Source: an optimization exercise on an open RTL-to-GDS flow (aim: small area and a short achievable clock period). Production flows keep margins and buffers that such runs may drop. Where RTL was checked, it was by simulation tests only, not by an equivalence proof against the original. The series may have gaps, and a smaller design here may also do less where the tests do not look. Only the layout flow was run in runs 9 to 12 and 16; the RTL was not checked for function there.

run_1/registers.png
(4 px per µm)
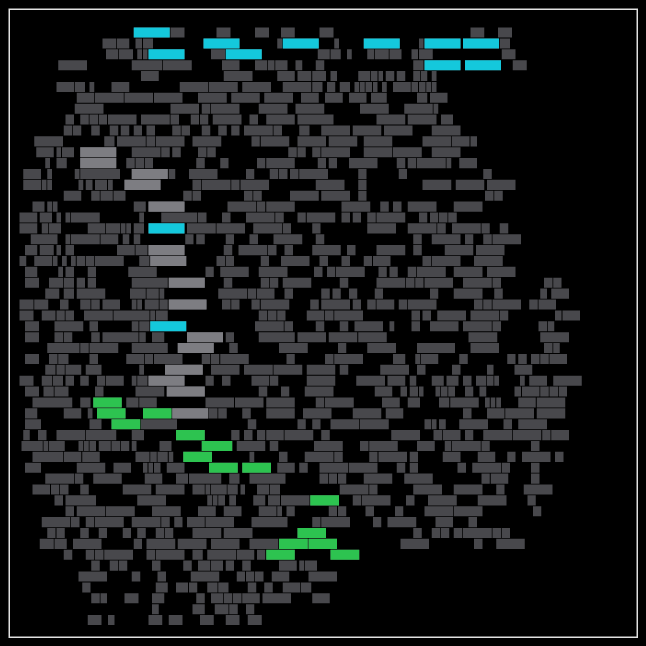
run_1/cts_layout.png
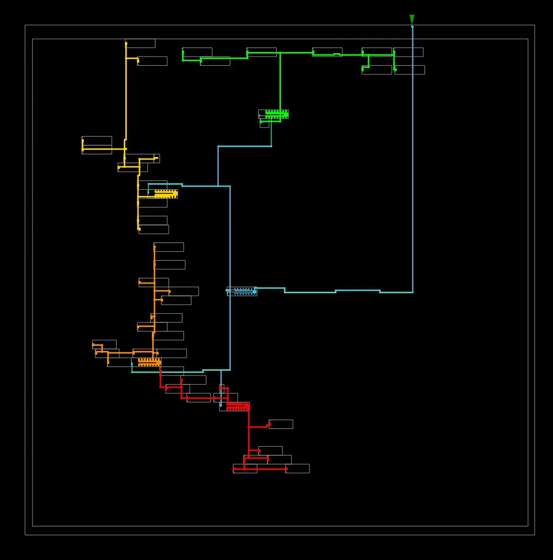
run_1/met2.png
(2 px per µm)
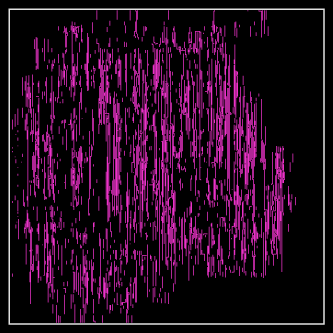
[flow/standard.sh]
#!/bin/bash
# synth_recipe.tcl (not shown) runs the flow's synth.tcl, then flattens the netlist and writes it again
# the make line also repeats each setting of config.mk as NAME=value (left out here)
make -C /OpenROAD-flow-scripts/flow DESIGN_CONFIG=/design/flow/config.mk WORK_HOME=/design/flow/orfs CLKGATE_MAP_FILE= SYNTH_SCRIPT=/design/flow/synth_recipe.tcl "${@:-finish}"
[flow/constraint.sdc]
create_clock -name core_clock -period 13.0 [get_ports {clk}]
set_input_delay 2.6000 -clock core_clock [delete_from_list [all_inputs] [get_ports {clk}]]
set_output_delay 2.6000 -clock core_clock [all_outputs]
set_load 0.01 [all_outputs]
[flow/flow/run.sh]
#!/bin/bash
# Layout flow: the standard flow, except that Yosys's generic "synth -run fine:"
# step skips its early ABC pass (-noabc), so that extract_fa sees the RTL's full
# adders as written (without the input/output inversions the early ABC pass puts
# around them). Everything else (dfflibmap, the final ABC mapping, flatten,
# renaming, floorplan .. finish) is the standard flow unchanged.
set -euo pipefail
HERE=$(pwd)
# ORFS's synth.tcl with the one change
sed 's/synth -top \$::env(DESIGN_NAME) -run fine: {\*}\$synth_full_args/synth -top $::env(DESIGN_NAME) -run fine: -noabc {*}$synth_full_args/' \
    "$FLOW_HOME/scripts/synth.tcl" > "$HERE/synth_noabc.tcl"
grep -q -- '-run fine: -noabc' "$HERE/synth_noabc.tcl"
# The standard flow's synthesis wrapper, sourcing the changed synth.tcl
sed "s#source \$::env(SCRIPTS_DIR)/synth.tcl#source $HERE/synth_noabc.tcl#" synth_recipe.tcl > "$HERE/flow_synth.tcl"
grep -q "source $HERE/synth_noabc.tcl" "$HERE/flow_synth.tcl"
# standard.sh, pointed at that wrapper
sed "s#SYNTH_SCRIPT=[^ ]*#SYNTH_SCRIPT=$HERE/flow_synth.tcl#" standard.sh > "$HERE/flow_standard.sh"
grep -q "SYNTH_SCRIPT=$HERE/flow_synth.tcl" "$HERE/flow_standard.sh"
bash "$HERE/flow_standard.sh" SETUP_SLACK_MARGIN=7 finish > "$HERE/flow_make.log" 2>&1
[flow/design.v]
module incline_sat(
    input [12:0] incline,
    output [9:0] incline_sat
);
assign incline_sat = (~incline[12] && |incline[12:9]) ? 10'h1FF : 
                    (incline[12] && ~(&incline[12:9])) ? 10'h200 : incline[9:0];
endmodule
module desiredDrive(
    input [11:0] avg_torque,
    input [4:0] cadence,
    input not_pedaling,
    input [12:0] incline,
    input [2:0] scale,
    output [14:0] ts_prod,
    output [14:0] ic_prod
);
logic torque_ge;
assign torque_ge = avg_torque[11] | avg_torque[10] | (avg_torque[9] & avg_torque[8] & avg_torque[7]);
logic [11:0] torque_pos;
assign torque_pos = {avg_torque[11:7] - 5'd7, avg_torque[6:0]};
logic inc_hi, inc_lo;
assign inc_hi = ~incline[12] & (|incline[11:8]);
assign inc_lo = incline[12] & ~(&incline[11:8]);
logic [8:0] incline_factor_limit;
assign incline_factor_limit = {~incline[8], incline[7:0]} | {9{inc_hi}};
logic active;
assign active = (|cadence[4:1]) & ~not_pedaling & torque_ge & ~inc_lo;
logic [2:0] scale_g;
assign scale_g = active ? scale : 3'h0;
wire a_p1 = torque_pos[0] & scale_g[0];
wire a_p2 = torque_pos[0] & scale_g[1];
wire a_p3 = torque_pos[0] & scale_g[2];
wire a_p4 = torque_pos[1] & scale_g[0];
wire a_p5 = torque_pos[1] & scale_g[1];
wire a_p6 = torque_pos[1] & scale_g[2];
wire a_p7 = torque_pos[2] & scale_g[0];
wire a_p8 = torque_pos[2] & scale_g[1];
wire a_p9 = torque_pos[2] & scale_g[2];
wire a_p10 = torque_pos[3] & scale_g[0];
wire a_p11 = torque_pos[3] & scale_g[1];
wire a_p12 = torque_pos[3] & scale_g[2];
wire a_p13 = torque_pos[4] & scale_g[0];
wire a_p14 = torque_pos[4] & scale_g[1];
wire a_p15 = torque_pos[4] & scale_g[2];
wire a_p16 = torque_pos[5] & scale_g[0];
wire a_p17 = torque_pos[5] & scale_g[1];
wire a_p18 = torque_pos[5] & scale_g[2];
wire a_p19 = torque_pos[6] & scale_g[0];
wire a_p20 = torque_pos[6] & scale_g[1];
wire a_p21 = torque_pos[6] & scale_g[2];
wire a_p22 = torque_pos[7] & scale_g[0];
wire a_p23 = torque_pos[7] & scale_g[1];
wire a_p24 = torque_pos[7] & scale_g[2];
wire a_p25 = torque_pos[8] & scale_g[0];
wire a_p26 = torque_pos[8] & scale_g[1];
wire a_p27 = torque_pos[8] & scale_g[2];
wire a_p28 = torque_pos[9] & scale_g[0];
wire a_p29 = torque_pos[9] & scale_g[1];
wire a_p30 = torque_pos[9] & scale_g[2];
wire a_p31 = torque_pos[10] & scale_g[0];
wire a_p32 = torque_pos[10] & scale_g[1];
wire a_p33 = torque_pos[10] & scale_g[2];
wire a_p34 = torque_pos[11] & scale_g[0];
wire a_p35 = torque_pos[11] & scale_g[1];
wire a_p36 = torque_pos[11] & scale_g[2];
wire a_s37 = a_p3 ^ a_p5;
wire a_c38 = a_p3 & a_p5;
wire a_s39 = a_p6 ^ a_p8 ^ a_p10;
wire a_c40 = (a_p6 & a_p8) | (a_p6 & a_p10) | (a_p8 & a_p10);
wire a_s41 = a_p9 ^ a_p11 ^ a_p13;
wire a_c42 = (a_p9 & a_p11) | (a_p9 & a_p13) | (a_p11 & a_p13);
wire a_s43 = a_p12 ^ a_p14 ^ a_p16;
wire a_c44 = (a_p12 & a_p14) | (a_p12 & a_p16) | (a_p14 & a_p16);
wire a_s45 = a_p15 ^ a_p17 ^ a_p19;
wire a_c46 = (a_p15 & a_p17) | (a_p15 & a_p19) | (a_p17 & a_p19);
wire a_s47 = a_p18 ^ a_p20 ^ a_p22;
wire a_c48 = (a_p18 & a_p20) | (a_p18 & a_p22) | (a_p20 & a_p22);
wire a_s49 = a_p21 ^ a_p23 ^ a_p25;
wire a_c50 = (a_p21 & a_p23) | (a_p21 & a_p25) | (a_p23 & a_p25);
wire a_s51 = a_p24 ^ a_p26 ^ a_p28;
wire a_c52 = (a_p24 & a_p26) | (a_p24 & a_p28) | (a_p26 & a_p28);
wire a_s53 = a_p27 ^ a_p29 ^ a_p31;
wire a_c54 = (a_p27 & a_p29) | (a_p27 & a_p31) | (a_p29 & a_p31);
wire a_s55 = a_p30 ^ a_p32 ^ a_p34;
wire a_c56 = (a_p30 & a_p32) | (a_p30 & a_p34) | (a_p32 & a_p34);
wire a_s57 = a_p33 ^ a_p35;
wire a_c58 = a_p33 & a_p35;
wire a_g59 = a_p1 & 1'b0;
wire a_g60 = a_p2 & a_p4;
wire a_g61 = a_p7 & a_s37;
wire a_g62 = a_c38 & a_s39;
wire a_g63 = a_c40 & a_s41;
wire a_g64 = a_c42 & a_s43;
wire a_g65 = a_c44 & a_s45;
wire a_g66 = a_c46 & a_s47;
wire a_g67 = a_c48 & a_s49;
wire a_g68 = a_c50 & a_s51;
wire a_g69 = a_c52 & a_s53;
wire a_g70 = a_c54 & a_s55;
wire a_g71 = a_c56 & a_s57;
wire a_g72 = a_p36 & a_c58;
wire a_g73 = 1'b0 & 1'b0;
wire a_h74 = a_p1 ^ 1'b0;
wire a_h75 = a_p2 ^ a_p4;
wire a_h76 = a_p7 ^ a_s37;
wire a_h77 = a_c38 ^ a_s39;
wire a_h78 = a_c40 ^ a_s41;
wire a_h79 = a_c42 ^ a_s43;
wire a_h80 = a_c44 ^ a_s45;
wire a_h81 = a_c46 ^ a_s47;
wire a_h82 = a_c48 ^ a_s49;
wire a_h83 = a_c50 ^ a_s51;
wire a_h84 = a_c52 ^ a_s53;
wire a_h85 = a_c54 ^ a_s55;
wire a_h86 = a_c56 ^ a_s57;
wire a_h87 = a_p36 ^ a_c58;
wire a_h88 = 1'b0 ^ 1'b0;
wire a_G89 = a_g60 | (a_h75 & a_g59);
wire a_P90 = a_h75 & a_h74;
wire a_G91 = a_g62 | (a_h77 & a_g61);
wire a_P92 = a_h77 & a_h76;
wire a_G93 = a_g64 | (a_h79 & a_g63);
wire a_P94 = a_h79 & a_h78;
wire a_G95 = a_g66 | (a_h81 & a_g65);
wire a_P96 = a_h81 & a_h80;
wire a_G97 = a_g68 | (a_h83 & a_g67);
wire a_P98 = a_h83 & a_h82;
wire a_G99 = a_g70 | (a_h85 & a_g69);
wire a_P100 = a_h85 & a_h84;
wire a_G101 = a_g72 | (a_h87 & a_g71);
wire a_P102 = a_h87 & a_h86;
wire a_G103 = a_g61 | (a_h76 & a_G89);
wire a_P104 = a_h76 & a_P90;
wire a_G105 = a_G91 | (a_P92 & a_G89);
wire a_P106 = a_P92 & a_P90;
wire a_G107 = a_g65 | (a_h80 & a_G93);
wire a_P108 = a_h80 & a_P94;
wire a_G109 = a_G95 | (a_P96 & a_G93);
wire a_P110 = a_P96 & a_P94;
wire a_G111 = a_g69 | (a_h84 & a_G97);
wire a_P112 = a_h84 & a_P98;
wire a_G113 = a_G99 | (a_P100 & a_G97);
wire a_P114 = a_P100 & a_P98;
wire a_G115 = a_g73 | (a_h88 & a_G101);
wire a_P116 = a_h88 & a_P102;
wire a_G117 = a_g63 | (a_h78 & a_G105);
wire a_P118 = a_h78 & a_P106;
wire a_G119 = a_G93 | (a_P94 & a_G105);
wire a_P120 = a_P94 & a_P106;
wire a_G121 = a_G107 | (a_P108 & a_G105);
wire a_P122 = a_P108 & a_P106;
wire a_G123 = a_G109 | (a_P110 & a_G105);
wire a_P124 = a_P110 & a_P106;
wire a_G125 = a_g71 | (a_h86 & a_G113);
wire a_P126 = a_h86 & a_P114;
wire a_G127 = a_G101 | (a_P102 & a_G113);
wire a_P128 = a_P102 & a_P114;
wire a_G129 = a_G115 | (a_P116 & a_G113);
wire a_P130 = a_P116 & a_P114;
wire a_G131 = a_g67 | (a_h82 & a_G123);
wire a_P132 = a_h82 & a_P124;
wire a_G133 = a_G97 | (a_P98 & a_G123);
wire a_P134 = a_P98 & a_P124;
wire a_G135 = a_G111 | (a_P112 & a_G123);
wire a_P136 = a_P112 & a_P124;
wire a_G137 = a_G113 | (a_P114 & a_G123);
wire a_P138 = a_P114 & a_P124;
wire a_G139 = a_G125 | (a_P126 & a_G123);
wire a_P140 = a_P126 & a_P124;
wire a_G141 = a_G127 | (a_P128 & a_G123);
wire a_P142 = a_P128 & a_P124;
wire a_G143 = a_G129 | (a_P130 & a_G123);
wire a_P144 = a_P130 & a_P124;
wire a_o145 = a_h75 ^ a_g59;
wire a_o146 = a_h76 ^ a_G89;
wire a_o147 = a_h77 ^ a_G103;
wire a_o148 = a_h78 ^ a_G105;
wire a_o149 = a_h79 ^ a_G117;
wire a_o150 = a_h80 ^ a_G119;
wire a_o151 = a_h81 ^ a_G121;
wire a_o152 = a_h82 ^ a_G123;
wire a_o153 = a_h83 ^ a_G131;
wire a_o154 = a_h84 ^ a_G133;
wire a_o155 = a_h85 ^ a_G135;
wire a_o156 = a_h86 ^ a_G137;
wire a_o157 = a_h87 ^ a_G139;
wire a_o158 = a_h88 ^ a_G141;
wire a_p159 = incline_factor_limit[0] & cadence[0];
wire a_p160 = incline_factor_limit[0] & cadence[1];
wire a_p161 = incline_factor_limit[0] & cadence[2];
wire a_p162 = incline_factor_limit[0] & cadence[3];
wire a_p163 = incline_factor_limit[0] & cadence[4];
wire a_p164 = incline_factor_limit[1] & cadence[0];
wire a_p165 = incline_factor_limit[1] & cadence[1];
wire a_p166 = incline_factor_limit[1] & cadence[2];
wire a_p167 = incline_factor_limit[1] & cadence[3];
wire a_p168 = incline_factor_limit[1] & cadence[4];
wire a_p169 = incline_factor_limit[2] & cadence[0];
wire a_p170 = incline_factor_limit[2] & cadence[1];
wire a_p171 = incline_factor_limit[2] & cadence[2];
wire a_p172 = incline_factor_limit[2] & cadence[3];
wire a_p173 = incline_factor_limit[2] & cadence[4];
wire a_p174 = incline_factor_limit[3] & cadence[0];
wire a_p175 = incline_factor_limit[3] & cadence[1];
wire a_p176 = incline_factor_limit[3] & cadence[2];
wire a_p177 = incline_factor_limit[3] & cadence[3];
wire a_p178 = incline_factor_limit[3] & cadence[4];
wire a_p179 = incline_factor_limit[4] & cadence[0];
wire a_p180 = incline_factor_limit[4] & cadence[1];
wire a_p181 = incline_factor_limit[4] & cadence[2];
wire a_p182 = incline_factor_limit[4] & cadence[3];
wire a_p183 = incline_factor_limit[4] & cadence[4];
wire a_p184 = incline_factor_limit[5] & cadence[0];
wire a_p185 = incline_factor_limit[5] & cadence[1];
wire a_p186 = incline_factor_limit[5] & cadence[2];
wire a_p187 = incline_factor_limit[5] & cadence[3];
wire a_p188 = incline_factor_limit[5] & cadence[4];
wire a_p189 = incline_factor_limit[6] & cadence[0];
wire a_p190 = incline_factor_limit[6] & cadence[1];
wire a_p191 = incline_factor_limit[6] & cadence[2];
wire a_p192 = incline_factor_limit[6] & cadence[3];
wire a_p193 = incline_factor_limit[6] & cadence[4];
wire a_p194 = incline_factor_limit[7] & cadence[0];
wire a_p195 = incline_factor_limit[7] & cadence[1];
wire a_p196 = incline_factor_limit[7] & cadence[2];
wire a_p197 = incline_factor_limit[7] & cadence[3];
wire a_p198 = incline_factor_limit[7] & cadence[4];
wire a_p199 = incline_factor_limit[8] & cadence[0];
wire a_p200 = incline_factor_limit[8] & cadence[1];
wire a_p201 = incline_factor_limit[8] & cadence[2];
wire a_p202 = incline_factor_limit[8] & cadence[3];
wire a_p203 = incline_factor_limit[8] & cadence[4];
wire a_s204 = a_p163 ^ a_p167;
wire a_c205 = a_p163 & a_p167;
wire a_s206 = incline_factor_limit[0] ^ a_p168 ^ a_p172;
wire a_c207 = (incline_factor_limit[0] & a_p168) | (incline_factor_limit[0] & a_p172) | (a_p168 & a_p172);
wire a_s208 = a_p176 ^ a_p180;
wire a_c209 = a_p176 & a_p180;
wire a_s210 = incline_factor_limit[1] ^ a_p173 ^ a_p177;
wire a_c211 = (incline_factor_limit[1] & a_p173) | (incline_factor_limit[1] & a_p177) | (a_p173 & a_p177);
wire a_s212 = a_p181 ^ a_p185 ^ a_p189;
wire a_c213 = (a_p181 & a_p185) | (a_p181 & a_p189) | (a_p185 & a_p189);
wire a_s214 = incline_factor_limit[2] ^ a_p178 ^ a_p182;
wire a_c215 = (incline_factor_limit[2] & a_p178) | (incline_factor_limit[2] & a_p182) | (a_p178 & a_p182);
wire a_s216 = a_p186 ^ a_p190 ^ a_p194;
wire a_c217 = (a_p186 & a_p190) | (a_p186 & a_p194) | (a_p190 & a_p194);
wire a_s218 = incline_factor_limit[3] ^ a_p183 ^ a_p187;
wire a_c219 = (incline_factor_limit[3] & a_p183) | (incline_factor_limit[3] & a_p187) | (a_p183 & a_p187);
wire a_s220 = a_p191 ^ a_p195 ^ a_p199;
wire a_c221 = (a_p191 & a_p195) | (a_p191 & a_p199) | (a_p195 & a_p199);
wire a_s222 = incline_factor_limit[4] ^ a_p188 ^ a_p192;
wire a_c223 = (incline_factor_limit[4] & a_p188) | (incline_factor_limit[4] & a_p192) | (a_p188 & a_p192);
wire a_s224 = a_p196 ^ a_p200;
wire a_c225 = a_p196 & a_p200;
wire a_s226 = incline_factor_limit[5] ^ a_p193 ^ a_p197;
wire a_c227 = (incline_factor_limit[5] & a_p193) | (incline_factor_limit[5] & a_p197) | (a_p193 & a_p197);
wire a_s228 = a_p162 ^ a_p166;
wire a_c229 = a_p162 & a_p166;
wire a_s230 = a_p171 ^ a_p175 ^ a_p179;
wire a_c231 = (a_p171 & a_p175) | (a_p171 & a_p179) | (a_p175 & a_p179);
wire a_s232 = a_p184 ^ a_c205 ^ a_s206;
wire a_c233 = (a_p184 & a_c205) | (a_p184 & a_s206) | (a_c205 & a_s206);
wire a_s234 = a_c207 ^ a_c209 ^ a_s210;
wire a_c235 = (a_c207 & a_c209) | (a_c207 & a_s210) | (a_c209 & a_s210);
wire a_s236 = a_c211 ^ a_c213 ^ a_s214;
wire a_c237 = (a_c211 & a_c213) | (a_c211 & a_s214) | (a_c213 & a_s214);
wire a_s238 = a_c215 ^ a_c217 ^ a_s218;
wire a_c239 = (a_c215 & a_c217) | (a_c215 & a_s218) | (a_c217 & a_s218);
wire a_s240 = a_c219 ^ a_c221 ^ a_s222;
wire a_c241 = (a_c219 & a_c221) | (a_c219 & a_s222) | (a_c221 & a_s222);
wire a_s242 = a_p201 ^ a_c223 ^ a_c225;
wire a_c243 = (a_p201 & a_c223) | (a_p201 & a_c225) | (a_c223 & a_c225);
wire a_s244 = incline_factor_limit[6] ^ a_p198 ^ a_p202;
wire a_c245 = (incline_factor_limit[6] & a_p198) | (incline_factor_limit[6] & a_p202) | (a_p198 & a_p202);
wire a_s246 = a_p161 ^ a_p165;
wire a_c247 = a_p161 & a_p165;
wire a_s248 = a_p170 ^ a_p174 ^ a_s228;
wire a_c249 = (a_p170 & a_p174) | (a_p170 & a_s228) | (a_p174 & a_s228);
wire a_s250 = a_s204 ^ a_c229 ^ a_s230;
wire a_c251 = (a_s204 & a_c229) | (a_s204 & a_s230) | (a_c229 & a_s230);
wire a_s252 = a_s208 ^ a_c231 ^ a_s232;
wire a_c253 = (a_s208 & a_c231) | (a_s208 & a_s232) | (a_c231 & a_s232);
wire a_s254 = a_s212 ^ a_c233 ^ a_s234;
wire a_c255 = (a_s212 & a_c233) | (a_s212 & a_s234) | (a_c233 & a_s234);
wire a_s256 = a_s216 ^ a_c235 ^ a_s236;
wire a_c257 = (a_s216 & a_c235) | (a_s216 & a_s236) | (a_c235 & a_s236);
wire a_s258 = a_s220 ^ a_c237 ^ a_s238;
wire a_c259 = (a_s220 & a_c237) | (a_s220 & a_s238) | (a_c237 & a_s238);
wire a_s260 = a_s224 ^ a_c239 ^ a_s240;
wire a_c261 = (a_s224 & a_c239) | (a_s224 & a_s240) | (a_c239 & a_s240);
wire a_s262 = a_s226 ^ a_c241 ^ a_s242;
wire a_c263 = (a_s226 & a_c241) | (a_s226 & a_s242) | (a_c241 & a_s242);
wire a_s264 = a_c227 ^ a_c243 ^ a_s244;
wire a_c265 = (a_c227 & a_c243) | (a_c227 & a_s244) | (a_c243 & a_s244);
wire a_s266 = incline_factor_limit[7] ^ a_p203 ^ a_c245;
wire a_c267 = (incline_factor_limit[7] & a_p203) | (incline_factor_limit[7] & a_c245) | (a_p203 & a_c245);
wire a_g268 = a_p159 & 1'b0;
wire a_g269 = a_p160 & a_p164;
wire a_g270 = a_p169 & a_s246;
wire a_g271 = a_c247 & a_s248;
wire a_g272 = a_c249 & a_s250;
wire a_g273 = a_c251 & a_s252;
wire a_g274 = a_c253 & a_s254;
wire a_g275 = a_c255 & a_s256;
wire a_g276 = a_c257 & a_s258;
wire a_g277 = a_c259 & a_s260;
wire a_g278 = a_c261 & a_s262;
wire a_g279 = a_c263 & a_s264;
wire a_g280 = a_c265 & a_s266;
wire a_g281 = incline_factor_limit[8] & a_c267;
wire a_g282 = 1'b0 & 1'b0;
wire a_h283 = a_p159 ^ 1'b0;
wire a_h284 = a_p160 ^ a_p164;
wire a_h285 = a_p169 ^ a_s246;
wire a_h286 = a_c247 ^ a_s248;
wire a_h287 = a_c249 ^ a_s250;
wire a_h288 = a_c251 ^ a_s252;
wire a_h289 = a_c253 ^ a_s254;
wire a_h290 = a_c255 ^ a_s256;
wire a_h291 = a_c257 ^ a_s258;
wire a_h292 = a_c259 ^ a_s260;
wire a_h293 = a_c261 ^ a_s262;
wire a_h294 = a_c263 ^ a_s264;
wire a_h295 = a_c265 ^ a_s266;
wire a_h296 = incline_factor_limit[8] ^ a_c267;
wire a_h297 = 1'b0 ^ 1'b0;
wire a_G298 = a_g269 | (a_h284 & a_g268);
wire a_P299 = a_h284 & a_h283;
wire a_G300 = a_g271 | (a_h286 & a_g270);
wire a_P301 = a_h286 & a_h285;
wire a_G302 = a_g273 | (a_h288 & a_g272);
wire a_P303 = a_h288 & a_h287;
wire a_G304 = a_g275 | (a_h290 & a_g274);
wire a_P305 = a_h290 & a_h289;
wire a_G306 = a_g277 | (a_h292 & a_g276);
wire a_P307 = a_h292 & a_h291;
wire a_G308 = a_g279 | (a_h294 & a_g278);
wire a_P309 = a_h294 & a_h293;
wire a_G310 = a_g281 | (a_h296 & a_g280);
wire a_P311 = a_h296 & a_h295;
wire a_G312 = a_g270 | (a_h285 & a_G298);
wire a_P313 = a_h285 & a_P299;
wire a_G314 = a_G300 | (a_P301 & a_G298);
wire a_P315 = a_P301 & a_P299;
wire a_G316 = a_g274 | (a_h289 & a_G302);
wire a_P317 = a_h289 & a_P303;
wire a_G318 = a_G304 | (a_P305 & a_G302);
wire a_P319 = a_P305 & a_P303;
wire a_G320 = a_g278 | (a_h293 & a_G306);
wire a_P321 = a_h293 & a_P307;
wire a_G322 = a_G308 | (a_P309 & a_G306);
wire a_P323 = a_P309 & a_P307;
wire a_G324 = a_g282 | (a_h297 & a_G310);
wire a_P325 = a_h297 & a_P311;
wire a_G326 = a_g272 | (a_h287 & a_G314);
wire a_P327 = a_h287 & a_P315;
wire a_G328 = a_G302 | (a_P303 & a_G314);
wire a_P329 = a_P303 & a_P315;
wire a_G330 = a_G316 | (a_P317 & a_G314);
wire a_P331 = a_P317 & a_P315;
wire a_G332 = a_G318 | (a_P319 & a_G314);
wire a_P333 = a_P319 & a_P315;
wire a_G334 = a_g280 | (a_h295 & a_G322);
wire a_P335 = a_h295 & a_P323;
wire a_G336 = a_G310 | (a_P311 & a_G322);
wire a_P337 = a_P311 & a_P323;
wire a_G338 = a_G324 | (a_P325 & a_G322);
wire a_P339 = a_P325 & a_P323;
wire a_G340 = a_g276 | (a_h291 & a_G332);
wire a_P341 = a_h291 & a_P333;
wire a_G342 = a_G306 | (a_P307 & a_G332);
wire a_P343 = a_P307 & a_P333;
wire a_G344 = a_G320 | (a_P321 & a_G332);
wire a_P345 = a_P321 & a_P333;
wire a_G346 = a_G322 | (a_P323 & a_G332);
wire a_P347 = a_P323 & a_P333;
wire a_G348 = a_G334 | (a_P335 & a_G332);
wire a_P349 = a_P335 & a_P333;
wire a_G350 = a_G336 | (a_P337 & a_G332);
wire a_P351 = a_P337 & a_P333;
wire a_G352 = a_G338 | (a_P339 & a_G332);
wire a_P353 = a_P339 & a_P333;
wire a_o354 = a_h284 ^ a_g268;
wire a_o355 = a_h285 ^ a_G298;
wire a_o356 = a_h286 ^ a_G312;
wire a_o357 = a_h287 ^ a_G314;
wire a_o358 = a_h288 ^ a_G326;
wire a_o359 = a_h289 ^ a_G328;
wire a_o360 = a_h290 ^ a_G330;
wire a_o361 = a_h291 ^ a_G332;
wire a_o362 = a_h292 ^ a_G340;
wire a_o363 = a_h293 ^ a_G342;
wire a_o364 = a_h294 ^ a_G344;
wire a_o365 = a_h295 ^ a_G346;
wire a_o366 = a_h296 ^ a_G348;
wire a_o367 = a_h297 ^ a_G350;
assign ts_prod = {a_o158, a_o157, a_o156, a_o155, a_o154, a_o153, a_o152, a_o151, a_o150, a_o149, a_o148, a_o147, a_o146, a_o145, a_h74};
assign ic_prod = {a_o367, a_o366, a_o365, a_o364, a_o363, a_o362, a_o361, a_o360, a_o359, a_o358, a_o357, a_o356, a_o355, a_o354, a_h283};
endmodule
module desiredDrive_reg(
    input clk, rst_n,
    input [11:0] avg_torque,
    input [4:0] cadence,
    input not_pedaling,
    input [12:0] incline,
    input [2:0] scale,
    output logic [11:0] target_curr
);
logic [14:0] ts_nxt, ic_nxt;
logic [14:0] ts_r, ic_r;
desiredDrive iDD(.avg_torque(avg_torque), .cadence(cadence), .not_pedaling(not_pedaling),
                 .incline(incline), .scale(scale), .ts_prod(ts_nxt), .ic_prod(ic_nxt));
always_ff @(posedge clk, negedge rst_n) begin
    if (!rst_n)
        ts_r <= 15'h0000;
    else
        ts_r <= ts_nxt;
end
always_ff @(posedge clk)
    ic_r <= ic_nxt;
wire b_p1 = ts_r[0] & ic_r[0];
wire b_p2 = ts_r[0] & ic_r[1];
wire b_p3 = ts_r[0] & ic_r[2];
wire b_p4 = ts_r[0] & ic_r[3];
wire b_p5 = ts_r[0] & ic_r[4];
wire b_p6 = ts_r[0] & ic_r[5];
wire b_p7 = ts_r[0] & ic_r[6];
wire b_p8 = ts_r[0] & ic_r[7];
wire b_p9 = ts_r[0] & ic_r[8];
wire b_p10 = ts_r[0] & ic_r[9];
wire b_p11 = ts_r[0] & ic_r[10];
wire b_p12 = ts_r[0] & ic_r[11];
wire b_p13 = ts_r[0] & ic_r[12];
wire b_p14 = ts_r[0] & ic_r[13];
wire b_p15 = ts_r[0] & ic_r[14];
wire b_p16 = ts_r[1] & ic_r[0];
wire b_p17 = ts_r[1] & ic_r[1];
wire b_p18 = ts_r[1] & ic_r[2];
wire b_p19 = ts_r[1] & ic_r[3];
wire b_p20 = ts_r[1] & ic_r[4];
wire b_p21 = ts_r[1] & ic_r[5];
wire b_p22 = ts_r[1] & ic_r[6];
wire b_p23 = ts_r[1] & ic_r[7];
wire b_p24 = ts_r[1] & ic_r[8];
wire b_p25 = ts_r[1] & ic_r[9];
wire b_p26 = ts_r[1] & ic_r[10];
wire b_p27 = ts_r[1] & ic_r[11];
wire b_p28 = ts_r[1] & ic_r[12];
wire b_p29 = ts_r[1] & ic_r[13];
wire b_p30 = ts_r[1] & ic_r[14];
wire b_p31 = ts_r[2] & ic_r[0];
wire b_p32 = ts_r[2] & ic_r[1];
wire b_p33 = ts_r[2] & ic_r[2];
wire b_p34 = ts_r[2] & ic_r[3];
wire b_p35 = ts_r[2] & ic_r[4];
wire b_p36 = ts_r[2] & ic_r[5];
wire b_p37 = ts_r[2] & ic_r[6];
wire b_p38 = ts_r[2] & ic_r[7];
wire b_p39 = ts_r[2] & ic_r[8];
wire b_p40 = ts_r[2] & ic_r[9];
wire b_p41 = ts_r[2] & ic_r[10];
wire b_p42 = ts_r[2] & ic_r[11];
wire b_p43 = ts_r[2] & ic_r[12];
wire b_p44 = ts_r[2] & ic_r[13];
wire b_p45 = ts_r[2] & ic_r[14];
wire b_p46 = ts_r[3] & ic_r[0];
wire b_p47 = ts_r[3] & ic_r[1];
wire b_p48 = ts_r[3] & ic_r[2];
wire b_p49 = ts_r[3] & ic_r[3];
wire b_p50 = ts_r[3] & ic_r[4];
wire b_p51 = ts_r[3] & ic_r[5];
wire b_p52 = ts_r[3] & ic_r[6];
wire b_p53 = ts_r[3] & ic_r[7];
wire b_p54 = ts_r[3] & ic_r[8];
wire b_p55 = ts_r[3] & ic_r[9];
wire b_p56 = ts_r[3] & ic_r[10];
wire b_p57 = ts_r[3] & ic_r[11];
wire b_p58 = ts_r[3] & ic_r[12];
wire b_p59 = ts_r[3] & ic_r[13];
wire b_p60 = ts_r[3] & ic_r[14];
wire b_p61 = ts_r[4] & ic_r[0];
wire b_p62 = ts_r[4] & ic_r[1];
wire b_p63 = ts_r[4] & ic_r[2];
wire b_p64 = ts_r[4] & ic_r[3];
wire b_p65 = ts_r[4] & ic_r[4];
wire b_p66 = ts_r[4] & ic_r[5];
wire b_p67 = ts_r[4] & ic_r[6];
wire b_p68 = ts_r[4] & ic_r[7];
wire b_p69 = ts_r[4] & ic_r[8];
wire b_p70 = ts_r[4] & ic_r[9];
wire b_p71 = ts_r[4] & ic_r[10];
wire b_p72 = ts_r[4] & ic_r[11];
wire b_p73 = ts_r[4] & ic_r[12];
wire b_p74 = ts_r[4] & ic_r[13];
wire b_p75 = ts_r[4] & ic_r[14];
wire b_p76 = ts_r[5] & ic_r[0];
wire b_p77 = ts_r[5] & ic_r[1];
wire b_p78 = ts_r[5] & ic_r[2];
wire b_p79 = ts_r[5] & ic_r[3];
wire b_p80 = ts_r[5] & ic_r[4];
wire b_p81 = ts_r[5] & ic_r[5];
wire b_p82 = ts_r[5] & ic_r[6];
wire b_p83 = ts_r[5] & ic_r[7];
wire b_p84 = ts_r[5] & ic_r[8];
wire b_p85 = ts_r[5] & ic_r[9];
wire b_p86 = ts_r[5] & ic_r[10];
wire b_p87 = ts_r[5] & ic_r[11];
wire b_p88 = ts_r[5] & ic_r[12];
wire b_p89 = ts_r[5] & ic_r[13];
wire b_p90 = ts_r[5] & ic_r[14];
wire b_p91 = ts_r[6] & ic_r[0];
wire b_p92 = ts_r[6] & ic_r[1];
wire b_p93 = ts_r[6] & ic_r[2];
wire b_p94 = ts_r[6] & ic_r[3];
wire b_p95 = ts_r[6] & ic_r[4];
wire b_p96 = ts_r[6] & ic_r[5];
wire b_p97 = ts_r[6] & ic_r[6];
wire b_p98 = ts_r[6] & ic_r[7];
wire b_p99 = ts_r[6] & ic_r[8];
wire b_p100 = ts_r[6] & ic_r[9];
wire b_p101 = ts_r[6] & ic_r[10];
wire b_p102 = ts_r[6] & ic_r[11];
wire b_p103 = ts_r[6] & ic_r[12];
wire b_p104 = ts_r[6] & ic_r[13];
wire b_p105 = ts_r[6] & ic_r[14];
wire b_p106 = ts_r[7] & ic_r[0];
wire b_p107 = ts_r[7] & ic_r[1];
wire b_p108 = ts_r[7] & ic_r[2];
wire b_p109 = ts_r[7] & ic_r[3];
wire b_p110 = ts_r[7] & ic_r[4];
wire b_p111 = ts_r[7] & ic_r[5];
wire b_p112 = ts_r[7] & ic_r[6];
wire b_p113 = ts_r[7] & ic_r[7];
wire b_p114 = ts_r[7] & ic_r[8];
wire b_p115 = ts_r[7] & ic_r[9];
wire b_p116 = ts_r[7] & ic_r[10];
wire b_p117 = ts_r[7] & ic_r[11];
wire b_p118 = ts_r[7] & ic_r[12];
wire b_p119 = ts_r[7] & ic_r[13];
wire b_p120 = ts_r[7] & ic_r[14];
wire b_p121 = ts_r[8] & ic_r[0];
wire b_p122 = ts_r[8] & ic_r[1];
wire b_p123 = ts_r[8] & ic_r[2];
wire b_p124 = ts_r[8] & ic_r[3];
wire b_p125 = ts_r[8] & ic_r[4];
wire b_p126 = ts_r[8] & ic_r[5];
wire b_p127 = ts_r[8] & ic_r[6];
wire b_p128 = ts_r[8] & ic_r[7];
wire b_p129 = ts_r[8] & ic_r[8];
wire b_p130 = ts_r[8] & ic_r[9];
wire b_p131 = ts_r[8] & ic_r[10];
wire b_p132 = ts_r[8] & ic_r[11];
wire b_p133 = ts_r[8] & ic_r[12];
wire b_p134 = ts_r[8] & ic_r[13];
wire b_p135 = ts_r[8] & ic_r[14];
wire b_p136 = ts_r[9] & ic_r[0];
wire b_p137 = ts_r[9] & ic_r[1];
wire b_p138 = ts_r[9] & ic_r[2];
wire b_p139 = ts_r[9] & ic_r[3];
wire b_p140 = ts_r[9] & ic_r[4];
wire b_p141 = ts_r[9] & ic_r[5];
wire b_p142 = ts_r[9] & ic_r[6];
wire b_p143 = ts_r[9] & ic_r[7];
wire b_p144 = ts_r[9] & ic_r[8];
wire b_p145 = ts_r[9] & ic_r[9];
wire b_p146 = ts_r[9] & ic_r[10];
wire b_p147 = ts_r[9] & ic_r[11];
wire b_p148 = ts_r[9] & ic_r[12];
wire b_p149 = ts_r[9] & ic_r[13];
wire b_p150 = ts_r[9] & ic_r[14];
wire b_p151 = ts_r[10] & ic_r[0];
wire b_p152 = ts_r[10] & ic_r[1];
wire b_p153 = ts_r[10] & ic_r[2];
wire b_p154 = ts_r[10] & ic_r[3];
wire b_p155 = ts_r[10] & ic_r[4];
wire b_p156 = ts_r[10] & ic_r[5];
wire b_p157 = ts_r[10] & ic_r[6];
wire b_p158 = ts_r[10] & ic_r[7];
wire b_p159 = ts_r[10] & ic_r[8];
wire b_p160 = ts_r[10] & ic_r[9];
wire b_p161 = ts_r[10] & ic_r[10];
wire b_p162 = ts_r[10] & ic_r[11];
wire b_p163 = ts_r[10] & ic_r[12];
wire b_p164 = ts_r[10] & ic_r[13];
wire b_p165 = ts_r[10] & ic_r[14];
wire b_p166 = ts_r[11] & ic_r[0];
wire b_p167 = ts_r[11] & ic_r[1];
wire b_p168 = ts_r[11] & ic_r[2];
wire b_p169 = ts_r[11] & ic_r[3];
wire b_p170 = ts_r[11] & ic_r[4];
wire b_p171 = ts_r[11] & ic_r[5];
wire b_p172 = ts_r[11] & ic_r[6];
wire b_p173 = ts_r[11] & ic_r[7];
wire b_p174 = ts_r[11] & ic_r[8];
wire b_p175 = ts_r[11] & ic_r[9];
wire b_p176 = ts_r[11] & ic_r[10];
wire b_p177 = ts_r[11] & ic_r[11];
wire b_p178 = ts_r[11] & ic_r[12];
wire b_p179 = ts_r[11] & ic_r[13];
wire b_p180 = ts_r[11] & ic_r[14];
wire b_p181 = ts_r[12] & ic_r[0];
wire b_p182 = ts_r[12] & ic_r[1];
wire b_p183 = ts_r[12] & ic_r[2];
wire b_p184 = ts_r[12] & ic_r[3];
wire b_p185 = ts_r[12] & ic_r[4];
wire b_p186 = ts_r[12] & ic_r[5];
wire b_p187 = ts_r[12] & ic_r[6];
wire b_p188 = ts_r[12] & ic_r[7];
wire b_p189 = ts_r[12] & ic_r[8];
wire b_p190 = ts_r[12] & ic_r[9];
wire b_p191 = ts_r[12] & ic_r[10];
wire b_p192 = ts_r[12] & ic_r[11];
wire b_p193 = ts_r[12] & ic_r[12];
wire b_p194 = ts_r[12] & ic_r[13];
wire b_p195 = ts_r[12] & ic_r[14];
wire b_p196 = ts_r[13] & ic_r[0];
wire b_p197 = ts_r[13] & ic_r[1];
wire b_p198 = ts_r[13] & ic_r[2];
wire b_p199 = ts_r[13] & ic_r[3];
wire b_p200 = ts_r[13] & ic_r[4];
wire b_p201 = ts_r[13] & ic_r[5];
wire b_p202 = ts_r[13] & ic_r[6];
wire b_p203 = ts_r[13] & ic_r[7];
wire b_p204 = ts_r[13] & ic_r[8];
wire b_p205 = ts_r[13] & ic_r[9];
wire b_p206 = ts_r[13] & ic_r[10];
wire b_p207 = ts_r[13] & ic_r[11];
wire b_p208 = ts_r[13] & ic_r[12];
wire b_p209 = ts_r[13] & ic_r[13];
wire b_p210 = ts_r[13] & ic_r[14];
wire b_p211 = ts_r[14] & ic_r[0];
wire b_p212 = ts_r[14] & ic_r[1];
wire b_p213 = ts_r[14] & ic_r[2];
wire b_p214 = ts_r[14] & ic_r[3];
wire b_p215 = ts_r[14] & ic_r[4];
wire b_p216 = ts_r[14] & ic_r[5];
wire b_p217 = ts_r[14] & ic_r[6];
wire b_p218 = ts_r[14] & ic_r[7];
wire b_p219 = ts_r[14] & ic_r[8];
wire b_p220 = ts_r[14] & ic_r[9];
wire b_p221 = ts_r[14] & ic_r[10];
wire b_p222 = ts_r[14] & ic_r[11];
wire b_p223 = ts_r[14] & ic_r[12];
wire b_p224 = ts_r[14] & ic_r[13];
wire b_p225 = ts_r[14] & ic_r[14];
wire b_s226 = b_p14 ^ b_p28;
wire b_c227 = b_p14 & b_p28;
wire b_s228 = b_p15 ^ b_p29 ^ b_p43;
wire b_c229 = (b_p15 & b_p29) | (b_p15 & b_p43) | (b_p29 & b_p43);
wire b_s230 = b_p57 ^ b_p71;
wire b_c231 = b_p57 & b_p71;
wire b_s232 = b_p30 ^ b_p44 ^ b_p58;
wire b_c233 = (b_p30 & b_p44) | (b_p30 & b_p58) | (b_p44 & b_p58);
wire b_s234 = b_p72 ^ b_p86;
wire b_c235 = b_p72 & b_p86;
wire b_s236 = b_p45 ^ b_p59 ^ b_p73;
wire b_c237 = (b_p45 & b_p59) | (b_p45 & b_p73) | (b_p59 & b_p73);
wire b_s238 = b_p10 ^ b_p24;
wire b_c239 = b_p10 & b_p24;
wire b_s240 = b_p11 ^ b_p25 ^ b_p39;
wire b_c241 = (b_p11 & b_p25) | (b_p11 & b_p39) | (b_p25 & b_p39);
wire b_s242 = b_p53 ^ b_p67;
wire b_c243 = b_p53 & b_p67;
wire b_s244 = b_p12 ^ b_p26 ^ b_p40;
wire b_c245 = (b_p12 & b_p26) | (b_p12 & b_p40) | (b_p26 & b_p40);
wire b_s246 = b_p54 ^ b_p68 ^ b_p82;
wire b_c247 = (b_p54 & b_p68) | (b_p54 & b_p82) | (b_p68 & b_p82);
wire b_s248 = b_p96 ^ b_p110;
wire b_c249 = b_p96 & b_p110;
wire b_s250 = b_p13 ^ b_p27 ^ b_p41;
wire b_c251 = (b_p13 & b_p27) | (b_p13 & b_p41) | (b_p27 & b_p41);
wire b_s252 = b_p55 ^ b_p69 ^ b_p83;
wire b_c253 = (b_p55 & b_p69) | (b_p55 & b_p83) | (b_p69 & b_p83);
wire b_s254 = b_p97 ^ b_p111 ^ b_p125;
wire b_c255 = (b_p97 & b_p111) | (b_p97 & b_p125) | (b_p111 & b_p125);
wire b_s256 = b_p139 ^ b_p153;
wire b_c257 = b_p139 & b_p153;
wire b_s258 = b_p42 ^ b_p56 ^ b_p70;
wire b_c259 = (b_p42 & b_p56) | (b_p42 & b_p70) | (b_p56 & b_p70);
wire b_s260 = b_p84 ^ b_p98 ^ b_p112;
wire b_c261 = (b_p84 & b_p98) | (b_p84 & b_p112) | (b_p98 & b_p112);
wire b_s262 = b_p126 ^ b_p140 ^ b_p154;
wire b_c263 = (b_p126 & b_p140) | (b_p126 & b_p154) | (b_p140 & b_p154);
wire b_s264 = b_p168 ^ b_p182 ^ b_p196;
wire b_c265 = (b_p168 & b_p182) | (b_p168 & b_p196) | (b_p182 & b_p196);
wire b_s266 = b_p85 ^ b_p99 ^ b_p113;
wire b_c267 = (b_p85 & b_p99) | (b_p85 & b_p113) | (b_p99 & b_p113);
wire b_s268 = b_p127 ^ b_p141 ^ b_p155;
wire b_c269 = (b_p127 & b_p141) | (b_p127 & b_p155) | (b_p141 & b_p155);
wire b_s270 = b_p169 ^ b_p183 ^ b_p197;
wire b_c271 = (b_p169 & b_p183) | (b_p169 & b_p197) | (b_p183 & b_p197);
wire b_s272 = b_p211 ^ b_c227 ^ b_s228;
wire b_c273 = (b_p211 & b_c227) | (b_p211 & b_s228) | (b_c227 & b_s228);
wire b_s274 = b_p100 ^ b_p114 ^ b_p128;
wire b_c275 = (b_p100 & b_p114) | (b_p100 & b_p128) | (b_p114 & b_p128);
wire b_s276 = b_p142 ^ b_p156 ^ b_p170;
wire b_c277 = (b_p142 & b_p156) | (b_p142 & b_p170) | (b_p156 & b_p170);
wire b_s278 = b_p184 ^ b_p198 ^ b_p212;
wire b_c279 = (b_p184 & b_p198) | (b_p184 & b_p212) | (b_p198 & b_p212);
wire b_s280 = b_c229 ^ b_c231 ^ b_s232;
wire b_c281 = (b_c229 & b_c231) | (b_c229 & b_s232) | (b_c231 & b_s232);
wire b_s282 = b_p87 ^ b_p101 ^ b_p115;
wire b_c283 = (b_p87 & b_p101) | (b_p87 & b_p115) | (b_p101 & b_p115);
wire b_s284 = b_p129 ^ b_p143 ^ b_p157;
wire b_c285 = (b_p129 & b_p143) | (b_p129 & b_p157) | (b_p143 & b_p157);
wire b_s286 = b_p171 ^ b_p185 ^ b_p199;
wire b_c287 = (b_p171 & b_p185) | (b_p171 & b_p199) | (b_p185 & b_p199);
wire b_s288 = b_p213 ^ b_c233 ^ b_c235;
wire b_c289 = (b_p213 & b_c233) | (b_p213 & b_c235) | (b_c233 & b_c235);
wire b_s290 = b_p60 ^ b_p74 ^ b_p88;
wire b_c291 = (b_p60 & b_p74) | (b_p60 & b_p88) | (b_p74 & b_p88);
wire b_s292 = b_p102 ^ b_p116 ^ b_p130;
wire b_c293 = (b_p102 & b_p116) | (b_p102 & b_p130) | (b_p116 & b_p130);
wire b_s294 = b_p144 ^ b_p158 ^ b_p172;
wire b_c295 = (b_p144 & b_p158) | (b_p144 & b_p172) | (b_p158 & b_p172);
wire b_s296 = b_p186 ^ b_p200 ^ b_p214;
wire b_c297 = (b_p186 & b_p200) | (b_p186 & b_p214) | (b_p200 & b_p214);
wire b_s298 = b_p75 ^ b_p89 ^ b_p103;
wire b_c299 = (b_p75 & b_p89) | (b_p75 & b_p103) | (b_p89 & b_p103);
wire b_s300 = b_p117 ^ b_p131 ^ b_p145;
wire b_c301 = (b_p117 & b_p131) | (b_p117 & b_p145) | (b_p131 & b_p145);
wire b_s302 = b_p159 ^ b_p173 ^ b_p187;
wire b_c303 = (b_p159 & b_p173) | (b_p159 & b_p187) | (b_p173 & b_p187);
wire b_s304 = b_p90 ^ b_p104 ^ b_p118;
wire b_c305 = (b_p90 & b_p104) | (b_p90 & b_p118) | (b_p104 & b_p118);
wire b_s306 = b_p132 ^ b_p146 ^ b_p160;
wire b_c307 = (b_p132 & b_p146) | (b_p132 & b_p160) | (b_p146 & b_p160);
wire b_s308 = b_p105 ^ b_p119 ^ b_p133;
wire b_c309 = (b_p105 & b_p119) | (b_p105 & b_p133) | (b_p119 & b_p133);
wire b_s310 = b_p7 ^ b_p21;
wire b_c311 = b_p7 & b_p21;
wire b_s312 = b_p8 ^ b_p22 ^ b_p36;
wire b_c313 = (b_p8 & b_p22) | (b_p8 & b_p36) | (b_p22 & b_p36);
wire b_s314 = b_p50 ^ b_p64;
wire b_c315 = b_p50 & b_p64;
wire b_s316 = b_p9 ^ b_p23 ^ b_p37;
wire b_c317 = (b_p9 & b_p23) | (b_p9 & b_p37) | (b_p23 & b_p37);
wire b_s318 = b_p51 ^ b_p65 ^ b_p79;
wire b_c319 = (b_p51 & b_p65) | (b_p51 & b_p79) | (b_p65 & b_p79);
wire b_s320 = b_p93 ^ b_p107;
wire b_c321 = b_p93 & b_p107;
wire b_s322 = b_p38 ^ b_p52 ^ b_p66;
wire b_c323 = (b_p38 & b_p52) | (b_p38 & b_p66) | (b_p52 & b_p66);
wire b_s324 = b_p80 ^ b_p94 ^ b_p108;
wire b_c325 = (b_p80 & b_p94) | (b_p80 & b_p108) | (b_p94 & b_p108);
wire b_s326 = b_p122 ^ b_p136 ^ b_s238;
wire b_c327 = (b_p122 & b_p136) | (b_p122 & b_s238) | (b_p136 & b_s238);
wire b_s328 = b_p81 ^ b_p95 ^ b_p109;
wire b_c329 = (b_p81 & b_p95) | (b_p81 & b_p109) | (b_p95 & b_p109);
wire b_s330 = b_p123 ^ b_p137 ^ b_p151;
wire b_c331 = (b_p123 & b_p137) | (b_p123 & b_p151) | (b_p137 & b_p151);
wire b_s332 = b_c239 ^ b_s240 ^ b_s242;
wire b_c333 = (b_c239 & b_s240) | (b_c239 & b_s242) | (b_s240 & b_s242);
wire b_s334 = b_p124 ^ b_p138 ^ b_p152;
wire b_c335 = (b_p124 & b_p138) | (b_p124 & b_p152) | (b_p138 & b_p152);
wire b_s336 = b_p166 ^ b_c241 ^ b_c243;
wire b_c337 = (b_p166 & b_c241) | (b_p166 & b_c243) | (b_c241 & b_c243);
wire b_s338 = b_s244 ^ b_s246 ^ b_s248;
wire b_c339 = (b_s244 & b_s246) | (b_s244 & b_s248) | (b_s246 & b_s248);
wire b_s340 = b_p167 ^ b_p181 ^ b_c245;
wire b_c341 = (b_p167 & b_p181) | (b_p167 & b_c245) | (b_p181 & b_c245);
wire b_s342 = b_c247 ^ b_c249 ^ b_s250;
wire b_c343 = (b_c247 & b_c249) | (b_c247 & b_s250) | (b_c249 & b_s250);
wire b_s344 = b_s252 ^ b_s254 ^ b_s256;
wire b_c345 = (b_s252 & b_s254) | (b_s252 & b_s256) | (b_s254 & b_s256);
wire b_s346 = b_s226 ^ b_c251 ^ b_c253;
wire b_c347 = (b_s226 & b_c251) | (b_s226 & b_c253) | (b_c251 & b_c253);
wire b_s348 = b_c255 ^ b_c257 ^ b_s258;
wire b_c349 = (b_c255 & b_c257) | (b_c255 & b_s258) | (b_c257 & b_s258);
wire b_s350 = b_s260 ^ b_s262 ^ b_s264;
wire b_c351 = (b_s260 & b_s262) | (b_s260 & b_s264) | (b_s262 & b_s264);
wire b_s352 = b_s230 ^ b_c259 ^ b_c261;
wire b_c353 = (b_s230 & b_c259) | (b_s230 & b_c261) | (b_c259 & b_c261);
wire b_s354 = b_c263 ^ b_c265 ^ b_s266;
wire b_c355 = (b_c263 & b_c265) | (b_c263 & b_s266) | (b_c265 & b_s266);
wire b_s356 = b_s268 ^ b_s270 ^ b_s272;
wire b_c357 = (b_s268 & b_s270) | (b_s268 & b_s272) | (b_s270 & b_s272);
wire b_s358 = b_s234 ^ b_c267 ^ b_c269;
wire b_c359 = (b_s234 & b_c267) | (b_s234 & b_c269) | (b_c267 & b_c269);
wire b_s360 = b_c271 ^ b_c273 ^ b_s274;
wire b_c361 = (b_c271 & b_c273) | (b_c271 & b_s274) | (b_c273 & b_s274);
wire b_s362 = b_s276 ^ b_s278 ^ b_s280;
wire b_c363 = (b_s276 & b_s278) | (b_s276 & b_s280) | (b_s278 & b_s280);
wire b_s364 = b_s236 ^ b_c275 ^ b_c277;
wire b_c365 = (b_s236 & b_c275) | (b_s236 & b_c277) | (b_c275 & b_c277);
wire b_s366 = b_c279 ^ b_c281 ^ b_s282;
wire b_c367 = (b_c279 & b_c281) | (b_c279 & b_s282) | (b_c281 & b_s282);
wire b_s368 = b_s284 ^ b_s286 ^ b_s288;
wire b_c369 = (b_s284 & b_s286) | (b_s284 & b_s288) | (b_s286 & b_s288);
wire b_s370 = b_c237 ^ b_c283 ^ b_c285;
wire b_c371 = (b_c237 & b_c283) | (b_c237 & b_c285) | (b_c283 & b_c285);
wire b_s372 = b_c287 ^ b_c289 ^ b_s290;
wire b_c373 = (b_c287 & b_c289) | (b_c287 & b_s290) | (b_c289 & b_s290);
wire b_s374 = b_s292 ^ b_s294 ^ b_s296;
wire b_c375 = (b_s292 & b_s294) | (b_s292 & b_s296) | (b_s294 & b_s296);
wire b_s376 = b_p201 ^ b_p215 ^ b_c291;
wire b_c377 = (b_p201 & b_p215) | (b_p201 & b_c291) | (b_p215 & b_c291);
wire b_s378 = b_c293 ^ b_c295 ^ b_c297;
wire b_c379 = (b_c293 & b_c295) | (b_c293 & b_c297) | (b_c295 & b_c297);
wire b_s380 = b_s298 ^ b_s300 ^ b_s302;
wire b_c381 = (b_s298 & b_s300) | (b_s298 & b_s302) | (b_s300 & b_s302);
wire b_s382 = b_p174 ^ b_p188 ^ b_p202;
wire b_c383 = (b_p174 & b_p188) | (b_p174 & b_p202) | (b_p188 & b_p202);
wire b_s384 = b_p216 ^ b_c299 ^ b_c301;
wire b_c385 = (b_p216 & b_c299) | (b_p216 & b_c301) | (b_c299 & b_c301);
wire b_s386 = b_c303 ^ b_s304 ^ b_s306;
wire b_c387 = (b_c303 & b_s304) | (b_c303 & b_s306) | (b_s304 & b_s306);
wire b_s388 = b_p147 ^ b_p161 ^ b_p175;
wire b_c389 = (b_p147 & b_p161) | (b_p147 & b_p175) | (b_p161 & b_p175);
wire b_s390 = b_p189 ^ b_p203 ^ b_p217;
wire b_c391 = (b_p189 & b_p203) | (b_p189 & b_p217) | (b_p203 & b_p217);
wire b_s392 = b_c305 ^ b_c307 ^ b_s308;
wire b_c393 = (b_c305 & b_c307) | (b_c305 & b_s308) | (b_c307 & b_s308);
wire b_s394 = b_p120 ^ b_p134 ^ b_p148;
wire b_c395 = (b_p120 & b_p134) | (b_p120 & b_p148) | (b_p134 & b_p148);
wire b_s396 = b_p162 ^ b_p176 ^ b_p190;
wire b_c397 = (b_p162 & b_p176) | (b_p162 & b_p190) | (b_p176 & b_p190);
wire b_s398 = b_p204 ^ b_p218 ^ b_c309;
wire b_c399 = (b_p204 & b_p218) | (b_p204 & b_c309) | (b_p218 & b_c309);
wire b_s400 = b_p135 ^ b_p149 ^ b_p163;
wire b_c401 = (b_p135 & b_p149) | (b_p135 & b_p163) | (b_p149 & b_p163);
wire b_s402 = b_p177 ^ b_p191 ^ b_p205;
wire b_c403 = (b_p177 & b_p191) | (b_p177 & b_p205) | (b_p191 & b_p205);
wire b_s404 = b_p150 ^ b_p164 ^ b_p178;
wire b_c405 = (b_p150 & b_p164) | (b_p150 & b_p178) | (b_p164 & b_p178);
wire b_s406 = b_p5 ^ b_p19;
wire b_c407 = b_p5 & b_p19;
wire b_s408 = b_p6 ^ b_p20 ^ b_p34;
wire b_c409 = (b_p6 & b_p20) | (b_p6 & b_p34) | (b_p20 & b_p34);
wire b_s410 = b_p48 ^ b_p62;
wire b_c411 = b_p48 & b_p62;
wire b_s412 = b_p35 ^ b_p49 ^ b_p63;
wire b_c413 = (b_p35 & b_p49) | (b_p35 & b_p63) | (b_p49 & b_p63);
wire b_s414 = b_p77 ^ b_p91 ^ b_s310;
wire b_c415 = (b_p77 & b_p91) | (b_p77 & b_s310) | (b_p91 & b_s310);
wire b_s416 = b_p78 ^ b_p92 ^ b_p106;
wire b_c417 = (b_p78 & b_p92) | (b_p78 & b_p106) | (b_p92 & b_p106);
wire b_s418 = b_c311 ^ b_s312 ^ b_s314;
wire b_c419 = (b_c311 & b_s312) | (b_c311 & b_s314) | (b_s312 & b_s314);
wire b_s420 = b_p121 ^ b_c313 ^ b_c315;
wire b_c421 = (b_p121 & b_c313) | (b_p121 & b_c315) | (b_c313 & b_c315);
wire b_s422 = b_s316 ^ b_s318 ^ b_s320;
wire b_c423 = (b_s316 & b_s318) | (b_s316 & b_s320) | (b_s318 & b_s320);
wire b_s424 = b_c317 ^ b_c319 ^ b_c321;
wire b_c425 = (b_c317 & b_c319) | (b_c317 & b_c321) | (b_c319 & b_c321);
wire b_s426 = b_s322 ^ b_s324 ^ b_s326;
wire b_c427 = (b_s322 & b_s324) | (b_s322 & b_s326) | (b_s324 & b_s326);
wire b_s428 = b_c323 ^ b_c325 ^ b_c327;
wire b_c429 = (b_c323 & b_c325) | (b_c323 & b_c327) | (b_c325 & b_c327);
wire b_s430 = b_s328 ^ b_s330 ^ b_s332;
wire b_c431 = (b_s328 & b_s330) | (b_s328 & b_s332) | (b_s330 & b_s332);
wire b_s432 = b_c329 ^ b_c331 ^ b_c333;
wire b_c433 = (b_c329 & b_c331) | (b_c329 & b_c333) | (b_c331 & b_c333);
wire b_s434 = b_s334 ^ b_s336 ^ b_s338;
wire b_c435 = (b_s334 & b_s336) | (b_s334 & b_s338) | (b_s336 & b_s338);
wire b_s436 = b_c335 ^ b_c337 ^ b_c339;
wire b_c437 = (b_c335 & b_c337) | (b_c335 & b_c339) | (b_c337 & b_c339);
wire b_s438 = b_s340 ^ b_s342 ^ b_s344;
wire b_c439 = (b_s340 & b_s342) | (b_s340 & b_s344) | (b_s342 & b_s344);
wire b_s440 = b_c341 ^ b_c343 ^ b_c345;
wire b_c441 = (b_c341 & b_c343) | (b_c341 & b_c345) | (b_c343 & b_c345);
wire b_s442 = b_s346 ^ b_s348 ^ b_s350;
wire b_c443 = (b_s346 & b_s348) | (b_s346 & b_s350) | (b_s348 & b_s350);
wire b_s444 = b_c347 ^ b_c349 ^ b_c351;
wire b_c445 = (b_c347 & b_c349) | (b_c347 & b_c351) | (b_c349 & b_c351);
wire b_s446 = b_s352 ^ b_s354 ^ b_s356;
wire b_c447 = (b_s352 & b_s354) | (b_s352 & b_s356) | (b_s354 & b_s356);
wire b_s448 = b_c353 ^ b_c355 ^ b_c357;
wire b_c449 = (b_c353 & b_c355) | (b_c353 & b_c357) | (b_c355 & b_c357);
wire b_s450 = b_s358 ^ b_s360 ^ b_s362;
wire b_c451 = (b_s358 & b_s360) | (b_s358 & b_s362) | (b_s360 & b_s362);
wire b_s452 = b_c359 ^ b_c361 ^ b_c363;
wire b_c453 = (b_c359 & b_c361) | (b_c359 & b_c363) | (b_c361 & b_c363);
wire b_s454 = b_s364 ^ b_s366 ^ b_s368;
wire b_c455 = (b_s364 & b_s366) | (b_s364 & b_s368) | (b_s366 & b_s368);
wire b_s456 = b_c365 ^ b_c367 ^ b_c369;
wire b_c457 = (b_c365 & b_c367) | (b_c365 & b_c369) | (b_c367 & b_c369);
wire b_s458 = b_s370 ^ b_s372 ^ b_s374;
wire b_c459 = (b_s370 & b_s372) | (b_s370 & b_s374) | (b_s372 & b_s374);
wire b_s460 = b_c371 ^ b_c373 ^ b_c375;
wire b_c461 = (b_c371 & b_c373) | (b_c371 & b_c375) | (b_c373 & b_c375);
wire b_s462 = b_s376 ^ b_s378 ^ b_s380;
wire b_c463 = (b_s376 & b_s378) | (b_s376 & b_s380) | (b_s378 & b_s380);
wire b_s464 = b_c377 ^ b_c379 ^ b_c381;
wire b_c465 = (b_c377 & b_c379) | (b_c377 & b_c381) | (b_c379 & b_c381);
wire b_s466 = b_s382 ^ b_s384 ^ b_s386;
wire b_c467 = (b_s382 & b_s384) | (b_s382 & b_s386) | (b_s384 & b_s386);
wire b_s468 = b_c383 ^ b_c385 ^ b_c387;
wire b_c469 = (b_c383 & b_c385) | (b_c383 & b_c387) | (b_c385 & b_c387);
wire b_s470 = b_s388 ^ b_s390 ^ b_s392;
wire b_c471 = (b_s388 & b_s390) | (b_s388 & b_s392) | (b_s390 & b_s392);
wire b_s472 = b_c389 ^ b_c391 ^ b_c393;
wire b_c473 = (b_c389 & b_c391) | (b_c389 & b_c393) | (b_c391 & b_c393);
wire b_s474 = b_s394 ^ b_s396 ^ b_s398;
wire b_c475 = (b_s394 & b_s396) | (b_s394 & b_s398) | (b_s396 & b_s398);
wire b_s476 = b_p219 ^ b_c395 ^ b_c397;
wire b_c477 = (b_p219 & b_c395) | (b_p219 & b_c397) | (b_c395 & b_c397);
wire b_s478 = b_c399 ^ b_s400 ^ b_s402;
wire b_c479 = (b_c399 & b_s400) | (b_c399 & b_s402) | (b_s400 & b_s402);
wire b_s480 = b_p192 ^ b_p206 ^ b_p220;
wire b_c481 = (b_p192 & b_p206) | (b_p192 & b_p220) | (b_p206 & b_p220);
wire b_s482 = b_c401 ^ b_c403 ^ b_s404;
wire b_c483 = (b_c401 & b_c403) | (b_c401 & b_s404) | (b_c403 & b_s404);
wire b_s484 = b_p165 ^ b_p179 ^ b_p193;
wire b_c485 = (b_p165 & b_p179) | (b_p165 & b_p193) | (b_p179 & b_p193);
wire b_s486 = b_p207 ^ b_p221 ^ b_c405;
wire b_c487 = (b_p207 & b_p221) | (b_p207 & b_c405) | (b_p221 & b_c405);
wire b_s488 = b_p180 ^ b_p194 ^ b_p208;
wire b_c489 = (b_p180 & b_p194) | (b_p180 & b_p208) | (b_p194 & b_p208);
wire b_s490 = b_p4 ^ b_p18;
wire b_c491 = b_p4 & b_p18;
wire b_s492 = b_p33 ^ b_p47 ^ b_p61;
wire b_c493 = (b_p33 & b_p47) | (b_p33 & b_p61) | (b_p47 & b_p61);
wire b_s494 = b_p76 ^ b_c407 ^ b_s408;
wire b_c495 = (b_p76 & b_c407) | (b_p76 & b_s408) | (b_c407 & b_s408);
wire b_s496 = b_c409 ^ b_c411 ^ b_s412;
wire b_c497 = (b_c409 & b_c411) | (b_c409 & b_s412) | (b_c411 & b_s412);
wire b_s498 = b_c413 ^ b_c415 ^ b_s416;
wire b_c499 = (b_c413 & b_c415) | (b_c413 & b_s416) | (b_c415 & b_s416);
wire b_s500 = b_c417 ^ b_c419 ^ b_s420;
wire b_c501 = (b_c417 & b_c419) | (b_c417 & b_s420) | (b_c419 & b_s420);
wire b_s502 = b_c421 ^ b_c423 ^ b_s424;
wire b_c503 = (b_c421 & b_c423) | (b_c421 & b_s424) | (b_c423 & b_s424);
wire b_s504 = b_c425 ^ b_c427 ^ b_s428;
wire b_c505 = (b_c425 & b_c427) | (b_c425 & b_s428) | (b_c427 & b_s428);
wire b_s506 = b_c429 ^ b_c431 ^ b_s432;
wire b_c507 = (b_c429 & b_c431) | (b_c429 & b_s432) | (b_c431 & b_s432);
wire b_s508 = b_c433 ^ b_c435 ^ b_s436;
wire b_c509 = (b_c433 & b_c435) | (b_c433 & b_s436) | (b_c435 & b_s436);
wire b_s510 = b_c437 ^ b_c439 ^ b_s440;
wire b_c511 = (b_c437 & b_c439) | (b_c437 & b_s440) | (b_c439 & b_s440);
wire b_s512 = b_c441 ^ b_c443 ^ b_s444;
wire b_c513 = (b_c441 & b_c443) | (b_c441 & b_s444) | (b_c443 & b_s444);
wire b_s514 = b_c445 ^ b_c447 ^ b_s448;
wire b_c515 = (b_c445 & b_c447) | (b_c445 & b_s448) | (b_c447 & b_s448);
wire b_s516 = b_c449 ^ b_c451 ^ b_s452;
wire b_c517 = (b_c449 & b_c451) | (b_c449 & b_s452) | (b_c451 & b_s452);
wire b_s518 = b_c453 ^ b_c455 ^ b_s456;
wire b_c519 = (b_c453 & b_c455) | (b_c453 & b_s456) | (b_c455 & b_s456);
wire b_s520 = b_c457 ^ b_c459 ^ b_s460;
wire b_c521 = (b_c457 & b_c459) | (b_c457 & b_s460) | (b_c459 & b_s460);
wire b_s522 = b_c461 ^ b_c463 ^ b_s464;
wire b_c523 = (b_c461 & b_c463) | (b_c461 & b_s464) | (b_c463 & b_s464);
wire b_s524 = b_c465 ^ b_c467 ^ b_s468;
wire b_c525 = (b_c465 & b_c467) | (b_c465 & b_s468) | (b_c467 & b_s468);
wire b_s526 = b_c469 ^ b_c471 ^ b_s472;
wire b_c527 = (b_c469 & b_c471) | (b_c469 & b_s472) | (b_c471 & b_s472);
wire b_s528 = b_c473 ^ b_c475 ^ b_s476;
wire b_c529 = (b_c473 & b_c475) | (b_c473 & b_s476) | (b_c475 & b_s476);
wire b_s530 = b_c477 ^ b_c479 ^ b_s480;
wire b_c531 = (b_c477 & b_c479) | (b_c477 & b_s480) | (b_c479 & b_s480);
wire b_s532 = b_c481 ^ b_c483 ^ b_s484;
wire b_c533 = (b_c481 & b_c483) | (b_c481 & b_s484) | (b_c483 & b_s484);
wire b_s534 = b_p222 ^ b_c485 ^ b_c487;
wire b_c535 = (b_p222 & b_c485) | (b_p222 & b_c487) | (b_c485 & b_c487);
wire b_s536 = b_p195 ^ b_p209 ^ b_p223;
wire b_c537 = (b_p195 & b_p209) | (b_p195 & b_p223) | (b_p209 & b_p223);
wire b_s538 = b_p3 ^ b_p17;
wire b_c539 = b_p3 & b_p17;
wire b_s540 = b_p32 ^ b_p46 ^ b_s490;
wire b_c541 = (b_p32 & b_p46) | (b_p32 & b_s490) | (b_p46 & b_s490);
wire b_s542 = b_s406 ^ b_c491 ^ b_s492;
wire b_c543 = (b_s406 & b_c491) | (b_s406 & b_s492) | (b_c491 & b_s492);
wire b_s544 = b_s410 ^ b_c493 ^ b_s494;
wire b_c545 = (b_s410 & b_c493) | (b_s410 & b_s494) | (b_c493 & b_s494);
wire b_s546 = b_s414 ^ b_c495 ^ b_s496;
wire b_c547 = (b_s414 & b_c495) | (b_s414 & b_s496) | (b_c495 & b_s496);
wire b_s548 = b_s418 ^ b_c497 ^ b_s498;
wire b_c549 = (b_s418 & b_c497) | (b_s418 & b_s498) | (b_c497 & b_s498);
wire b_s550 = b_s422 ^ b_c499 ^ b_s500;
wire b_c551 = (b_s422 & b_c499) | (b_s422 & b_s500) | (b_c499 & b_s500);
wire b_s552 = b_s426 ^ b_c501 ^ b_s502;
wire b_c553 = (b_s426 & b_c501) | (b_s426 & b_s502) | (b_c501 & b_s502);
wire b_s554 = b_s430 ^ b_c503 ^ b_s504;
wire b_c555 = (b_s430 & b_c503) | (b_s430 & b_s504) | (b_c503 & b_s504);
wire b_s556 = b_s434 ^ b_c505 ^ b_s506;
wire b_c557 = (b_s434 & b_c505) | (b_s434 & b_s506) | (b_c505 & b_s506);
wire b_s558 = b_s438 ^ b_c507 ^ b_s508;
wire b_c559 = (b_s438 & b_c507) | (b_s438 & b_s508) | (b_c507 & b_s508);
wire b_s560 = b_s442 ^ b_c509 ^ b_s510;
wire b_c561 = (b_s442 & b_c509) | (b_s442 & b_s510) | (b_c509 & b_s510);
wire b_s562 = b_s446 ^ b_c511 ^ b_s512;
wire b_c563 = (b_s446 & b_c511) | (b_s446 & b_s512) | (b_c511 & b_s512);
wire b_s564 = b_s450 ^ b_c513 ^ b_s514;
wire b_c565 = (b_s450 & b_c513) | (b_s450 & b_s514) | (b_c513 & b_s514);
wire b_s566 = b_s454 ^ b_c515 ^ b_s516;
wire b_c567 = (b_s454 & b_c515) | (b_s454 & b_s516) | (b_c515 & b_s516);
wire b_s568 = b_s458 ^ b_c517 ^ b_s518;
wire b_c569 = (b_s458 & b_c517) | (b_s458 & b_s518) | (b_c517 & b_s518);
wire b_s570 = b_s462 ^ b_c519 ^ b_s520;
wire b_c571 = (b_s462 & b_c519) | (b_s462 & b_s520) | (b_c519 & b_s520);
wire b_s572 = b_s466 ^ b_c521 ^ b_s522;
wire b_c573 = (b_s466 & b_c521) | (b_s466 & b_s522) | (b_c521 & b_s522);
wire b_s574 = b_s470 ^ b_c523 ^ b_s524;
wire b_c575 = (b_s470 & b_c523) | (b_s470 & b_s524) | (b_c523 & b_s524);
wire b_s576 = b_s474 ^ b_c525 ^ b_s526;
wire b_c577 = (b_s474 & b_c525) | (b_s474 & b_s526) | (b_c525 & b_s526);
wire b_s578 = b_s478 ^ b_c527 ^ b_s528;
wire b_c579 = (b_s478 & b_c527) | (b_s478 & b_s528) | (b_c527 & b_s528);
wire b_s580 = b_s482 ^ b_c529 ^ b_s530;
wire b_c581 = (b_s482 & b_c529) | (b_s482 & b_s530) | (b_c529 & b_s530);
wire b_s582 = b_s486 ^ b_c531 ^ b_s532;
wire b_c583 = (b_s486 & b_c531) | (b_s486 & b_s532) | (b_c531 & b_s532);
wire b_s584 = b_s488 ^ b_c533 ^ b_s534;
wire b_c585 = (b_s488 & b_c533) | (b_s488 & b_s534) | (b_c533 & b_s534);
wire b_s586 = b_c489 ^ b_c535 ^ b_s536;
wire b_c587 = (b_c489 & b_c535) | (b_c489 & b_s536) | (b_c535 & b_s536);
wire b_s588 = b_p210 ^ b_p224 ^ b_c537;
wire b_c589 = (b_p210 & b_p224) | (b_p210 & b_c537) | (b_p224 & b_c537);
wire b_g590 = b_p1 & 1'b0;
wire b_g591 = b_p2 & b_p16;
wire b_g592 = b_p31 & b_s538;
wire b_g593 = b_c539 & b_s540;
wire b_g594 = b_c541 & b_s542;
wire b_g595 = b_c543 & b_s544;
wire b_g596 = b_c545 & b_s546;
wire b_g597 = b_c547 & b_s548;
wire b_g598 = b_c549 & b_s550;
wire b_g599 = b_c551 & b_s552;
wire b_g600 = b_c553 & b_s554;
wire b_g601 = b_c555 & b_s556;
wire b_g602 = b_c557 & b_s558;
wire b_g603 = b_c559 & b_s560;
wire b_g604 = b_c561 & b_s562;
wire b_g605 = b_c563 & b_s564;
wire b_g606 = b_c565 & b_s566;
wire b_g607 = b_c567 & b_s568;
wire b_g608 = b_c569 & b_s570;
wire b_g609 = b_c571 & b_s572;
wire b_g610 = b_c573 & b_s574;
wire b_g611 = b_c575 & b_s576;
wire b_g612 = b_c577 & b_s578;
wire b_g613 = b_c579 & b_s580;
wire b_g614 = b_c581 & b_s582;
wire b_g615 = b_c583 & b_s584;
wire b_g616 = b_c585 & b_s586;
wire b_g617 = b_c587 & b_s588;
wire b_g618 = b_p225 & b_c589;
wire b_g619 = 1'b0 & 1'b0;
wire b_h620 = b_p1 ^ 1'b0;
wire b_h621 = b_p2 ^ b_p16;
wire b_h622 = b_p31 ^ b_s538;
wire b_h623 = b_c539 ^ b_s540;
wire b_h624 = b_c541 ^ b_s542;
wire b_h625 = b_c543 ^ b_s544;
wire b_h626 = b_c545 ^ b_s546;
wire b_h627 = b_c547 ^ b_s548;
wire b_h628 = b_c549 ^ b_s550;
wire b_h629 = b_c551 ^ b_s552;
wire b_h630 = b_c553 ^ b_s554;
wire b_h631 = b_c555 ^ b_s556;
wire b_h632 = b_c557 ^ b_s558;
wire b_h633 = b_c559 ^ b_s560;
wire b_h634 = b_c561 ^ b_s562;
wire b_h635 = b_c563 ^ b_s564;
wire b_h636 = b_c565 ^ b_s566;
wire b_h637 = b_c567 ^ b_s568;
wire b_h638 = b_c569 ^ b_s570;
wire b_h639 = b_c571 ^ b_s572;
wire b_h640 = b_c573 ^ b_s574;
wire b_h641 = b_c575 ^ b_s576;
wire b_h642 = b_c577 ^ b_s578;
wire b_h643 = b_c579 ^ b_s580;
wire b_h644 = b_c581 ^ b_s582;
wire b_h645 = b_c583 ^ b_s584;
wire b_h646 = b_c585 ^ b_s586;
wire b_h647 = b_c587 ^ b_s588;
wire b_h648 = b_p225 ^ b_c589;
wire b_h649 = 1'b0 ^ 1'b0;
wire b_G650 = b_g591 | (b_h621 & b_g590);
wire b_P651 = b_h621 & b_h620;
wire b_G652 = b_g593 | (b_h623 & b_g592);
wire b_P653 = b_h623 & b_h622;
wire b_G654 = b_g595 | (b_h625 & b_g594);
wire b_P655 = b_h625 & b_h624;
wire b_G656 = b_g597 | (b_h627 & b_g596);
wire b_P657 = b_h627 & b_h626;
wire b_G658 = b_g599 | (b_h629 & b_g598);
wire b_P659 = b_h629 & b_h628;
wire b_G660 = b_g601 | (b_h631 & b_g600);
wire b_P661 = b_h631 & b_h630;
wire b_G662 = b_g603 | (b_h633 & b_g602);
wire b_P663 = b_h633 & b_h632;
wire b_G664 = b_g605 | (b_h635 & b_g604);
wire b_P665 = b_h635 & b_h634;
wire b_G666 = b_g607 | (b_h637 & b_g606);
wire b_P667 = b_h637 & b_h636;
wire b_G668 = b_g609 | (b_h639 & b_g608);
wire b_P669 = b_h639 & b_h638;
wire b_G670 = b_g611 | (b_h641 & b_g610);
wire b_P671 = b_h641 & b_h640;
wire b_G672 = b_g613 | (b_h643 & b_g612);
wire b_P673 = b_h643 & b_h642;
wire b_G674 = b_g615 | (b_h645 & b_g614);
wire b_P675 = b_h645 & b_h644;
wire b_G676 = b_g617 | (b_h647 & b_g616);
wire b_P677 = b_h647 & b_h646;
wire b_G678 = b_g619 | (b_h649 & b_g618);
wire b_P679 = b_h649 & b_h648;
wire b_G680 = b_g592 | (b_h622 & b_G650);
wire b_P681 = b_h622 & b_P651;
wire b_G682 = b_G652 | (b_P653 & b_G650);
wire b_P683 = b_P653 & b_P651;
wire b_G684 = b_g596 | (b_h626 & b_G654);
wire b_P685 = b_h626 & b_P655;
wire b_G686 = b_G656 | (b_P657 & b_G654);
wire b_P687 = b_P657 & b_P655;
wire b_G688 = b_g600 | (b_h630 & b_G658);
wire b_P689 = b_h630 & b_P659;
wire b_G690 = b_G660 | (b_P661 & b_G658);
wire b_P691 = b_P661 & b_P659;
wire b_G692 = b_g604 | (b_h634 & b_G662);
wire b_P693 = b_h634 & b_P663;
wire b_G694 = b_G664 | (b_P665 & b_G662);
wire b_P695 = b_P665 & b_P663;
wire b_G696 = b_g608 | (b_h638 & b_G666);
wire b_P697 = b_h638 & b_P667;
wire b_G698 = b_G668 | (b_P669 & b_G666);
wire b_P699 = b_P669 & b_P667;
wire b_G700 = b_g612 | (b_h642 & b_G670);
wire b_P701 = b_h642 & b_P671;
wire b_G702 = b_G672 | (b_P673 & b_G670);
wire b_P703 = b_P673 & b_P671;
wire b_G704 = b_g616 | (b_h646 & b_G674);
wire b_P705 = b_h646 & b_P675;
wire b_G706 = b_G676 | (b_P677 & b_G674);
wire b_P707 = b_P677 & b_P675;
wire b_G708 = b_g594 | (b_h624 & b_G682);
wire b_P709 = b_h624 & b_P683;
wire b_G710 = b_G654 | (b_P655 & b_G682);
wire b_P711 = b_P655 & b_P683;
wire b_G712 = b_G684 | (b_P685 & b_G682);
wire b_P713 = b_P685 & b_P683;
wire b_G714 = b_G686 | (b_P687 & b_G682);
wire b_P715 = b_P687 & b_P683;
wire b_G716 = b_g602 | (b_h632 & b_G690);
wire b_P717 = b_h632 & b_P691;
wire b_G718 = b_G662 | (b_P663 & b_G690);
wire b_P719 = b_P663 & b_P691;
wire b_G720 = b_G692 | (b_P693 & b_G690);
wire b_P721 = b_P693 & b_P691;
wire b_G722 = b_G694 | (b_P695 & b_G690);
wire b_P723 = b_P695 & b_P691;
wire b_G724 = b_g610 | (b_h640 & b_G698);
wire b_P725 = b_h640 & b_P699;
wire b_G726 = b_G670 | (b_P671 & b_G698);
wire b_P727 = b_P671 & b_P699;
wire b_G728 = b_G700 | (b_P701 & b_G698);
wire b_P729 = b_P701 & b_P699;
wire b_G730 = b_G702 | (b_P703 & b_G698);
wire b_P731 = b_P703 & b_P699;
wire b_G732 = b_g618 | (b_h648 & b_G706);
wire b_P733 = b_h648 & b_P707;
wire b_G734 = b_G678 | (b_P679 & b_G706);
wire b_P735 = b_P679 & b_P707;
wire b_G736 = b_g598 | (b_h628 & b_G714);
wire b_P737 = b_h628 & b_P715;
wire b_G738 = b_G658 | (b_P659 & b_G714);
wire b_P739 = b_P659 & b_P715;
wire b_G740 = b_G688 | (b_P689 & b_G714);
wire b_P741 = b_P689 & b_P715;
wire b_G742 = b_G690 | (b_P691 & b_G714);
wire b_P743 = b_P691 & b_P715;
wire b_G744 = b_G716 | (b_P717 & b_G714);
wire b_P745 = b_P717 & b_P715;
wire b_G746 = b_G718 | (b_P719 & b_G714);
wire b_P747 = b_P719 & b_P715;
wire b_G748 = b_G720 | (b_P721 & b_G714);
wire b_P749 = b_P721 & b_P715;
wire b_G750 = b_G722 | (b_P723 & b_G714);
wire b_P751 = b_P723 & b_P715;
wire b_G752 = b_g614 | (b_h644 & b_G730);
wire b_P753 = b_h644 & b_P731;
wire b_G754 = b_G674 | (b_P675 & b_G730);
wire b_P755 = b_P675 & b_P731;
wire b_G756 = b_G704 | (b_P705 & b_G730);
wire b_P757 = b_P705 & b_P731;
wire b_G758 = b_G706 | (b_P707 & b_G730);
wire b_P759 = b_P707 & b_P731;
wire b_G760 = b_G732 | (b_P733 & b_G730);
wire b_P761 = b_P733 & b_P731;
wire b_G762 = b_G734 | (b_P735 & b_G730);
wire b_P763 = b_P735 & b_P731;
wire b_G764 = b_g606 | (b_h636 & b_G750);
wire b_P765 = b_h636 & b_P751;
wire b_G766 = b_G666 | (b_P667 & b_G750);
wire b_P767 = b_P667 & b_P751;
wire b_G768 = b_G696 | (b_P697 & b_G750);
wire b_P769 = b_P697 & b_P751;
wire b_G770 = b_G698 | (b_P699 & b_G750);
wire b_P771 = b_P699 & b_P751;
wire b_G772 = b_G724 | (b_P725 & b_G750);
wire b_P773 = b_P725 & b_P751;
wire b_G774 = b_G726 | (b_P727 & b_G750);
wire b_P775 = b_P727 & b_P751;
wire b_G776 = b_G728 | (b_P729 & b_G750);
wire b_P777 = b_P729 & b_P751;
wire b_G778 = b_G730 | (b_P731 & b_G750);
wire b_P779 = b_P731 & b_P751;
wire b_G780 = b_G752 | (b_P753 & b_G750);
wire b_P781 = b_P753 & b_P751;
wire b_G782 = b_G754 | (b_P755 & b_G750);
wire b_P783 = b_P755 & b_P751;
wire b_G784 = b_G756 | (b_P757 & b_G750);
wire b_P785 = b_P757 & b_P751;
wire b_G786 = b_G758 | (b_P759 & b_G750);
wire b_P787 = b_P759 & b_P751;
wire b_G788 = b_G760 | (b_P761 & b_G750);
wire b_P789 = b_P761 & b_P751;
wire b_G790 = b_G762 | (b_P763 & b_G750);
wire b_P791 = b_P763 & b_P751;
wire b_o792 = b_h635 ^ b_G748;
wire b_o793 = b_h636 ^ b_G750;
wire b_o794 = b_h637 ^ b_G764;
wire b_o795 = b_h638 ^ b_G766;
wire b_o796 = b_h639 ^ b_G768;
wire b_o797 = b_h640 ^ b_G770;
wire b_o798 = b_h641 ^ b_G772;
wire b_o799 = b_h642 ^ b_G774;
wire b_o800 = b_h643 ^ b_G776;
wire b_o801 = b_h644 ^ b_G778;
wire b_o802 = b_h645 ^ b_G780;
wire b_o803 = b_h646 ^ b_G782;
wire b_o804 = b_h647 ^ b_G784;
wire b_o805 = b_h648 ^ b_G786;
wire b_o806 = b_h649 ^ b_G788;
logic [14:0] prod_hi;
assign prod_hi = {b_o806, b_o805, b_o804, b_o803, b_o802, b_o801, b_o800, b_o799, b_o798, b_o797, b_o796, b_o795, b_o794, b_o793, b_o792};
always_ff @(posedge clk, negedge rst_n) begin
    if (!rst_n)
        target_curr <= 12'h000;
    else
        target_curr <= (|prod_hi[14:12]) ? 12'hFFF : prod_hi[11:0];
end
endmodule
[flow/config.mk]
export PLATFORM = sky130hd
export DESIGN_NAME = desiredDrive_reg
export DESIGN_NICKNAME = desiredDrive_reg
export VERILOG_FILES = /design/flow/design.v
export SDC_FILE = /design/flow/constraint.sdc
export NUM_CORES = 4
export LEC_CHECK = 0
export CAP_MARGIN = 20
export CORE_MARGIN = 2
export CORE_UTILIZATION = 40
export SLEW_MARGIN = 20
==> metrics.cfg, run 1 <==
[placed_design]
pre_cts_slack_ps=5960
io_buffer_count=47
place_area_um2=10100

[status]
status=complete, no violations

[yosys]
synth.avg_cell_area_um2=10.9
synth_top_family_by_area=adder cells
synthMuxAreaShare_pct=0
netlist_area_um2=9310
synth-compound-area-share_pct=5.21
syn_nets=1177
synthAdderAreaFrac_pct=55.4
async_flop_share_pct=64.3

[setup_path]
start_kind=input pin
slowest_delay_ps=540
cp_common_cell=fa_1
r2r_cells=15
crit_arrival_ps=6350
r2r_start=ic_r[13]
crit_buf_inv=1
critPathTopFamily=adder cells
r2r-end=target_curr[3]

[grt]
antenna_found_initial=1
grt_use_total_pct=19.5
grt_pass1_vias=7144

[clock_network]
clock_sinks=42
cts_root_buffer=clkbuf_16
cts-hold-fix-buffers=0
clk_latency_ps=300

[final_layout]
antenna_cells=0
final_common_cell=and2_1
multiInputGateArea_um2=8390
final.fill_count=2146

[min_path]
hold_end=target_curr[11]
hold_path_depth=5
hp-class=flip-flop to flip-flop

[sta]
maxSlewViolCount=0
timing.final.hold_violations=0
rsz0062_at_grt=yes
maxSlewHeadroom_pct=45.3
fin_crit_ps=6160
worst_slack_ps=6840
fin_skew_ps=5.62
finalCritPeriodShare_pct=47.4

[routing]
vias=6213
viasPerCell=5.14
firstDrtPassIters=5
drc=0
wl_per_cell_um=17.7

[floorplanning]
rows=55
dieArea_um2=24500
die_x_um=157

About registers.png:
ic_r: shown in green, sequential cells 15. target_curr: shown in cyan, sequential cells 12.
Final Core Density: 46.2%
FF/Latch Area: 981 µm²
Seq area share: 9.32%

About cts_layout.png:
seq_cells: 42
total CTS buffers: 5
CTS H-tree lvls: 2

About met2.png:
The layer carries 10,300 µm of wire. The longest straight run is 70.9 µm. 1,039 nets have wire on it. The wires run mostly vertical. The layer holds 48% of the routed length.
GRT met2 Usage: 32.9%
Post-Route WL: 21,400 µm

[run 1: registers in the layout, indices dropped and copies added, names as in the netlist]
| register | cells |
|---|---|
| ts_r | 15 |
| target_curr | 12 |
| ic_r | 15 |
[run 1: cell usage after synthesis (2+ instances only)]
cell type / instances / area (µm²)
xnor2_1: 14 / 123
a41o_1: 3 / 30.0
or2_2: 2 / 12.5
nor4_1: 2 / 12.5
nor3_1: 7 / 35.0
ha_1: 75 / 938
o21ai_0: 11 / 55.1
o21a_1: 3 / 22.5
a21o_1: 4 / 30.0
nor4b_1: 2 / 17.5
nand2_1: 27 / 101
dfxtp_1: 15 / 300
or2_0: 8 / 50.1
nand3_1: 7 / 35.0
a21oi_1: 18 / 90.1
and2_1: 270 / 1690
clkbuf_1: 32 / 120
o41a_1: 3 / 33.8
dfrtp_1: 27 / 676
xor2_1: 11 / 96.3
nand4_1: 2 / 12.5
and3_1: 25 / 156
o21bai_1: 5 / 37.5
nor2_1: 33 / 124
inv_1: 10 / 37.5
fa_1: 211 / 4220
a31oi_1: 3 / 18.8
nand2b_1: 3 / 18.8
[run 1: metal layers]
metal | GRT usage [%] | routed length (µm) | share of wire [%]
met1 | 26.5 | 9820 | 46
met2 | 32.9 | 10300 | 48
met3 | 2.96 | 884 | 4.1
met4 | 4.63 | 329 | 1.5
met5 | 0 | 0 | 0
[run 1: repair_timing]
item	CTS	global route
resized for setup	52	22
pin swaps	22	12
setup endpoints to repair	24	24
buffers inserted	14	0
gates cloned	1	0
[run 1: final cells by class]
| type | count | area share, % |
|---|---|---|
| sequential | 42 | 9.32 |
| clock buffer | 5 | 1.19 |
| inverter | 10 | 0.357 |
| clock inverter | 3 | 0.155 |
| tap | 313 | 3.72 |
| timing repair buffer | 64 | 5.52 |
| multi-input combinational | 771 | 79.7 |
[run 1: how the worst max path moves through the flow]
stage,start,endpoint,slack (ps),depth (start not counted)
final,incline[10],ic_r[13],6840,15
after global routing,incline[10],ic_r[13],6680,15
after CTS,incline[9],ic_r[13],6670,15
after detailed placement,incline[8],ic_r[13],5960,13
after global placement,incline[8],ic_r[13],6040,15
after floorplan,incline[8],ic_r[13],6730,14
run_1/density.png
(2 px per µm) 16 x 16 tiles, from dark blue (low) to red (high), 0 to 100% covered.
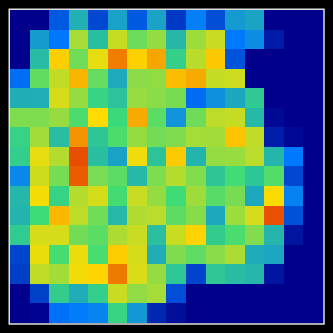

## Run 2: what changed since run 1
--- a/flow/flow/run.sh
+++ b/flow/flow/run.sh
@@ -16,4 +16,4 @@
 # standard.sh, pointed at that wrapper
 sed "s#SYNTH_SCRIPT=[^ ]*#SYNTH_SCRIPT=$HERE/flow_synth.tcl#" standard.sh > "$HERE/flow_standard.sh"
 grep -q "SYNTH_SCRIPT=$HERE/flow_synth.tcl" "$HERE/flow_standard.sh"
-bash "$HERE/flow_standard.sh" SETUP_SLACK_MARGIN=7 finish > "$HERE/flow_make.log" 2>&1
+bash "$HERE/flow_standard.sh" finish > "$HERE/flow_make.log" 2>&1
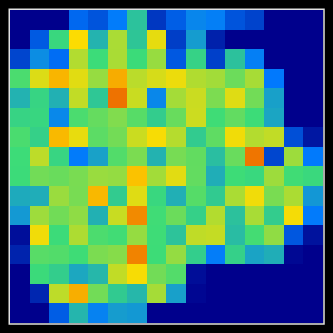
run_2/density.png
(2 px per µm) 16 x 16 tiles, from dark blue (low) to red (high), 0 to 100% covered.
3.9% of the tiles are over 75% full. The emptiest ninth of the die: lower right. The mean over all tiles is 40%.
core box area: 22,800 µm²
Initial Util: 40.9%
Final Core Density: 44.9%

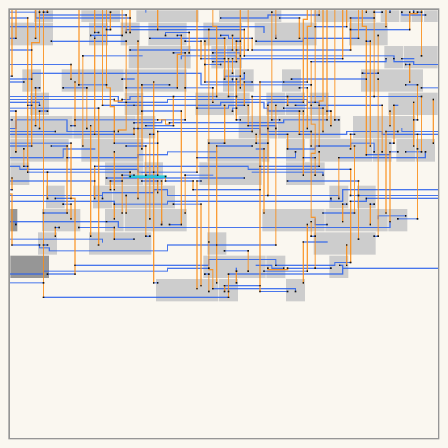
run_2/zoom.png
Region (92, 14) to (142, 64) µm. Cells in gray, sequential cells in the stronger gray; small squares are vias.
met2: shown in orange. met3: shown in cyan. met1: shown in blue.
Sequential cells in the window: 1. Most frequent: and2_1 (30), fa_1 (28), ha_1 (9). Netlist names of flops here include ic_r (1). 75 logic cells have their middle in the window.

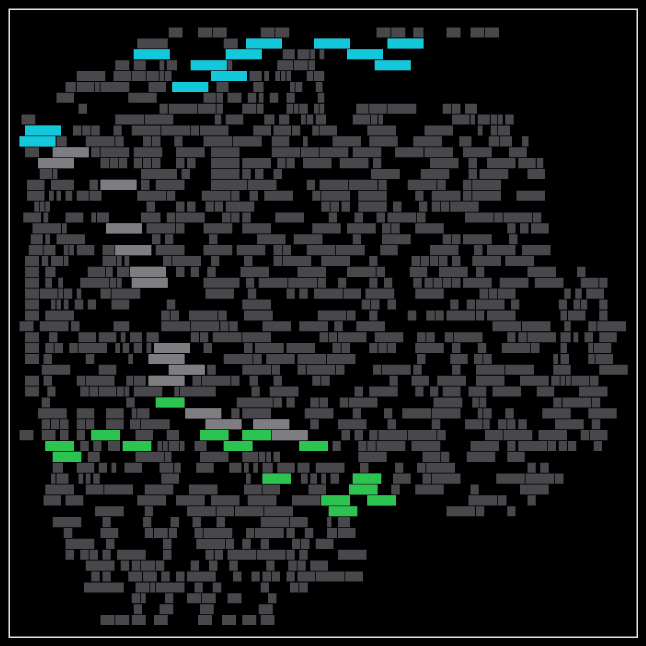
run_2/registers.png
(4 px per µm)
ic_r: shown in green, sequential cells 15. target_curr: shown in cyan, sequential cells 12.
Another 15 sequential cells are not colored.
Seq area share: 9.55%
FF/Latch Area: 976 µm²

==> run 2 against run 1 <==
Net effect: first-iteration DRC count is 22% higher; critical endpoint unchanged; largest cell class unchanged; wire length rose by 1.2%; clock skew is 1.7 ps lower; worst hold slack better by 31 ps.
==> metrics.cfg, run 2 <==
[status]
status=complete, no violations

[floorplanning]
dieArea_um2=24500  ; unchanged
rows=55  ; unchanged
die_h_um=157
die_x_um=157  ; unchanged

[yosys]
netlist.top_cell.by_area=fa_1
synth_most_common_cell=and2_1
syn_nets=1177  ; unchanged
synth_common_cells=270 x and2_1, 211 x fa_1, 75 x ha_1, 33 x nor2_1, 32 x clkbuf_1
synthDistinctLibCells=50
yosys-top-cells-area=fa_1 45%, and2_1 18%, ha_1 10%
netlist_area_um2=9310  ; unchanged
async_flop_share_pct=64.3  ; unchanged
netlist_instances=855
synth-edff-count=0
synth_ff_type=dfrtp_1
synth.avg_cell_area_um2=10.9  ; unchanged
synth_top_area_share_pct=45.4  ; unchanged
yosys_warnings=1

[sta]
maxSlewHeadroom_pct=32.2  ; -13 points
finalSetupTns_ps=0
timing.final.hold_violations=0  ; unchanged
rsz0062_at_grt=no
fin_crit_ps=6960  ; +797 ps
fmax_mhz=144
fin_skew_ps=3.96  ; -1.66 ps
tightestPinTransition_ps=1020
maxSlewViolCount=0  ; unchanged
finalSetupViolCount=0
finalCritPeriodShare_pct=53.6  ; +6.1 points

[flow_run]
drv_cap=0

[setup_path]
startpoint=incline[8]
critPathTopFamily=adder cells
start_kind=input pin
crit_type=input pin to flip-flop
worstPathMaxFanout=8
slowest_delay_ps=520  ; -20 ps
r2r_start=ic_r[14]
path_cells=clkdlybuf4s50_1 > nor4_1 > nor2_1 > or2_0 > and2_1 > fa_1 > fa_1 > fa_1 > ha_1 > o21ai_0 > a21oi_1 > o41a_1 > a41o_1 > o31ai_2 > xnor2_1
crit_arrival_ps=7180  ; +830 ps
cp_common_cell=fa_1
end_kind=flip-flop
crit_buf_inv=1  ; unchanged

[min_path]
hold_path.startpoint=ts_r[14]
hp-class=flip-flop to flip-flop

[clock_network]
clock_path_buffers=2
cts_setup_buffers=0  ; -14
clk_latency_ps=280  ; -20 ps
clock_sinks=42  ; unchanged
htreeDepth=2  ; unchanged
cts_root_buffer=clkbuf_16
numCtsBuffers=5  ; unchanged
cts_tree=done
clkTransAtPathRegs_ps=60
cts-hold-fix-buffers=0  ; unchanged
post_cts_resized=0  ; -100%

[final_layout]
final_common_cell=and2_1
antenna_cells=0  ; unchanged
largestRegisters=ic_r: 15 flops, ts_r: 15 flops, target_curr: 12 flops
fin_nets=1200
final_cell_mix=270 x and2_1, 211 x fa_1, 75 x ha_1
synthToLayoutAreaGrowth_pct=9.77

[grt]
antenna_found_initial=0  ; -1
grt_pass1_vias=7041  ; -1.4%
grt_use_total_pct=19.6  ; +0.18 points
gr-total-overflow=0
grt_max_degree=28
grt_pass1_wl_um=37100

[routing]
viasPerCell=5.14  ; about the same
wl_per_cell_um=18.1  ; +2.6%
ant_nets=0
drt_wl_total_um=21600  ; +1.2%
firstDrtPassIters=4  ; -1
vias=6128  ; -1.4%
drc=0  ; unchanged
drtIter0Drc=234

[placed_design]
io_buffer_count=47  ; unchanged
gp_congestion=0.804

-- run 2: cell counts after synthesis --
No cell type changed its count.
-- run 2: worst register-to-register path, stage by stage (launching register included) --
cell	delay, ps
dfxtp_1	720
and2_1	250
fa_1	430
fa_1	530
fa_1	440
fa_1	400
fa_1	530
fa_1	460
ha_1	300
nand2_1	60
a311oi_1	570
o41ai_1	200
a31o_2	310
o21ai_2	300
a31oi_4	190
o21ai_0	180
-- run 2: area by class of cell --
type | instances | area [µm²]
clock buffer | 7 | 143
clock inverter | 1 | 5.00
fill | 2190 | 12600
inverter | 10 | 37.5
multi-input combinational | 771 | 8190
sequential | 42 | 976
tap | 313 | 392
timing repair buffer | 48 | 478
-- run 2: final timing paths --
kind	slack, ps	depth (start not counted)	endpoint
worst max register to register	7010	15	target_curr[3]
worst min register to register	1260	5	target_curr[11]
max in group asynchronous	10000	2	ts_r[1]
worst max-delay path	6040	15	ic_r[13]
worst min-delay path	1260	5	target_curr[11]
min in group asynchronous	2710	2	target_curr[5]
-- run 2: routing by layer --
metal  part of all wire [%]  vias to the layer above  global-route usage [%]
met2                     49                       79                    34.0
li1                       -                     2814                       -
met1                     47                     3219                    27.2
met5                      0                        -                       0
met4                    1.2                        0                    3.58
met3                    2.8                       16                    2.02
-- run 2: logic make-up after synthesis --
kind of cell             after synthesis  synth area share, %
AO/OA/AOI/OAI                         66                 5.21
AND/OR/NAND/NOR                      394                 24.8
adder cells (fa/ha/maj)              286                 55.4
flip-flops                            42                 10.5
XOR/XNOR                              25                 2.35
buffers and inverters                 42                 1.69
-- run 2: through the flow --
stage / std cells / area (µm²) / setup slack (ps) / utilization, %
global placement: 1184 / 10100 / 5790 / 44.2
CTS: 1192 / 10200 / 6010 / 44.9
detailed placement: 1184 / 10100 / 5730 / 44.2
global route: 1192 / 10200 / 5680 / 44.9
floorplan: 855 / 9310 / 6490 / -
finish: 1192 / 10200 / 6040 / 44.9
run_2/met2.png
(2 px per µm)
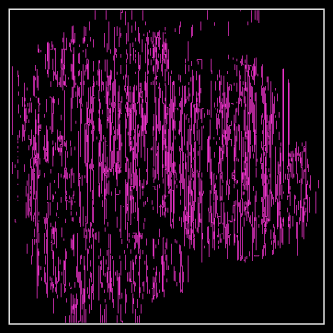

## Run 3: what changed since run 2
--- a/flow/flow/run.sh
+++ b/flow/flow/run.sh
@@ -16,4 +16,4 @@
 # standard.sh, pointed at that wrapper
 sed "s#SYNTH_SCRIPT=[^ ]*#SYNTH_SCRIPT=$HERE/flow_synth.tcl#" standard.sh > "$HERE/flow_standard.sh"
 grep -q "SYNTH_SCRIPT=$HERE/flow_synth.tcl" "$HERE/flow_standard.sh"
-bash "$HERE/flow_standard.sh" finish > "$HERE/flow_make.log" 2>&1
+bash "$HERE/flow_standard.sh" SETUP_SLACK_MARGIN=6.5 "BUFFER_PORTS_ARGS=-buffer_cell sky130_fd_sc_hd__buf_2" finish > "$HERE/flow_make.log" 2>&1
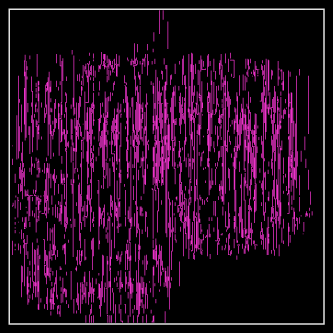
run_3/met2.png
(2 px per µm)
Post-Route WL: 21,200 µm
Vias: 6,145
GRT met2 Usage: 32.9%

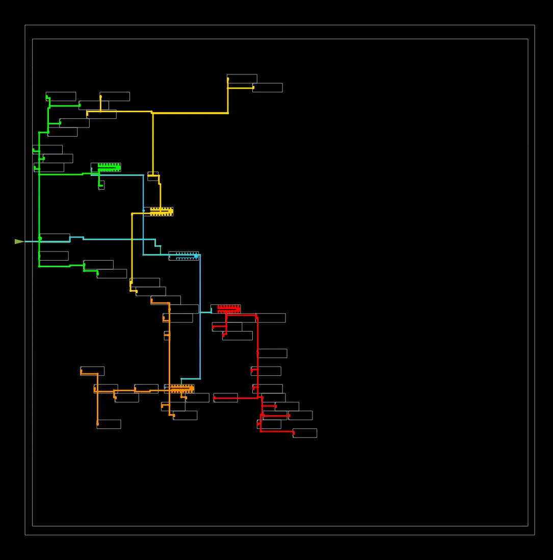
run_3/cts_layout.png
Root Driver: clkbuf_16
CTS sink count: 42

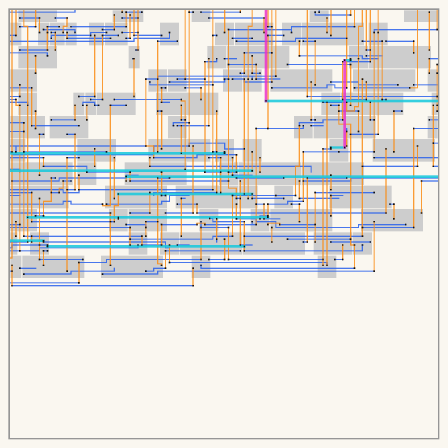
run_3/zoom.png
Region (92, 14) to (142, 64) µm. Cells in gray, sequential cells in the stronger gray; small squares are vias.
met3: shown in cyan. met2: shown in orange. met4: shown in magenta. met1: shown in blue.
78 logic cells have their middle in the window. Sequential cells in the window: 0. Most frequent: and2_1 (34), fa_1 (25), ha_1 (9).

==> run 3 against run 2 <==
Net effect: area after synthesis is the same; count of clock-buffer cells in the layout shrank 2; worst setup slack gained 620 ps; register-to-register slack lost 130 ps; cell count grew 0.25%; wire length shrank 1.9%; sequential share of layout area grew 0.14 points; critical path type unchanged; critical endpoint is now ic_r[14]; largest cell class unchanged.
==> metrics.cfg, run 3 <==
[clock_network]
cts_tree=done
clk_latency_ps=290  ; about the same
clock_path_buffers=2  ; unchanged
htreeDepth=2  ; unchanged
numCtsBuffers=5  ; unchanged
cts-hold-fix-buffers=0  ; unchanged

[setup_path]
crit_arrival_ps=6520  ; -660 ps
end_kind=flip-flop
cp_common_cell=fa_1
critPathTopFamily=adder cells

[floorplanning]
die_x_um=157  ; unchanged
rows=55  ; unchanged
tap_cells=313  ; unchanged

[final_layout]
synthToLayoutAreaGrowth_pct=8.15
fin_nets=1203  ; +0.25%
buffer_area_share_pct=2.63  ; -2.0 points
dominant_cells=multi-input gates
nNonClkBuffers=51  ; +6.3%
multiInputGateArea_um2=8260  ; +0.81%
multi_input_area_share_pct=82.0  ; +1.9 points
final_cell_mix=270 x and2_1, 210 x fa_1, 73 x ha_1
antenna_cells=0  ; unchanged

[sta]
maxSlewViolCount=0  ; unchanged
fmax_mhz=158  ; +9.7%
finalCritPeriodShare_pct=48.8  ; -4.8 points
tightestPinTransition_ps=788  ; -228 ps
maxSlewHeadroom_pct=47.1  ; +15 points

[yosys]
synth_common_cells=270 x and2_1, 211 x fa_1, 75 x ha_1, 33 x nor2_1, 32 x clkbuf_1
synth_most_common_cell=and2_1
yosys_warnings=1  ; unchanged
netlist.top_cell.by_area=fa_1
synth_ff_type=dfrtp_1

[routing]
firstDrtPassIters=4  ; unchanged
drc=0  ; unchanged
ant_nets=0  ; unchanged

[grt]
grt_pass1_wl_um=36300  ; -2.3%
gr-total-overflow=0  ; unchanged

[status]
status=complete, no violations

==> run 3: cell counts after synthesis <==
No cell type changed its count.
==> run 3: per-layer routing <==
metal	part of all wire (%)	vias up	track usage, %	wire (µm)
met5	0	-	0	0
met4	1.1	0	2.62	233
met3	3.8	14	2.41	815
met2	49	116	32.9	10500
met1	46	3186	26.5	9680
li1	-	2829	-	-
==> run 3: worst min-delay path: cells and delay by family (launching register included) <==
kind,cells,cell delay [ps]
flip-flops,1,640
AND/OR/NAND/NOR,4,450
adder cells (fa/ha/maj),1,120
==> run 3: timing repair <==
action	CTS	global route
endpoints found under the hold margin	0	0
pin swaps	8	13
setup endpoints to repair	4	5
setup buffers	2	1
gates resized for setup	5	16
==> run 3: stage by stage <==
step | instances | hold slack (ps) | utilization, % | worst slack (ps)
2_1_floorplan | 855 | 951 | - | 6510
5_1_grt | 1195 | 1350 | 44.2 | 6500
3_5_place_dp | 1184 | 1240 | 43.1 | 6040
4_1_cts | 1194 | 1250 | 43.9 | 6520
3_3_place_gp | 1184 | 1260 | 43.1 | 6110
6_report | 1195 | 1250 | 44.2 | 6660
==> run 3: path summary, 6_finish.rpt <==
path / start / to / slack (ps) / cells past startpoint
worst max-delay path: incline[8] / ic_r[14] / 6660 / 13
worst min-delay path: ts_r[14] / target_curr[11] / 1250 / 5
worst max register to register: ic_r[13] / target_curr[3] / 6880 / 15
worst min register to register: ts_r[14] / target_curr[11] / 1250 / 5
max in group asynchronous: rst_n / ts_r[5] / 10280 / 1
min in group asynchronous: rst_n / target_curr[5] / 2320 / 1
==> run 3: cell families after synthesis <==
kind of cell	synth area share [%]
simple gates	24.8
fa+ha+maj	55.4
compound gates	5.21
buf+inv	1.69
flops	10.5
xor+xnor	2.35
run_3/density.png
(2 px per µm) 16 x 16 tiles, from dark blue (low) to red (high), 0 to 100% covered.
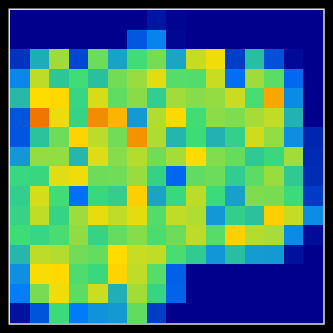

## Run 4: what changed since run 3
==> flow/flow/run.sh (replaced) <==
#!/bin/bash
# Layout flow: the standard flow (standard.sh), with these changes:
#  - synthesis: Yosys's generic "synth -run fine:" step skips its early ABC
#    pass (-noabc), so that extract_fa sees the RTL's full adders as written
#    (without the input/output inversions that pass puts around them), and
#    extract_fa looks for full adders only (EXTRACT_FA_ARGS); the rest of
#    synthesis (dfflibmap, the final ABC mapping, flatten, renaming) is as in
#    the standard flow's synthesis;
#  - the port buffers are PORT_BUF cells;
#  - ORFS's timing repair aims for SETUP_SLACK_MARGIN ns of setup slack.
# The SDC, the clock period and every other step are the standard flow's.
set -euo pipefail
HERE=$(pwd)
EXTRACT_FA_ARGS=""
SETUP_MARGIN=6.0
PORT_BUF=sky130_fd_sc_hd__buf_1
# ORFS's synth.tcl with the changes
sed -e 's/synth -top \$::env(DESIGN_NAME) -run fine: {\*}\$synth_full_args/synth -top $::env(DESIGN_NAME) -run fine: -noabc {*}$synth_full_args/' \
    -e "s/extract_fa {\*}\[dont_use_extract_fa_args\]/extract_fa $EXTRACT_FA_ARGS/" \
    "$FLOW_HOME/scripts/synth.tcl" > "$HERE/synth_changed.tcl"
grep -q -- '-run fine: -noabc' "$HERE/synth_changed.tcl"
grep -q -- "^ *extract_fa $EXTRACT_FA_ARGS\$" "$HERE/synth_changed.tcl"
# The standard flow's synthesis wrapper, sourcing the changed synth.tcl
sed "s#source \$::env(SCRIPTS_DIR)/synth.tcl#source $HERE/synth_changed.tcl#" synth_recipe.tcl > "$HERE/flow_synth.tcl"
grep -q "source $HERE/synth_changed.tcl" "$HERE/flow_synth.tcl"
# standard.sh, pointed at that wrapper
sed "s#SYNTH_SCRIPT=[^ ]*#SYNTH_SCRIPT=$HERE/flow_synth.tcl#" standard.sh > "$HERE/flow_standard.sh"
grep -q "SYNTH_SCRIPT=$HERE/flow_synth.tcl" "$HERE/flow_standard.sh"
bash "$HERE/flow_standard.sh" SETUP_SLACK_MARGIN=$SETUP_MARGIN \
    "BUFFER_PORTS_ARGS=-buffer_cell $PORT_BUF" finish > "$HERE/flow_make.log" 2>&1
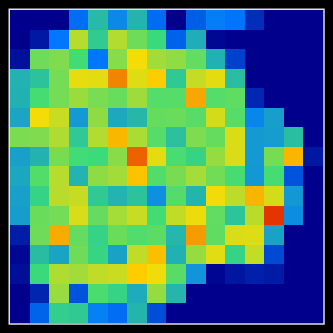
run_4/density.png
(2 px per µm) 16 x 16 tiles, from dark blue (low) to red (high), 0 to 100% covered.
The emptiest ninth of the die: upper right. 5.1% of the tiles are over 75% full. The densest ninth of the die: center. The mean over all tiles is 39%. The fullest tile reaches 94%.
Final Core Density: 43.7%

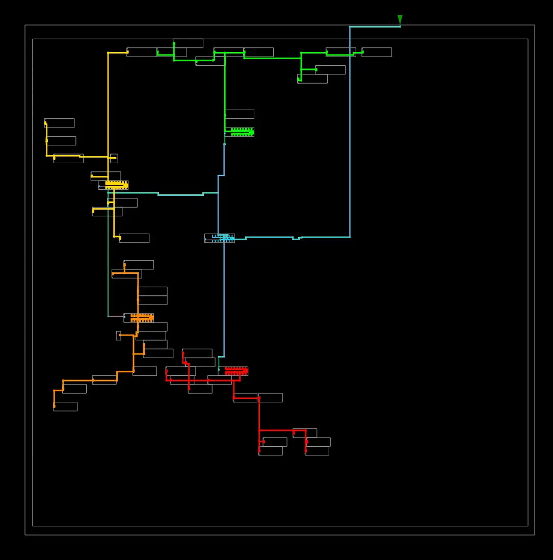
run_4/cts_layout.png

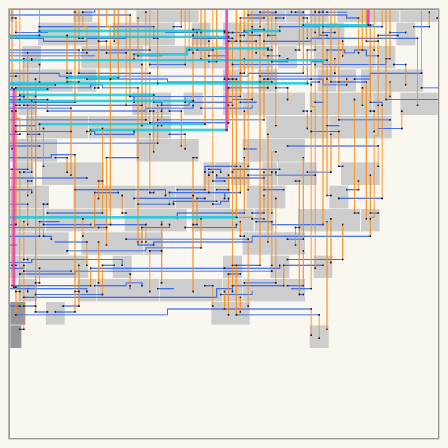
run_4/zoom.png
Region (92, 14) to (142, 64) µm. Cells in gray, sequential cells in the stronger gray; small squares are vias.
met1: shown in blue. met4: shown in magenta. met2: shown in orange. met3: shown in cyan.
Sequential cells in the window: 0. 87 logic cells have their middle in the window. Most frequent: and2_1 (38), fa_1 (36), ha_1 (8).

==> run 4 against run 3 <==
Net effect: register-to-register slack lost 40 ps; count of clock-buffer cells in the layout rose by 2; core utilization decreased by 0.54 points.
==> metrics.cfg, run 4 <==
[sta]
maxSlewViolCount=0  ; unchanged
tightestPinTransition_ps=939  ; +150 ps
maxSlewHeadroom_pct=37.0  ; -10 points
finalSetupTns_ps=0
finalCritPeriodShare_pct=50.6  ; +1.8 points
holdWs_ps=1230  ; -23.0 ps
rsz0062_at_grt=no
worst_slack_ps=6420  ; -234 ps
fmax_mhz=152  ; -3.6%
fin_crit_ps=6580
finalSetupViolCount=0
fin_skew_ps=5.27
timing.final.hold_violations=0

[grt]
antenna_found_initial=0
grt_max_degree=28
grt_pass1_wl_um=37100  ; +2.2%
gr-total-overflow=0  ; unchanged
grt_use_total_pct=19.6
grt_pass1_vias=7126

[flow_run]
drv_cap=0

[placed_design]
detailed_place_hpwl_um=16700
place_area_um2=9780
pre_cts_slack_ps=6100  ; +65.0 ps
io_buffer_count=47
gp_congestion=0.805

[clock_network]
clkTransAtPathRegs_ps=60
clock_path_buffers=2  ; unchanged
clk_latency_ps=300  ; about the same
htreeDepth=2  ; unchanged
post_cts_resized=0  ; -5
cts_tree=done
clock_sinks=42  ; unchanged
cts_root_buffer=clkbuf_16
cts-hold-fix-buffers=0  ; unchanged
cts_setup_buffers=0  ; -2
numCtsBuffers=5  ; unchanged

[routing]
viasPerCell=5.18
vias=6180  ; +0.57%
drt_wl_total_um=21300  ; +0.39%
ant_nets=0  ; unchanged
drc=0  ; unchanged
drtIter0Drc=256
wl_per_cell_um=17.9
firstDrtPassIters=4  ; unchanged

[yosys]
synthDistinctLibCells=50
synth_top_area_share_pct=45.4
netlist.top_cell.by_area=fa_1
yosys_warnings=1  ; unchanged
yosys_register_bits=42
synth-edff-count=0
synth.avg_cell_area_um2=10.9
yosys-top-cells-area=fa_1 45%, and2_1 18%, ha_1 10%
async_flop_share_pct=64.3
netlist_area_um2=9310
netlist_instances=855
synth_ff_type=dfrtp_1
syn_nets=1177
synth_most_common_cell=and2_1
ys_seq_area_share_pct=10.5
synth_common_cells=270 x and2_1, 211 x fa_1, 75 x ha_1, 33 x nor2_1, 32 x clkbuf_1

[setup_path]
critical_path_required_ps=13230
cpMaxStageDelayCell=fa_1
start_kind=input pin
worstPathMaxFanout=8
reg2reg_slack_ps=6840  ; -40 ps
end_kind=flip-flop
crit_type=input pin to flip-flop
cp_common_cell=fa_1
crit_arrival_ps=6800  ; +280 ps
path_cells=buf_1 > nor4_1 > nor2_1 > or2_0 > and2_1 > fa_1 > fa_1 > fa_1 > ha_1 > o21ai_0 > a21oi_1 > o41a_1 > a41o_1 > o31ai_2 > xnor2_1
slowest_delay_ps=510

[status]
status=complete, no violations

[final_layout]
final_common_cell=and2_1
fin_nets=1201  ; -0.17%
synthToLayoutAreaGrowth_pct=6.82
antenna_cells=0  ; unchanged
drive_gt1_share_pct=2.05
design_area_um2=9950
final_cell_mix=270 x and2_1, 211 x fa_1, 75 x ha_1
largestRegisters=ic_r: 15 flops, ts_r: 15 flops, target_curr: 12 flops

[floorplanning]
coreArea_um2=22800
rows=55  ; unchanged
die_x_um=157  ; unchanged
die_h_um=157
dieArea_um2=24500
initial_core_util_pct=40.9
num_io_pins=48

[min_path]
hp-class=flip-flop to flip-flop

-- run 4: critical path, delay by kind of cell --
kind	cells	cell delay [ps]
buffers and inverters	1	100
XOR/XNOR	1	140
adder cells (fa/ha/maj)	4	1820
AO/OA/AOI/OAI	5	1150
AND/OR/NAND/NOR	4	980
-- run 4: final cells by class --
cell class	count	area, µm²
well taps	313	392
inverters	10	37.5
clock inverters	1	6.26
multi-input cells	771	8190
flip-flops and latches	42	976
clock buffers	7	154
fillers	2179	12800
repair buffers	49	191
-- run 4: path summary, 6_finish.rpt --
check,startpoint,end,depth (start not counted)
max reg2reg,ic_r[13],target_curr[4],15
max in group asynchronous,rst_n,ts_r[3],2
max,incline[8],ic_r[13],15
min in group asynchronous,rst_n,target_curr[5],2
min,ts_r[14],target_curr[11],5
min reg2reg,ts_r[14],target_curr[11],5
-- run 4: cell families (layout without fill, tap and decap cells) --
family / after synthesis / count (layout) / share of synthesized area [%]
simple gates: 394 / 394 / 24.8
flops: 42 / 42 / 10.5
compound gates: 66 / 66 / 5.21
buf+inv: 42 / 67 / 1.69
fa+ha+maj: 286 / 286 / 55.4
xor+xnor: 25 / 25 / 2.35
-- run 4: stage by stage --
| stage | utilization, % | cells |
|---|---|---|
| CTS | 43.6 | 1192 |
| global route | 43.7 | 1193 |
| global placement | 42.9 | 1184 |
| floorplan | - | 855 |
| detailed placement | 42.9 | 1184 |
| finish | 43.7 | 1193 |
-- run 4: routing by layer --
metal / routed length (µm) / vias to the layer above / track usage (%)
met1: 9420 / 3216 / 25.7
met5: 0 / - / 0
met4: 460 / 0 / 5.11
li1: - / 2822 / -
met2: 10700 / 113 / 34.5
met3: 697 / 29 / 2.33
run_4/met2.png
(2 px per µm)
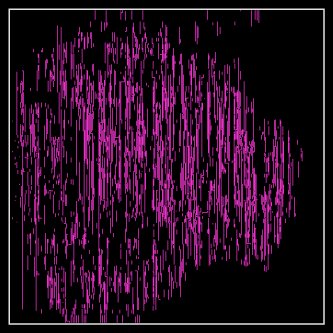

## Run 5: what changed since run 4
--- a/flow/flow/run.sh
+++ b/flow/flow/run.sh
@@ -12,7 +12,7 @@
 set -euo pipefail
 HERE=$(pwd)
 EXTRACT_FA_ARGS=""
-SETUP_MARGIN=6.0
+SETUP_MARGIN=6.8
 PORT_BUF=sky130_fd_sc_hd__buf_1
 # ORFS's synth.tcl with the changes
 sed -e 's/synth -top \$::env(DESIGN_NAME) -run fine: {\*}\$synth_full_args/synth -top $::env(DESIGN_NAME) -run fine: -noabc {*}$synth_full_args/' \
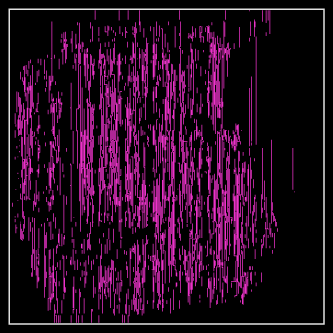
run_5/met2.png
(2 px per µm)
The longest straight run is 83.0 µm. The layer carries 11,100 µm of wire. The wires run mostly vertical.
GRT met2 Usage: 34.6%
Vias: 6,222
Post-Route WL: 21,700 µm

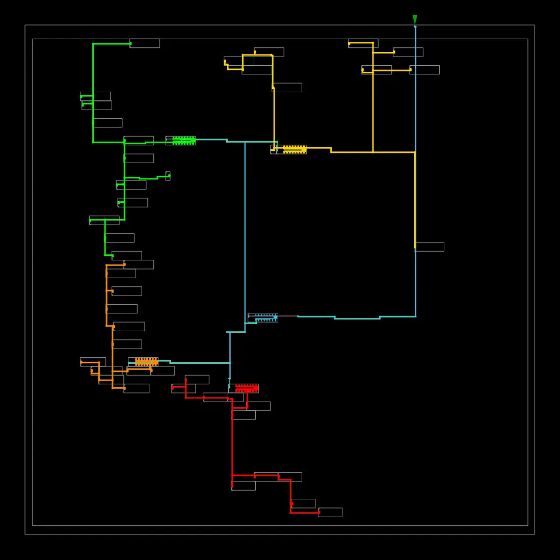
run_5/cts_layout.png

==> run 5 against run 4 <==
Net effect: flip-flop and latch count unchanged; first-iteration DRC count increased by 12%; count of clock-buffer cells in the layout did not move; worst hold slack worse by 140 ps; still clean; register-to-register slack improved by 350 ps.
==> metrics.cfg, run 5 <==
[status]
status=complete, no violations

[grt]
gr-total-overflow=0  ; unchanged
grt_use_total_pct=19.8  ; +0.19 points
grt_pass1_wl_um=37400  ; +0.69%
grt_max_degree=28  ; unchanged
grt_pass1_vias=7084  ; -0.59%
antenna_found_initial=0  ; unchanged

[setup_path]
crit_type=input pin to flip-flop
cpMaxStageDelayCell=fa_1
path_cells=buf_6 > nor4_4 > nor2_4 > or2_4 > and2_4 > fa_1 > fa_1 > fa_1 > ha_4 > o21ai_2 > a21oi_2 > o41a_1 > buf_6 > fa_2 > xor2_1
worstPathMaxFanout=8  ; unchanged
cp_common_cell=fa_1
r2r-end=target_curr[1]
end_kind=flip-flop
slowest_delay_ps=530  ; +20 ps
r2r_start=ts_r[0]
r2r_cells=16  ; +1
reg2reg_slack_ps=7190  ; +350 ps
start_kind=input pin
critical_path_required_ps=13180  ; -50 ps
crit_arrival_ps=6360  ; -440 ps

[floorplanning]
rows=55  ; unchanged
die_h_um=157  ; unchanged
coreArea_um2=22800  ; unchanged
dieArea_um2=24500  ; unchanged
die_x_um=157  ; unchanged
initial_core_util_pct=40.9  ; unchanged
num_io_pins=48  ; unchanged

[sta]
worst_slack_ps=6820  ; +401 ps
fmax_mhz=162  ; +6.5%
finalCritPeriodShare_pct=47.5  ; -3.1 points
finalSetupViolCount=0  ; unchanged
holdWs_ps=1090  ; -139 ps
tightestPinTransition_ps=724  ; -215 ps
maxSlewHeadroom_pct=51.7  ; +15 points
maxSlewViolCount=0  ; unchanged
fin_skew_ps=13.5  ; +8.19 ps
timing.final.hold_violations=0  ; unchanged
fin_crit_ps=6180  ; -401 ps
rsz0062_at_grt=yes
finalSetupTns_ps=0  ; unchanged

[yosys]
yosys_warnings=1  ; unchanged
syn_nets=1177  ; unchanged
ys_seq_area_share_pct=10.5  ; unchanged
netlist_area_um2=9310  ; unchanged
netlist_instances=855  ; unchanged
synth-edff-count=0  ; unchanged
yosys-top-cells-area=fa_1 45%, and2_1 18%, ha_1 10%
synth_most_common_cell=and2_1
synth_top_area_share_pct=45.4  ; unchanged
async_flop_share_pct=64.3  ; unchanged
synth.avg_cell_area_um2=10.9  ; unchanged
netlist.top_cell.by_area=fa_1
synth_ff_type=dfrtp_1
yosys_register_bits=42  ; unchanged
synthDistinctLibCells=50  ; unchanged
synth_common_cells=270 x and2_1, 211 x fa_1, 75 x ha_1, 33 x nor2_1, 32 x clkbuf_1

[final_layout]
synthToLayoutAreaGrowth_pct=9.23
final_cell_mix=267 x and2_1, 210 x fa_1, 72 x ha_1
fin_nets=1214  ; +1.1%
antenna_cells=0  ; unchanged
final_common_cell=and2_1
final.fill_count=2157  ; -1.0%
drive_gt1_share_pct=6.49  ; +4.4 points
largestRegisters=ic_r: 15 flops, ts_r: 15 flops, target_curr: 12 flops

[routing]
viasPerCell=5.16  ; -0.41%
ant_nets=0  ; unchanged
wl_per_cell_um=18.0  ; +0.88%
firstDrtPassIters=4  ; unchanged
drtIter0Drc=287  ; +12%
drc=0  ; unchanged

[placed_design]
detailed_place_hpwl_um=16800  ; +0.49%
pre_cts_slack_ps=6310  ; +206 ps
gp_congestion=0.815  ; +1.2%
io_buffer_count=47  ; unchanged

[clock_network]
clock_path_buffers=2  ; unchanged
clk_latency_ps=300  ; about the same
htreeDepth=2  ; unchanged
cts-hold-fix-buffers=0  ; unchanged
cts_tree=done
clock_sinks=42  ; unchanged
clkTransAtPathRegs_ps=70  ; about the same
numCtsBuffers=5  ; unchanged
cts_root_buffer=clkbuf_16

[flow_run]
drv_cap=0  ; unchanged

[min_path]
hold_end=target_curr[11]
hp-class=flip-flop to flip-flop
hold_path.startpoint=ic_r[14]
hold_path_depth=5  ; unchanged

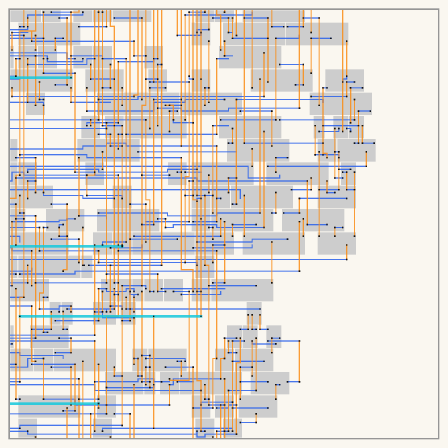
run_5/zoom.png
Region (92, 14) to (142, 64) µm. Cells in gray, sequential cells in the stronger gray; small squares are vias.

## run 5: cell count changes in the layout (fill, tap and decap cells not counted), moves of 4 or more
cell / change
buf_4: +8
buf_6: +7
or2_0: -6
or2_4: +4
## run 5: metal layers
| layer | vias up | share of wire (%) | track usage [%] |
|---|---|---|---|
| met2 | 107 | 51 | 34.6 |
| met4 | 0 | 1.1 | 4.28 |
| met5 | - | 0 | 0 |
| met1 | 3258 | 45 | 26.7 |
| li1 | 2841 | - | - |
| met3 | 16 | 3.1 | 2.19 |
## run 5: cells by family (layout without fill, tap and decap cells)
family	count (synthesis)	count (layout)	share of synthesized area (%)
AND/OR/NAND/NOR	394	394	24.8
adder cells (fa/ha/maj)	286	286	55.4
AO/OA/AOI/OAI	66	66	5.21
flip-flops	42	42	10.5
buffers and inverters	42	80	1.69
XOR/XNOR	25	25	2.35
## run 5: repair_timing
action	4_1_cts	5_1_grt
gates resized for setup	15	17
pin swaps	14	15
buffers inserted	10	4
endpoints found under the setup margin	6	20
endpoints found under the hold margin	0	0
## run 5: final cells by class
class                           instances  area [µm²]  area share, %
Tap cell                              313         392           3.85
Multi-Input combinational cell        771        8290           81.5
Sequential cell                        42         983           9.67
Clock buffer                            7         143           1.40
Inverter                               10        37.5          0.369
Timing Repair Buffer                   62         324           3.19
Clock inverter                          1        5.00         0.0492
## run 5: worst max path at each step
stage | endpoint | slack [ps] | startpoint | cells after the start
4_1_cts | ic_r[13] | 6770 | incline[9] | 15
3_3_place_gp | ic_r[13] | 6390 | incline[8] | 15
6_report | ic_r[9] | 6820 | incline[10] | 15
5_1_grt | ic_r[9] | 6690 | incline[10] | 15
3_5_place_dp | ic_r[13] | 6310 | incline[8] | 13
2_1_floorplan | ic_r[13] | 6720 | incline[8] | 14
## run 5: worst max-delay path, delay by kind of cell
kind | cells | cell delay [ps]
buffers and inverters | 2 | 240
adders and majority gates | 5 | 1990
AOI/OAI and AO/OA | 3 | 520
xor gates and xnor gates | 1 | 140
and+or+nand+nor | 4 | 850
## run 5: through the flow
| stage | utilization, % | cells | area (µm²) |
|---|---|---|---|
| CTS | 44.3 | 1202 | 10100 |
| global placement | 43.0 | 1184 | 9800 |
| finish | 44.7 | 1206 | 10200 |
| global route | 44.7 | 1206 | 10200 |
| floorplan | - | 855 | 9350 |
| detailed placement | 43.0 | 1184 | 9800 |
run_5/registers.png
(4 px per µm)
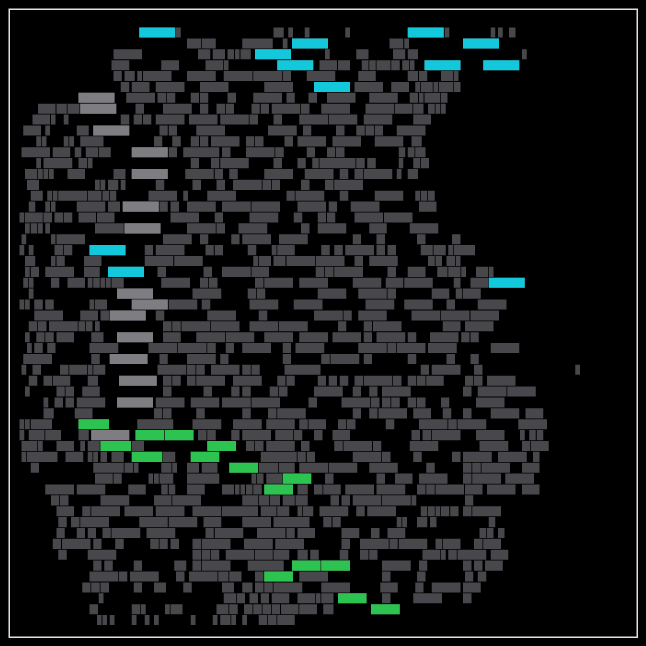

## Run 6: what changed since run 5
--- a/flow/flow/run.sh
+++ b/flow/flow/run.sh
@@ -12,7 +12,7 @@
 set -euo pipefail
 HERE=$(pwd)
 EXTRACT_FA_ARGS=""
-SETUP_MARGIN=6.8
+SETUP_MARGIN=7.0
 PORT_BUF=sky130_fd_sc_hd__buf_1
 # ORFS's synth.tcl with the changes
 sed -e 's/synth -top \$::env(DESIGN_NAME) -run fine: {\*}\$synth_full_args/synth -top $::env(DESIGN_NAME) -run fine: -noabc {*}$synth_full_args/' \
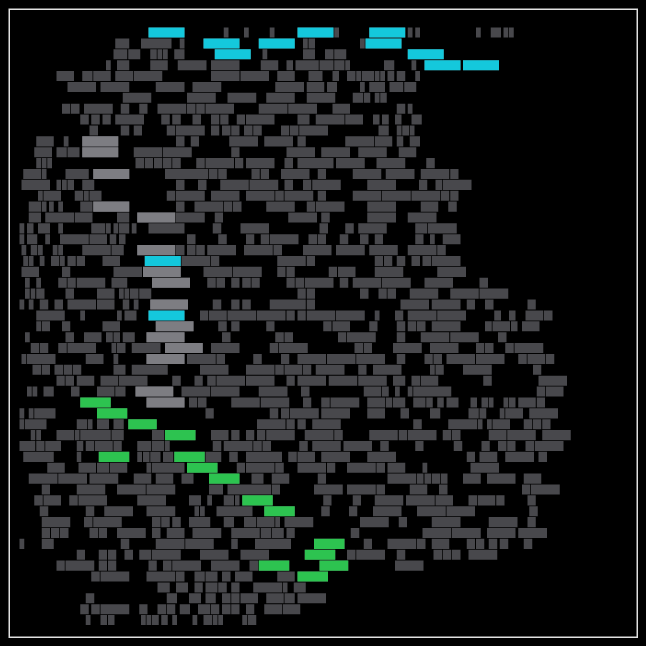
run_6/registers.png
(4 px per µm)
ic_r: shown in green, sequential cells 15. target_curr: shown in cyan, sequential cells 12.
Final Core Density: 44.9%
FF/Latch Area: 1010 µm²
Seq area share: 9.83%

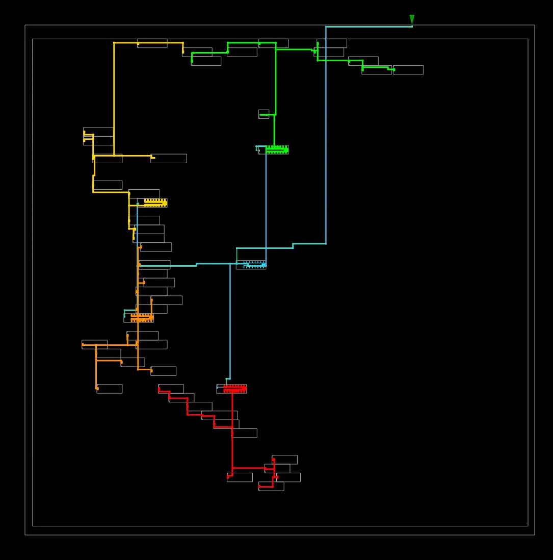
run_6/cts_layout.png

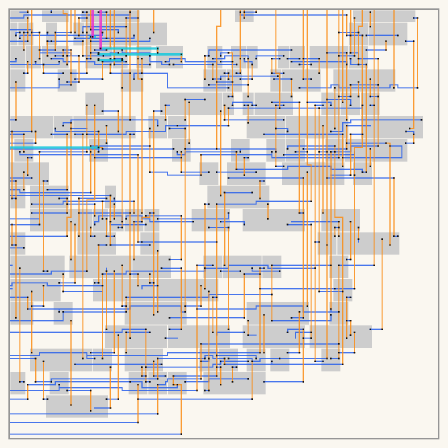
run_6/zoom.png
Region (92, 14) to (142, 64) µm. Cells in gray, sequential cells in the stronger gray; small squares are vias.

==> run 6 against run 5 <==
Net effect: fmax is 0.62% higher; area after synthesis stayed put; cell count fell by 0.25%; flip-flop and latch count did not move; die area unchanged; critical path type unchanged; core utilization grew 0.25 points.
==> metrics.cfg, run 6 <==
[status]
status=complete, no violations

[yosys]
ys_seq_area_share_pct=10.5  ; unchanged
syn_nets=1177  ; unchanged
synth_most_common_cell=and2_1
netlist.top_cell.by_area=fa_1
netlist_instances=855  ; unchanged
yosys_warnings=1  ; unchanged
synth-edff-count=0  ; unchanged
synthDistinctLibCells=50  ; unchanged
synth.avg_cell_area_um2=10.9  ; unchanged
yosys_register_bits=42  ; unchanged
synth-compound-area-share_pct=5.21  ; unchanged
yosys.area_share.xor_xnor_pct=2.35  ; unchanged
synth_top_area_share_pct=45.4  ; unchanged
yosys-top-cells-area=fa_1 45%, and2_1 18%, ha_1 10%
synth_common_cells=270 x and2_1, 211 x fa_1, 75 x ha_1, 33 x nor2_1, 32 x clkbuf_1
netlist_area_um2=9310  ; unchanged

[setup_path]
slowest_delay_ps=540  ; about the same
path_cells=buf_8 > nor4_4 > nor2_4 > or2_4 > and2_4 > fa_1 > fa_1 > fa_1 > ha_4 > o21ai_2 > a21oi_2 > o41a_1 > a41o_1 > o31ai_4 > xnor2_1
critical_path_required_ps=13180  ; about the same
worstPathMaxFanout=8  ; unchanged
end_kind=flip-flop
crit_arrival_ps=6320  ; -40 ps
cpMaxStageDelayCell=fa_1
reg2reg_slack_ps=7190  ; about the same
r2r_start=ts_r[0]
crit_type=input pin to flip-flop
start_kind=input pin
cp-endpoint=ic_r[13]

[routing]
firstDrtPassIters=5  ; +1
ant_nets=0  ; unchanged
viasPerCell=5.15  ; -0.19%
vias=6195  ; -0.43%
drtIter0Drc=291  ; +1.4%
drt_wl_total_um=21000  ; -3.3%
drc=0  ; unchanged

[final_layout]
multiInputGateArea_um2=8310  ; +0.27%
final.fill_count=2148  ; -0.42%
final_cell_mix=267 x and2_1, 210 x fa_1, 72 x ha_1
fin_nets=1211  ; -0.25%
antenna_cells=0  ; unchanged
drive_gt1_share_pct=8.99  ; +2.5 points

[sta]
fin_crit_ps=6140  ; -38.3 ps
rsz0062_at_grt=yes
finalCritPeriodShare_pct=47.2  ; -0.29 points
maxSlewViolCount=0  ; unchanged
worst_slack_ps=6860  ; +38.3 ps
finalSetupViolCount=0  ; unchanged
finalSetupTns_ps=0  ; unchanged
holdWs_ps=1090  ; +1.10 ps
maxSlewHeadroom_pct=48.0  ; -3.7 points

[placed_design]
pre_cts_slack_ps=6350  ; +42.5 ps
place_area_um2=9810  ; about the same
detailed_place_hpwl_um=16400  ; -2.5%

[grt]
grt_pass1_vias=6847  ; -3.3%
use_met2_pct=31.0  ; -3.5 points
grt_pass1_wl_um=36400  ; -2.7%

[floorplanning]
dieArea_um2=24500  ; unchanged
rows=55  ; unchanged
die_h_um=157  ; unchanged
coreArea_um2=22800  ; unchanged

[min_path]
hold_path_depth=5  ; unchanged
hp-class=flip-flop to flip-flop

[clock_network]
clkTransAtPathRegs_ps=60  ; about the same
cts-hold-fix-buffers=0  ; unchanged
cts_tree=done

## run 6: cell types whose count changed in the layout (fill, tap and decap cells not counted), moves of 3 or more
cell / delta
dfxtp_2: +10
dfrtp_2: +8
buf_6: -6
dfxtp_1: -10
dfrtp_1: -8
buf_1: -3
clkbuf_2: +3
## run 6: cells by family after synthesis
family / count (synthesis)
AO/OA/AOI/OAI: 66
XOR/XNOR: 25
adder cells (fa/ha/maj): 286
buffers and inverters: 42
flip-flops: 42
AND/OR/NAND/NOR: 394
## run 6: critical path: cells and delay by family
family          cells  cell delay, ps
fa+ha+maj           4            1690
buf+inv             1             100
xor+xnor            1              90
compound gates      5             990
simple gates        4             840
## run 6: metrics by stage
stage	utilization, %	instances
finish	44.9	1203
global route	44.9	1203
CTS	44.5	1200
detailed placement	43.1	1185
global placement	43.1	1185
floorplan	-	855
## run 6: what timing repair did
| action | 4_1_cts | 5_1_grt |
|---|---|---|
| endpoints found under the setup margin | 19 | 20 |
| buffers inserted | 7 | 3 |
| pin swaps | 10 | 7 |
| resized for setup | 25 | 30 |
## run 6: cell type report
| type | count | share of cell area (%) |
|---|---|---|
| Multi-Input combinational cell | 771 | 81.2 |
| Sequential cell | 42 | 9.83 |
| Tap cell | 313 | 3.83 |
| Timing Repair Buffer | 59 | 2.84 |
| Clock buffer | 5 | 1.22 |
| Clock inverter | 3 | 0.673 |
| Inverter | 10 | 0.367 |
## run 6: worst min path at each step
stage / from / to / slack, ps
after floorplan: ic_r[14] / target_curr[11] / 950
after global placement: ts_r[14] / target_curr[11] / 1230
after detailed placement: ts_r[14] / target_curr[11] / 1220
after CTS: ic_r[13] / target_curr[11] / 1200
after global routing: ic_r[14] / target_curr[11] / 1210
final: ic_r[14] / target_curr[11] / 1090
## run 6: routing by layer
metal  part of all wire [%]  up-vias
li1                       -     2843
met1                     48     3221
met2                     47      107
met3                    3.3       24
met4                    2.2        0
met5                      0        -
run_6/met2.png
(2 px per µm)
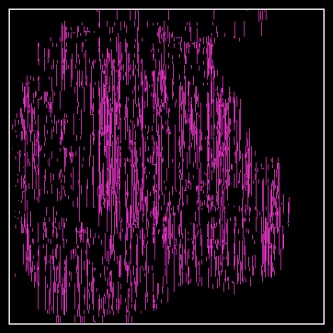

## Run 7: what changed since run 6
--- a/flow/flow/run.sh
+++ b/flow/flow/run.sh
@@ -12,7 +12,7 @@
 set -euo pipefail
 HERE=$(pwd)
 EXTRACT_FA_ARGS=""
-SETUP_MARGIN=7.0
+SETUP_MARGIN=7.3
 PORT_BUF=sky130_fd_sc_hd__buf_1
 # ORFS's synth.tcl with the changes
 sed -e 's/synth -top \$::env(DESIGN_NAME) -run fine: {\*}\$synth_full_args/synth -top $::env(DESIGN_NAME) -run fine: -noabc {*}$synth_full_args/' \
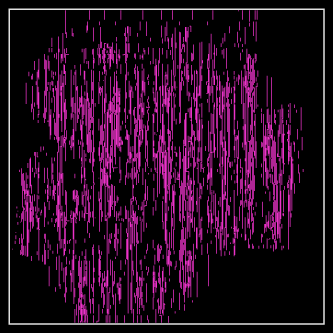
run_7/met2.png
(2 px per µm)
The layer holds 52% of the routed length. The wires run mostly vertical. The layer carries 11,200 µm of wire. The longest straight run is 63.2 µm. 1,077 nets have wire on it.
Vias: 6,240
Post-Route WL: 21,600 µm
GRT met2 Usage: 34.8%

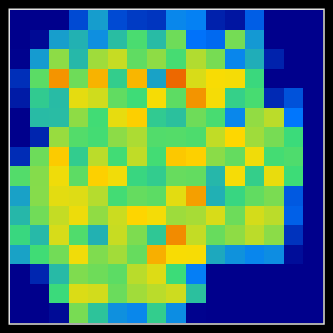
run_7/density.png
(2 px per µm) 16 x 16 tiles, from dark blue (low) to red (high), 0 to 100% covered.
5.9% of the tiles are over 75% full. The fullest tile reaches 88%. 20% of the tiles are nearly empty.
Final Core Density: 45.9%

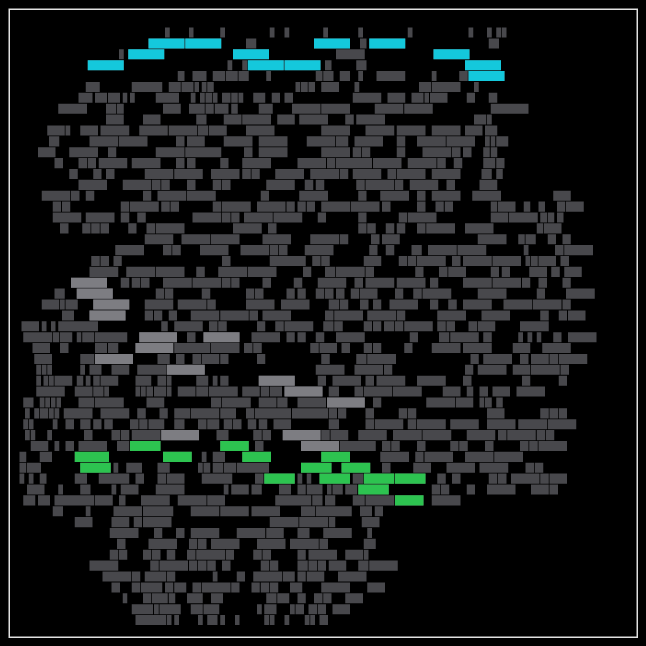
run_7/registers.png
(4 px per µm)
FF/Latch Area: 1000 µm²
Seq area share: 9.57%

==> run 7 against run 6 <==
Net effect: highest routed layer unchanged; worst setup slack got worse by 41 ps; cell count up 1.2%; global-route usage rose by 0.23 points; critical path depth unchanged; worst hold slack gained 28 ps; synthesized cell count stayed put; clock skew is 4.3 ps higher; die area is the same.
==> metrics.cfg, run 7 <==
[final_layout]
final_cell_mix=268 x and2_1, 209 x fa_1, 71 x ha_1
final_cells=1217  ; +1.2%
fin_nets=1225  ; +1.2%
antenna_cells=0  ; unchanged

[sta]
maxSlewHeadroom_pct=58.5  ; +10 points
finalCritPeriodShare_pct=47.5  ; +0.32 points
maxSlewViolCount=0  ; unchanged
rsz0062_at_grt=yes
worst_slack_ps=6820  ; -41.5 ps
finalSetupTns_ps=0  ; unchanged
fin_crit_ps=6180  ; +41.5 ps

[routing]
ant_nets=0  ; unchanged
firstDrtPassIters=4  ; -1
drtIter0Drc=240  ; -18%

[yosys]
synth.avg_cell_area_um2=10.9  ; unchanged
yosys_warnings=1  ; unchanged
ys_seq_area_share_pct=10.5  ; unchanged
yosys_register_bits=42  ; unchanged
yosys-top-cells-area=fa_1 45%, and2_1 18%, ha_1 10%
netlist.top_cell.by_area=fa_1
synth_common_cells=270 x and2_1, 211 x fa_1, 75 x ha_1, 33 x nor2_1, 32 x clkbuf_1
syn_nets=1177  ; unchanged
synth_top_area_share_pct=45.4  ; unchanged
netlist_instances=855  ; unchanged
netlist_area_um2=9310  ; unchanged

[clock_network]
cts_tree=done

[placed_design]
pre_cts_slack_ps=6350  ; -5.28 ps
detailed_place_hpwl_um=16500  ; +0.72%
place_area_um2=9820  ; about the same

[grt]
grt_pass1_wl_um=36600  ; +0.74%
grt_pass1_vias=7013  ; +2.4%

[setup_path]
crit_arrival_ps=6360  ; +40 ps
worstPathMaxFanout=8  ; unchanged
crit_type=input pin to flip-flop
start_kind=input pin
end_kind=flip-flop

[floorplanning]
dieArea_um2=24500  ; unchanged
rows=55  ; unchanged
die_h_um=157  ; unchanged

[status]
status=complete, no violations

[min_path]
hp-class=flip-flop to flip-flop

==> run 7: cell counts after synthesis <==
No cell type changed its count.
==> run 7: final timing paths <==
check / start / to / slack [ps] / cells after the start
max: incline[10] / ic_r[9] / 6820 / 15
min: ic_r[14] / target_curr[11] / 1120 / 5
max reg2reg: ic_r[9] / target_curr[7] / 7430 / 14
min reg2reg: ic_r[14] / target_curr[11] / 1120 / 5
max in group asynchronous: rst_n / ts_r[2] / 10390 / 2
min in group asynchronous: rst_n / target_curr[1] / 2280 / 2
==> run 7: metal layers <==
layer  up-vias  global-route usage (%)  part of all wire [%]
met4         0                    3.28                  0.95
met3        13                    2.22                   2.7
met5         -                       0                     0
li1       2871                       -                     -
met2        79                    34.8                    52
met1      3277                    25.7                    44
==> run 7: metrics by stage <==
stage | hold slack, ps
5_1_grt | 1190
2_1_floorplan | 951
4_1_cts | 1260
3_3_place_gp | 1230
3_5_place_dp | 1240
6_report | 1120
==> run 7: cell families after synthesis <==
| family | synth area share (%) |
|---|---|
| DFF | 10.5 |
| adders and majority gates | 55.4 |
| buffers and inverters | 1.69 |
| AOI/OAI and AO/OA | 5.21 |
| xor gates and xnor gates | 2.35 |
| and+or+nand+nor | 24.8 |
==> run 7: final cells by class <==
class	instances	area, µm²	share of cell area (%)
clock buffer	5	125	1.20
clock inverter	3	20.0	0.191
inverter	10	37.5	0.359
multi-input combinational	771	8430	80.6
sequential	42	1000	9.57
tap	313	392	3.74
timing repair buffer	73	454	4.34
==> run 7: what timing repair did <==
| item | 4_1_cts | 5_1_grt |
|---|---|---|
| cloned | 0 | 2 |
| pin swaps | 12 | 22 |
| setup buffers | 6 | 16 |
| gates resized for setup | 21 | 81 |
| hold buffers | 0 | 0 |
| endpoints found under the setup margin | 26 | 28 |
| endpoints found under the hold margin | 0 | 0 |
==> run 7: worst max-delay path, cell delays in order <==
cell and delay (ps):
buf_8 100, nor4_4 310, nor2_4 100, or2_4 280, and2_4 140, fa_1 510, fa_1 430, fa_1 560
ha_4 220, o21ai_2 60, a21oi_2 50, o41a_1 350, buf_4 160, fa_2 330, xor2_1 140
run_7/cts_layout.png
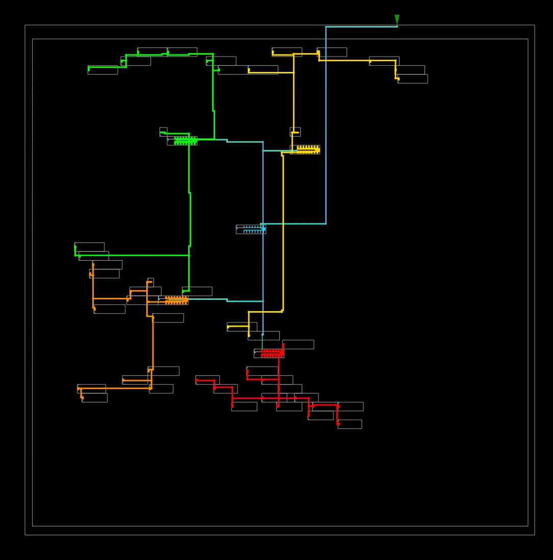

## Run 8: what changed since run 7
--- a/flow/flow/run.sh
+++ b/flow/flow/run.sh
@@ -12,7 +12,7 @@
 set -euo pipefail
 HERE=$(pwd)
 EXTRACT_FA_ARGS=""
-SETUP_MARGIN=7.3
+SETUP_MARGIN=6.5
 PORT_BUF=sky130_fd_sc_hd__buf_1
 # ORFS's synth.tcl with the changes
 sed -e 's/synth -top \$::env(DESIGN_NAME) -run fine: {\*}\$synth_full_args/synth -top $::env(DESIGN_NAME) -run fine: -noabc {*}$synth_full_args/' \
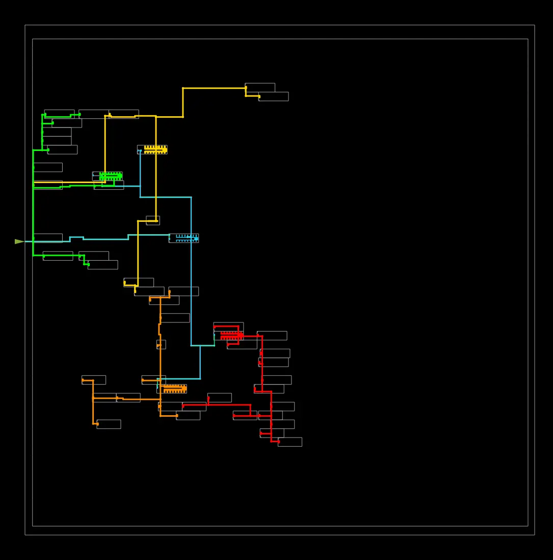
run_8/cts_layout.png

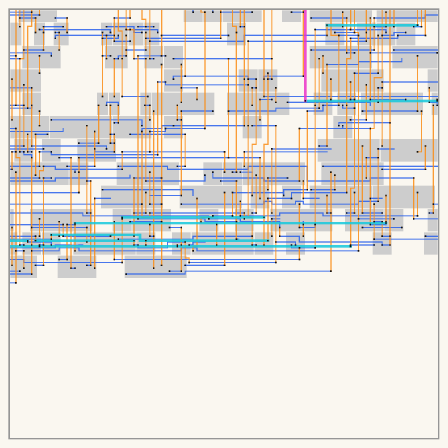
run_8/zoom.png
Region (92, 14) to (142, 64) µm. Cells in gray, sequential cells in the stronger gray; small squares are vias.
met4: shown in magenta. met1: shown in blue. met2: shown in orange. met3: shown in cyan.
Sequential cells in the window: 0. 81 logic cells have their middle in the window. Most frequent: and2_1 (37), fa_1 (25), ha_1 (9).

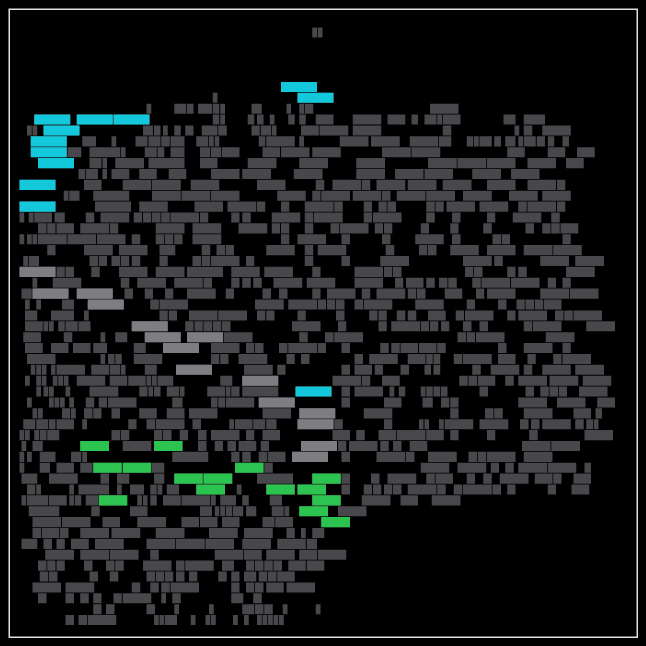
run_8/registers.png
(4 px per µm)
ic_r: shown in green, sequential cells 15. target_curr: shown in cyan, sequential cells 12.
Another 15 sequential cells are not colored.
Final Core Density: 44.1%
Seq area share: 9.72%
FF/Latch Area: 976 µm²

==> run 8 against run 7 <==
Net effect: still clean on timing, DRC and antenna; critical path type unchanged; area after synthesis stayed put; wire length is 2.4% lower; die area stayed put.
==> metrics.cfg, run 8 <==
[status]
status=complete, no violations

[yosys]
synth_top_area_share_pct=45.4  ; unchanged
synth_most_common_cell=and2_1
netlist_instances=855  ; unchanged
syn_nets=1177  ; unchanged
ys_seq_area_share_pct=10.5  ; unchanged
yosys_warnings=1  ; unchanged
synth.avg_cell_area_um2=10.9  ; unchanged
yosys_register_bits=42  ; unchanged
netlist.top_cell.by_area=fa_1
netlist_area_um2=9310  ; unchanged
yosys-top-cells-area=fa_1 45%, and2_1 18%, ha_1 10%
synth-edff-count=0
async_flop_share_pct=64.3
synth_common_cells=270 x and2_1, 211 x fa_1, 75 x ha_1, 33 x nor2_1, 32 x clkbuf_1

[sta]
finalSetupViolCount=0
maxSlewViolCount=0  ; unchanged
finalCritPeriodShare_pct=49.0  ; +1.4 points
fin_crit_ps=6370  ; +185 ps
rsz0062_at_grt=no
maxSlewHeadroom_pct=54.8  ; -3.7 points
finalSetupTns_ps=0  ; unchanged

[setup_path]
r2r_start=ic_r[13]
cpMaxStageDelayCell=fa_1
cp_common_cell=fa_1
start_kind=input pin
crit_type=input pin to flip-flop
path_cells=buf_6 > nor4_4 > nor2_4 > or2_4 > and2_4 > fa_1 > fa_1 > fa_1 > ha_4 > o21ai_2 > a21oi_2 > o41a_1 > a41o_1 > o31ai_4 > xnor2_1
end_kind=flip-flop
startpoint=incline[9]
slowest_delay_ps=550  ; about the same
worstPathMaxFanout=8  ; unchanged
crit_arrival_ps=6550  ; +190 ps
r2r_cells=15  ; +1
reg2reg_slack_ps=6960  ; -470 ps

[floorplanning]
rows=55  ; unchanged
die_h_um=157  ; unchanged
dieArea_um2=24500  ; unchanged
coreArea_um2=22800
num_io_pins=48

[routing]
drt_wl_total_um=21100  ; -2.4%
ant_nets=0  ; unchanged
viasPerCell=5.14
vias=6136  ; -1.7%
drc=0
firstDrtPassIters=5  ; +1
drtIter0Drc=240  ; unchanged

[placed_design]
io_buffer_count=47
detailed_place_hpwl_um=16800  ; +2.2%

[grt]
grt_pass1_wl_um=36400  ; -0.58%
grt_max_degree=28
grt_use_total_pct=19.1
grt_pass1_vias=6828  ; -2.6%

[min_path]
hp-class=flip-flop to flip-flop
hold_path.startpoint=ts_r[14]
hold_path_depth=5  ; unchanged

[final_layout]
largestRegisters=ic_r: 15 flops, ts_r: 15 flops, target_curr: 12 flops
antenna_cells=0  ; unchanged
final_cell_mix=269 x and2_1, 211 x fa_1, 74 x ha_1
fin_nets=1202  ; -1.9%

[clock_network]
cts_tree=done
clock_path_buffers=2
htreeDepth=2
cts-hold-fix-buffers=0  ; unchanged

[flow_run]
drv_cap=0

-- run 8: worst max-delay path: cells and delay by family --
kind	cells	cell delay (ps)
AO/OA/AOI/OAI	5	1110
AND/OR/NAND/NOR	4	890
buffers and inverters	1	100
XOR/XNOR	1	100
adder cells (fa/ha/maj)	4	1740
-- run 8: logic make-up (layout without fill, tap and decap cells) --
kind of cell | Yosys count | after routing | synth area share [%]
simple gates | 394 | 394 | 24.8
fa+ha+maj | 286 | 286 | 55.4
compound gates | 66 | 66 | 5.21
flops | 42 | 42 | 10.5
buf+inv | 42 | 68 | 1.69
xor+xnor | 25 | 25 | 2.35
-- run 8: layer usage --
metal	track usage, %	vias up	wire [µm]
li1	-	2822	-
met1	26.8	3189	9690
met2	33.1	111	10400
met3	1.69	14	712
met4	2.71	0	237
met5	0	-	0
-- run 8: per-stage QoR --
step	worst slack, ps	area (µm²)	hold slack (ps)	cells
after detailed placement	6100	9780	1230	1185
after CTS	6520	9960	1260	1193
after floorplan	6510	9310	951	855
final	6630	10000	1240	1194
after global placement	6160	9780	1240	1185
after global routing	6460	10000	1360	1194
-- run 8: final timing paths --
kind,to
setup / recovery,ic_r[13]
hold / removal,target_curr[11]
setup reg to reg,target_curr[3]
hold reg to reg,target_curr[11]
max in group asynchronous,ts_r[4]
min in group asynchronous,target_curr[11]
-- run 8: area by class of cell --
class / instances / area, µm² / area share, %
multi-input cells: 771 / 8250 / 82.2
flip-flops and latches: 42 / 976 / 9.72
well taps: 313 / 392 / 3.90
repair buffers: 50 / 214 / 2.13
clock buffers: 6 / 150 / 1.50
inverters: 10 / 37.5 / 0.374
clock inverters: 2 / 18.8 / 0.187
-- run 8: what timing repair did --
| action | 4_1_cts | 5_1_grt |
|---|---|---|
| pin swaps | 1 | 11 |
| setup endpoints to repair | 2 | 7 |
| hold endpoints to repair | 0 | 0 |
| resized for setup | 4 | 21 |
| setup buffers | 0 | 1 |
run_8/density.png
(2 px per µm) 16 x 16 tiles, from dark blue (low) to red (high), 0 to 100% covered.
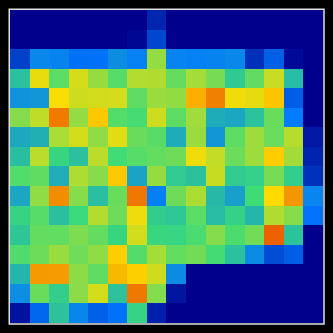

## Run 9: what changed since run 8
--- a/flow/design.v
+++ b/flow/design.v
@@ -407,17 +407,20 @@
     output logic [11:0] target_curr
 );
 logic [14:0] ts_nxt, ic_nxt;
-logic [14:0] ts_r, ic_r;
+logic [14:0] ts_rn, ic_rn;
 desiredDrive iDD(.avg_torque(avg_torque), .cadence(cadence), .not_pedaling(not_pedaling),
                  .incline(incline), .scale(scale), .ts_prod(ts_nxt), .ic_prod(ic_nxt));
 always_ff @(posedge clk, negedge rst_n) begin
     if (!rst_n)
-        ts_r <= 15'h0000;
+        ts_rn <= 15'h7FFF;
     else
-        ts_r <= ts_nxt;
+        ts_rn <= ~ts_nxt;
 end
 always_ff @(posedge clk)
-    ic_r <= ic_nxt;
+    ic_rn <= ~ic_nxt;
+logic [14:0] ts_r, ic_r;
+assign ts_r = ~ts_rn;
+assign ic_r = ~ic_rn;
 wire b_p1 = ts_r[0] & ic_r[0];
 wire b_p2 = ts_r[0] & ic_r[1];
 wire b_p3 = ts_r[0] & ic_r[2];
--- a/flow/flow/run.sh
+++ b/flow/flow/run.sh
@@ -12,7 +12,7 @@
 set -euo pipefail
 HERE=$(pwd)
 EXTRACT_FA_ARGS=""
-SETUP_MARGIN=6.5
+SETUP_MARGIN=6.8
 PORT_BUF=sky130_fd_sc_hd__buf_1
 # ORFS's synth.tcl with the changes
 sed -e 's/synth -top \$::env(DESIGN_NAME) -run fine: {\*}\$synth_full_args/synth -top $::env(DESIGN_NAME) -run fine: -noabc {*}$synth_full_args/' \
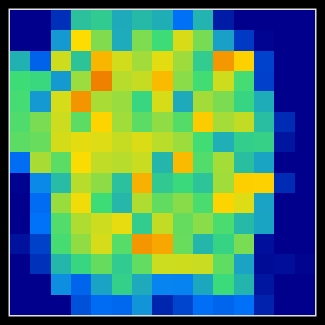
run_9/density.png
(2 px per µm) 15 x 15 tiles, from dark blue (low) to red (high), 0 to 100% covered.
core box area: 21,800 µm²
Final Core Density: 44.3%
Initial Util: 40.5%

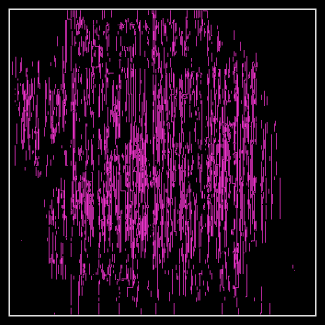
run_9/met2.png
(2 px per µm)
GRT met2 Usage: 32.8%
Vias: 6,294
Post-Route WL: 20,300 µm

==> run 9 against run 8 <==
Net effect: largest cell class unchanged; register-to-register slack gained 290 ps; cell count shrank 1.9%; area after synthesis shrank 5.3%.
==> metrics.cfg, run 9 <==
[placed_design]
gp_congestion=0.811
detailed_place_hpwl_um=15700  ; -6.8%
io_buffer_count=47  ; unchanged
pre_cts_slack_ps=6360  ; +264 ps

[final_layout]
final.fill_count=2085
antenna_cells=0  ; unchanged
final_common_cell=nor2_1
seq_area_um2=995  ; +1.9%
fin_nets=1212  ; +0.83%
final_cells=1171  ; -1.9%
final_cell_mix=257 x nor2_1, 209 x fa_1, 70 x ha_1
largestRegisters=ic_rn: 15 flops, ts_rn: 15 flops, target_curr: 12 flops

[sta]
maxSlewViolCount=0  ; unchanged
finalSetupViolCount=0  ; unchanged
finalSetupTns_ps=0  ; unchanged
fin_crit_ps=6180  ; -181 ps
finalCritPeriodShare_pct=47.6  ; -1.4 points
maxSlewHeadroom_pct=46.6  ; -8.1 points
worst_slack_ps=6820  ; +181 ps

[yosys]
synthSimpleGateAreaFrac_pct=20.4  ; -4.5 points
synth-edff-count=0  ; unchanged
synthMuxAreaShare_pct=0.114  ; +0.11 points
syn_nets=1180  ; +0.25%
synthAdderAreaFrac_pct=58.5  ; +3.1 points
synth_common_cells=258 x nor2_1, 211 x fa_1, 75 x ha_1, 44 x and2_1, 33 x clkbuf_1
synth_top_family_by_area=adder cells
netlist_instances=858  ; +0.35%
async_flop_share_pct=64.3  ; unchanged
yosys_warnings=1  ; unchanged
synth_top_area_share_pct=47.9  ; +2.5 points
synth-compound-area-share_pct=5.18  ; -0.033 points
yosys-top-cells-area=fa_1 48%, nor2_1 11%, ha_1 11%
ys_seq_area_share_pct=11.3  ; +0.80 points
yosys_register_bits=42  ; unchanged
synth_most_common_cell=nor2_1
synth.avg_cell_area_um2=10.3  ; -5.7%
netlist_area_um2=8820  ; -5.3%

[routing]
firstDrtPassIters=7  ; +2
ant_nets=0  ; unchanged
drtIter0Drc=362  ; +51%
drc=0  ; unchanged
viasPerCell=5.37  ; +4.6%

[floorplanning]
dieArea_um2=23300  ; -5.2%
rows=54  ; -1.8%
num_io_pins=48  ; unchanged

[grt]
grt_max_degree=28  ; unchanged
grt_use_total_pct=18.5  ; -0.62 points
grt_pass1_vias=6733  ; -1.4%

[status]
status=complete, no violations

[setup_path]
start_kind=input pin
crit_type=input pin to flip-flop
worstPathMaxFanout=7  ; -1
end_kind=flip-flop
crit_arrival_ps=6390  ; -160 ps

[clock_network]
cts_tree=done
cts-hold-fix-buffers=0  ; unchanged
clock_path_buffers=2  ; unchanged
htreeDepth=2  ; unchanged

[min_path]
hp-class=flip-flop to flip-flop

[flow_run]
drv_cap=0  ; unchanged

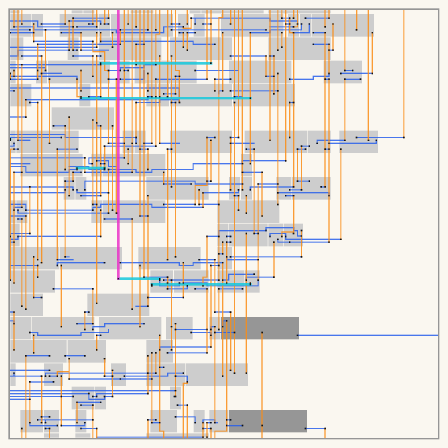
run_9/zoom.png
Region (89, 13) to (139, 63) µm. Cells in gray, sequential cells in the stronger gray; small squares are vias.
met1: shown in blue. met3: shown in cyan. met4: shown in magenta. met2: shown in orange.
90 logic cells have their middle in the window. Most frequent: fa_1 (30), nor2_1 (28), ha_1 (8). Sequential cells in the window: 2. Netlist names of flops here include target_curr (2).

-- run 9: changes by cell type after synthesis, sizes merged, moves of 2 or more --
| cell | change |
|---|---|
| o41ai | -2 |
| and2 | -226 |
| dfrtp | -15 |
| a41o | -2 |
| xor2 | -5 |
| and3 | -2 |
| or3 | +2 |
| nor2 | +225 |
| nand3 | +3 |
| nand2 | -5 |
| xnor2 | +5 |
| o21bai | -4 |
| dfstp | +15 |
| inv | +5 |
-- run 9: repair_timing --
item / CTS / global route
setup buffers: 5 / 4
hold endpoints to repair: 0 / 0
pin swaps: 9 / 16
endpoints found under the setup margin: 6 / 10
gates resized for setup: 14 / 18
-- run 9: per-layer routing --
metal / wire length [µm] / vias up / part of all wire [%] / track usage (%)
met4: 250 / 0 / 1.2 / 3.66
met3: 834 / 12 / 4.1 / 2.19
met5: 0 / - / 0 / 0
met1: 8590 / 3303 / 42 / 24.7
li1: - / 2836 / - / -
met2: 10700 / 143 / 52 / 32.8
-- run 9: critical path: stages --
cell	delay [ps]
buf_6	100
nor4_4	300
nor2_4	100
or2_4	280
and2_4	160
fa_1	520
fa_1	430
fa_1	530
ha_4	210
o21ai_2	60
a21oi_2	60
o41a_1	330
buf_4	150
fa_2	520
inv_2	30
-- run 9: area by class of cell --
type / instances / share of cell area [%]
Sequential cell: 42 / 10.3
Multi-Input combinational cell: 768 / 81.0
Clock inverter: 3 / 0.260
Inverter: 15 / 0.584
Timing Repair Buffer: 58 / 2.86
Clock buffer: 5 / 1.30
Tap cell: 280 / 3.64
-- run 9: final timing paths --
path                       slack (ps)        from              end  cells past startpoint
max                              6820  incline[9]         ic_rn[8]                     15
min                               980   ts_rn[14]  target_curr[11]                      4
max reg2reg                      7250   ic_rn[14]   target_curr[6]                     15
min reg2reg                       980   ts_rn[14]  target_curr[11]                      4
max in group asynchronous       10150       rst_n   target_curr[3]                      1
min in group asynchronous        2360       rst_n  target_curr[10]                      1
-- run 9: per-stage QoR --
step / cell area (µm²) / hold slack (ps)
floorplan: 8850 / 763
global placement: 9270 / 972
detailed placement: 9270 / 975
CTS: 9510 / 990
global route: 9640 / 1080
finish: 9640 / 976
-- run 9: cell families (layout without fill, tap and decap cells) --
group	count (synthesis)	in the layout
flops	42	42
mux	1	1
compound gates	59	59
fa+ha+maj	286	286
simple gates	397	397
buf+inv	48	81
xor+xnor	25	25
run_9/cts_layout.png
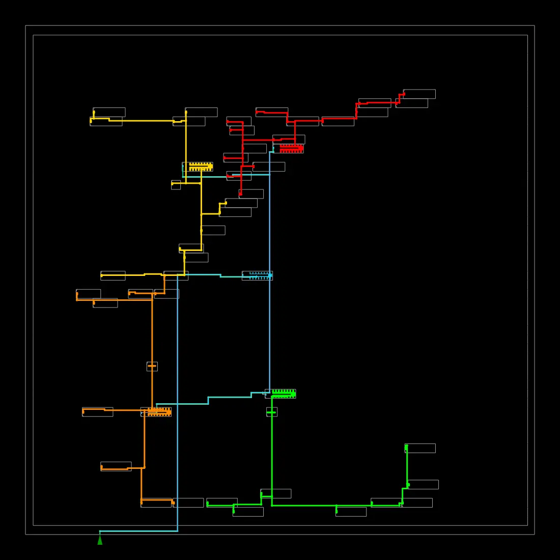

## Run 10: what changed since run 9
--- a/flow/config.mk
+++ b/flow/config.mk
@@ -8,4 +8,5 @@
 export CAP_MARGIN = 20
 export CORE_MARGIN = 2
 export CORE_UTILIZATION = 40
+export CTS_BUF_LIST = sky130_fd_sc_hd__clkbuf_4 sky130_fd_sc_hd__clkbuf_8
 export SLEW_MARGIN = 20
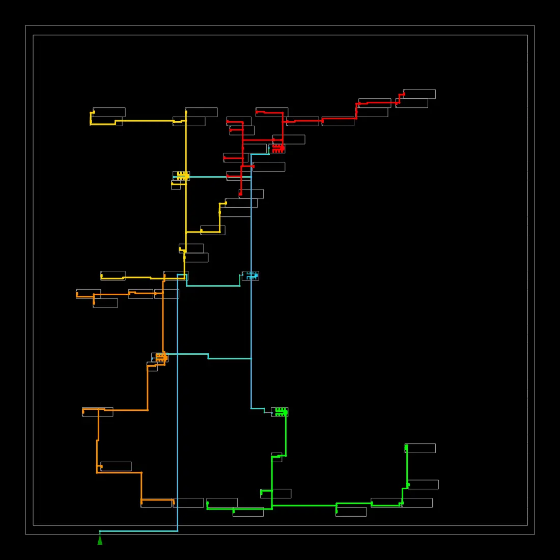
run_10/cts_layout.png
Root Driver: clkbuf_8

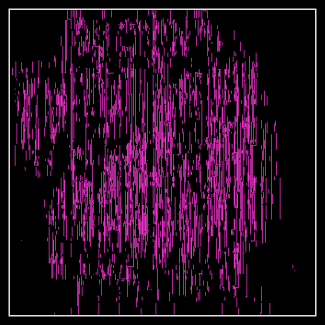
run_10/met2.png
(2 px per µm)
1,060 nets have wire on it. The wires run mostly vertical. The longest straight run is 51.0 µm. The layer carries 10,400 µm of wire. The layer holds 52% of the routed length.
Post-Route WL: 20,200 µm
Vias: 6,289

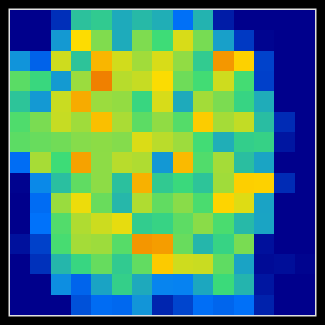
run_10/density.png
(2 px per µm) 15 x 15 tiles, from dark blue (low) to red (high), 0 to 100% covered.
Final Core Density: 43.8%

==> run 10 against run 9 <==
Net effect: critical endpoint unchanged; sequential share of layout area up 0.11 points; cell count about the same; via count about the same; flip-flop and latch count did not move; wire length fell by 0.87%; critical path type unchanged; worst setup slack better by 27 ps.
==> metrics.cfg, run 10 <==
[sta]
maxSlewHeadroom_pct=47.4  ; +0.73 points
fin_crit_ps=6160  ; -27.3 ps
finalSetupTns_ps=0  ; unchanged
fin_skew_ps=11.0
tightestPinTransition_ps=790
maxSlewViolCount=0  ; unchanged
timing.final.hold_violations=0
fmax_mhz=162
finalCritPeriodShare_pct=47.4  ; -0.21 points
finalSetupViolCount=0  ; unchanged
rsz0062_at_grt=yes

[floorplanning]
initial_core_util_pct=40.5  ; unchanged
die_h_um=152
rows=54  ; unchanged
coreArea_um2=21800  ; unchanged
die_x_um=152
dieArea_um2=23300  ; unchanged
num_io_pins=48  ; unchanged

[setup_path]
r2r_cells=15  ; unchanged
crit_type=input pin to flip-flop
reg2reg_slack_ps=7260  ; about the same
crit_arrival_ps=6390  ; about the same
r2r-end=target_curr[3]
end_kind=flip-flop
critical_path_required_ps=13240
start_kind=input pin
worstPathMaxFanout=8  ; +1
r2r_start=ts_rn[0]

[final_layout]
antenna_cells=0  ; unchanged
synthToLayoutAreaGrowth_pct=8.14
design_area_um2=9540  ; -1.0%
final_cell_mix=256 x nor2_1, 210 x fa_1, 72 x ha_1
final_common_cell=nor2_1
largestRegisters=ic_rn: 15 flops, ts_rn: 15 flops, target_curr: 12 flops
drive_gt1_share_pct=7.53
fin_nets=1211  ; -0.083%

[grt]
grt_util_met1_pct=24.7  ; -0.033 points
antenna_found_initial=0
grt_use_total_pct=18.4  ; -0.12 points
gr-total-overflow=0
grt_pass1_vias=6710  ; -0.34%
grt_util_met3_pct=2.19  ; unchanged
use_met2_pct=32.2  ; -0.60 points
grt.busiest_layer=met2
grt_pass1_wl_um=34300
grt_max_degree=28  ; unchanged

[min_path]
hp-class=flip-flop to flip-flop
hold_path_depth=4  ; unchanged
hold_end=target_curr[11]
hold_path.startpoint=ts_rn[14]

[routing]
ant_nets=0  ; unchanged
drtIter0Drc=389  ; +7.5%
viasPerCell=5.38  ; about the same
wl_per_cell_um=17.2
drc=0  ; unchanged
firstDrtPassIters=7  ; unchanged

[placed_design]
place_area_um2=9270  ; unchanged
detailed_place_hpwl_um=15700  ; unchanged
gp_congestion=0.811  ; unchanged
io_buffer_count=47  ; unchanged

[yosys]
syn_nets=1180  ; unchanged
netlist_instances=858  ; unchanged
synth_top_area_share_pct=47.9  ; unchanged
synth.avg_cell_area_um2=10.3  ; unchanged
netlist.top_cell.by_area=fa_1
yosys-top-cells-area=fa_1 48%, nor2_1 11%, ha_1 11%
synthDistinctLibCells=57
synth_common_cells=258 x nor2_1, 211 x fa_1, 75 x ha_1, 44 x and2_1, 33 x clkbuf_1
ys_seq_area_share_pct=11.3  ; unchanged
synth-edff-count=0  ; unchanged
yosys_warnings=1  ; unchanged
netlist_area_um2=8820  ; unchanged
synth_most_common_cell=nor2_1
async_flop_share_pct=64.3  ; unchanged
synth_ff_type=dfxtp_1
yosys_register_bits=42  ; unchanged

[clock_network]
clkTransAtPathRegs_ps=100
cts-hold-fix-buffers=0  ; unchanged
numCtsBuffers=5
clk_latency_ps=330
cts_tree=done
clock_sinks=42
clock_path_buffers=2  ; unchanged
htreeDepth=2  ; unchanged

[flow_run]
drv_cap=0  ; unchanged

[status]
status=complete, no violations

-- run 10: cell counts after synthesis --
No cell type changed its count.
-- run 10: cell type report --
cell class / instances / area [µm²]
clock buffers: 5 / 68.8
clock inverters: 3 / 25.0
multi-input cells: 768 / 7770
fillers: 2093 / 12200
well taps: 280 / 350
inverters: 15 / 56.3
repair buffers: 57 / 272
flip-flops and latches: 42 / 995
-- run 10: worst max-delay path by stage --
stage               start        end  slack, ps  cells past startpoint
2_1_floorplan  incline[8]   ic_rn[8]       6740                     13
3_3_place_gp   incline[8]  ic_rn[13]       6450                     13
3_5_place_dp   incline[8]  ic_rn[14]       6360                     13
4_1_cts        incline[9]   ic_rn[8]       6810                     15
5_1_grt        incline[8]   ic_rn[8]       6710                     15
6_report       incline[8]   ic_rn[8]       6840                     15
-- run 10: per-layer routing --
metal | vias to the layer above | wire length [µm]
li1 | 2833 | -
met2 | 172 | 10400
met5 | - | 0
met4 | 0 | 306
met3 | 20 | 1030
met1 | 3264 | 8410
-- run 10: kinds of logic after synthesis --
logic type / synth area share, %
DFF: 11.3
and+or+nand+nor: 20.4
buffers and inverters: 2.04
muxes: 0.114
adders and majority gates: 58.5
xor gates and xnor gates: 2.48
AOI/OAI and AO/OA: 5.18
-- run 10: metrics by stage --
stage                     hold slack, ps  setup WS, ps  util (%)  std cells
after floorplan                      763          6740         -        858
after global placement               972          6450      42.6       1153
after detailed placement             975          6360      42.6       1153
after CTS                            997          6810      43.3       1165
after global routing                1080          6710      43.8       1170
final                                986          6840      43.8       1170
-- run 10: repair_timing --
| item | CTS | global route |
|---|---|---|
| resized for setup | 8 | 21 |
| pin swaps | 7 | 14 |
| endpoints found under the setup margin | 3 | 11 |
| buffers inserted | 4 | 4 |
-- run 10: worst max-delay path, cell delays in order --
cell	delay [ps]
buf_8	100
nor4_4	310
nor2_4	90
or2_4	280
and2_4	160
fa_1	520
fa_1	430
fa_1	540
ha_4	220
o21ai_2	60
a21oi_2	60
o41a_1	330
buf_4	150
fa_2	520
inv_2	30
run_10/zoom.png
Region (89, 13) to (139, 63) µm. Cells in gray, sequential cells in the stronger gray; small squares are vias.
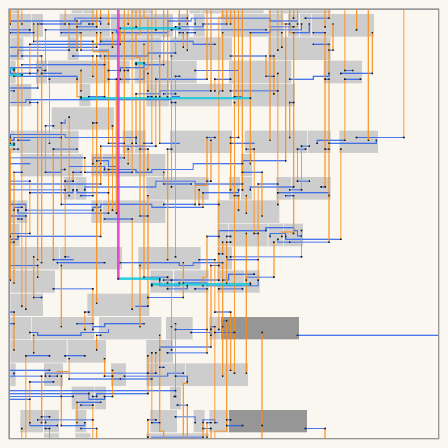

## Run 11: what changed since run 10
--- a/flow/design.v
+++ b/flow/design.v
@@ -21,8 +21,10 @@
 logic inc_hi, inc_lo;
 assign inc_hi = ~incline[12] & (|incline[11:8]);
 assign inc_lo = incline[12] & ~(&incline[11:8]);
+logic [8:0] incline_factor_lo;
+assign incline_factor_lo = {~incline[8], incline[7:0]};
 logic [8:0] incline_factor_limit;
-assign incline_factor_limit = {~incline[8], incline[7:0]} | {9{inc_hi}};
+assign incline_factor_limit = incline_factor_lo | {9{inc_hi}};
 logic active;
 assign active = (|cadence[4:1]) & ~not_pedaling & torque_ge & ~inc_lo;
 logic [2:0] scale_g;
@@ -185,75 +187,75 @@
 wire a_o156 = a_h86 ^ a_G137;
 wire a_o157 = a_h87 ^ a_G139;
 wire a_o158 = a_h88 ^ a_G141;
-wire a_p159 = incline_factor_limit[0] & cadence[0];
-wire a_p160 = incline_factor_limit[0] & cadence[1];
-wire a_p161 = incline_factor_limit[0] & cadence[2];
-wire a_p162 = incline_factor_limit[0] & cadence[3];
-wire a_p163 = incline_factor_limit[0] & cadence[4];
-wire a_p164 = incline_factor_limit[1] & cadence[0];
-wire a_p165 = incline_factor_limit[1] & cadence[1];
-wire a_p166 = incline_factor_limit[1] & cadence[2];
-wire a_p167 = incline_factor_limit[1] & cadence[3];
-wire a_p168 = incline_factor_limit[1] & cadence[4];
-wire a_p169 = incline_factor_limit[2] & cadence[0];
-wire a_p170 = incline_factor_limit[2] & cadence[1];
-wire a_p171 = incline_factor_limit[2] & cadence[2];
-wire a_p172 = incline_factor_limit[2] & cadence[3];
-wire a_p173 = incline_factor_limit[2] & cadence[4];
-wire a_p174 = incline_factor_limit[3] & cadence[0];
-wire a_p175 = incline_factor_limit[3] & cadence[1];
-wire a_p176 = incline_factor_limit[3] & cadence[2];
-wire a_p177 = incline_factor_limit[3] & cadence[3];
-wire a_p178 = incline_factor_limit[3] & cadence[4];
-wire a_p179 = incline_factor_limit[4] & cadence[0];
-wire a_p180 = incline_factor_limit[4] & cadence[1];
-wire a_p181 = incline_factor_limit[4] & cadence[2];
-wire a_p182 = incline_factor_limit[4] & cadence[3];
-wire a_p183 = incline_factor_limit[4] & cadence[4];
-wire a_p184 = incline_factor_limit[5] & cadence[0];
-wire a_p185 = incline_factor_limit[5] & cadence[1];
-wire a_p186 = incline_factor_limit[5] & cadence[2];
-wire a_p187 = incline_factor_limit[5] & cadence[3];
-wire a_p188 = incline_factor_limit[5] & cadence[4];
-wire a_p189 = incline_factor_limit[6] & cadence[0];
-wire a_p190 = incline_factor_limit[6] & cadence[1];
-wire a_p191 = incline_factor_limit[6] & cadence[2];
-wire a_p192 = incline_factor_limit[6] & cadence[3];
-wire a_p193 = incline_factor_limit[6] & cadence[4];
-wire a_p194 = incline_factor_limit[7] & cadence[0];
-wire a_p195 = incline_factor_limit[7] & cadence[1];
-wire a_p196 = incline_factor_limit[7] & cadence[2];
-wire a_p197 = incline_factor_limit[7] & cadence[3];
-wire a_p198 = incline_factor_limit[7] & cadence[4];
-wire a_p199 = incline_factor_limit[8] & cadence[0];
-wire a_p200 = incline_factor_limit[8] & cadence[1];
-wire a_p201 = incline_factor_limit[8] & cadence[2];
-wire a_p202 = incline_factor_limit[8] & cadence[3];
-wire a_p203 = incline_factor_limit[8] & cadence[4];
+wire a_p159 = incline_factor_lo[0] & cadence[0];
+wire a_p160 = incline_factor_lo[0] & cadence[1];
+wire a_p161 = incline_factor_lo[0] & cadence[2];
+wire a_p162 = incline_factor_lo[0] & cadence[3];
+wire a_p163 = incline_factor_lo[0] & cadence[4];
+wire a_p164 = incline_factor_lo[1] & cadence[0];
+wire a_p165 = incline_factor_lo[1] & cadence[1];
+wire a_p166 = incline_factor_lo[1] & cadence[2];
+wire a_p167 = incline_factor_lo[1] & cadence[3];
+wire a_p168 = incline_factor_lo[1] & cadence[4];
+wire a_p169 = incline_factor_lo[2] & cadence[0];
+wire a_p170 = incline_factor_lo[2] & cadence[1];
+wire a_p171 = incline_factor_lo[2] & cadence[2];
+wire a_p172 = incline_factor_lo[2] & cadence[3];
+wire a_p173 = incline_factor_lo[2] & cadence[4];
+wire a_p174 = incline_factor_lo[3] & cadence[0];
+wire a_p175 = incline_factor_lo[3] & cadence[1];
+wire a_p176 = incline_factor_lo[3] & cadence[2];
+wire a_p177 = incline_factor_lo[3] & cadence[3];
+wire a_p178 = incline_factor_lo[3] & cadence[4];
+wire a_p179 = incline_factor_lo[4] & cadence[0];
+wire a_p180 = incline_factor_lo[4] & cadence[1];
+wire a_p181 = incline_factor_lo[4] & cadence[2];
+wire a_p182 = incline_factor_lo[4] & cadence[3];
+wire a_p183 = incline_factor_lo[4] & cadence[4];
+wire a_p184 = incline_factor_lo[5] & cadence[0];
+wire a_p185 = incline_factor_lo[5] & cadence[1];
+wire a_p186 = incline_factor_lo[5] & cadence[2];
+wire a_p187 = incline_factor_lo[5] & cadence[3];
+wire a_p188 = incline_factor_lo[5] & cadence[4];
+wire a_p189 = incline_factor_lo[6] & cadence[0];
+wire a_p190 = incline_factor_lo[6] & cadence[1];
+wire a_p191 = incline_factor_lo[6] & cadence[2];
+wire a_p192 = incline_factor_lo[6] & cadence[3];
+wire a_p193 = incline_factor_lo[6] & cadence[4];
+wire a_p194 = incline_factor_lo[7] & cadence[0];
+wire a_p195 = incline_factor_lo[7] & cadence[1];
+wire a_p196 = incline_factor_lo[7] & cadence[2];
+wire a_p197 = incline_factor_lo[7] & cadence[3];
+wire a_p198 = incline_factor_lo[7] & cadence[4];
+wire a_p199 = incline_factor_lo[8] & cadence[0];
+wire a_p200 = incline_factor_lo[8] & cadence[1];
+wire a_p201 = incline_factor_lo[8] & cadence[2];
+wire a_p202 = incline_factor_lo[8] & cadence[3];
+wire a_p203 = incline_factor_lo[8] & cadence[4];
 wire a_s204 = a_p163 ^ a_p167;
 wire a_c205 = a_p163 & a_p167;
-wire a_s206 = incline_factor_limit[0] ^ a_p168 ^ a_p172;
-wire a_c207 = (incline_factor_limit[0] & a_p168) | (incline_factor_limit[0] & a_p172) | (a_p168 & a_p172);
+wire a_s206 = incline_factor_lo[0] ^ a_p168 ^ a_p172;
+wire a_c207 = (incline_factor_lo[0] & a_p168) | (incline_factor_lo[0] & a_p172) | (a_p168 & a_p172);
 wire a_s208 = a_p176 ^ a_p180;
 wire a_c209 = a_p176 & a_p180;
-wire a_s210 = incline_factor_limit[1] ^ a_p173 ^ a_p177;
-wire a_c211 = (incline_factor_limit[1] & a_p173) | (incline_factor_limit[1] & a_p177) | (a_p173 & a_p177);
+wire a_s210 = incline_factor_lo[1] ^ a_p173 ^ a_p177;
+wire a_c211 = (incline_factor_lo[1] & a_p173) | (incline_factor_lo[1] & a_p177) | (a_p173 & a_p177);
 wire a_s212 = a_p181 ^ a_p185 ^ a_p189;
 wire a_c213 = (a_p181 & a_p185) | (a_p181 & a_p189) | (a_p185 & a_p189);
-wire a_s214 = incline_factor_limit[2] ^ a_p178 ^ a_p182;
-wire a_c215 = (incline_factor_limit[2] & a_p178) | (incline_factor_limit[2] & a_p182) | (a_p178 & a_p182);
+wire a_s214 = incline_factor_lo[2] ^ a_p178 ^ a_p182;
+wire a_c215 = (incline_factor_lo[2] & a_p178) | (incline_factor_lo[2] & a_p182) | (a_p178 & a_p182);
 wire a_s216 = a_p186 ^ a_p190 ^ a_p194;
 wire a_c217 = (a_p186 & a_p190) | (a_p186 & a_p194) | (a_p190 & a_p194);
-wire a_s218 = incline_factor_limit[3] ^ a_p183 ^ a_p187;
-wire a_c219 = (incline_factor_limit[3] & a_p183) | (incline_factor_limit[3] & a_p187) | (a_p183 & a_p187);
+wire a_s218 = incline_factor_lo[3] ^ a_p183 ^ a_p187;
+wire a_c219 = (incline_factor_lo[3] & a_p183) | (incline_factor_lo[3] & a_p187) | (a_p183 & a_p187);
 wire a_s220 = a_p191 ^ a_p195 ^ a_p199;
 wire a_c221 = (a_p191 & a_p195) | (a_p191 & a_p199) | (a_p195 & a_p199);
-wire a_s222 = incline_factor_limit[4] ^ a_p188 ^ a_p192;
-wire a_c223 = (incline_factor_limit[4] & a_p188) | (incline_factor_limit[4] & a_p192) | (a_p188 & a_p192);
+wire a_s222 = incline_factor_lo[4] ^ a_p188 ^ a_p192;
+wire a_c223 = (incline_factor_lo[4] & a_p188) | (incline_factor_lo[4] & a_p192) | (a_p188 & a_p192);
 wire a_s224 = a_p196 ^ a_p200;
 wire a_c225 = a_p196 & a_p200;
-wire a_s226 = incline_factor_limit[5] ^ a_p193 ^ a_p197;
-wire a_c227 = (incline_factor_limit[5] & a_p193) | (incline_factor_limit[5] & a_p197) | (a_p193 & a_p197);
+wire a_s226 = incline_factor_lo[5] ^ a_p193 ^ a_p197;
+wire a_c227 = (incline_factor_lo[5] & a_p193) | (incline_factor_lo[5] & a_p197) | (a_p193 & a_p197);
 wire a_s228 = a_p162 ^ a_p166;
 wire a_c229 = a_p162 & a_p166;
 wire a_s230 = a_p171 ^ a_p175 ^ a_p179;
@@ -270,8 +272,8 @@
 wire a_c241 = (a_c219 & a_c221) | (a_c219 & a_s222) | (a_c221 & a_s222);
 wire a_s242 = a_p201 ^ a_c223 ^ a_c225;
 wire a_c243 = (a_p201 & a_c223) | (a_p201 & a_c225) | (a_c223 & a_c225);
-wire a_s244 = incline_factor_limit[6] ^ a_p198 ^ a_p202;
-wire a_c245 = (incline_factor_limit[6] & a_p198) | (incline_factor_limit[6] & a_p202) | (a_p198 & a_p202);
+wire a_s244 = incline_factor_lo[6] ^ a_p198 ^ a_p202;
+wire a_c245 = (incline_factor_lo[6] & a_p198) | (incline_factor_lo[6] & a_p202) | (a_p198 & a_p202);
 wire a_s246 = a_p161 ^ a_p165;
 wire a_c247 = a_p161 & a_p165;
 wire a_s248 = a_p170 ^ a_p174 ^ a_s228;
@@ -292,8 +294,8 @@
 wire a_c263 = (a_s226 & a_c241) | (a_s226 & a_s242) | (a_c241 & a_s242);
 wire a_s264 = a_c227 ^ a_c243 ^ a_s244;
 wire a_c265 = (a_c227 & a_c243) | (a_c227 & a_s244) | (a_c243 & a_s244);
-wire a_s266 = incline_factor_limit[7] ^ a_p203 ^ a_c245;
-wire a_c267 = (incline_factor_limit[7] & a_p203) | (incline_factor_limit[7] & a_c245) | (a_p203 & a_c245);
+wire a_s266 = incline_factor_lo[7] ^ a_p203 ^ a_c245;
+wire a_c267 = (incline_factor_lo[7] & a_p203) | (incline_factor_lo[7] & a_c245) | (a_p203 & a_c245);
 wire a_g268 = a_p159 & 1'b0;
 wire a_g269 = a_p160 & a_p164;
 wire a_g270 = a_p169 & a_s246;
@@ -307,7 +309,7 @@
 wire a_g278 = a_c261 & a_s262;
 wire a_g279 = a_c263 & a_s264;
 wire a_g280 = a_c265 & a_s266;
-wire a_g281 = incline_factor_limit[8] & a_c267;
+wire a_g281 = incline_factor_lo[8] & a_c267;
 wire a_g282 = 1'b0 & 1'b0;
 wire a_h283 = a_p159 ^ 1'b0;
 wire a_h284 = a_p160 ^ a_p164;
@@ -322,7 +324,7 @@
 wire a_h293 = a_c261 ^ a_s262;
 wire a_h294 = a_c263 ^ a_s264;
 wire a_h295 = a_c265 ^ a_s266;
-wire a_h296 = incline_factor_limit[8] ^ a_c267;
+wire a_h296 = incline_factor_lo[8] ^ a_c267;
 wire a_h297 = 1'b0 ^ 1'b0;
 wire a_G298 = a_g269 | (a_h284 & a_g268);
 wire a_P299 = a_h284 & a_h283;
@@ -394,8 +396,14 @@
 wire a_o365 = a_h295 ^ a_G346;
 wire a_o366 = a_h296 ^ a_G348;
 wire a_o367 = a_h297 ^ a_G350;
+logic [5:0] cf_m1;
+assign cf_m1 = {1'b1, cadence} - 6'd1;
+logic [14:0] ic_lo_prod;
+assign ic_lo_prod = {a_o367, a_o366, a_o365, a_o364, a_o363, a_o362, a_o361, a_o360, a_o359, a_o358, a_o357, a_o356, a_o355, a_o354, a_h283};
+logic [14:0] ic_sel;
+assign ic_sel = inc_hi ? {cf_m1, 3'b111, ~cf_m1} : ic_lo_prod;
 assign ts_prod = {a_o158, a_o157, a_o156, a_o155, a_o154, a_o153, a_o152, a_o151, a_o150, a_o149, a_o148, a_o147, a_o146, a_o145, a_h74};
-assign ic_prod = {a_o367, a_o366, a_o365, a_o364, a_o363, a_o362, a_o361, a_o360, a_o359, a_o358, a_o357, a_o356, a_o355, a_o354, a_h283};
+assign ic_prod = {ic_sel[14], ic_sel[13], ic_sel[12], ic_sel[11], ic_sel[10], ic_sel[9], ic_sel[8], ic_sel[7], ic_sel[6], ic_sel[5], ic_sel[4], ic_sel[3], ic_sel[2], ic_sel[1], ic_sel[0]};
 endmodule
 module desiredDrive_reg(
     input clk, rst_n,
@@ -1229,10 +1237,17 @@
 wire b_o806 = b_h649 ^ b_G788;
 logic [14:0] prod_hi;
 assign prod_hi = {b_o806, b_o805, b_o804, b_o803, b_o802, b_o801, b_o800, b_o799, b_o798, b_o797, b_o796, b_o795, b_o794, b_o793, b_o792};
+logic [11:0] curr_r;
+logic sat_r;
 always_ff @(posedge clk, negedge rst_n) begin
-    if (!rst_n)
-        target_curr <= 12'h000;
-    else
-        target_curr <= (|prod_hi[14:12]) ? 12'hFFF : prod_hi[11:0];
+    if (!rst_n) begin
+        curr_r <= 12'h000;
+        sat_r <= 1'b0;
+    end
+    else begin
+        curr_r <= prod_hi[11:0];
+        sat_r <= |prod_hi[14:12];
+    end
 end
+assign target_curr = curr_r | {12{sat_r}};
 endmodule
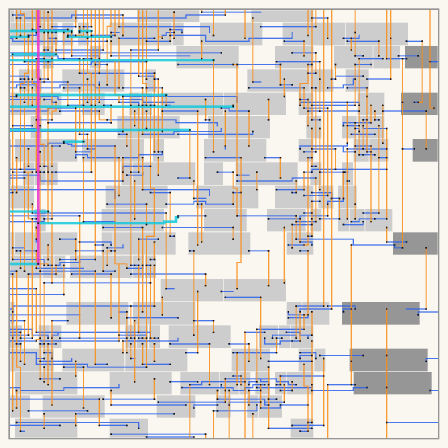
run_11/zoom.png
Region (91, 14) to (141, 64) µm. Cells in gray, sequential cells in the stronger gray; small squares are vias.

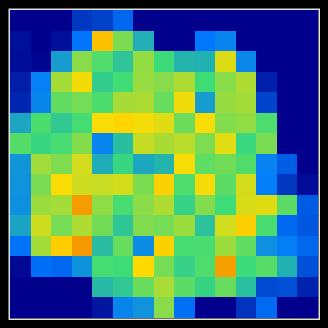
run_11/density.png
(2 px per µm) 15 x 15 tiles, from dark blue (low) to red (high), 0 to 100% covered.
Initial Util: 41.1%
core box area: 22,000 µm²
Final Core Density: 43.4%

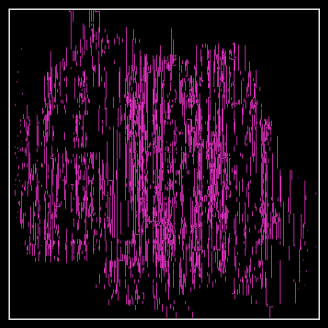
run_11/met2.png
(2 px per µm)
The layer carries 9,830 µm of wire. 1,043 nets have wire on it. The longest straight run is 80.5 µm.
Vias: 6,414
Post-Route WL: 20,600 µm
GRT met2 Usage: 30.6%

==> run 11 against run 10 <==
Net effect: global-route usage about the same; first-iteration DRC count down 24%; count of clock-buffer cells in the layout is the same; highest routed layer unchanged.
==> metrics.cfg, run 11 <==
[status]
status=complete, no violations

[sta]
finalCritPeriodShare_pct=46.0  ; -1.4 points
fin_crit_ps=5980  ; -181 ps
timing.final.hold_violations=0  ; unchanged
fmax_mhz=167  ; +3.0%
tightestPinTransition_ps=861  ; +71.0 ps
finalSetupViolCount=0  ; unchanged
rsz0062_at_grt=yes
maxSlewViolCount=0  ; unchanged
fin_skew_ps=8.34  ; -2.70 ps
maxSlewHeadroom_pct=42.4  ; -4.9 points
finalSetupTns_ps=0  ; unchanged

[setup_path]
end_kind=flip-flop
r2r_start=ts_rn[0]
crit_arrival_ps=6190  ; -200 ps
reg2reg_slack_ps=7200  ; -60 ps
r2r-end=sat_r
path_cells=buf_1 > and2_1 > fa_1 > fa_1 > fa_1 > ha_1 > a21o_1 > a21o_1 > a21o_1 > a41o_1 > a311oi_2 > xnor2_1 > a21boi_1
r2r_cells=15  ; unchanged
worstPathMaxFanout=6  ; -2
cpMaxStageDelayCell=fa_1
crit_type=input pin to flip-flop
critPathTopFamily=adder cells
slowest_delay_ps=530  ; about the same
crit_buf_inv=1  ; -2
start_kind=input pin
critical_path_required_ps=13210  ; -30 ps

[yosys]
synthDistinctLibCells=51  ; -11%
syn_nets=1214  ; +2.9%
ys_seq_area_share_pct=11.3  ; +0.019 points
synth_ff_type=dfxtp_1
synth_common_cells=253 x nor2_1, 211 x fa_1, 76 x ha_1, 41 x and2_1, 38 x clkbuf_1
yosys-top-cells-area=fa_1 47%, ha_1 11%, nor2_1 11%
yosys_warnings=1  ; unchanged
netlist_instances=891  ; +3.8%
netlist_area_um2=9020  ; +2.3%
netlist.top_cell.by_area=fa_1
synth-edff-count=0  ; unchanged
synth.avg_cell_area_um2=10.1  ; -1.4%
async_flop_share_pct=65.1  ; +0.83 points
synth_top_area_share_pct=46.8  ; -1.1 points

[grt]
gr-total-overflow=0  ; unchanged
grt_max_degree=29  ; +3.6%
grt_pass1_wl_um=34600  ; +1.0%
grt_use_total_pct=18.4  ; about the same
antenna_found_initial=0  ; unchanged
grt_pass1_vias=6692  ; -0.27%

[routing]
drtIter0Drc=296  ; -24%
drc=0  ; unchanged
ant_nets=0  ; unchanged
viasPerCell=5.39  ; +0.36%
wl_per_cell_um=17.3  ; +0.58%
firstDrtPassIters=5  ; -2

[clock_network]
cts_root_buffer=clkbuf_8
cts_tree=done
htreeDepth=2  ; unchanged
numCtsBuffers=5  ; unchanged
clock_sinks=43  ; +2.4%
cts-hold-fix-buffers=0  ; unchanged
clock_path_buffers=2  ; unchanged
clk_latency_ps=330  ; about the same
clkTransAtPathRegs_ps=90  ; about the same

[flow_run]
drv_cap=0  ; unchanged

[final_layout]
seq_area_um2=1020  ; +2.6%
antenna_cells=0  ; unchanged
final_cells=1189  ; +1.6%
final_common_cell=nor2_1
final_cell_mix=253 x nor2_1, 211 x fa_1, 76 x ha_1
largestRegisters=ic_rn: 15 flops, ts_rn: 15 flops, curr_r: 12 flops
multiInputGateArea_um2=7820  ; +0.58%
synthToLayoutAreaGrowth_pct=5.49
fin_nets=1231  ; +1.7%
drive_gt1_share_pct=5.83  ; -1.7 points
final.fill_count=2106  ; +0.62%

[placed_design]
io_buffer_count=47  ; unchanged
dpl.cell_count=1181  ; +2.4%
detailed_place_hpwl_um=16300  ; +3.6%
gp_congestion=0.820  ; +1.1%

[min_path]
hold_path_depth=4  ; unchanged
hp-class=flip-flop to flip-flop
hold_path.startpoint=ic_rn[14]
hold_end=sat_r

[floorplanning]
dieArea_um2=23800  ; +2.3%
die_h_um=154  ; +1.1%
num_io_pins=48  ; unchanged
rows=54  ; unchanged
die_x_um=154  ; +1.1%

-- run 11: cell types whose count changed in the layout (fill, tap and decap cells not counted), sizes merged, moves of 5 or more --
cell | before | now
a21oi | 17 | 24
nor2 | 258 | 253
o21ai | 12 | 18
a21o | 4 | 9
buf | 56 | 44
xor2 | 6 | 12
or2 | 9 | 14
-- run 11: what timing repair did --
item / in CTS / in global routing
pin swaps: 0 / 0
gates resized for setup: 1 / 7
endpoints found under the setup margin: 1 / 5
buffers inserted: 0 / 0
-- run 11: final cells by class --
cell class              count  area share (%)
flip-flops and latches     43            10.7
well taps                 280            3.68
inverters                  15           0.591
clock inverters             3           0.197
clock buffers               5           0.723
multi-input cells         795            82.1
repair buffers             48            2.00
-- run 11: per-stage QoR --
stage | setup WS [ps] | hold WS [ps] | instance area, µm²
floorplan | 6820 | 793 | 9030
global placement | 6470 | 997 | 9420
detailed placement | 6420 | 985 | 9420
CTS | 6840 | 994 | 9510
global route | 6790 | 962 | 9520
finish | 7020 | 900 | 9520
-- run 11: cell families after synthesis --
family          count (synthesis)  synth area share (%)
buf+inv                        53                  2.20
fa+ha+maj                     287                  57.3
compound gates                 85                  6.79
simple gates                  395                  19.6
flops                          43                  11.3
xor+xnor                       28                  2.72
-- run 11: worst max path at each step --
stage,from,to,cells past startpoint
2_1_floorplan,cadence[3],ic_rn[9],15
3_3_place_gp,cadence[3],ic_rn[9],15
3_5_place_dp,cadence[3],ic_rn[9],15
4_1_cts,cadence[4],ic_rn[9],15
5_1_grt,cadence[3],ic_rn[9],15
6_report,incline[4],ic_rn[12],13
-- run 11: per-layer routing --
layer  share of wire [%]  vias to the layer above  routed length (µm)  global-route usage (%)
li1                    -                     2922                   -                       -
met1                  45                     3306                9370                    25.7
met2                  48                      165                9830                    30.6
met3                 5.4                       21                1120                    2.77
met4                 1.3                        0                 276                    3.78
met5                   0                        -                   0                       0
-- run 11: worst min-delay path, delay by kind of cell (launching register included) --
family	cells	cell delay (ps)
and+or+nand+nor	2	230
DFF	1	420
adders and majority gates	1	140
AOI/OAI and AO/OA	1	80
run_11/cts_layout.png
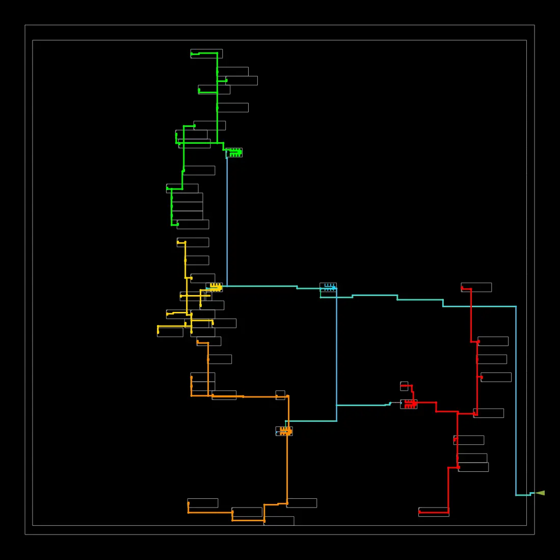

## Run 12: large edit since run 11, in outline
flow/design.v: 1253 -> 1235 lines; modules unchanged: 1
  desiredDrive: edited, 400 -> 392 lines
  desiredDrive_reg: edited, 846 -> 836 lines
--- a/flow/flow/run.sh
+++ b/flow/flow/run.sh
@@ -12,7 +12,7 @@
 set -euo pipefail
 HERE=$(pwd)
-EXTRACT_FA_ARGS=""
-SETUP_MARGIN=6.8
-PORT_BUF=sky130_fd_sc_hd__buf_1
+EXTRACT_FA_ARGS="-fa"
+SETUP_MARGIN=6.5
+PORT_BUF=sky130_fd_sc_hd__buf_2
 # ORFS's synth.tcl with the changes
 sed -e 's/synth -top \$::env(DESIGN_NAME) -run fine: {\*}\$synth_full_args/synth -top $::env(DESIGN_NAME) -run fine: -noabc {*}$synth_full_args/' \
--- a/flow/config.mk
+++ b/flow/config.mk
@@ -9,4 +9,3 @@
 export CORE_MARGIN = 2
 export CORE_UTILIZATION = 40
-export CTS_BUF_LIST = sky130_fd_sc_hd__clkbuf_4 sky130_fd_sc_hd__clkbuf_8
 export SLEW_MARGIN = 20
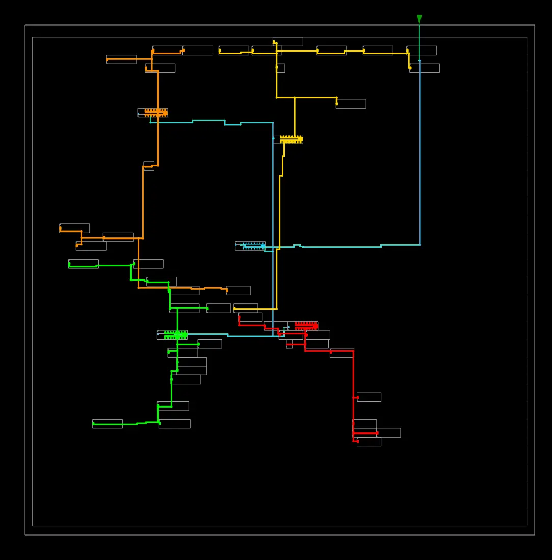
run_12/cts_layout.png
Root Driver: clkbuf_16

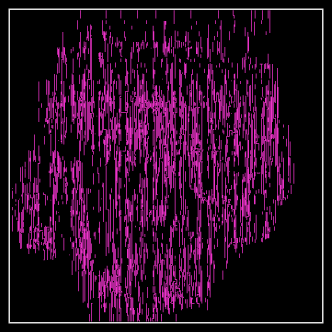
run_12/met2.png
(2 px per µm)
Vias: 7,289
Post-Route WL: 22,500 µm
GRT met2 Usage: 35.9%

==> run 12 against run 11 <==
Net effect: global-route usage grew 1.9 points; highest routed layer unchanged; cell count up 11%; critical endpoint is now ic_r[12]; worst hold slack better by 150 ps; count of clock-buffer cells in the layout did not move; critical path depth grew 6.
==> metrics.cfg, run 12 <==
[placed_design]
gp_congestion=0.833  ; +1.6%
detailed_place_hpwl_um=17000  ; +4.5%
io_buffer_count=47  ; unchanged
pre_cts_slack_ps=5530  ; -886 ps

[clock_network]
numCtsBuffers=5  ; unchanged
clock_sinks=42  ; -2.3%
clk_latency_ps=310  ; -20 ps
clkTransAtPathRegs_ps=70  ; -20 ps
clock_path_buffers=2  ; unchanged
htreeDepth=2  ; unchanged
cts_tree=done

[yosys]
synth_common_cells=310 x nand2_1, 211 x fa_1, 64 x clkbuf_1, 54 x inv_1, 50 x xnor2_1
yosys_register_bits=42
synth_most_common_cell=nand2_1
async_flop_share_pct=64.3  ; -0.83 points
netlist_instances=1025  ; +15%
ys_seq_area_share_pct=10.6  ; -0.74 points
yosys_warnings=1  ; unchanged
netlist_area_um2=9250  ; +2.5%
synth.avg_cell_area_um2=9.02  ; -11%
synth_ff_type=dfrtp_1
synth-edff-count=0  ; unchanged
yosys.area_share.xor_xnor_pct=7.86  ; +5.1 points
synthSimpleGateAreaFrac_pct=20.2  ; +0.56 points
synth_top_area_share_pct=45.7  ; -1.1 points
synthMuxAreaShare_pct=0.108  ; +0.11 points
synth-compound-area-share_pct=8.99  ; +2.2 points
syn_nets=1272  ; +4.8%
synth_top_family_by_area=adder cells
yosys-top-cells-area=fa_1 46%, nand2_1 13%, dfrtp_1 7.3%
synthAdderAreaFrac_pct=47.2  ; -10 points
synthDistinctLibCells=63  ; +24%
netlist.top_cell.by_area=fa_1

[grt]
gr-total-overflow=0  ; unchanged
grt_use_total_pct=20.3  ; +1.9 points
grt_pass1_wl_um=39300  ; +14%
grt_pass1_vias=8001  ; +20%
grt_max_degree=28  ; -3.4%
antenna_found_initial=0  ; unchanged

[floorplanning]
initial_core_util_pct=40.8  ; -0.26 points
coreArea_um2=22600  ; +3.1%
die_h_um=156  ; +1.2%
num_io_pins=48  ; unchanged
rows=55  ; +1.9%
die_x_um=156  ; +1.2%
dieArea_um2=24300  ; +2.4%

[final_layout]
final_common_cell=nand2_1
synthToLayoutAreaGrowth_pct=9.17
fin_nets=1282  ; +4.1%
drive_gt1_share_pct=11.8  ; +5.9 points
antenna_cells=0  ; unchanged
final.fill_count=2175  ; +3.3%
final_cell_mix=305 x nand2_1, 210 x fa_1, 53 x inv_1
largestRegisters=ic_r: 15 flops, ts_r: 15 flops, target_curr: 12 flops

[sta]
fin_skew_ps=13.4  ; +5.08 ps
tightestPinTransition_ps=828  ; -32.7 ps
fin_crit_ps=6520  ; +543 ps
finalSetupTns_ps=0  ; unchanged
finalSetupViolCount=0  ; unchanged
timing.final.hold_violations=0  ; unchanged
worst_slack_ps=6480  ; -543 ps
maxSlewHeadroom_pct=44.7  ; +2.3 points
rsz0062_at_grt=yes
fmax_mhz=153  ; -8.3%
finalCritPeriodShare_pct=50.1  ; +4.2 points
maxSlewViolCount=0  ; unchanged

[status]
status=complete, no violations

[setup_path]
crit_arrival_ps=6720  ; +530 ps
end_kind=flip-flop
start_kind=input pin
worstPathMaxFanout=6  ; unchanged
critical_path_required_ps=13200  ; about the same
crit_type=input pin to flip-flop

[routing]
firstDrtPassIters=4  ; -1
viasPerCell=5.52  ; +2.3%
drtIter0Drc=412  ; +39%
ant_nets=0  ; unchanged
drc=0  ; unchanged
wl_per_cell_um=17.0  ; -1.6%

[min_path]
hp-class=flip-flop to flip-flop

[flow_run]
drv_cap=0  ; unchanged

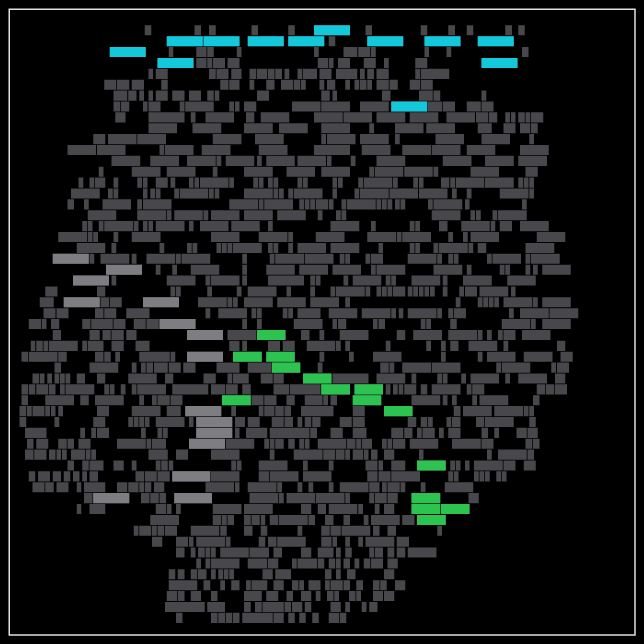
run_12/registers.png
(4 px per µm)
FF/Latch Area: 978 µm²
Final Core Density: 44.6%
Seq area share: 9.69%

[run 12: cell types whose count changed after synthesis, sizes merged, moves of 28 or more]
cell	previous run	this run
and2	41	13
ha	76	0
inv	15	54
nand2	24	310
nor2	253	34
xnor2	16	50
[run 12: final cells by class]
cell class / count / area (µm²) / area share [%]
clock inverter: 3 / 21.3 / 0.211
multi-input combinational: 861 / 7970 / 79.0
clock buffer: 5 / 125 / 1.24
inverter: 54 / 203 / 2.01
timing repair buffer: 71 / 438 / 4.34
sequential: 42 / 978 / 9.69
tap: 285 / 357 / 3.53
[run 12: metal layers]
| layer | up-vias | track usage (%) | share of wire, % |
|---|---|---|---|
| li1 | 3294 | - | - |
| met1 | 3747 | 25.6 | 41 |
| met2 | 202 | 35.9 | 51 |
| met3 | 46 | 2.64 | 4.5 |
| met4 | 0 | 6.99 | 3.0 |
| met5 | - | 0 | 0 |
[run 12: critical path: stages]
cell      delay [ps]
buf_8            100
nor4_4           270
or2_4            250
nand2b_4          80
nand2_2           70
fa_1             430
fa_1             530
inv_2             40
fa_1             560
xor2_1           180
nand2_1           90
a211o_1          240
o211ai_1          80
buf_4            190
a21oi_4           80
o41ai_4          310
nand2_1          150
maj3_2           330
xnor2_1          120
[run 12: through the flow]
stage	hold slack [ps]	instances	area, µm²	utilization [%]
final	1050	1321	10100	44.6
after global routing	1150	1321	10100	44.6
after CTS	1060	1315	9940	43.9
after detailed placement	1050	1290	9630	42.5
after global placement	1050	1290	9630	42.5
after floorplan	554	1025	9310	-
[run 12: worst paths after layout]
| kind | start | to | slack [ps] | cells past startpoint |
|---|---|---|---|---|
| max in group asynchronous | rst_n | ts_r[2] | 10210 | 1 |
| worst max-delay path | incline[10] | ic_r[12] | 6480 | 19 |
| worst min-delay path | ic_r[14] | target_curr[11] | 1050 | 2 |
| worst max register to register | ic_r[14] | target_curr[6] | 6890 | 17 |
| min in group asynchronous | rst_n | target_curr[0] | 2310 | 1 |
| worst min register to register | ic_r[14] | target_curr[11] | 1050 | 2 |
[run 12: what timing repair did]
action	4_1_cts	5_1_grt
setup buffers	17	6
gates resized for setup	13	25
hold buffers	0	0
endpoints found under the setup margin	12	18
pin swaps	14	9
run_12/zoom.png
Region (92, 14) to (142, 64) µm. Cells in gray, sequential cells in the stronger gray; small squares are vias.
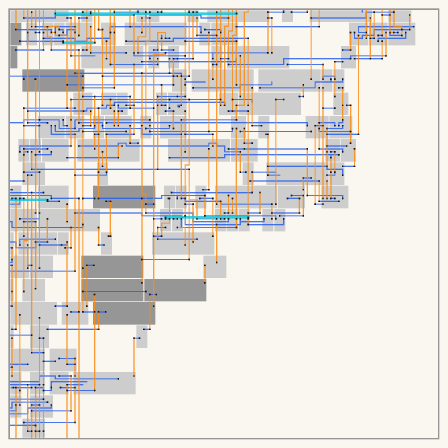

==> run 13: too many edits to list; what changed since run 12 <==
flow/design.v: 1235 -> 1268 lines; modules unchanged: 1
  cpa_ts: new, 103 lines
  cpa_ic: new, 103 lines
  cpa_prod: new, 220 lines
  desiredDrive: edited, 392 -> 204 lines
  desiredDrive_reg: edited, 836 -> 631 lines
==> module desiredDrive as of run 13 <==
module desiredDrive(
    input [11:0] avg_torque,
    input [4:0] cadence,
    input not_pedaling,
    input [12:0] incline,
    input [2:0] scale,
    output [14:0] ts_prod,
    output [14:0] ic_prod
);
logic torque_ge;
assign torque_ge = avg_torque[11] | avg_torque[10] | (avg_torque[9] & avg_torque[8] & avg_torque[7]);
logic [11:0] torque_pos;
assign torque_pos = {avg_torque[11:7] - 5'd7, avg_torque[6:0]};
logic inc_hi, inc_lo;
assign inc_hi = ~incline[12] & (|incline[11:8]);
assign inc_lo = incline[12] & ~(&incline[11:8]);
logic [8:0] incline_factor_lo;
assign incline_factor_lo = {~incline[8], incline[7:0]};
logic [8:0] incline_factor_limit;
assign incline_factor_limit = incline_factor_lo | {9{inc_hi}};
logic active;
assign active = (|cadence[4:1]) & ~not_pedaling & torque_ge & ~inc_lo;
logic [2:0] scale_g;
assign scale_g = active ? scale : 3'h0;
wire a_p1 = torque_pos[0] & scale_g[0];
wire a_p2 = torque_pos[0] & scale_g[1];
wire a_p3 = torque_pos[0] & scale_g[2];
wire a_p4 = torque_pos[1] & scale_g[0];
wire a_p5 = torque_pos[1] & scale_g[1];
wire a_p6 = torque_pos[1] & scale_g[2];
wire a_p7 = torque_pos[2] & scale_g[0];
wire a_p8 = torque_pos[2] & scale_g[1];
wire a_p9 = torque_pos[2] & scale_g[2];
wire a_p10 = torque_pos[3] & scale_g[0];
wire a_p11 = torque_pos[3] & scale_g[1];
wire a_p12 = torque_pos[3] & scale_g[2];
wire a_p13 = torque_pos[4] & scale_g[0];
wire a_p14 = torque_pos[4] & scale_g[1];
wire a_p15 = torque_pos[4] & scale_g[2];
wire a_p16 = torque_pos[5] & scale_g[0];
wire a_p17 = torque_pos[5] & scale_g[1];
wire a_p18 = torque_pos[5] & scale_g[2];
wire a_p19 = torque_pos[6] & scale_g[0];
wire a_p20 = torque_pos[6] & scale_g[1];
wire a_p21 = torque_pos[6] & scale_g[2];
wire a_p22 = torque_pos[7] & scale_g[0];
wire a_p23 = torque_pos[7] & scale_g[1];
wire a_p24 = torque_pos[7] & scale_g[2];
wire a_p25 = torque_pos[8] & scale_g[0];
wire a_p26 = torque_pos[8] & scale_g[1];
wire a_p27 = torque_pos[8] & scale_g[2];
wire a_p28 = torque_pos[9] & scale_g[0];
wire a_p29 = torque_pos[9] & scale_g[1];
wire a_p30 = torque_pos[9] & scale_g[2];
wire a_p31 = torque_pos[10] & scale_g[0];
wire a_p32 = torque_pos[10] & scale_g[1];
wire a_p33 = torque_pos[10] & scale_g[2];
wire a_p34 = torque_pos[11] & scale_g[0];
wire a_p35 = torque_pos[11] & scale_g[1];
wire a_p36 = torque_pos[11] & scale_g[2];
wire a_s37 = a_p3 ^ a_p5;
wire a_c38 = a_p3 & a_p5;
wire a_s39 = a_p6 ^ a_p8 ^ a_p10;
wire a_c40 = (a_p6 & a_p8) | (a_p6 & a_p10) | (a_p8 & a_p10);
wire a_s41 = a_p9 ^ a_p11 ^ a_p13;
wire a_c42 = (a_p9 & a_p11) | (a_p9 & a_p13) | (a_p11 & a_p13);
wire a_s43 = a_p12 ^ a_p14 ^ a_p16;
wire a_c44 = (a_p12 & a_p14) | (a_p12 & a_p16) | (a_p14 & a_p16);
wire a_s45 = a_p15 ^ a_p17 ^ a_p19;
wire a_c46 = (a_p15 & a_p17) | (a_p15 & a_p19) | (a_p17 & a_p19);
wire a_s47 = a_p18 ^ a_p20 ^ a_p22;
wire a_c48 = (a_p18 & a_p20) | (a_p18 & a_p22) | (a_p20 & a_p22);
wire a_s49 = a_p21 ^ a_p23 ^ a_p25;
wire a_c50 = (a_p21 & a_p23) | (a_p21 & a_p25) | (a_p23 & a_p25);
wire a_s51 = a_p24 ^ a_p26 ^ a_p28;
wire a_c52 = (a_p24 & a_p26) | (a_p24 & a_p28) | (a_p26 & a_p28);
wire a_s53 = a_p27 ^ a_p29 ^ a_p31;
wire a_c54 = (a_p27 & a_p29) | (a_p27 & a_p31) | (a_p29 & a_p31);
wire a_s55 = a_p30 ^ a_p32 ^ a_p34;
wire a_c56 = (a_p30 & a_p32) | (a_p30 & a_p34) | (a_p32 & a_p34);
wire a_s57 = a_p33 ^ a_p35;
wire a_c58 = a_p33 & a_p35;
wire [14:0] a_q59;
cpa_ts u_cpa_ts(.a({1'b0, a_p36, a_c56, a_c54, a_c52, a_c50, a_c48, a_c46, a_c44, a_c42, a_c40, a_c38, a_p7, a_p2, a_p1}), .b({1'b0, a_c58, a_s57, a_s55, a_s53, a_s51, a_s49, a_s47, a_s45, a_s43, a_s41, a_s39, a_s37, a_p4, 1'b0}), .s(a_q59));
wire a_p60 = incline_factor_lo[0] & cadence[0];
wire a_p61 = incline_factor_lo[0] & cadence[1];
wire a_p62 = incline_factor_lo[0] & cadence[2];
wire a_p63 = incline_factor_lo[0] & cadence[3];
wire a_p64 = incline_factor_lo[0] & cadence[4];
wire a_p65 = incline_factor_lo[1] & cadence[0];
wire a_p66 = incline_factor_lo[1] & cadence[1];
wire a_p67 = incline_factor_lo[1] & cadence[2];
wire a_p68 = incline_factor_lo[1] & cadence[3];
wire a_p69 = incline_factor_lo[1] & cadence[4];
wire a_p70 = incline_factor_lo[2] & cadence[0];
wire a_p71 = incline_factor_lo[2] & cadence[1];
wire a_p72 = incline_factor_lo[2] & cadence[2];
wire a_p73 = incline_factor_lo[2] & cadence[3];
wire a_p74 = incline_factor_lo[2] & cadence[4];
wire a_p75 = incline_factor_lo[3] & cadence[0];
wire a_p76 = incline_factor_lo[3] & cadence[1];
wire a_p77 = incline_factor_lo[3] & cadence[2];
wire a_p78 = incline_factor_lo[3] & cadence[3];
wire a_p79 = incline_factor_lo[3] & cadence[4];
wire a_p80 = incline_factor_lo[4] & cadence[0];
wire a_p81 = incline_factor_lo[4] & cadence[1];
wire a_p82 = incline_factor_lo[4] & cadence[2];
wire a_p83 = incline_factor_lo[4] & cadence[3];
wire a_p84 = incline_factor_lo[4] & cadence[4];
wire a_p85 = incline_factor_lo[5] & cadence[0];
wire a_p86 = incline_factor_lo[5] & cadence[1];
wire a_p87 = incline_factor_lo[5] & cadence[2];
wire a_p88 = incline_factor_lo[5] & cadence[3];
wire a_p89 = incline_factor_lo[5] & cadence[4];
wire a_p90 = incline_factor_lo[6] & cadence[0];
wire a_p91 = incline_factor_lo[6] & cadence[1];
wire a_p92 = incline_factor_lo[6] & cadence[2];
wire a_p93 = incline_factor_lo[6] & cadence[3];
wire a_p94 = incline_factor_lo[6] & cadence[4];
wire a_p95 = incline_factor_lo[7] & cadence[0];
wire a_p96 = incline_factor_lo[7] & cadence[1];
wire a_p97 = incline_factor_lo[7] & cadence[2];
wire a_p98 = incline_factor_lo[7] & cadence[3];
wire a_p99 = incline_factor_lo[7] & cadence[4];
wire a_p100 = incline_factor_lo[8] & cadence[0];
wire a_p101 = incline_factor_lo[8] & cadence[1];
wire a_p102 = incline_factor_lo[8] & cadence[2];
wire a_p103 = incline_factor_lo[8] & cadence[3];
wire a_p104 = incline_factor_lo[8] & cadence[4];
wire a_s105 = a_p64 ^ a_p68;
wire a_c106 = a_p64 & a_p68;
wire a_s107 = incline_factor_lo[0] ^ a_p69 ^ a_p73;
wire a_c108 = (incline_factor_lo[0] & a_p69) | (incline_factor_lo[0] & a_p73) | (a_p69 & a_p73);
wire a_s109 = a_p77 ^ a_p81;
wire a_c110 = a_p77 & a_p81;
wire a_s111 = incline_factor_lo[1] ^ a_p74 ^ a_p78;
wire a_c112 = (incline_factor_lo[1] & a_p74) | (incline_factor_lo[1] & a_p78) | (a_p74 & a_p78);
wire a_s113 = a_p82 ^ a_p86 ^ a_p90;
wire a_c114 = (a_p82 & a_p86) | (a_p82 & a_p90) | (a_p86 & a_p90);
wire a_s115 = incline_factor_lo[2] ^ a_p79 ^ a_p83;
wire a_c116 = (incline_factor_lo[2] & a_p79) | (incline_factor_lo[2] & a_p83) | (a_p79 & a_p83);
wire a_s117 = a_p87 ^ a_p91 ^ a_p95;
wire a_c118 = (a_p87 & a_p91) | (a_p87 & a_p95) | (a_p91 & a_p95);
wire a_s119 = incline_factor_lo[3] ^ a_p84 ^ a_p88;
wire a_c120 = (incline_factor_lo[3] & a_p84) | (incline_factor_lo[3] & a_p88) | (a_p84 & a_p88);
wire a_s121 = a_p92 ^ a_p96 ^ a_p100;
wire a_c122 = (a_p92 & a_p96) | (a_p92 & a_p100) | (a_p96 & a_p100);
wire a_s123 = incline_factor_lo[4] ^ a_p89 ^ a_p93;
wire a_c124 = (incline_factor_lo[4] & a_p89) | (incline_factor_lo[4] & a_p93) | (a_p89 & a_p93);
wire a_s125 = a_p97 ^ a_p101;
wire a_c126 = a_p97 & a_p101;
wire a_s127 = incline_factor_lo[5] ^ a_p94 ^ a_p98;
wire a_c128 = (incline_factor_lo[5] & a_p94) | (incline_factor_lo[5] & a_p98) | (a_p94 & a_p98);
wire a_s129 = a_p63 ^ a_p67;
wire a_c130 = a_p63 & a_p67;
wire a_s131 = a_p72 ^ a_p76 ^ a_p80;
wire a_c132 = (a_p72 & a_p76) | (a_p72 & a_p80) | (a_p76 & a_p80);
wire a_s133 = a_p85 ^ a_c106 ^ a_s107;
wire a_c134 = (a_p85 & a_c106) | (a_p85 & a_s107) | (a_c106 & a_s107);
wire a_s135 = a_c108 ^ a_c110 ^ a_s111;
wire a_c136 = (a_c108 & a_c110) | (a_c108 & a_s111) | (a_c110 & a_s111);
wire a_s137 = a_c112 ^ a_c114 ^ a_s115;
wire a_c138 = (a_c112 & a_c114) | (a_c112 & a_s115) | (a_c114 & a_s115);
wire a_s139 = a_c116 ^ a_c118 ^ a_s119;
wire a_c140 = (a_c116 & a_c118) | (a_c116 & a_s119) | (a_c118 & a_s119);
wire a_s141 = a_c120 ^ a_c122 ^ a_s123;
wire a_c142 = (a_c120 & a_c122) | (a_c120 & a_s123) | (a_c122 & a_s123);
wire a_s143 = a_p102 ^ a_c124 ^ a_c126;
wire a_c144 = (a_p102 & a_c124) | (a_p102 & a_c126) | (a_c124 & a_c126);
wire a_s145 = incline_factor_lo[6] ^ a_p99 ^ a_p103;
wire a_c146 = (incline_factor_lo[6] & a_p99) | (incline_factor_lo[6] & a_p103) | (a_p99 & a_p103);
wire a_s147 = a_p62 ^ a_p66;
wire a_c148 = a_p62 & a_p66;
wire a_s149 = a_p71 ^ a_p75 ^ a_s129;
wire a_c150 = (a_p71 & a_p75) | (a_p71 & a_s129) | (a_p75 & a_s129);
wire a_s151 = a_s105 ^ a_c130 ^ a_s131;
wire a_c152 = (a_s105 & a_c130) | (a_s105 & a_s131) | (a_c130 & a_s131);
wire a_s153 = a_s109 ^ a_c132 ^ a_s133;
wire a_c154 = (a_s109 & a_c132) | (a_s109 & a_s133) | (a_c132 & a_s133);
wire a_s155 = a_s113 ^ a_c134 ^ a_s135;
wire a_c156 = (a_s113 & a_c134) | (a_s113 & a_s135) | (a_c134 & a_s135);
wire a_s157 = a_s117 ^ a_c136 ^ a_s137;
wire a_c158 = (a_s117 & a_c136) | (a_s117 & a_s137) | (a_c136 & a_s137);
wire a_s159 = a_s121 ^ a_c138 ^ a_s139;
wire a_c160 = (a_s121 & a_c138) | (a_s121 & a_s139) | (a_c138 & a_s139);
wire a_s161 = a_s125 ^ a_c140 ^ a_s141;
wire a_c162 = (a_s125 & a_c140) | (a_s125 & a_s141) | (a_c140 & a_s141);
wire a_s163 = a_s127 ^ a_c142 ^ a_s143;
wire a_c164 = (a_s127 & a_c142) | (a_s127 & a_s143) | (a_c142 & a_s143);
wire a_s165 = a_c128 ^ a_c144 ^ a_s145;
wire a_c166 = (a_c128 & a_c144) | (a_c128 & a_s145) | (a_c144 & a_s145);
wire a_s167 = incline_factor_lo[7] ^ a_p104 ^ a_c146;
wire a_c168 = (incline_factor_lo[7] & a_p104) | (incline_factor_lo[7] & a_c146) | (a_p104 & a_c146);
wire [14:0] a_q169;
cpa_ic u_cpa_ic(.a({1'b0, incline_factor_lo[8], a_c166, a_c164, a_c162, a_c160, a_c158, a_c156, a_c154, a_c152, a_c150, a_c148, a_p70, a_p61, a_p60}), .b({1'b0, a_c168, a_s167, a_s165, a_s163, a_s161, a_s159, a_s157, a_s155, a_s153, a_s151, a_s149, a_s147, a_p65, 1'b0}), .s(a_q169));
logic [5:0] cf_m1;
assign cf_m1 = {1'b1, cadence} - 6'd1;
logic [14:0] ic_lo_prod;
assign ic_lo_prod = {a_q169[14], a_q169[13], a_q169[12], a_q169[11], a_q169[10], a_q169[9], a_q169[8], a_q169[7], a_q169[6], a_q169[5], a_q169[4], a_q169[3], a_q169[2], a_q169[1], a_q169[0]};
logic [14:0] ic_sel;
assign ic_sel = inc_hi ? {cf_m1, 3'b111, ~cf_m1} : ic_lo_prod;
assign ts_prod = {a_q59[14], a_q59[13], a_q59[12], a_q59[11], a_q59[10], a_q59[9], a_q59[8], a_q59[7], a_q59[6], a_q59[5], a_q59[4], a_q59[3], a_q59[2], a_q59[1], a_q59[0]};
assign ic_prod = {ic_sel[14], ic_sel[13], ic_sel[12], ic_sel[11], ic_sel[10], ic_sel[9], ic_sel[8], ic_sel[7], ic_sel[6], ic_sel[5], ic_sel[4], ic_sel[3], ic_sel[2], ic_sel[1], ic_sel[0]};
endmodule
--- a/flow/flow/run.sh
+++ b/flow/flow/run.sh
@@ -12,7 +12,7 @@
 set -euo pipefail
 HERE=$(pwd)
-EXTRACT_FA_ARGS="-fa"
-SETUP_MARGIN=6.5
-PORT_BUF=sky130_fd_sc_hd__buf_2
+EXTRACT_FA_ARGS=""
+SETUP_MARGIN=6.8
+PORT_BUF=sky130_fd_sc_hd__buf_1
 # ORFS's synth.tcl with the changes
 sed -e 's/synth -top \$::env(DESIGN_NAME) -run fine: {\*}\$synth_full_args/synth -top $::env(DESIGN_NAME) -run fine: -noabc {*}$synth_full_args/' \
--- a/flow/config.mk
+++ b/flow/config.mk
@@ -9,3 +9,4 @@
 export CORE_MARGIN = 2
 export CORE_UTILIZATION = 40
+export CTS_BUF_LIST = sky130_fd_sc_hd__clkbuf_4 sky130_fd_sc_hd__clkbuf_8
 export SLEW_MARGIN = 20
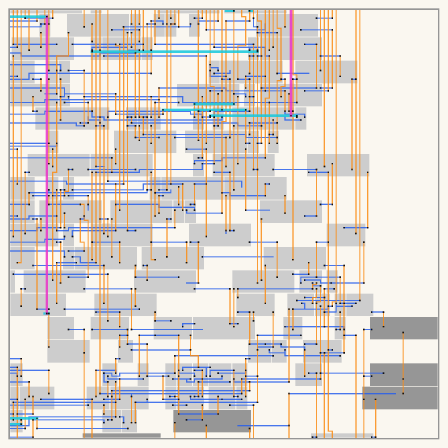
run_13/zoom.png
Region (90, 13) to (140, 63) µm. Cells in gray, sequential cells in the stronger gray; small squares are vias.
met1: shown in blue. met4: shown in magenta. met2: shown in orange. met3: shown in cyan.
107 logic cells have their middle in the window. Most frequent: fa_1 (34), nor2_1 (32). Netlist names of flops here include curr_r (4). Sequential cells in the window: 4.

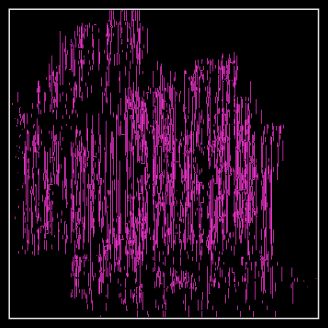
run_13/met2.png
(2 px per µm)
1,044 nets have wire on it. The layer holds 50% of the routed length. The longest straight run is 61.2 µm. The layer carries 10,400 µm of wire. The wires run mostly vertical.
Vias: 6,417
Post-Route WL: 20,700 µm
GRT met2 Usage: 32.4%

==> run 13 against run 12 <==
Net effect: synthesized cell count is 14% lower; design area is 5.9% lower; via count is 12% lower; worst setup slack better by 530 ps; core utilization is 1.3 points lower; wire length is 7.9% lower; highest routed layer unchanged; global-route usage is 1.7 points lower; critical endpoint is now ts_rn[9]; register-to-register slack better by 400 ps; cell count is 10% lower; non-clock buffer count is 22 lower.
==> metrics.cfg, run 13 <==
[status]
status=complete, no violations

[min_path]
hp-class=flip-flop to flip-flop

[yosys]
synthMuxAreaShare_pct=0.111  ; +0.0032 points
netlist_instances=886  ; -14%
async_flop_share_pct=65.1  ; +0.83 points
synth-compound-area-share_pct=6.42  ; -2.6 points
yosys.area_share.xor_xnor_pct=2.63  ; -5.2 points
synth_top_family_by_area=adder cells
yosys_register_bits=43  ; +2.4%
yosys-top-cells-area=fa_1 47%, ha_1 11%, nor2_1 11%
ys_seq_area_share_pct=11.4  ; +0.80 points
netlist_area_um2=8980  ; -2.9%
synth_top_area_share_pct=47.0  ; +1.4 points
synthDistinctLibCells=50  ; -21%
synth_common_cells=252 x nor2_1, 211 x fa_1, 76 x ha_1, 41 x and2_1, 40 x clkbuf_1
synth.avg_cell_area_um2=10.1  ; +12%
synth_most_common_cell=nor2_1

[sta]
rsz0062_at_grt=no
fin_crit_ps=5990  ; -533 ps
maxSlewHeadroom_pct=40.9  ; -3.8 points
finalSetupViolCount=0  ; unchanged
finalCritPeriodShare_pct=46.0  ; -4.1 points
timing.final.hold_violations=0  ; unchanged
tightestPinTransition_ps=883  ; +55.2 ps
fmax_mhz=167  ; +8.9%
finalSetupTns_ps=0  ; unchanged
fin_skew_ps=9.03  ; -4.39 ps

[clock_network]
clock_path_buffers=2  ; unchanged
numCtsBuffers=5  ; unchanged
cts_tree=done
clk_latency_ps=320  ; about the same
cts-hold-fix-buffers=0  ; unchanged

[grt]
gr-total-overflow=0  ; unchanged
grt_max_degree=29  ; +3.6%
grt_pass1_vias=6968  ; -13%
grt_pass1_wl_um=35200  ; -11%
grt_use_total_pct=18.6  ; -1.7 points
antenna_found_initial=0  ; unchanged

[setup_path]
end_kind=flip-flop
crit_type=input pin to flip-flop
cp-endpoint=ts_rn[9]
crit_arrival_ps=6230  ; -490 ps
r2r_cells=14  ; -3
r2r-end=curr_r[11]
reg2reg_slack_ps=7290  ; +400 ps
worstPathMaxFanout=27  ; +21
start_kind=input pin

[routing]
ant_nets=0  ; unchanged
wl_per_cell_um=17.5  ; +2.8%
firstDrtPassIters=5  ; +1
wl_met3_um=922  ; -8.9%
wl_met1_um=9100  ; -2.1%
drc=0  ; unchanged

[floorplanning]
die_h_um=154  ; -1.4%
coreArea_um2=22000  ; -3.0%
num_io_pins=48  ; unchanged

[final_layout]
fin_util_pct=43.3  ; -1.3 points
final.fill_count=2109  ; -3.0%
seq_area_um2=1020  ; +4.2%
synthToLayoutAreaGrowth_pct=5.81
drive_gt1_share_pct=6.20  ; -5.6 points

[placed_design]
io_buffer_count=47  ; unchanged
gp_congestion=0.838  ; +0.59%
detailed_place_hpwl_um=16100  ; -5.1%

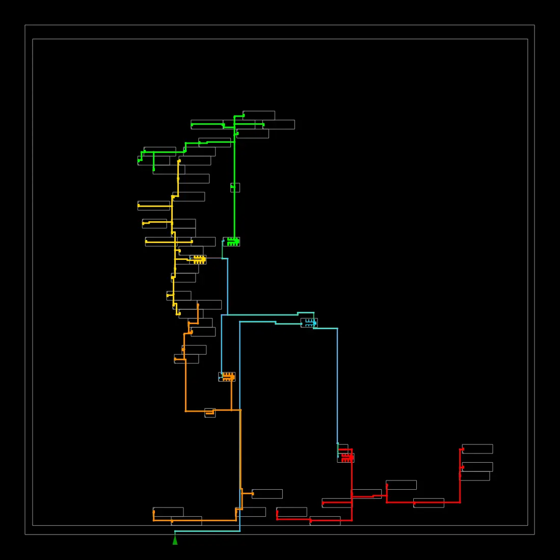
run_13/cts_layout.png
CTS sink count: 43
seq_cells: 43
Root Driver: clkbuf_8

## run 13: changes by cell type after synthesis, sizes merged, moves of 28 or more
cell / change
inv: -36
nor2: +218
xnor2: -32
and2: +28
nand2: -291
ha: +76
## run 13: how the worst min path moves through the flow
stage          slack, ps    end
2_1_floorplan        890  sat_r
3_3_place_gp         920  sat_r
3_5_place_dp         920  sat_r
4_1_cts              940  sat_r
5_1_grt             1020  sat_r
6_report             920  sat_r
## run 13: cells by family (layout without fill, tap and decap cells)
group | count (synthesis) | in the layout
compound gates | 84 | 84
xor+xnor | 27 | 27
fa+ha+maj | 287 | 287
buf+inv | 58 | 75
flops | 43 | 43
mux | 1 | 1
simple gates | 386 | 386
## run 13: area by class of cell
| cell class | count | area share, % |
|---|---|---|
| multi-input combinational | 785 | 81.8 |
| sequential | 43 | 10.7 |
| tap | 280 | 3.69 |
| timing repair buffer | 49 | 2.09 |
| clock buffer | 5 | 0.724 |
| inverter | 18 | 0.711 |
| clock inverter | 3 | 0.263 |
## run 13: critical path, cell delays in order
cell      delay [ps]
clkbuf_2         190
or4_1            570
nand2b_1         110
a221oi_2          40
buf_4            200
and3_1           220
fa_1             470
ha_1             330
a21o_1           210
a21o_1           180
a21oi_1          200
nor2b_1           80
nor2_2           130
o21bai_1         100
fa_1             430
xnor2_1          140
## run 13: per-layer routing
layer	track usage, %	up-vias
met1	25.1	3339
met4	4.32	0
met3	2.14	25
li1	-	2905
met5	0	-
met2	32.4	148
## run 13: per-stage QoR
step	worst slack [ps]	hold WS, ps	instances	cell area, µm²
2_1_floorplan	6820	891	886	8980
3_3_place_gp	6520	920	1175	9380
3_5_place_dp	6460	924	1175	9380
4_1_cts	6810	936	1183	9470
5_1_grt	6810	1020	1183	9500
6_report	7010	917	1183	9500
## run 13: repair_timing
| item | in CTS | in global routing |
|---|---|---|
| endpoints found under the setup margin | 0 | 6 |
| resized for setup | 0 | 10 |
| buffers inserted | 0 | 0 |
run_13/registers.png
(4 px per µm)
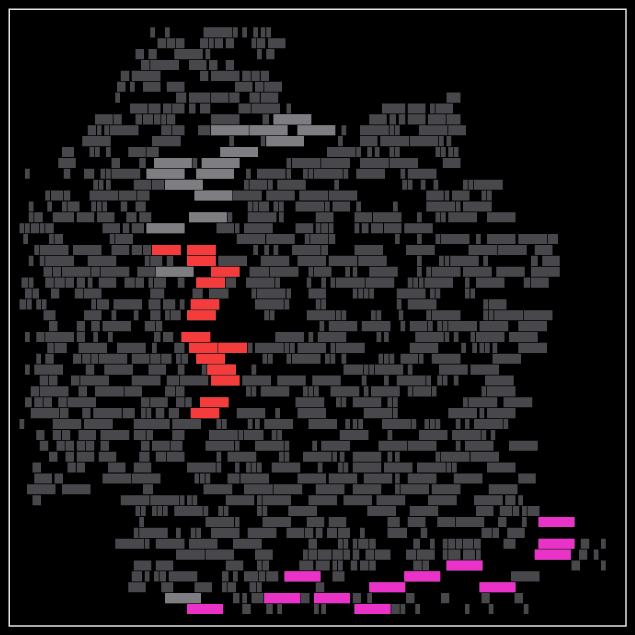

## Run 14: what changed since run 13
--- a/flow/flow/run.sh
+++ b/flow/flow/run.sh
@@ -12,7 +12,7 @@
 set -euo pipefail
 HERE=$(pwd)
 EXTRACT_FA_ARGS=""
-SETUP_MARGIN=6.8
+SETUP_MARGIN=7.5
 PORT_BUF=sky130_fd_sc_hd__buf_1
 # ORFS's synth.tcl with the changes
 sed -e 's/synth -top \$::env(DESIGN_NAME) -run fine: {\*}\$synth_full_args/synth -top $::env(DESIGN_NAME) -run fine: -noabc {*}$synth_full_args/' \
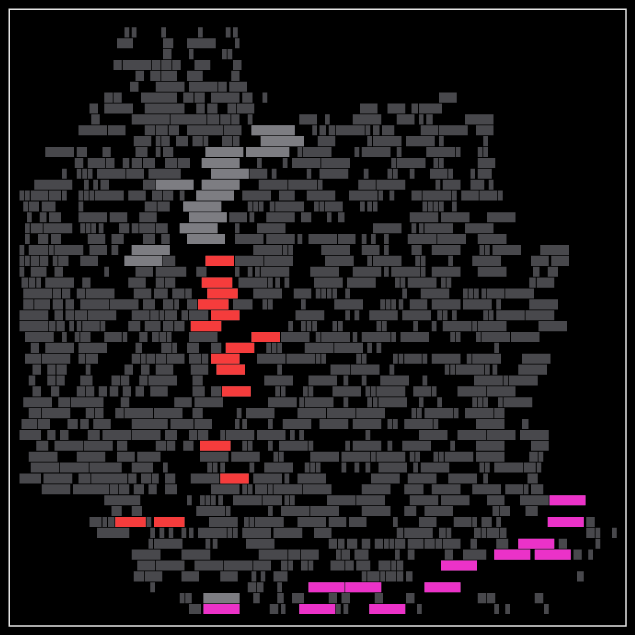
run_14/registers.png
(4 px per µm)
ic_rn: shown in red, sequential cells 15. curr_r: shown in magenta, sequential cells 12.
Another 16 sequential cells are not colored.
Seq area share: 10.3%
FF/Latch Area: 1040 µm²

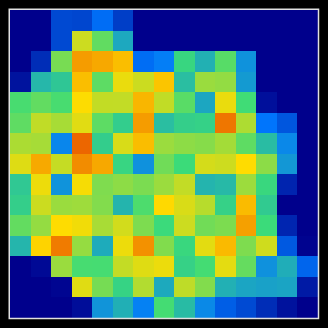
run_14/density.png
(2 px per µm) 15 x 15 tiles, from dark blue (low) to red (high), 0 to 100% covered.
8.9% of the tiles are over 75% full. The fullest tile reaches 88%. The emptiest ninth of the die: upper right. 21% of the tiles are nearly empty.
Initial Util: 40.9%
Final Core Density: 46.2%

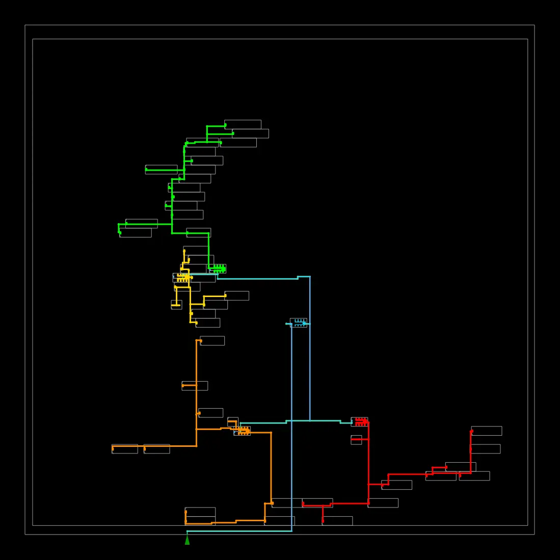
run_14/cts_layout.png

==> run 14 against run 13 <==
Net effect: flip-flop and latch count is the same; clock skew grew 10 ps; first-iteration DRC count grew 16%; core utilization grew 2.9 points; still clean; via count grew 2.6%.
==> metrics.cfg, run 14 <==
[routing]
firstDrtPassIters=4  ; -1
ant_nets=0  ; unchanged
wl_per_cell_um=17.9  ; +2.3%
drc=0  ; unchanged
drt_wl_total_um=21800  ; +5.2%
vias=6583  ; +2.6%

[placed_design]
pre_cts_slack_ps=6480  ; +11.4 ps
io_buffer_count=47  ; unchanged
gp_congestion=0.825  ; -1.5%
place_area_um2=9450  ; +0.76%
detailed_place_hpwl_um=16200  ; +0.61%

[grt]
grt_pass1_wl_um=36800  ; +4.7%
grt_max_degree=29  ; unchanged
grt_use_total_pct=19.5  ; +0.93 points
antenna_found_initial=0  ; unchanged
gr-total-overflow=0  ; unchanged

[setup_path]
slowest_delay_ps=580  ; about the same
start_kind=input pin
crit_type=input pin to flip-flop
path_cells=buf_12 > or4_4 > nand2b_4 > a221oi_4 > buf_12 > and3_4 > fa_1 > ha_4 > a21o_1 > a21o_1 > a21oi_2 > nor2b_1 > nor2_1 > o21bai_1 > fa_2 > inv_1
crit_arrival_ps=5950  ; -280 ps
cpMaxStageDelayCell=fa_1
end_kind=flip-flop

[clock_network]
cts_tree=done
clock_sinks=43  ; unchanged
clk_latency_ps=330  ; about the same
cts_root_buffer=clkbuf_8
clock_path_buffers=2  ; unchanged

[floorplanning]
coreArea_um2=22000  ; unchanged
die_h_um=154  ; unchanged

[final_layout]
final.fill_count=2060  ; -2.3%

[sta]
tightestPinTransition_ps=966  ; +83.2 ps
holdWs_ps=833  ; -83.6 ps
worst_slack_ps=7310  ; +297 ps
fin_skew_ps=19.5  ; +10.4 ps
maxSlewHeadroom_pct=35.4  ; -5.6 points
timing.final.hold_violations=0  ; unchanged
finalSetupViolCount=0  ; unchanged
fin_crit_ps=5690  ; -297 ps

[yosys]
synth_most_common_cell=nor2_1
netlist_area_um2=8980  ; unchanged
yosys_register_bits=43  ; unchanged
ys_seq_area_share_pct=11.4  ; unchanged
synth_top_area_share_pct=47.0  ; unchanged

[status]
status=complete, no violations

run 14: layout make-up:
type	count	area share, %
flip-flops and latches	43	10.3
inverters	18	0.666
clock buffers	5	0.679
repair buffers	82	5.59
well taps	280	3.45
multi-input cells	786	79.1
clock inverters	3	0.259
run 14: what timing repair did:
action / in CTS / in global routing
setup buffers: 23 / 12
hold buffers: 0 / 0
cloned: 1 / 0
gates resized for setup: 63 / 21
endpoints found under the setup margin: 21 / 20
pin swaps: 41 / 25
run 14: path summary, 6_finish.rpt:
check                           startpoint         end  slack, ps  cells past startpoint
worst max register to register    ts_rn[3]  curr_r[10]       7560                     14
worst max-delay path            cadence[4]    ts_rn[8]       7310                     16
max in group asynchronous            rst_n   curr_r[5]      10210                      1
min in group asynchronous            rst_n   curr_r[2]       2320                      1
worst min register to register   ic_rn[14]       sat_r        830                      4
worst min-delay path             ic_rn[14]       sat_r        830                      4
run 14: routing by layer:
metal / GRT usage (%) / up-vias / wire length, µm
li1: - / 2971 / -
met1: 25.6 / 3414 / 9260
met2: 33.7 / 172 / 10900
met3: 3.86 / 26 / 1240
met4: 4.41 / 0 / 395
met5: 0 / - / 0
run 14: stage by stage:
stage | cells | util, %
6_report | 1217 | 46.2
5_1_grt | 1217 | 46.2
4_1_cts | 1205 | 45.4
3_5_place_dp | 1173 | 43.0
3_3_place_gp | 1173 | 43.0
2_1_floorplan | 886 | -
run 14: cells by family after synthesis:
family / synth area share [%]
simple gates: 19.4
fa+ha+maj: 57.6
compound gates: 6.42
buf+inv: 2.42
flops: 11.4
xor+xnor: 2.63
mux: 0.111
run 14: critical path: cells and delay by family:
family,cells,cell delay [ps]
AOI/OAI and AO/OA,5,680
adders and majority gates,3,1310
buffers and inverters,3,320
and+or+nand+nor,5,1040
run_14/zoom.png
Region (90, 13) to (140, 63) µm. Cells in gray, sequential cells in the stronger gray; small squares are vias.
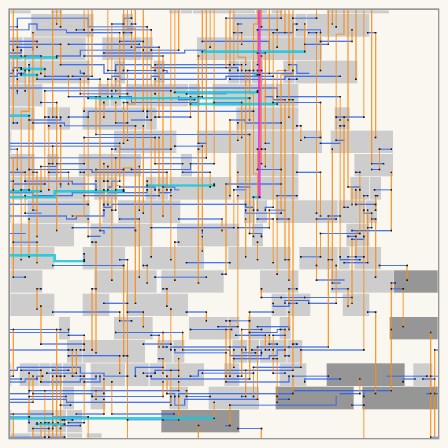

## Run 15: what changed since run 14
--- a/flow/flow/run.sh
+++ b/flow/flow/run.sh
@@ -12,7 +12,7 @@
 set -euo pipefail
 HERE=$(pwd)
 EXTRACT_FA_ARGS=""
-SETUP_MARGIN=7.5
+SETUP_MARGIN=7.2
 PORT_BUF=sky130_fd_sc_hd__buf_1
 # ORFS's synth.tcl with the changes
 sed -e 's/synth -top \$::env(DESIGN_NAME) -run fine: {\*}\$synth_full_args/synth -top $::env(DESIGN_NAME) -run fine: -noabc {*}$synth_full_args/' \
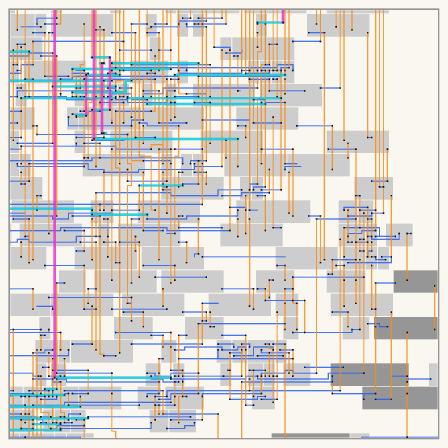
run_15/zoom.png
Region (90, 13) to (140, 63) µm. Cells in gray, sequential cells in the stronger gray; small squares are vias.
met2: shown in orange. met1: shown in blue. met3: shown in cyan. met4: shown in magenta.
Netlist names of flops here include curr_r (4). Sequential cells in the window: 4. Most frequent: nor2_1 (37), fa_1 (36), ha_1 (6). 122 logic cells have their middle in the window.

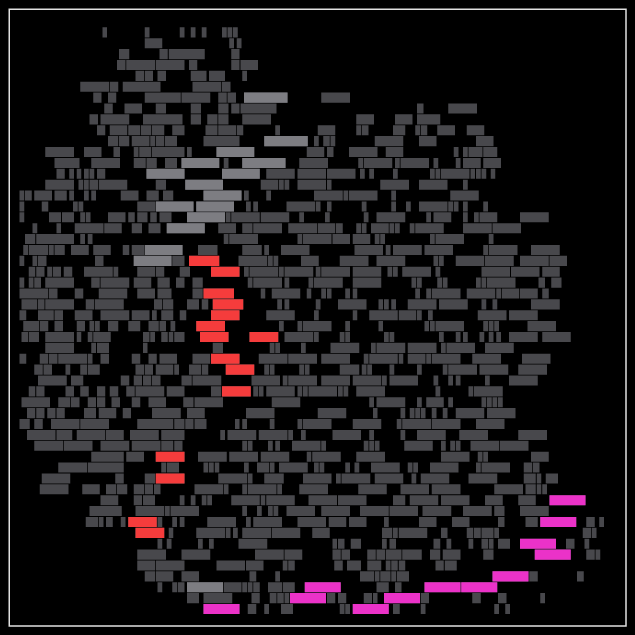
run_15/registers.png
(4 px per µm)
ic_rn: shown in red, sequential cells 15. curr_r: shown in magenta, sequential cells 12.
Final Core Density: 44.9%
FF/Latch Area: 1030 µm²
Seq area share: 10.5%

==> run 15 against run 14 <==
Net effect: area after synthesis is the same; die area did not move; global-route usage is 0.57 points lower; cell count is 1.8% lower; still clean on timing, DRC and antenna.
==> metrics.cfg, run 15 <==
[status]
status=complete, no violations

[sta]
maxSlewHeadroom_pct=37.9  ; +2.6 points
finalSetupViolCount=0  ; unchanged
finalCritPeriodShare_pct=44.1
worst_slack_ps=7270  ; -44.6 ps
fin_skew_ps=11.6  ; -7.88 ps
timing.final.hold_violations=0  ; unchanged
fin_crit_ps=5730  ; +44.6 ps

[setup_path]
crit_type=input pin to flip-flop
critPathTopFamily=adder cells
start_kind=input pin
end_kind=flip-flop
crit_arrival_ps=6000  ; +50 ps
slowest_delay_ps=590  ; about the same
path_cells=buf_6 > or4_4 > nand2b_4 > a221oi_4 > buf_12 > and3_4 > fa_1 > ha_4 > a21o_1 > a21o_1 > a21oi_2 > nor2b_1 > nor2_1 > o21bai_1 > fa_2 > inv_1
crit_buf_inv=3  ; unchanged

[routing]
vias=6525  ; -0.88%
drt_wl_total_um=21600  ; -0.87%
ant_nets=0  ; unchanged
drc=0  ; unchanged
firstDrtPassIters=7  ; +3
drtIter0Drc=451
wl_per_cell_um=18.1  ; +0.95%

[floorplanning]
coreArea_um2=22000  ; unchanged
initial_core_util_pct=40.9  ; unchanged
dieArea_um2=23700
die_h_um=154  ; unchanged

[clock_network]
cts_root_buffer=clkbuf_8
clock_sinks=43  ; unchanged
clk_latency_ps=330  ; about the same
clock_path_buffers=2  ; unchanged
cts_tree=done

[grt]
grt_use_total_pct=18.9  ; -0.57 points
grt_max_degree=29  ; unchanged
gr-total-overflow=0  ; unchanged
grt_pass1_wl_um=35500  ; -3.6%
antenna_found_initial=0  ; unchanged

[yosys]
synth_top_area_share_pct=47.0  ; unchanged
yosys_warnings=1
ys_seq_area_share_pct=11.4  ; unchanged
yosys_register_bits=43  ; unchanged
netlist.top_cell.by_area=fa_1
synth_most_common_cell=nor2_1
netlist_area_um2=8980  ; unchanged

[placed_design]
pre_cts_slack_ps=6510  ; +37.0 ps
detailed_place_hpwl_um=16500  ; +1.8%

[final_layout]
fin_nets=1237

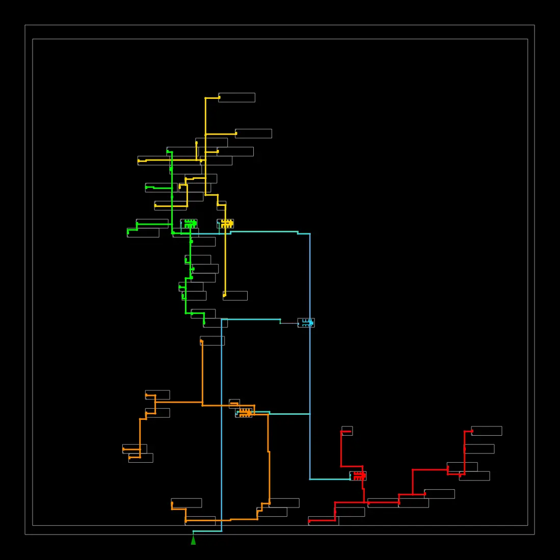
run_15/cts_layout.png

==> run 15: area by class of cell <==
cell class                 instances  area (µm²)
tap                              280         350
multi-input combinational        786        7950
inverter                          18        67.6
fill                            2091       12100
clock buffer                       5        68.8
sequential                        43        1030
clock inverter                     3        25.0
timing repair buffer              60         358
==> run 15: per-stage QoR <==
stage | std cells | hold slack, ps | area, µm² | utilization, %
2_1_floorplan | 886 | 891 | 9080 | -
3_3_place_gp | 1173 | 918 | 9450 | 43.0
3_5_place_dp | 1173 | 930 | 9450 | 43.0
4_1_cts | 1185 | 940 | 9590 | 43.7
5_1_grt | 1195 | 890 | 9850 | 44.9
6_report | 1195 | 856 | 9850 | 44.9
==> run 15: timing repair <==
action | in CTS | in global routing
hold buffers | 0 | 0
cloned | 1 | 1
setup endpoints to repair | 8 | 15
buffers inserted | 3 | 9
hold endpoints to repair | 0 | 0
pin swaps | 2 | 24
resized for setup | 3 | 52
==> run 15: worst paths after layout <==
path,from,to,slack [ps],cells after the start
worst max-delay path,cadence[1],ts_rn[8],7270,16
worst min-delay path,ic_rn[14],sat_r,860,4
worst max register to register,ts_rn[0],curr_r[11],7540,14
worst min register to register,ic_rn[14],sat_r,860,4
max in group asynchronous,rst_n,curr_r[8],10220,1
min in group asynchronous,rst_n,curr_r[10],2310,1
==> run 15: cell families after synthesis <==
group	synth area share, %
and+or+nand+nor	19.4
adders and majority gates	57.6
AOI/OAI and AO/OA	6.42
buffers and inverters	2.42
DFF	11.4
xor gates and xnor gates	2.63
muxes	0.111
==> run 15: metal layers <==
metal  track usage (%)  routed length [µm]  vias up
met3              1.94                1140       29
met5                 0                   0        -
met1              25.1                9010     3377
met4              5.25                 401        0
li1                  -                   -     2935
met2              33.3               11100      184
==> run 15: worst reg2reg max path, stage by stage (launching register included) <==
cell and delay [ps]:
dfstp_4 730, nor2_1 90, fa_1 480, fa_1 490
fa_1 510, fa_1 430, fa_1 530, fa_1 410
ha_1 360, o211ai_1 100, a31o_2 260, or3_1 390
a21oi_2 200, o21ai_0 200, xnor2_1 160
run_15/density.png
(2 px per µm) 15 x 15 tiles, from dark blue (low) to red (high), 0 to 100% covered.
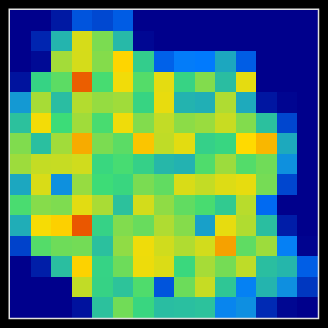

## Run 16: what changed since run 15
--- a/flow/design.v
+++ b/flow/design.v
@@ -455,42 +455,42 @@
 assign active = (|cadence[4:1]) & ~not_pedaling & torque_ge & ~inc_lo;
 logic [2:0] scale_g;
 assign scale_g = active ? scale : 3'h0;
-wire a_p1 = torque_pos[0] & scale_g[0];
-wire a_p2 = torque_pos[0] & scale_g[1];
-wire a_p3 = torque_pos[0] & scale_g[2];
-wire a_p4 = torque_pos[1] & scale_g[0];
-wire a_p5 = torque_pos[1] & scale_g[1];
-wire a_p6 = torque_pos[1] & scale_g[2];
-wire a_p7 = torque_pos[2] & scale_g[0];
-wire a_p8 = torque_pos[2] & scale_g[1];
-wire a_p9 = torque_pos[2] & scale_g[2];
-wire a_p10 = torque_pos[3] & scale_g[0];
-wire a_p11 = torque_pos[3] & scale_g[1];
-wire a_p12 = torque_pos[3] & scale_g[2];
-wire a_p13 = torque_pos[4] & scale_g[0];
-wire a_p14 = torque_pos[4] & scale_g[1];
-wire a_p15 = torque_pos[4] & scale_g[2];
-wire a_p16 = torque_pos[5] & scale_g[0];
-wire a_p17 = torque_pos[5] & scale_g[1];
-wire a_p18 = torque_pos[5] & scale_g[2];
-wire a_p19 = torque_pos[6] & scale_g[0];
-wire a_p20 = torque_pos[6] & scale_g[1];
-wire a_p21 = torque_pos[6] & scale_g[2];
-wire a_p22 = torque_pos[7] & scale_g[0];
-wire a_p23 = torque_pos[7] & scale_g[1];
-wire a_p24 = torque_pos[7] & scale_g[2];
-wire a_p25 = torque_pos[8] & scale_g[0];
-wire a_p26 = torque_pos[8] & scale_g[1];
-wire a_p27 = torque_pos[8] & scale_g[2];
-wire a_p28 = torque_pos[9] & scale_g[0];
-wire a_p29 = torque_pos[9] & scale_g[1];
-wire a_p30 = torque_pos[9] & scale_g[2];
-wire a_p31 = torque_pos[10] & scale_g[0];
-wire a_p32 = torque_pos[10] & scale_g[1];
-wire a_p33 = torque_pos[10] & scale_g[2];
-wire a_p34 = torque_pos[11] & scale_g[0];
-wire a_p35 = torque_pos[11] & scale_g[1];
-wire a_p36 = torque_pos[11] & scale_g[2];
+wire a_p1 = torque_pos[0] & scale[0];
+wire a_p2 = torque_pos[0] & scale[1];
+wire a_p3 = torque_pos[0] & scale[2];
+wire a_p4 = torque_pos[1] & scale[0];
+wire a_p5 = torque_pos[1] & scale[1];
+wire a_p6 = torque_pos[1] & scale[2];
+wire a_p7 = torque_pos[2] & scale[0];
+wire a_p8 = torque_pos[2] & scale[1];
+wire a_p9 = torque_pos[2] & scale[2];
+wire a_p10 = torque_pos[3] & scale[0];
+wire a_p11 = torque_pos[3] & scale[1];
+wire a_p12 = torque_pos[3] & scale[2];
+wire a_p13 = torque_pos[4] & scale[0];
+wire a_p14 = torque_pos[4] & scale[1];
+wire a_p15 = torque_pos[4] & scale[2];
+wire a_p16 = torque_pos[5] & scale[0];
+wire a_p17 = torque_pos[5] & scale[1];
+wire a_p18 = torque_pos[5] & scale[2];
+wire a_p19 = torque_pos[6] & scale[0];
+wire a_p20 = torque_pos[6] & scale[1];
+wire a_p21 = torque_pos[6] & scale[2];
+wire a_p22 = torque_pos[7] & scale[0];
+wire a_p23 = torque_pos[7] & scale[1];
+wire a_p24 = torque_pos[7] & scale[2];
+wire a_p25 = torque_pos[8] & scale[0];
+wire a_p26 = torque_pos[8] & scale[1];
+wire a_p27 = torque_pos[8] & scale[2];
+wire a_p28 = torque_pos[9] & scale[0];
+wire a_p29 = torque_pos[9] & scale[1];
+wire a_p30 = torque_pos[9] & scale[2];
+wire a_p31 = torque_pos[10] & scale[0];
+wire a_p32 = torque_pos[10] & scale[1];
+wire a_p33 = torque_pos[10] & scale[2];
+wire a_p34 = torque_pos[11] & scale[0];
+wire a_p35 = torque_pos[11] & scale[1];
+wire a_p36 = torque_pos[11] & scale[2];
 wire a_s37 = a_p3 ^ a_p5;
 wire a_c38 = a_p3 & a_p5;
 wire a_s39 = a_p6 ^ a_p8 ^ a_p10;
@@ -632,7 +632,7 @@
 assign ic_lo_prod = {a_q169[14], a_q169[13], a_q169[12], a_q169[11], a_q169[10], a_q169[9], a_q169[8], a_q169[7], a_q169[6], a_q169[5], a_q169[4], a_q169[3], a_q169[2], a_q169[1], a_q169[0]};
 logic [14:0] ic_sel;
 assign ic_sel = inc_hi ? {cf_m1, 3'b111, ~cf_m1} : ic_lo_prod;
-assign ts_prod = {a_q59[14], a_q59[13], a_q59[12], a_q59[11], a_q59[10], a_q59[9], a_q59[8], a_q59[7], a_q59[6], a_q59[5], a_q59[4], a_q59[3], a_q59[2], a_q59[1], a_q59[0]};
+assign ts_prod = {15{active}} & {a_q59[14], a_q59[13], a_q59[12], a_q59[11], a_q59[10], a_q59[9], a_q59[8], a_q59[7], a_q59[6], a_q59[5], a_q59[4], a_q59[3], a_q59[2], a_q59[1], a_q59[0]};
 assign ic_prod = {ic_sel[14], ic_sel[13], ic_sel[12], ic_sel[11], ic_sel[10], ic_sel[9], ic_sel[8], ic_sel[7], ic_sel[6], ic_sel[5], ic_sel[4], ic_sel[3], ic_sel[2], ic_sel[1], ic_sel[0]};
 endmodule
 module desiredDrive_reg(
--- a/flow/flow/run.sh
+++ b/flow/flow/run.sh
@@ -12,7 +12,7 @@
 set -euo pipefail
 HERE=$(pwd)
 EXTRACT_FA_ARGS=""
-SETUP_MARGIN=7.2
+SETUP_MARGIN=7.0
 PORT_BUF=sky130_fd_sc_hd__buf_1
 # ORFS's synth.tcl with the changes
 sed -e 's/synth -top \$::env(DESIGN_NAME) -run fine: {\*}\$synth_full_args/synth -top $::env(DESIGN_NAME) -run fine: -noabc {*}$synth_full_args/' \
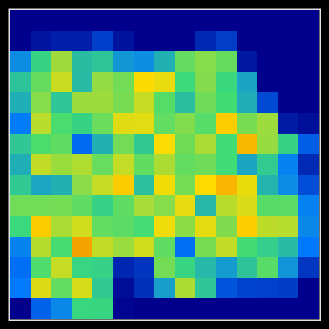
run_16/density.png
(2 px per µm) 15 x 15 tiles, from dark blue (low) to red (high), 0 to 100% covered.
Final Core Density: 42.9%
core box area: 22,500 µm²
Initial Util: 40.4%

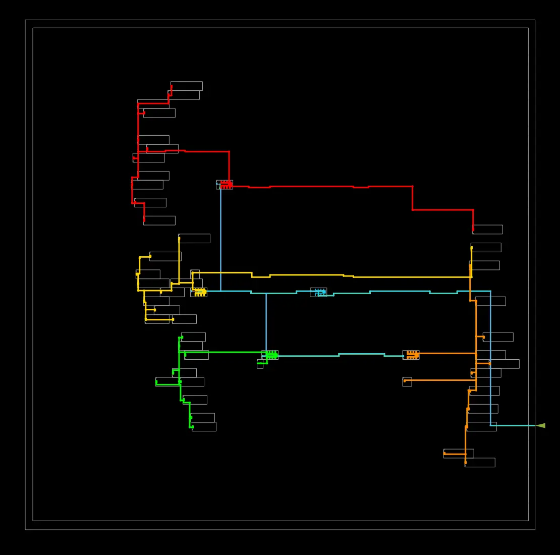
run_16/cts_layout.png

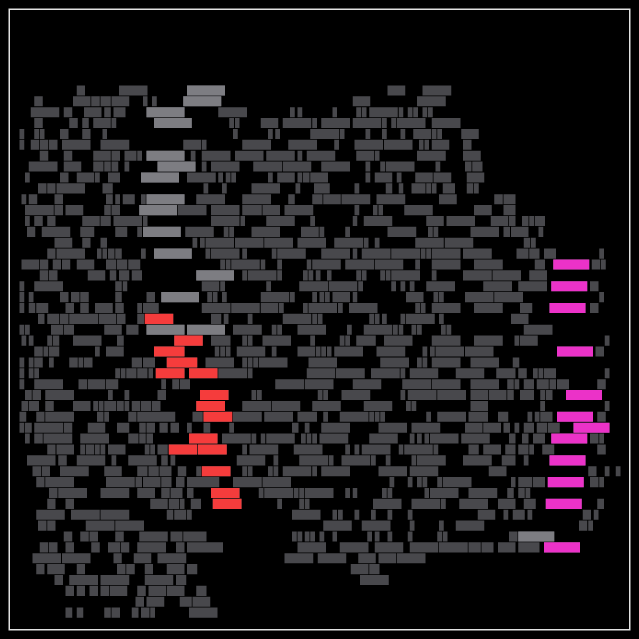
run_16/registers.png
(4 px per µm)
FF/Latch Area: 1020 µm²
Seq area share: 10.6%

==> run 16 against run 15 <==
Net effect: still clean; critical path depth decreased by 4; count of clock-buffer cells in the layout increased by 2; die area increased by 1.2%; global-route usage increased by 0.21 points; area after synthesis increased by 1.2%; core utilization decreased by 2.0 points; synthesized cell count increased by 1.6%; register-to-register slack got worse by 250 ps; critical endpoint is now ic_rn[13].
==> metrics.cfg, run 16 <==
[floorplanning]
die_h_um=155  ; +0.59%
dieArea_um2=23900  ; +1.2%
rows=55

[grt]
grt_use_total_pct=19.2  ; +0.21 points
grt_util_met3_pct=2.97  ; +1.0 points
gr-total-overflow=0  ; unchanged
antenna_found_initial=0  ; unchanged
grt_max_degree=29  ; unchanged
grt.busiest_layer=met2

[placed_design]
detailed_place_hpwl_um=16600  ; +0.34%
pre_cts_slack_ps=6620  ; +103 ps
dpl.cell_count=1192  ; +1.6%

[yosys]
netlist_area_um2=9090  ; +1.2%
yosys_register_bits=43  ; unchanged
synthAdderAreaFrac_pct=56.9  ; -0.70 points
netlist.top_cell.by_area=fa_1
yosys_warnings=1  ; unchanged
synth-compound-area-share_pct=6.65  ; +0.23 points
synthMuxAreaShare_pct=0.124  ; +0.012 points
synthSimpleGateAreaFrac_pct=20.6  ; +1.2 points
synth_most_common_cell=nor2_1
ys_seq_area_share_pct=11.2  ; -0.14 points
synth_top_area_share_pct=46.5  ; -0.57 points

[routing]
drt_wl_total_um=21400  ; -0.90%
wl_per_cell_um=17.8  ; -1.4%
drc=0  ; unchanged
viasPerCell=5.37
ant_nets=0  ; unchanged
firstDrtPassIters=4  ; -3
vias=6452  ; -1.1%
drtIter0Drc=327  ; -27%

[sta]
fin_skew_ps=17.6  ; +5.99 ps
maxSlewHeadroom_pct=47.8  ; +9.9 points
timing.final.hold_violations=0  ; unchanged
fmax_mhz=172
finalSetupViolCount=0  ; unchanged
worst_slack_ps=7180  ; -84.2 ps
holdWs_ps=917  ; +60.7 ps
finalCritPeriodShare_pct=44.7  ; +0.65 points

[setup_path]
crit_type=input pin to flip-flop
start_kind=input pin
crit_arrival_ps=6040  ; +40 ps
path_cells=clkbuf_4 > and2_1 > fa_1 > fa_1 > fa_1 > ha_1 > a21o_1 > a21o_1 > a21o_1 > o311ai_4 > a21boi_1 > o31a_1
end_kind=flip-flop
crit_buf_inv=1  ; -2
critPathTopFamily=adder cells
slowest_delay_ps=520  ; -70 ps

[final_layout]
final_cells=1201  ; +0.50%
fin_nets=1238  ; +0.081%

[clock_network]
clock_sinks=43  ; unchanged
clk_latency_ps=320  ; about the same
cts_root_buffer=clkbuf_8
clock_path_buffers=2  ; unchanged

[status]
status=complete, no violations

[run 16: layout make-up]
class                   count  area [µm²]
clock buffers               7        83.8
clock inverters             1        5.00
fillers                  2188       12900
inverters                  13        48.8
multi-input cells         803        7920
flip-flops and latches     43        1020
well taps                 285         357
repair buffers             49         206
[run 16: stage by stage]
step	util, %	instance area (µm²)
global route	42.9	9640
CTS	42.6	9590
detailed placement	42.2	9500
global placement	42.2	9500
floorplan	-	9120
finish	42.9	9640
[run 16: timing repair]
item / 4_1_cts / 5_1_grt
hold buffers: 0 / 0
setup buffers: 0 / 1
hold endpoints to repair: 0 / 0
pin swaps: 0 / 4
endpoints found under the setup margin: 2 / 5
resized for setup: 2 / 16
[run 16: cells by family after synthesis]
group           after synthesis
mux                           1
flops                        43
buf+inv                      54
simple gates                405
compound gates               87
fa+ha+maj                   287
xor+xnor                     23
[run 16: worst register-to-register path, cell delays in order, from the launching register on]
cell	delay, ps
dfstp_2	760
nor2_1	120
fa_1	460
fa_1	550
fa_1	450
fa_1	410
fa_1	540
fa_1	410
ha_1	340
a21oi_1	240
o21ai_1	180
a221o_1	420
a221oi_2	270
o31ai_2	130
a211o_1	310
[run 16: path summary, 6_finish.rpt]
check / startpoint / cells after the start / end / slack [ps]
setup / recovery: cadence[3] / 12 / ic_rn[13] / 7180
hold / removal: ic_rn[14] / 3 / sat_r / 920
setup reg to reg: ts_rn[1] / 14 / sat_r / 7290
hold reg to reg: ic_rn[14] / 3 / sat_r / 920
max in group asynchronous: rst_n / 1 / curr_r[2] / 10220
min in group asynchronous: rst_n / 1 / curr_r[1] / 2310
[run 16: metal layers]
metal  share of wire [%]  up-vias  wire [µm]
li1                    -     2928          -
met1                  46     3260       9810
met2                  46      234       9850
met3                 6.6       30       1420
met4                 1.6        0        346
met5                   0        -          0

==> layout pictures side by side <==
Layout detail.
image #1
Region (92, 14) to (142, 64) µm. Cells in gray, sequential cells in the stronger gray; small squares are vias.
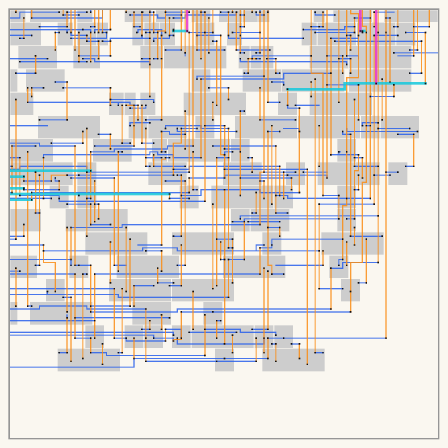
image #2
Region (92, 14) to (142, 64) µm. Cells in gray, sequential cells in the stronger gray; small squares are vias.
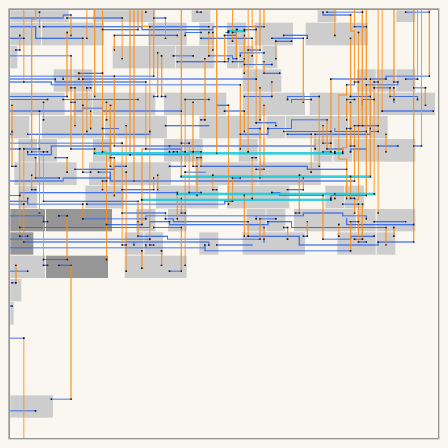
image #3
Region (91, 14) to (141, 64) µm. Cells in gray, sequential cells in the stronger gray; small squares are vias.
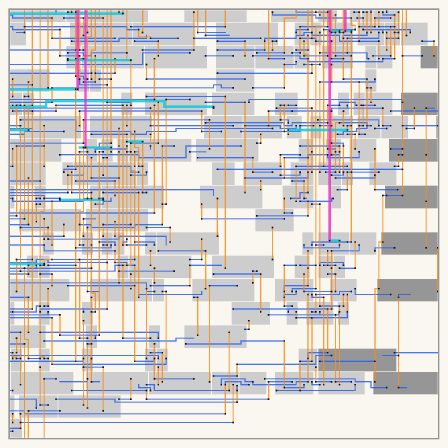
| from | picture |
|---|---|
| run 7 | image #2 |
| run 16 | image #3 |
| run 1 | image #1 |

Key to image #2:
met3: shown in cyan. met2: shown in orange. met1: shown in blue.
Most frequent: and2_1 (33), fa_1 (28), ha_1 (7). Netlist names of flops here include ic_r (3). 77 logic cells have their middle in the window. Sequential cells in the window: 3.

[what the ideal ports hide]
The results above use ideal ports. As a check the final layouts listed here were re-extracted and re-timed, cells and wires unchanged.
Step 1: set_driving_cell puts a clkbuf_16 on clk and a buf_2 on each other input, an assumption about the parent block.
Step 2 also shifts input and output timing later by t, the mid clock arrival at the registers, as if the neighbouring blocks saw the same clock.
a / b / c = no drivers / after step 1 / after step 2; a / b = the first two.
run	t, ns	setup WS [ns]	hold WS [ns]	worst setup path at the end	cell pins on the clock port's net
run 1	0.344	6.835 / 6.845 / 6.501	1.230 / 1.230 / 1.230	input to register	1
run 2	0.329	6.038 / 6.058 / 5.729	1.261 / 1.261 / 1.261	input to register	1
run 3	0.318	6.656 / 6.665 / 6.347	1.248 / 1.248 / 1.248	input to register	1
run 4	0.339	6.422 / 6.446 / 6.108	1.225 / 1.225 / 1.225	input to register	1
run 5	0.342	6.823 / 6.839 / 6.497	1.086 / 1.086 / 1.086	input to register	1
run 6	0.341	6.861 / 6.867 / 6.526	1.088 / 1.088 / 1.088	input to register	1
run 7	0.336	6.820 / 6.818 / 6.482	1.116 / 1.116 / 1.116	input to register	1
run 8	0.325	6.635 / 6.633 / 6.308	1.244 / 1.244 / 1.244	input to register	1
run 9	0.346	6.816 / 6.829 / 6.484	0.976 / 0.976 / 0.976	input to register	1
run 10	0.364	6.843 / 6.846 / 6.482	0.986 / 0.986 / 0.986	input to register	1
run 11	0.361	7.024 / 7.040 / 6.679	0.900 / 0.900 / 0.900	input to register	1
run 12	0.344	6.481 / 6.487 / 6.143	1.053 / 1.053 / 1.053	input to register	1
run 13	0.348	7.015 / 7.031 / 6.682	0.917 / 0.917 / 0.917	input to register	1
run 14	0.348	7.312 / 7.298 / 6.950	0.833 / 0.833 / 0.833	input to register	1
run 15	0.362	7.267 / 7.271 / 6.909	0.856 / 0.856 / 0.856	input to register	1
run 16	0.352	7.183 / 7.199 / 6.847	0.917 / 0.917 / 0.917	input to register	1
After both steps setup and hold are still met in every run listed. The setup slack of run 14, which loses most, moves by -0.014 ns with the drivers and by -0.362 ns with both steps.
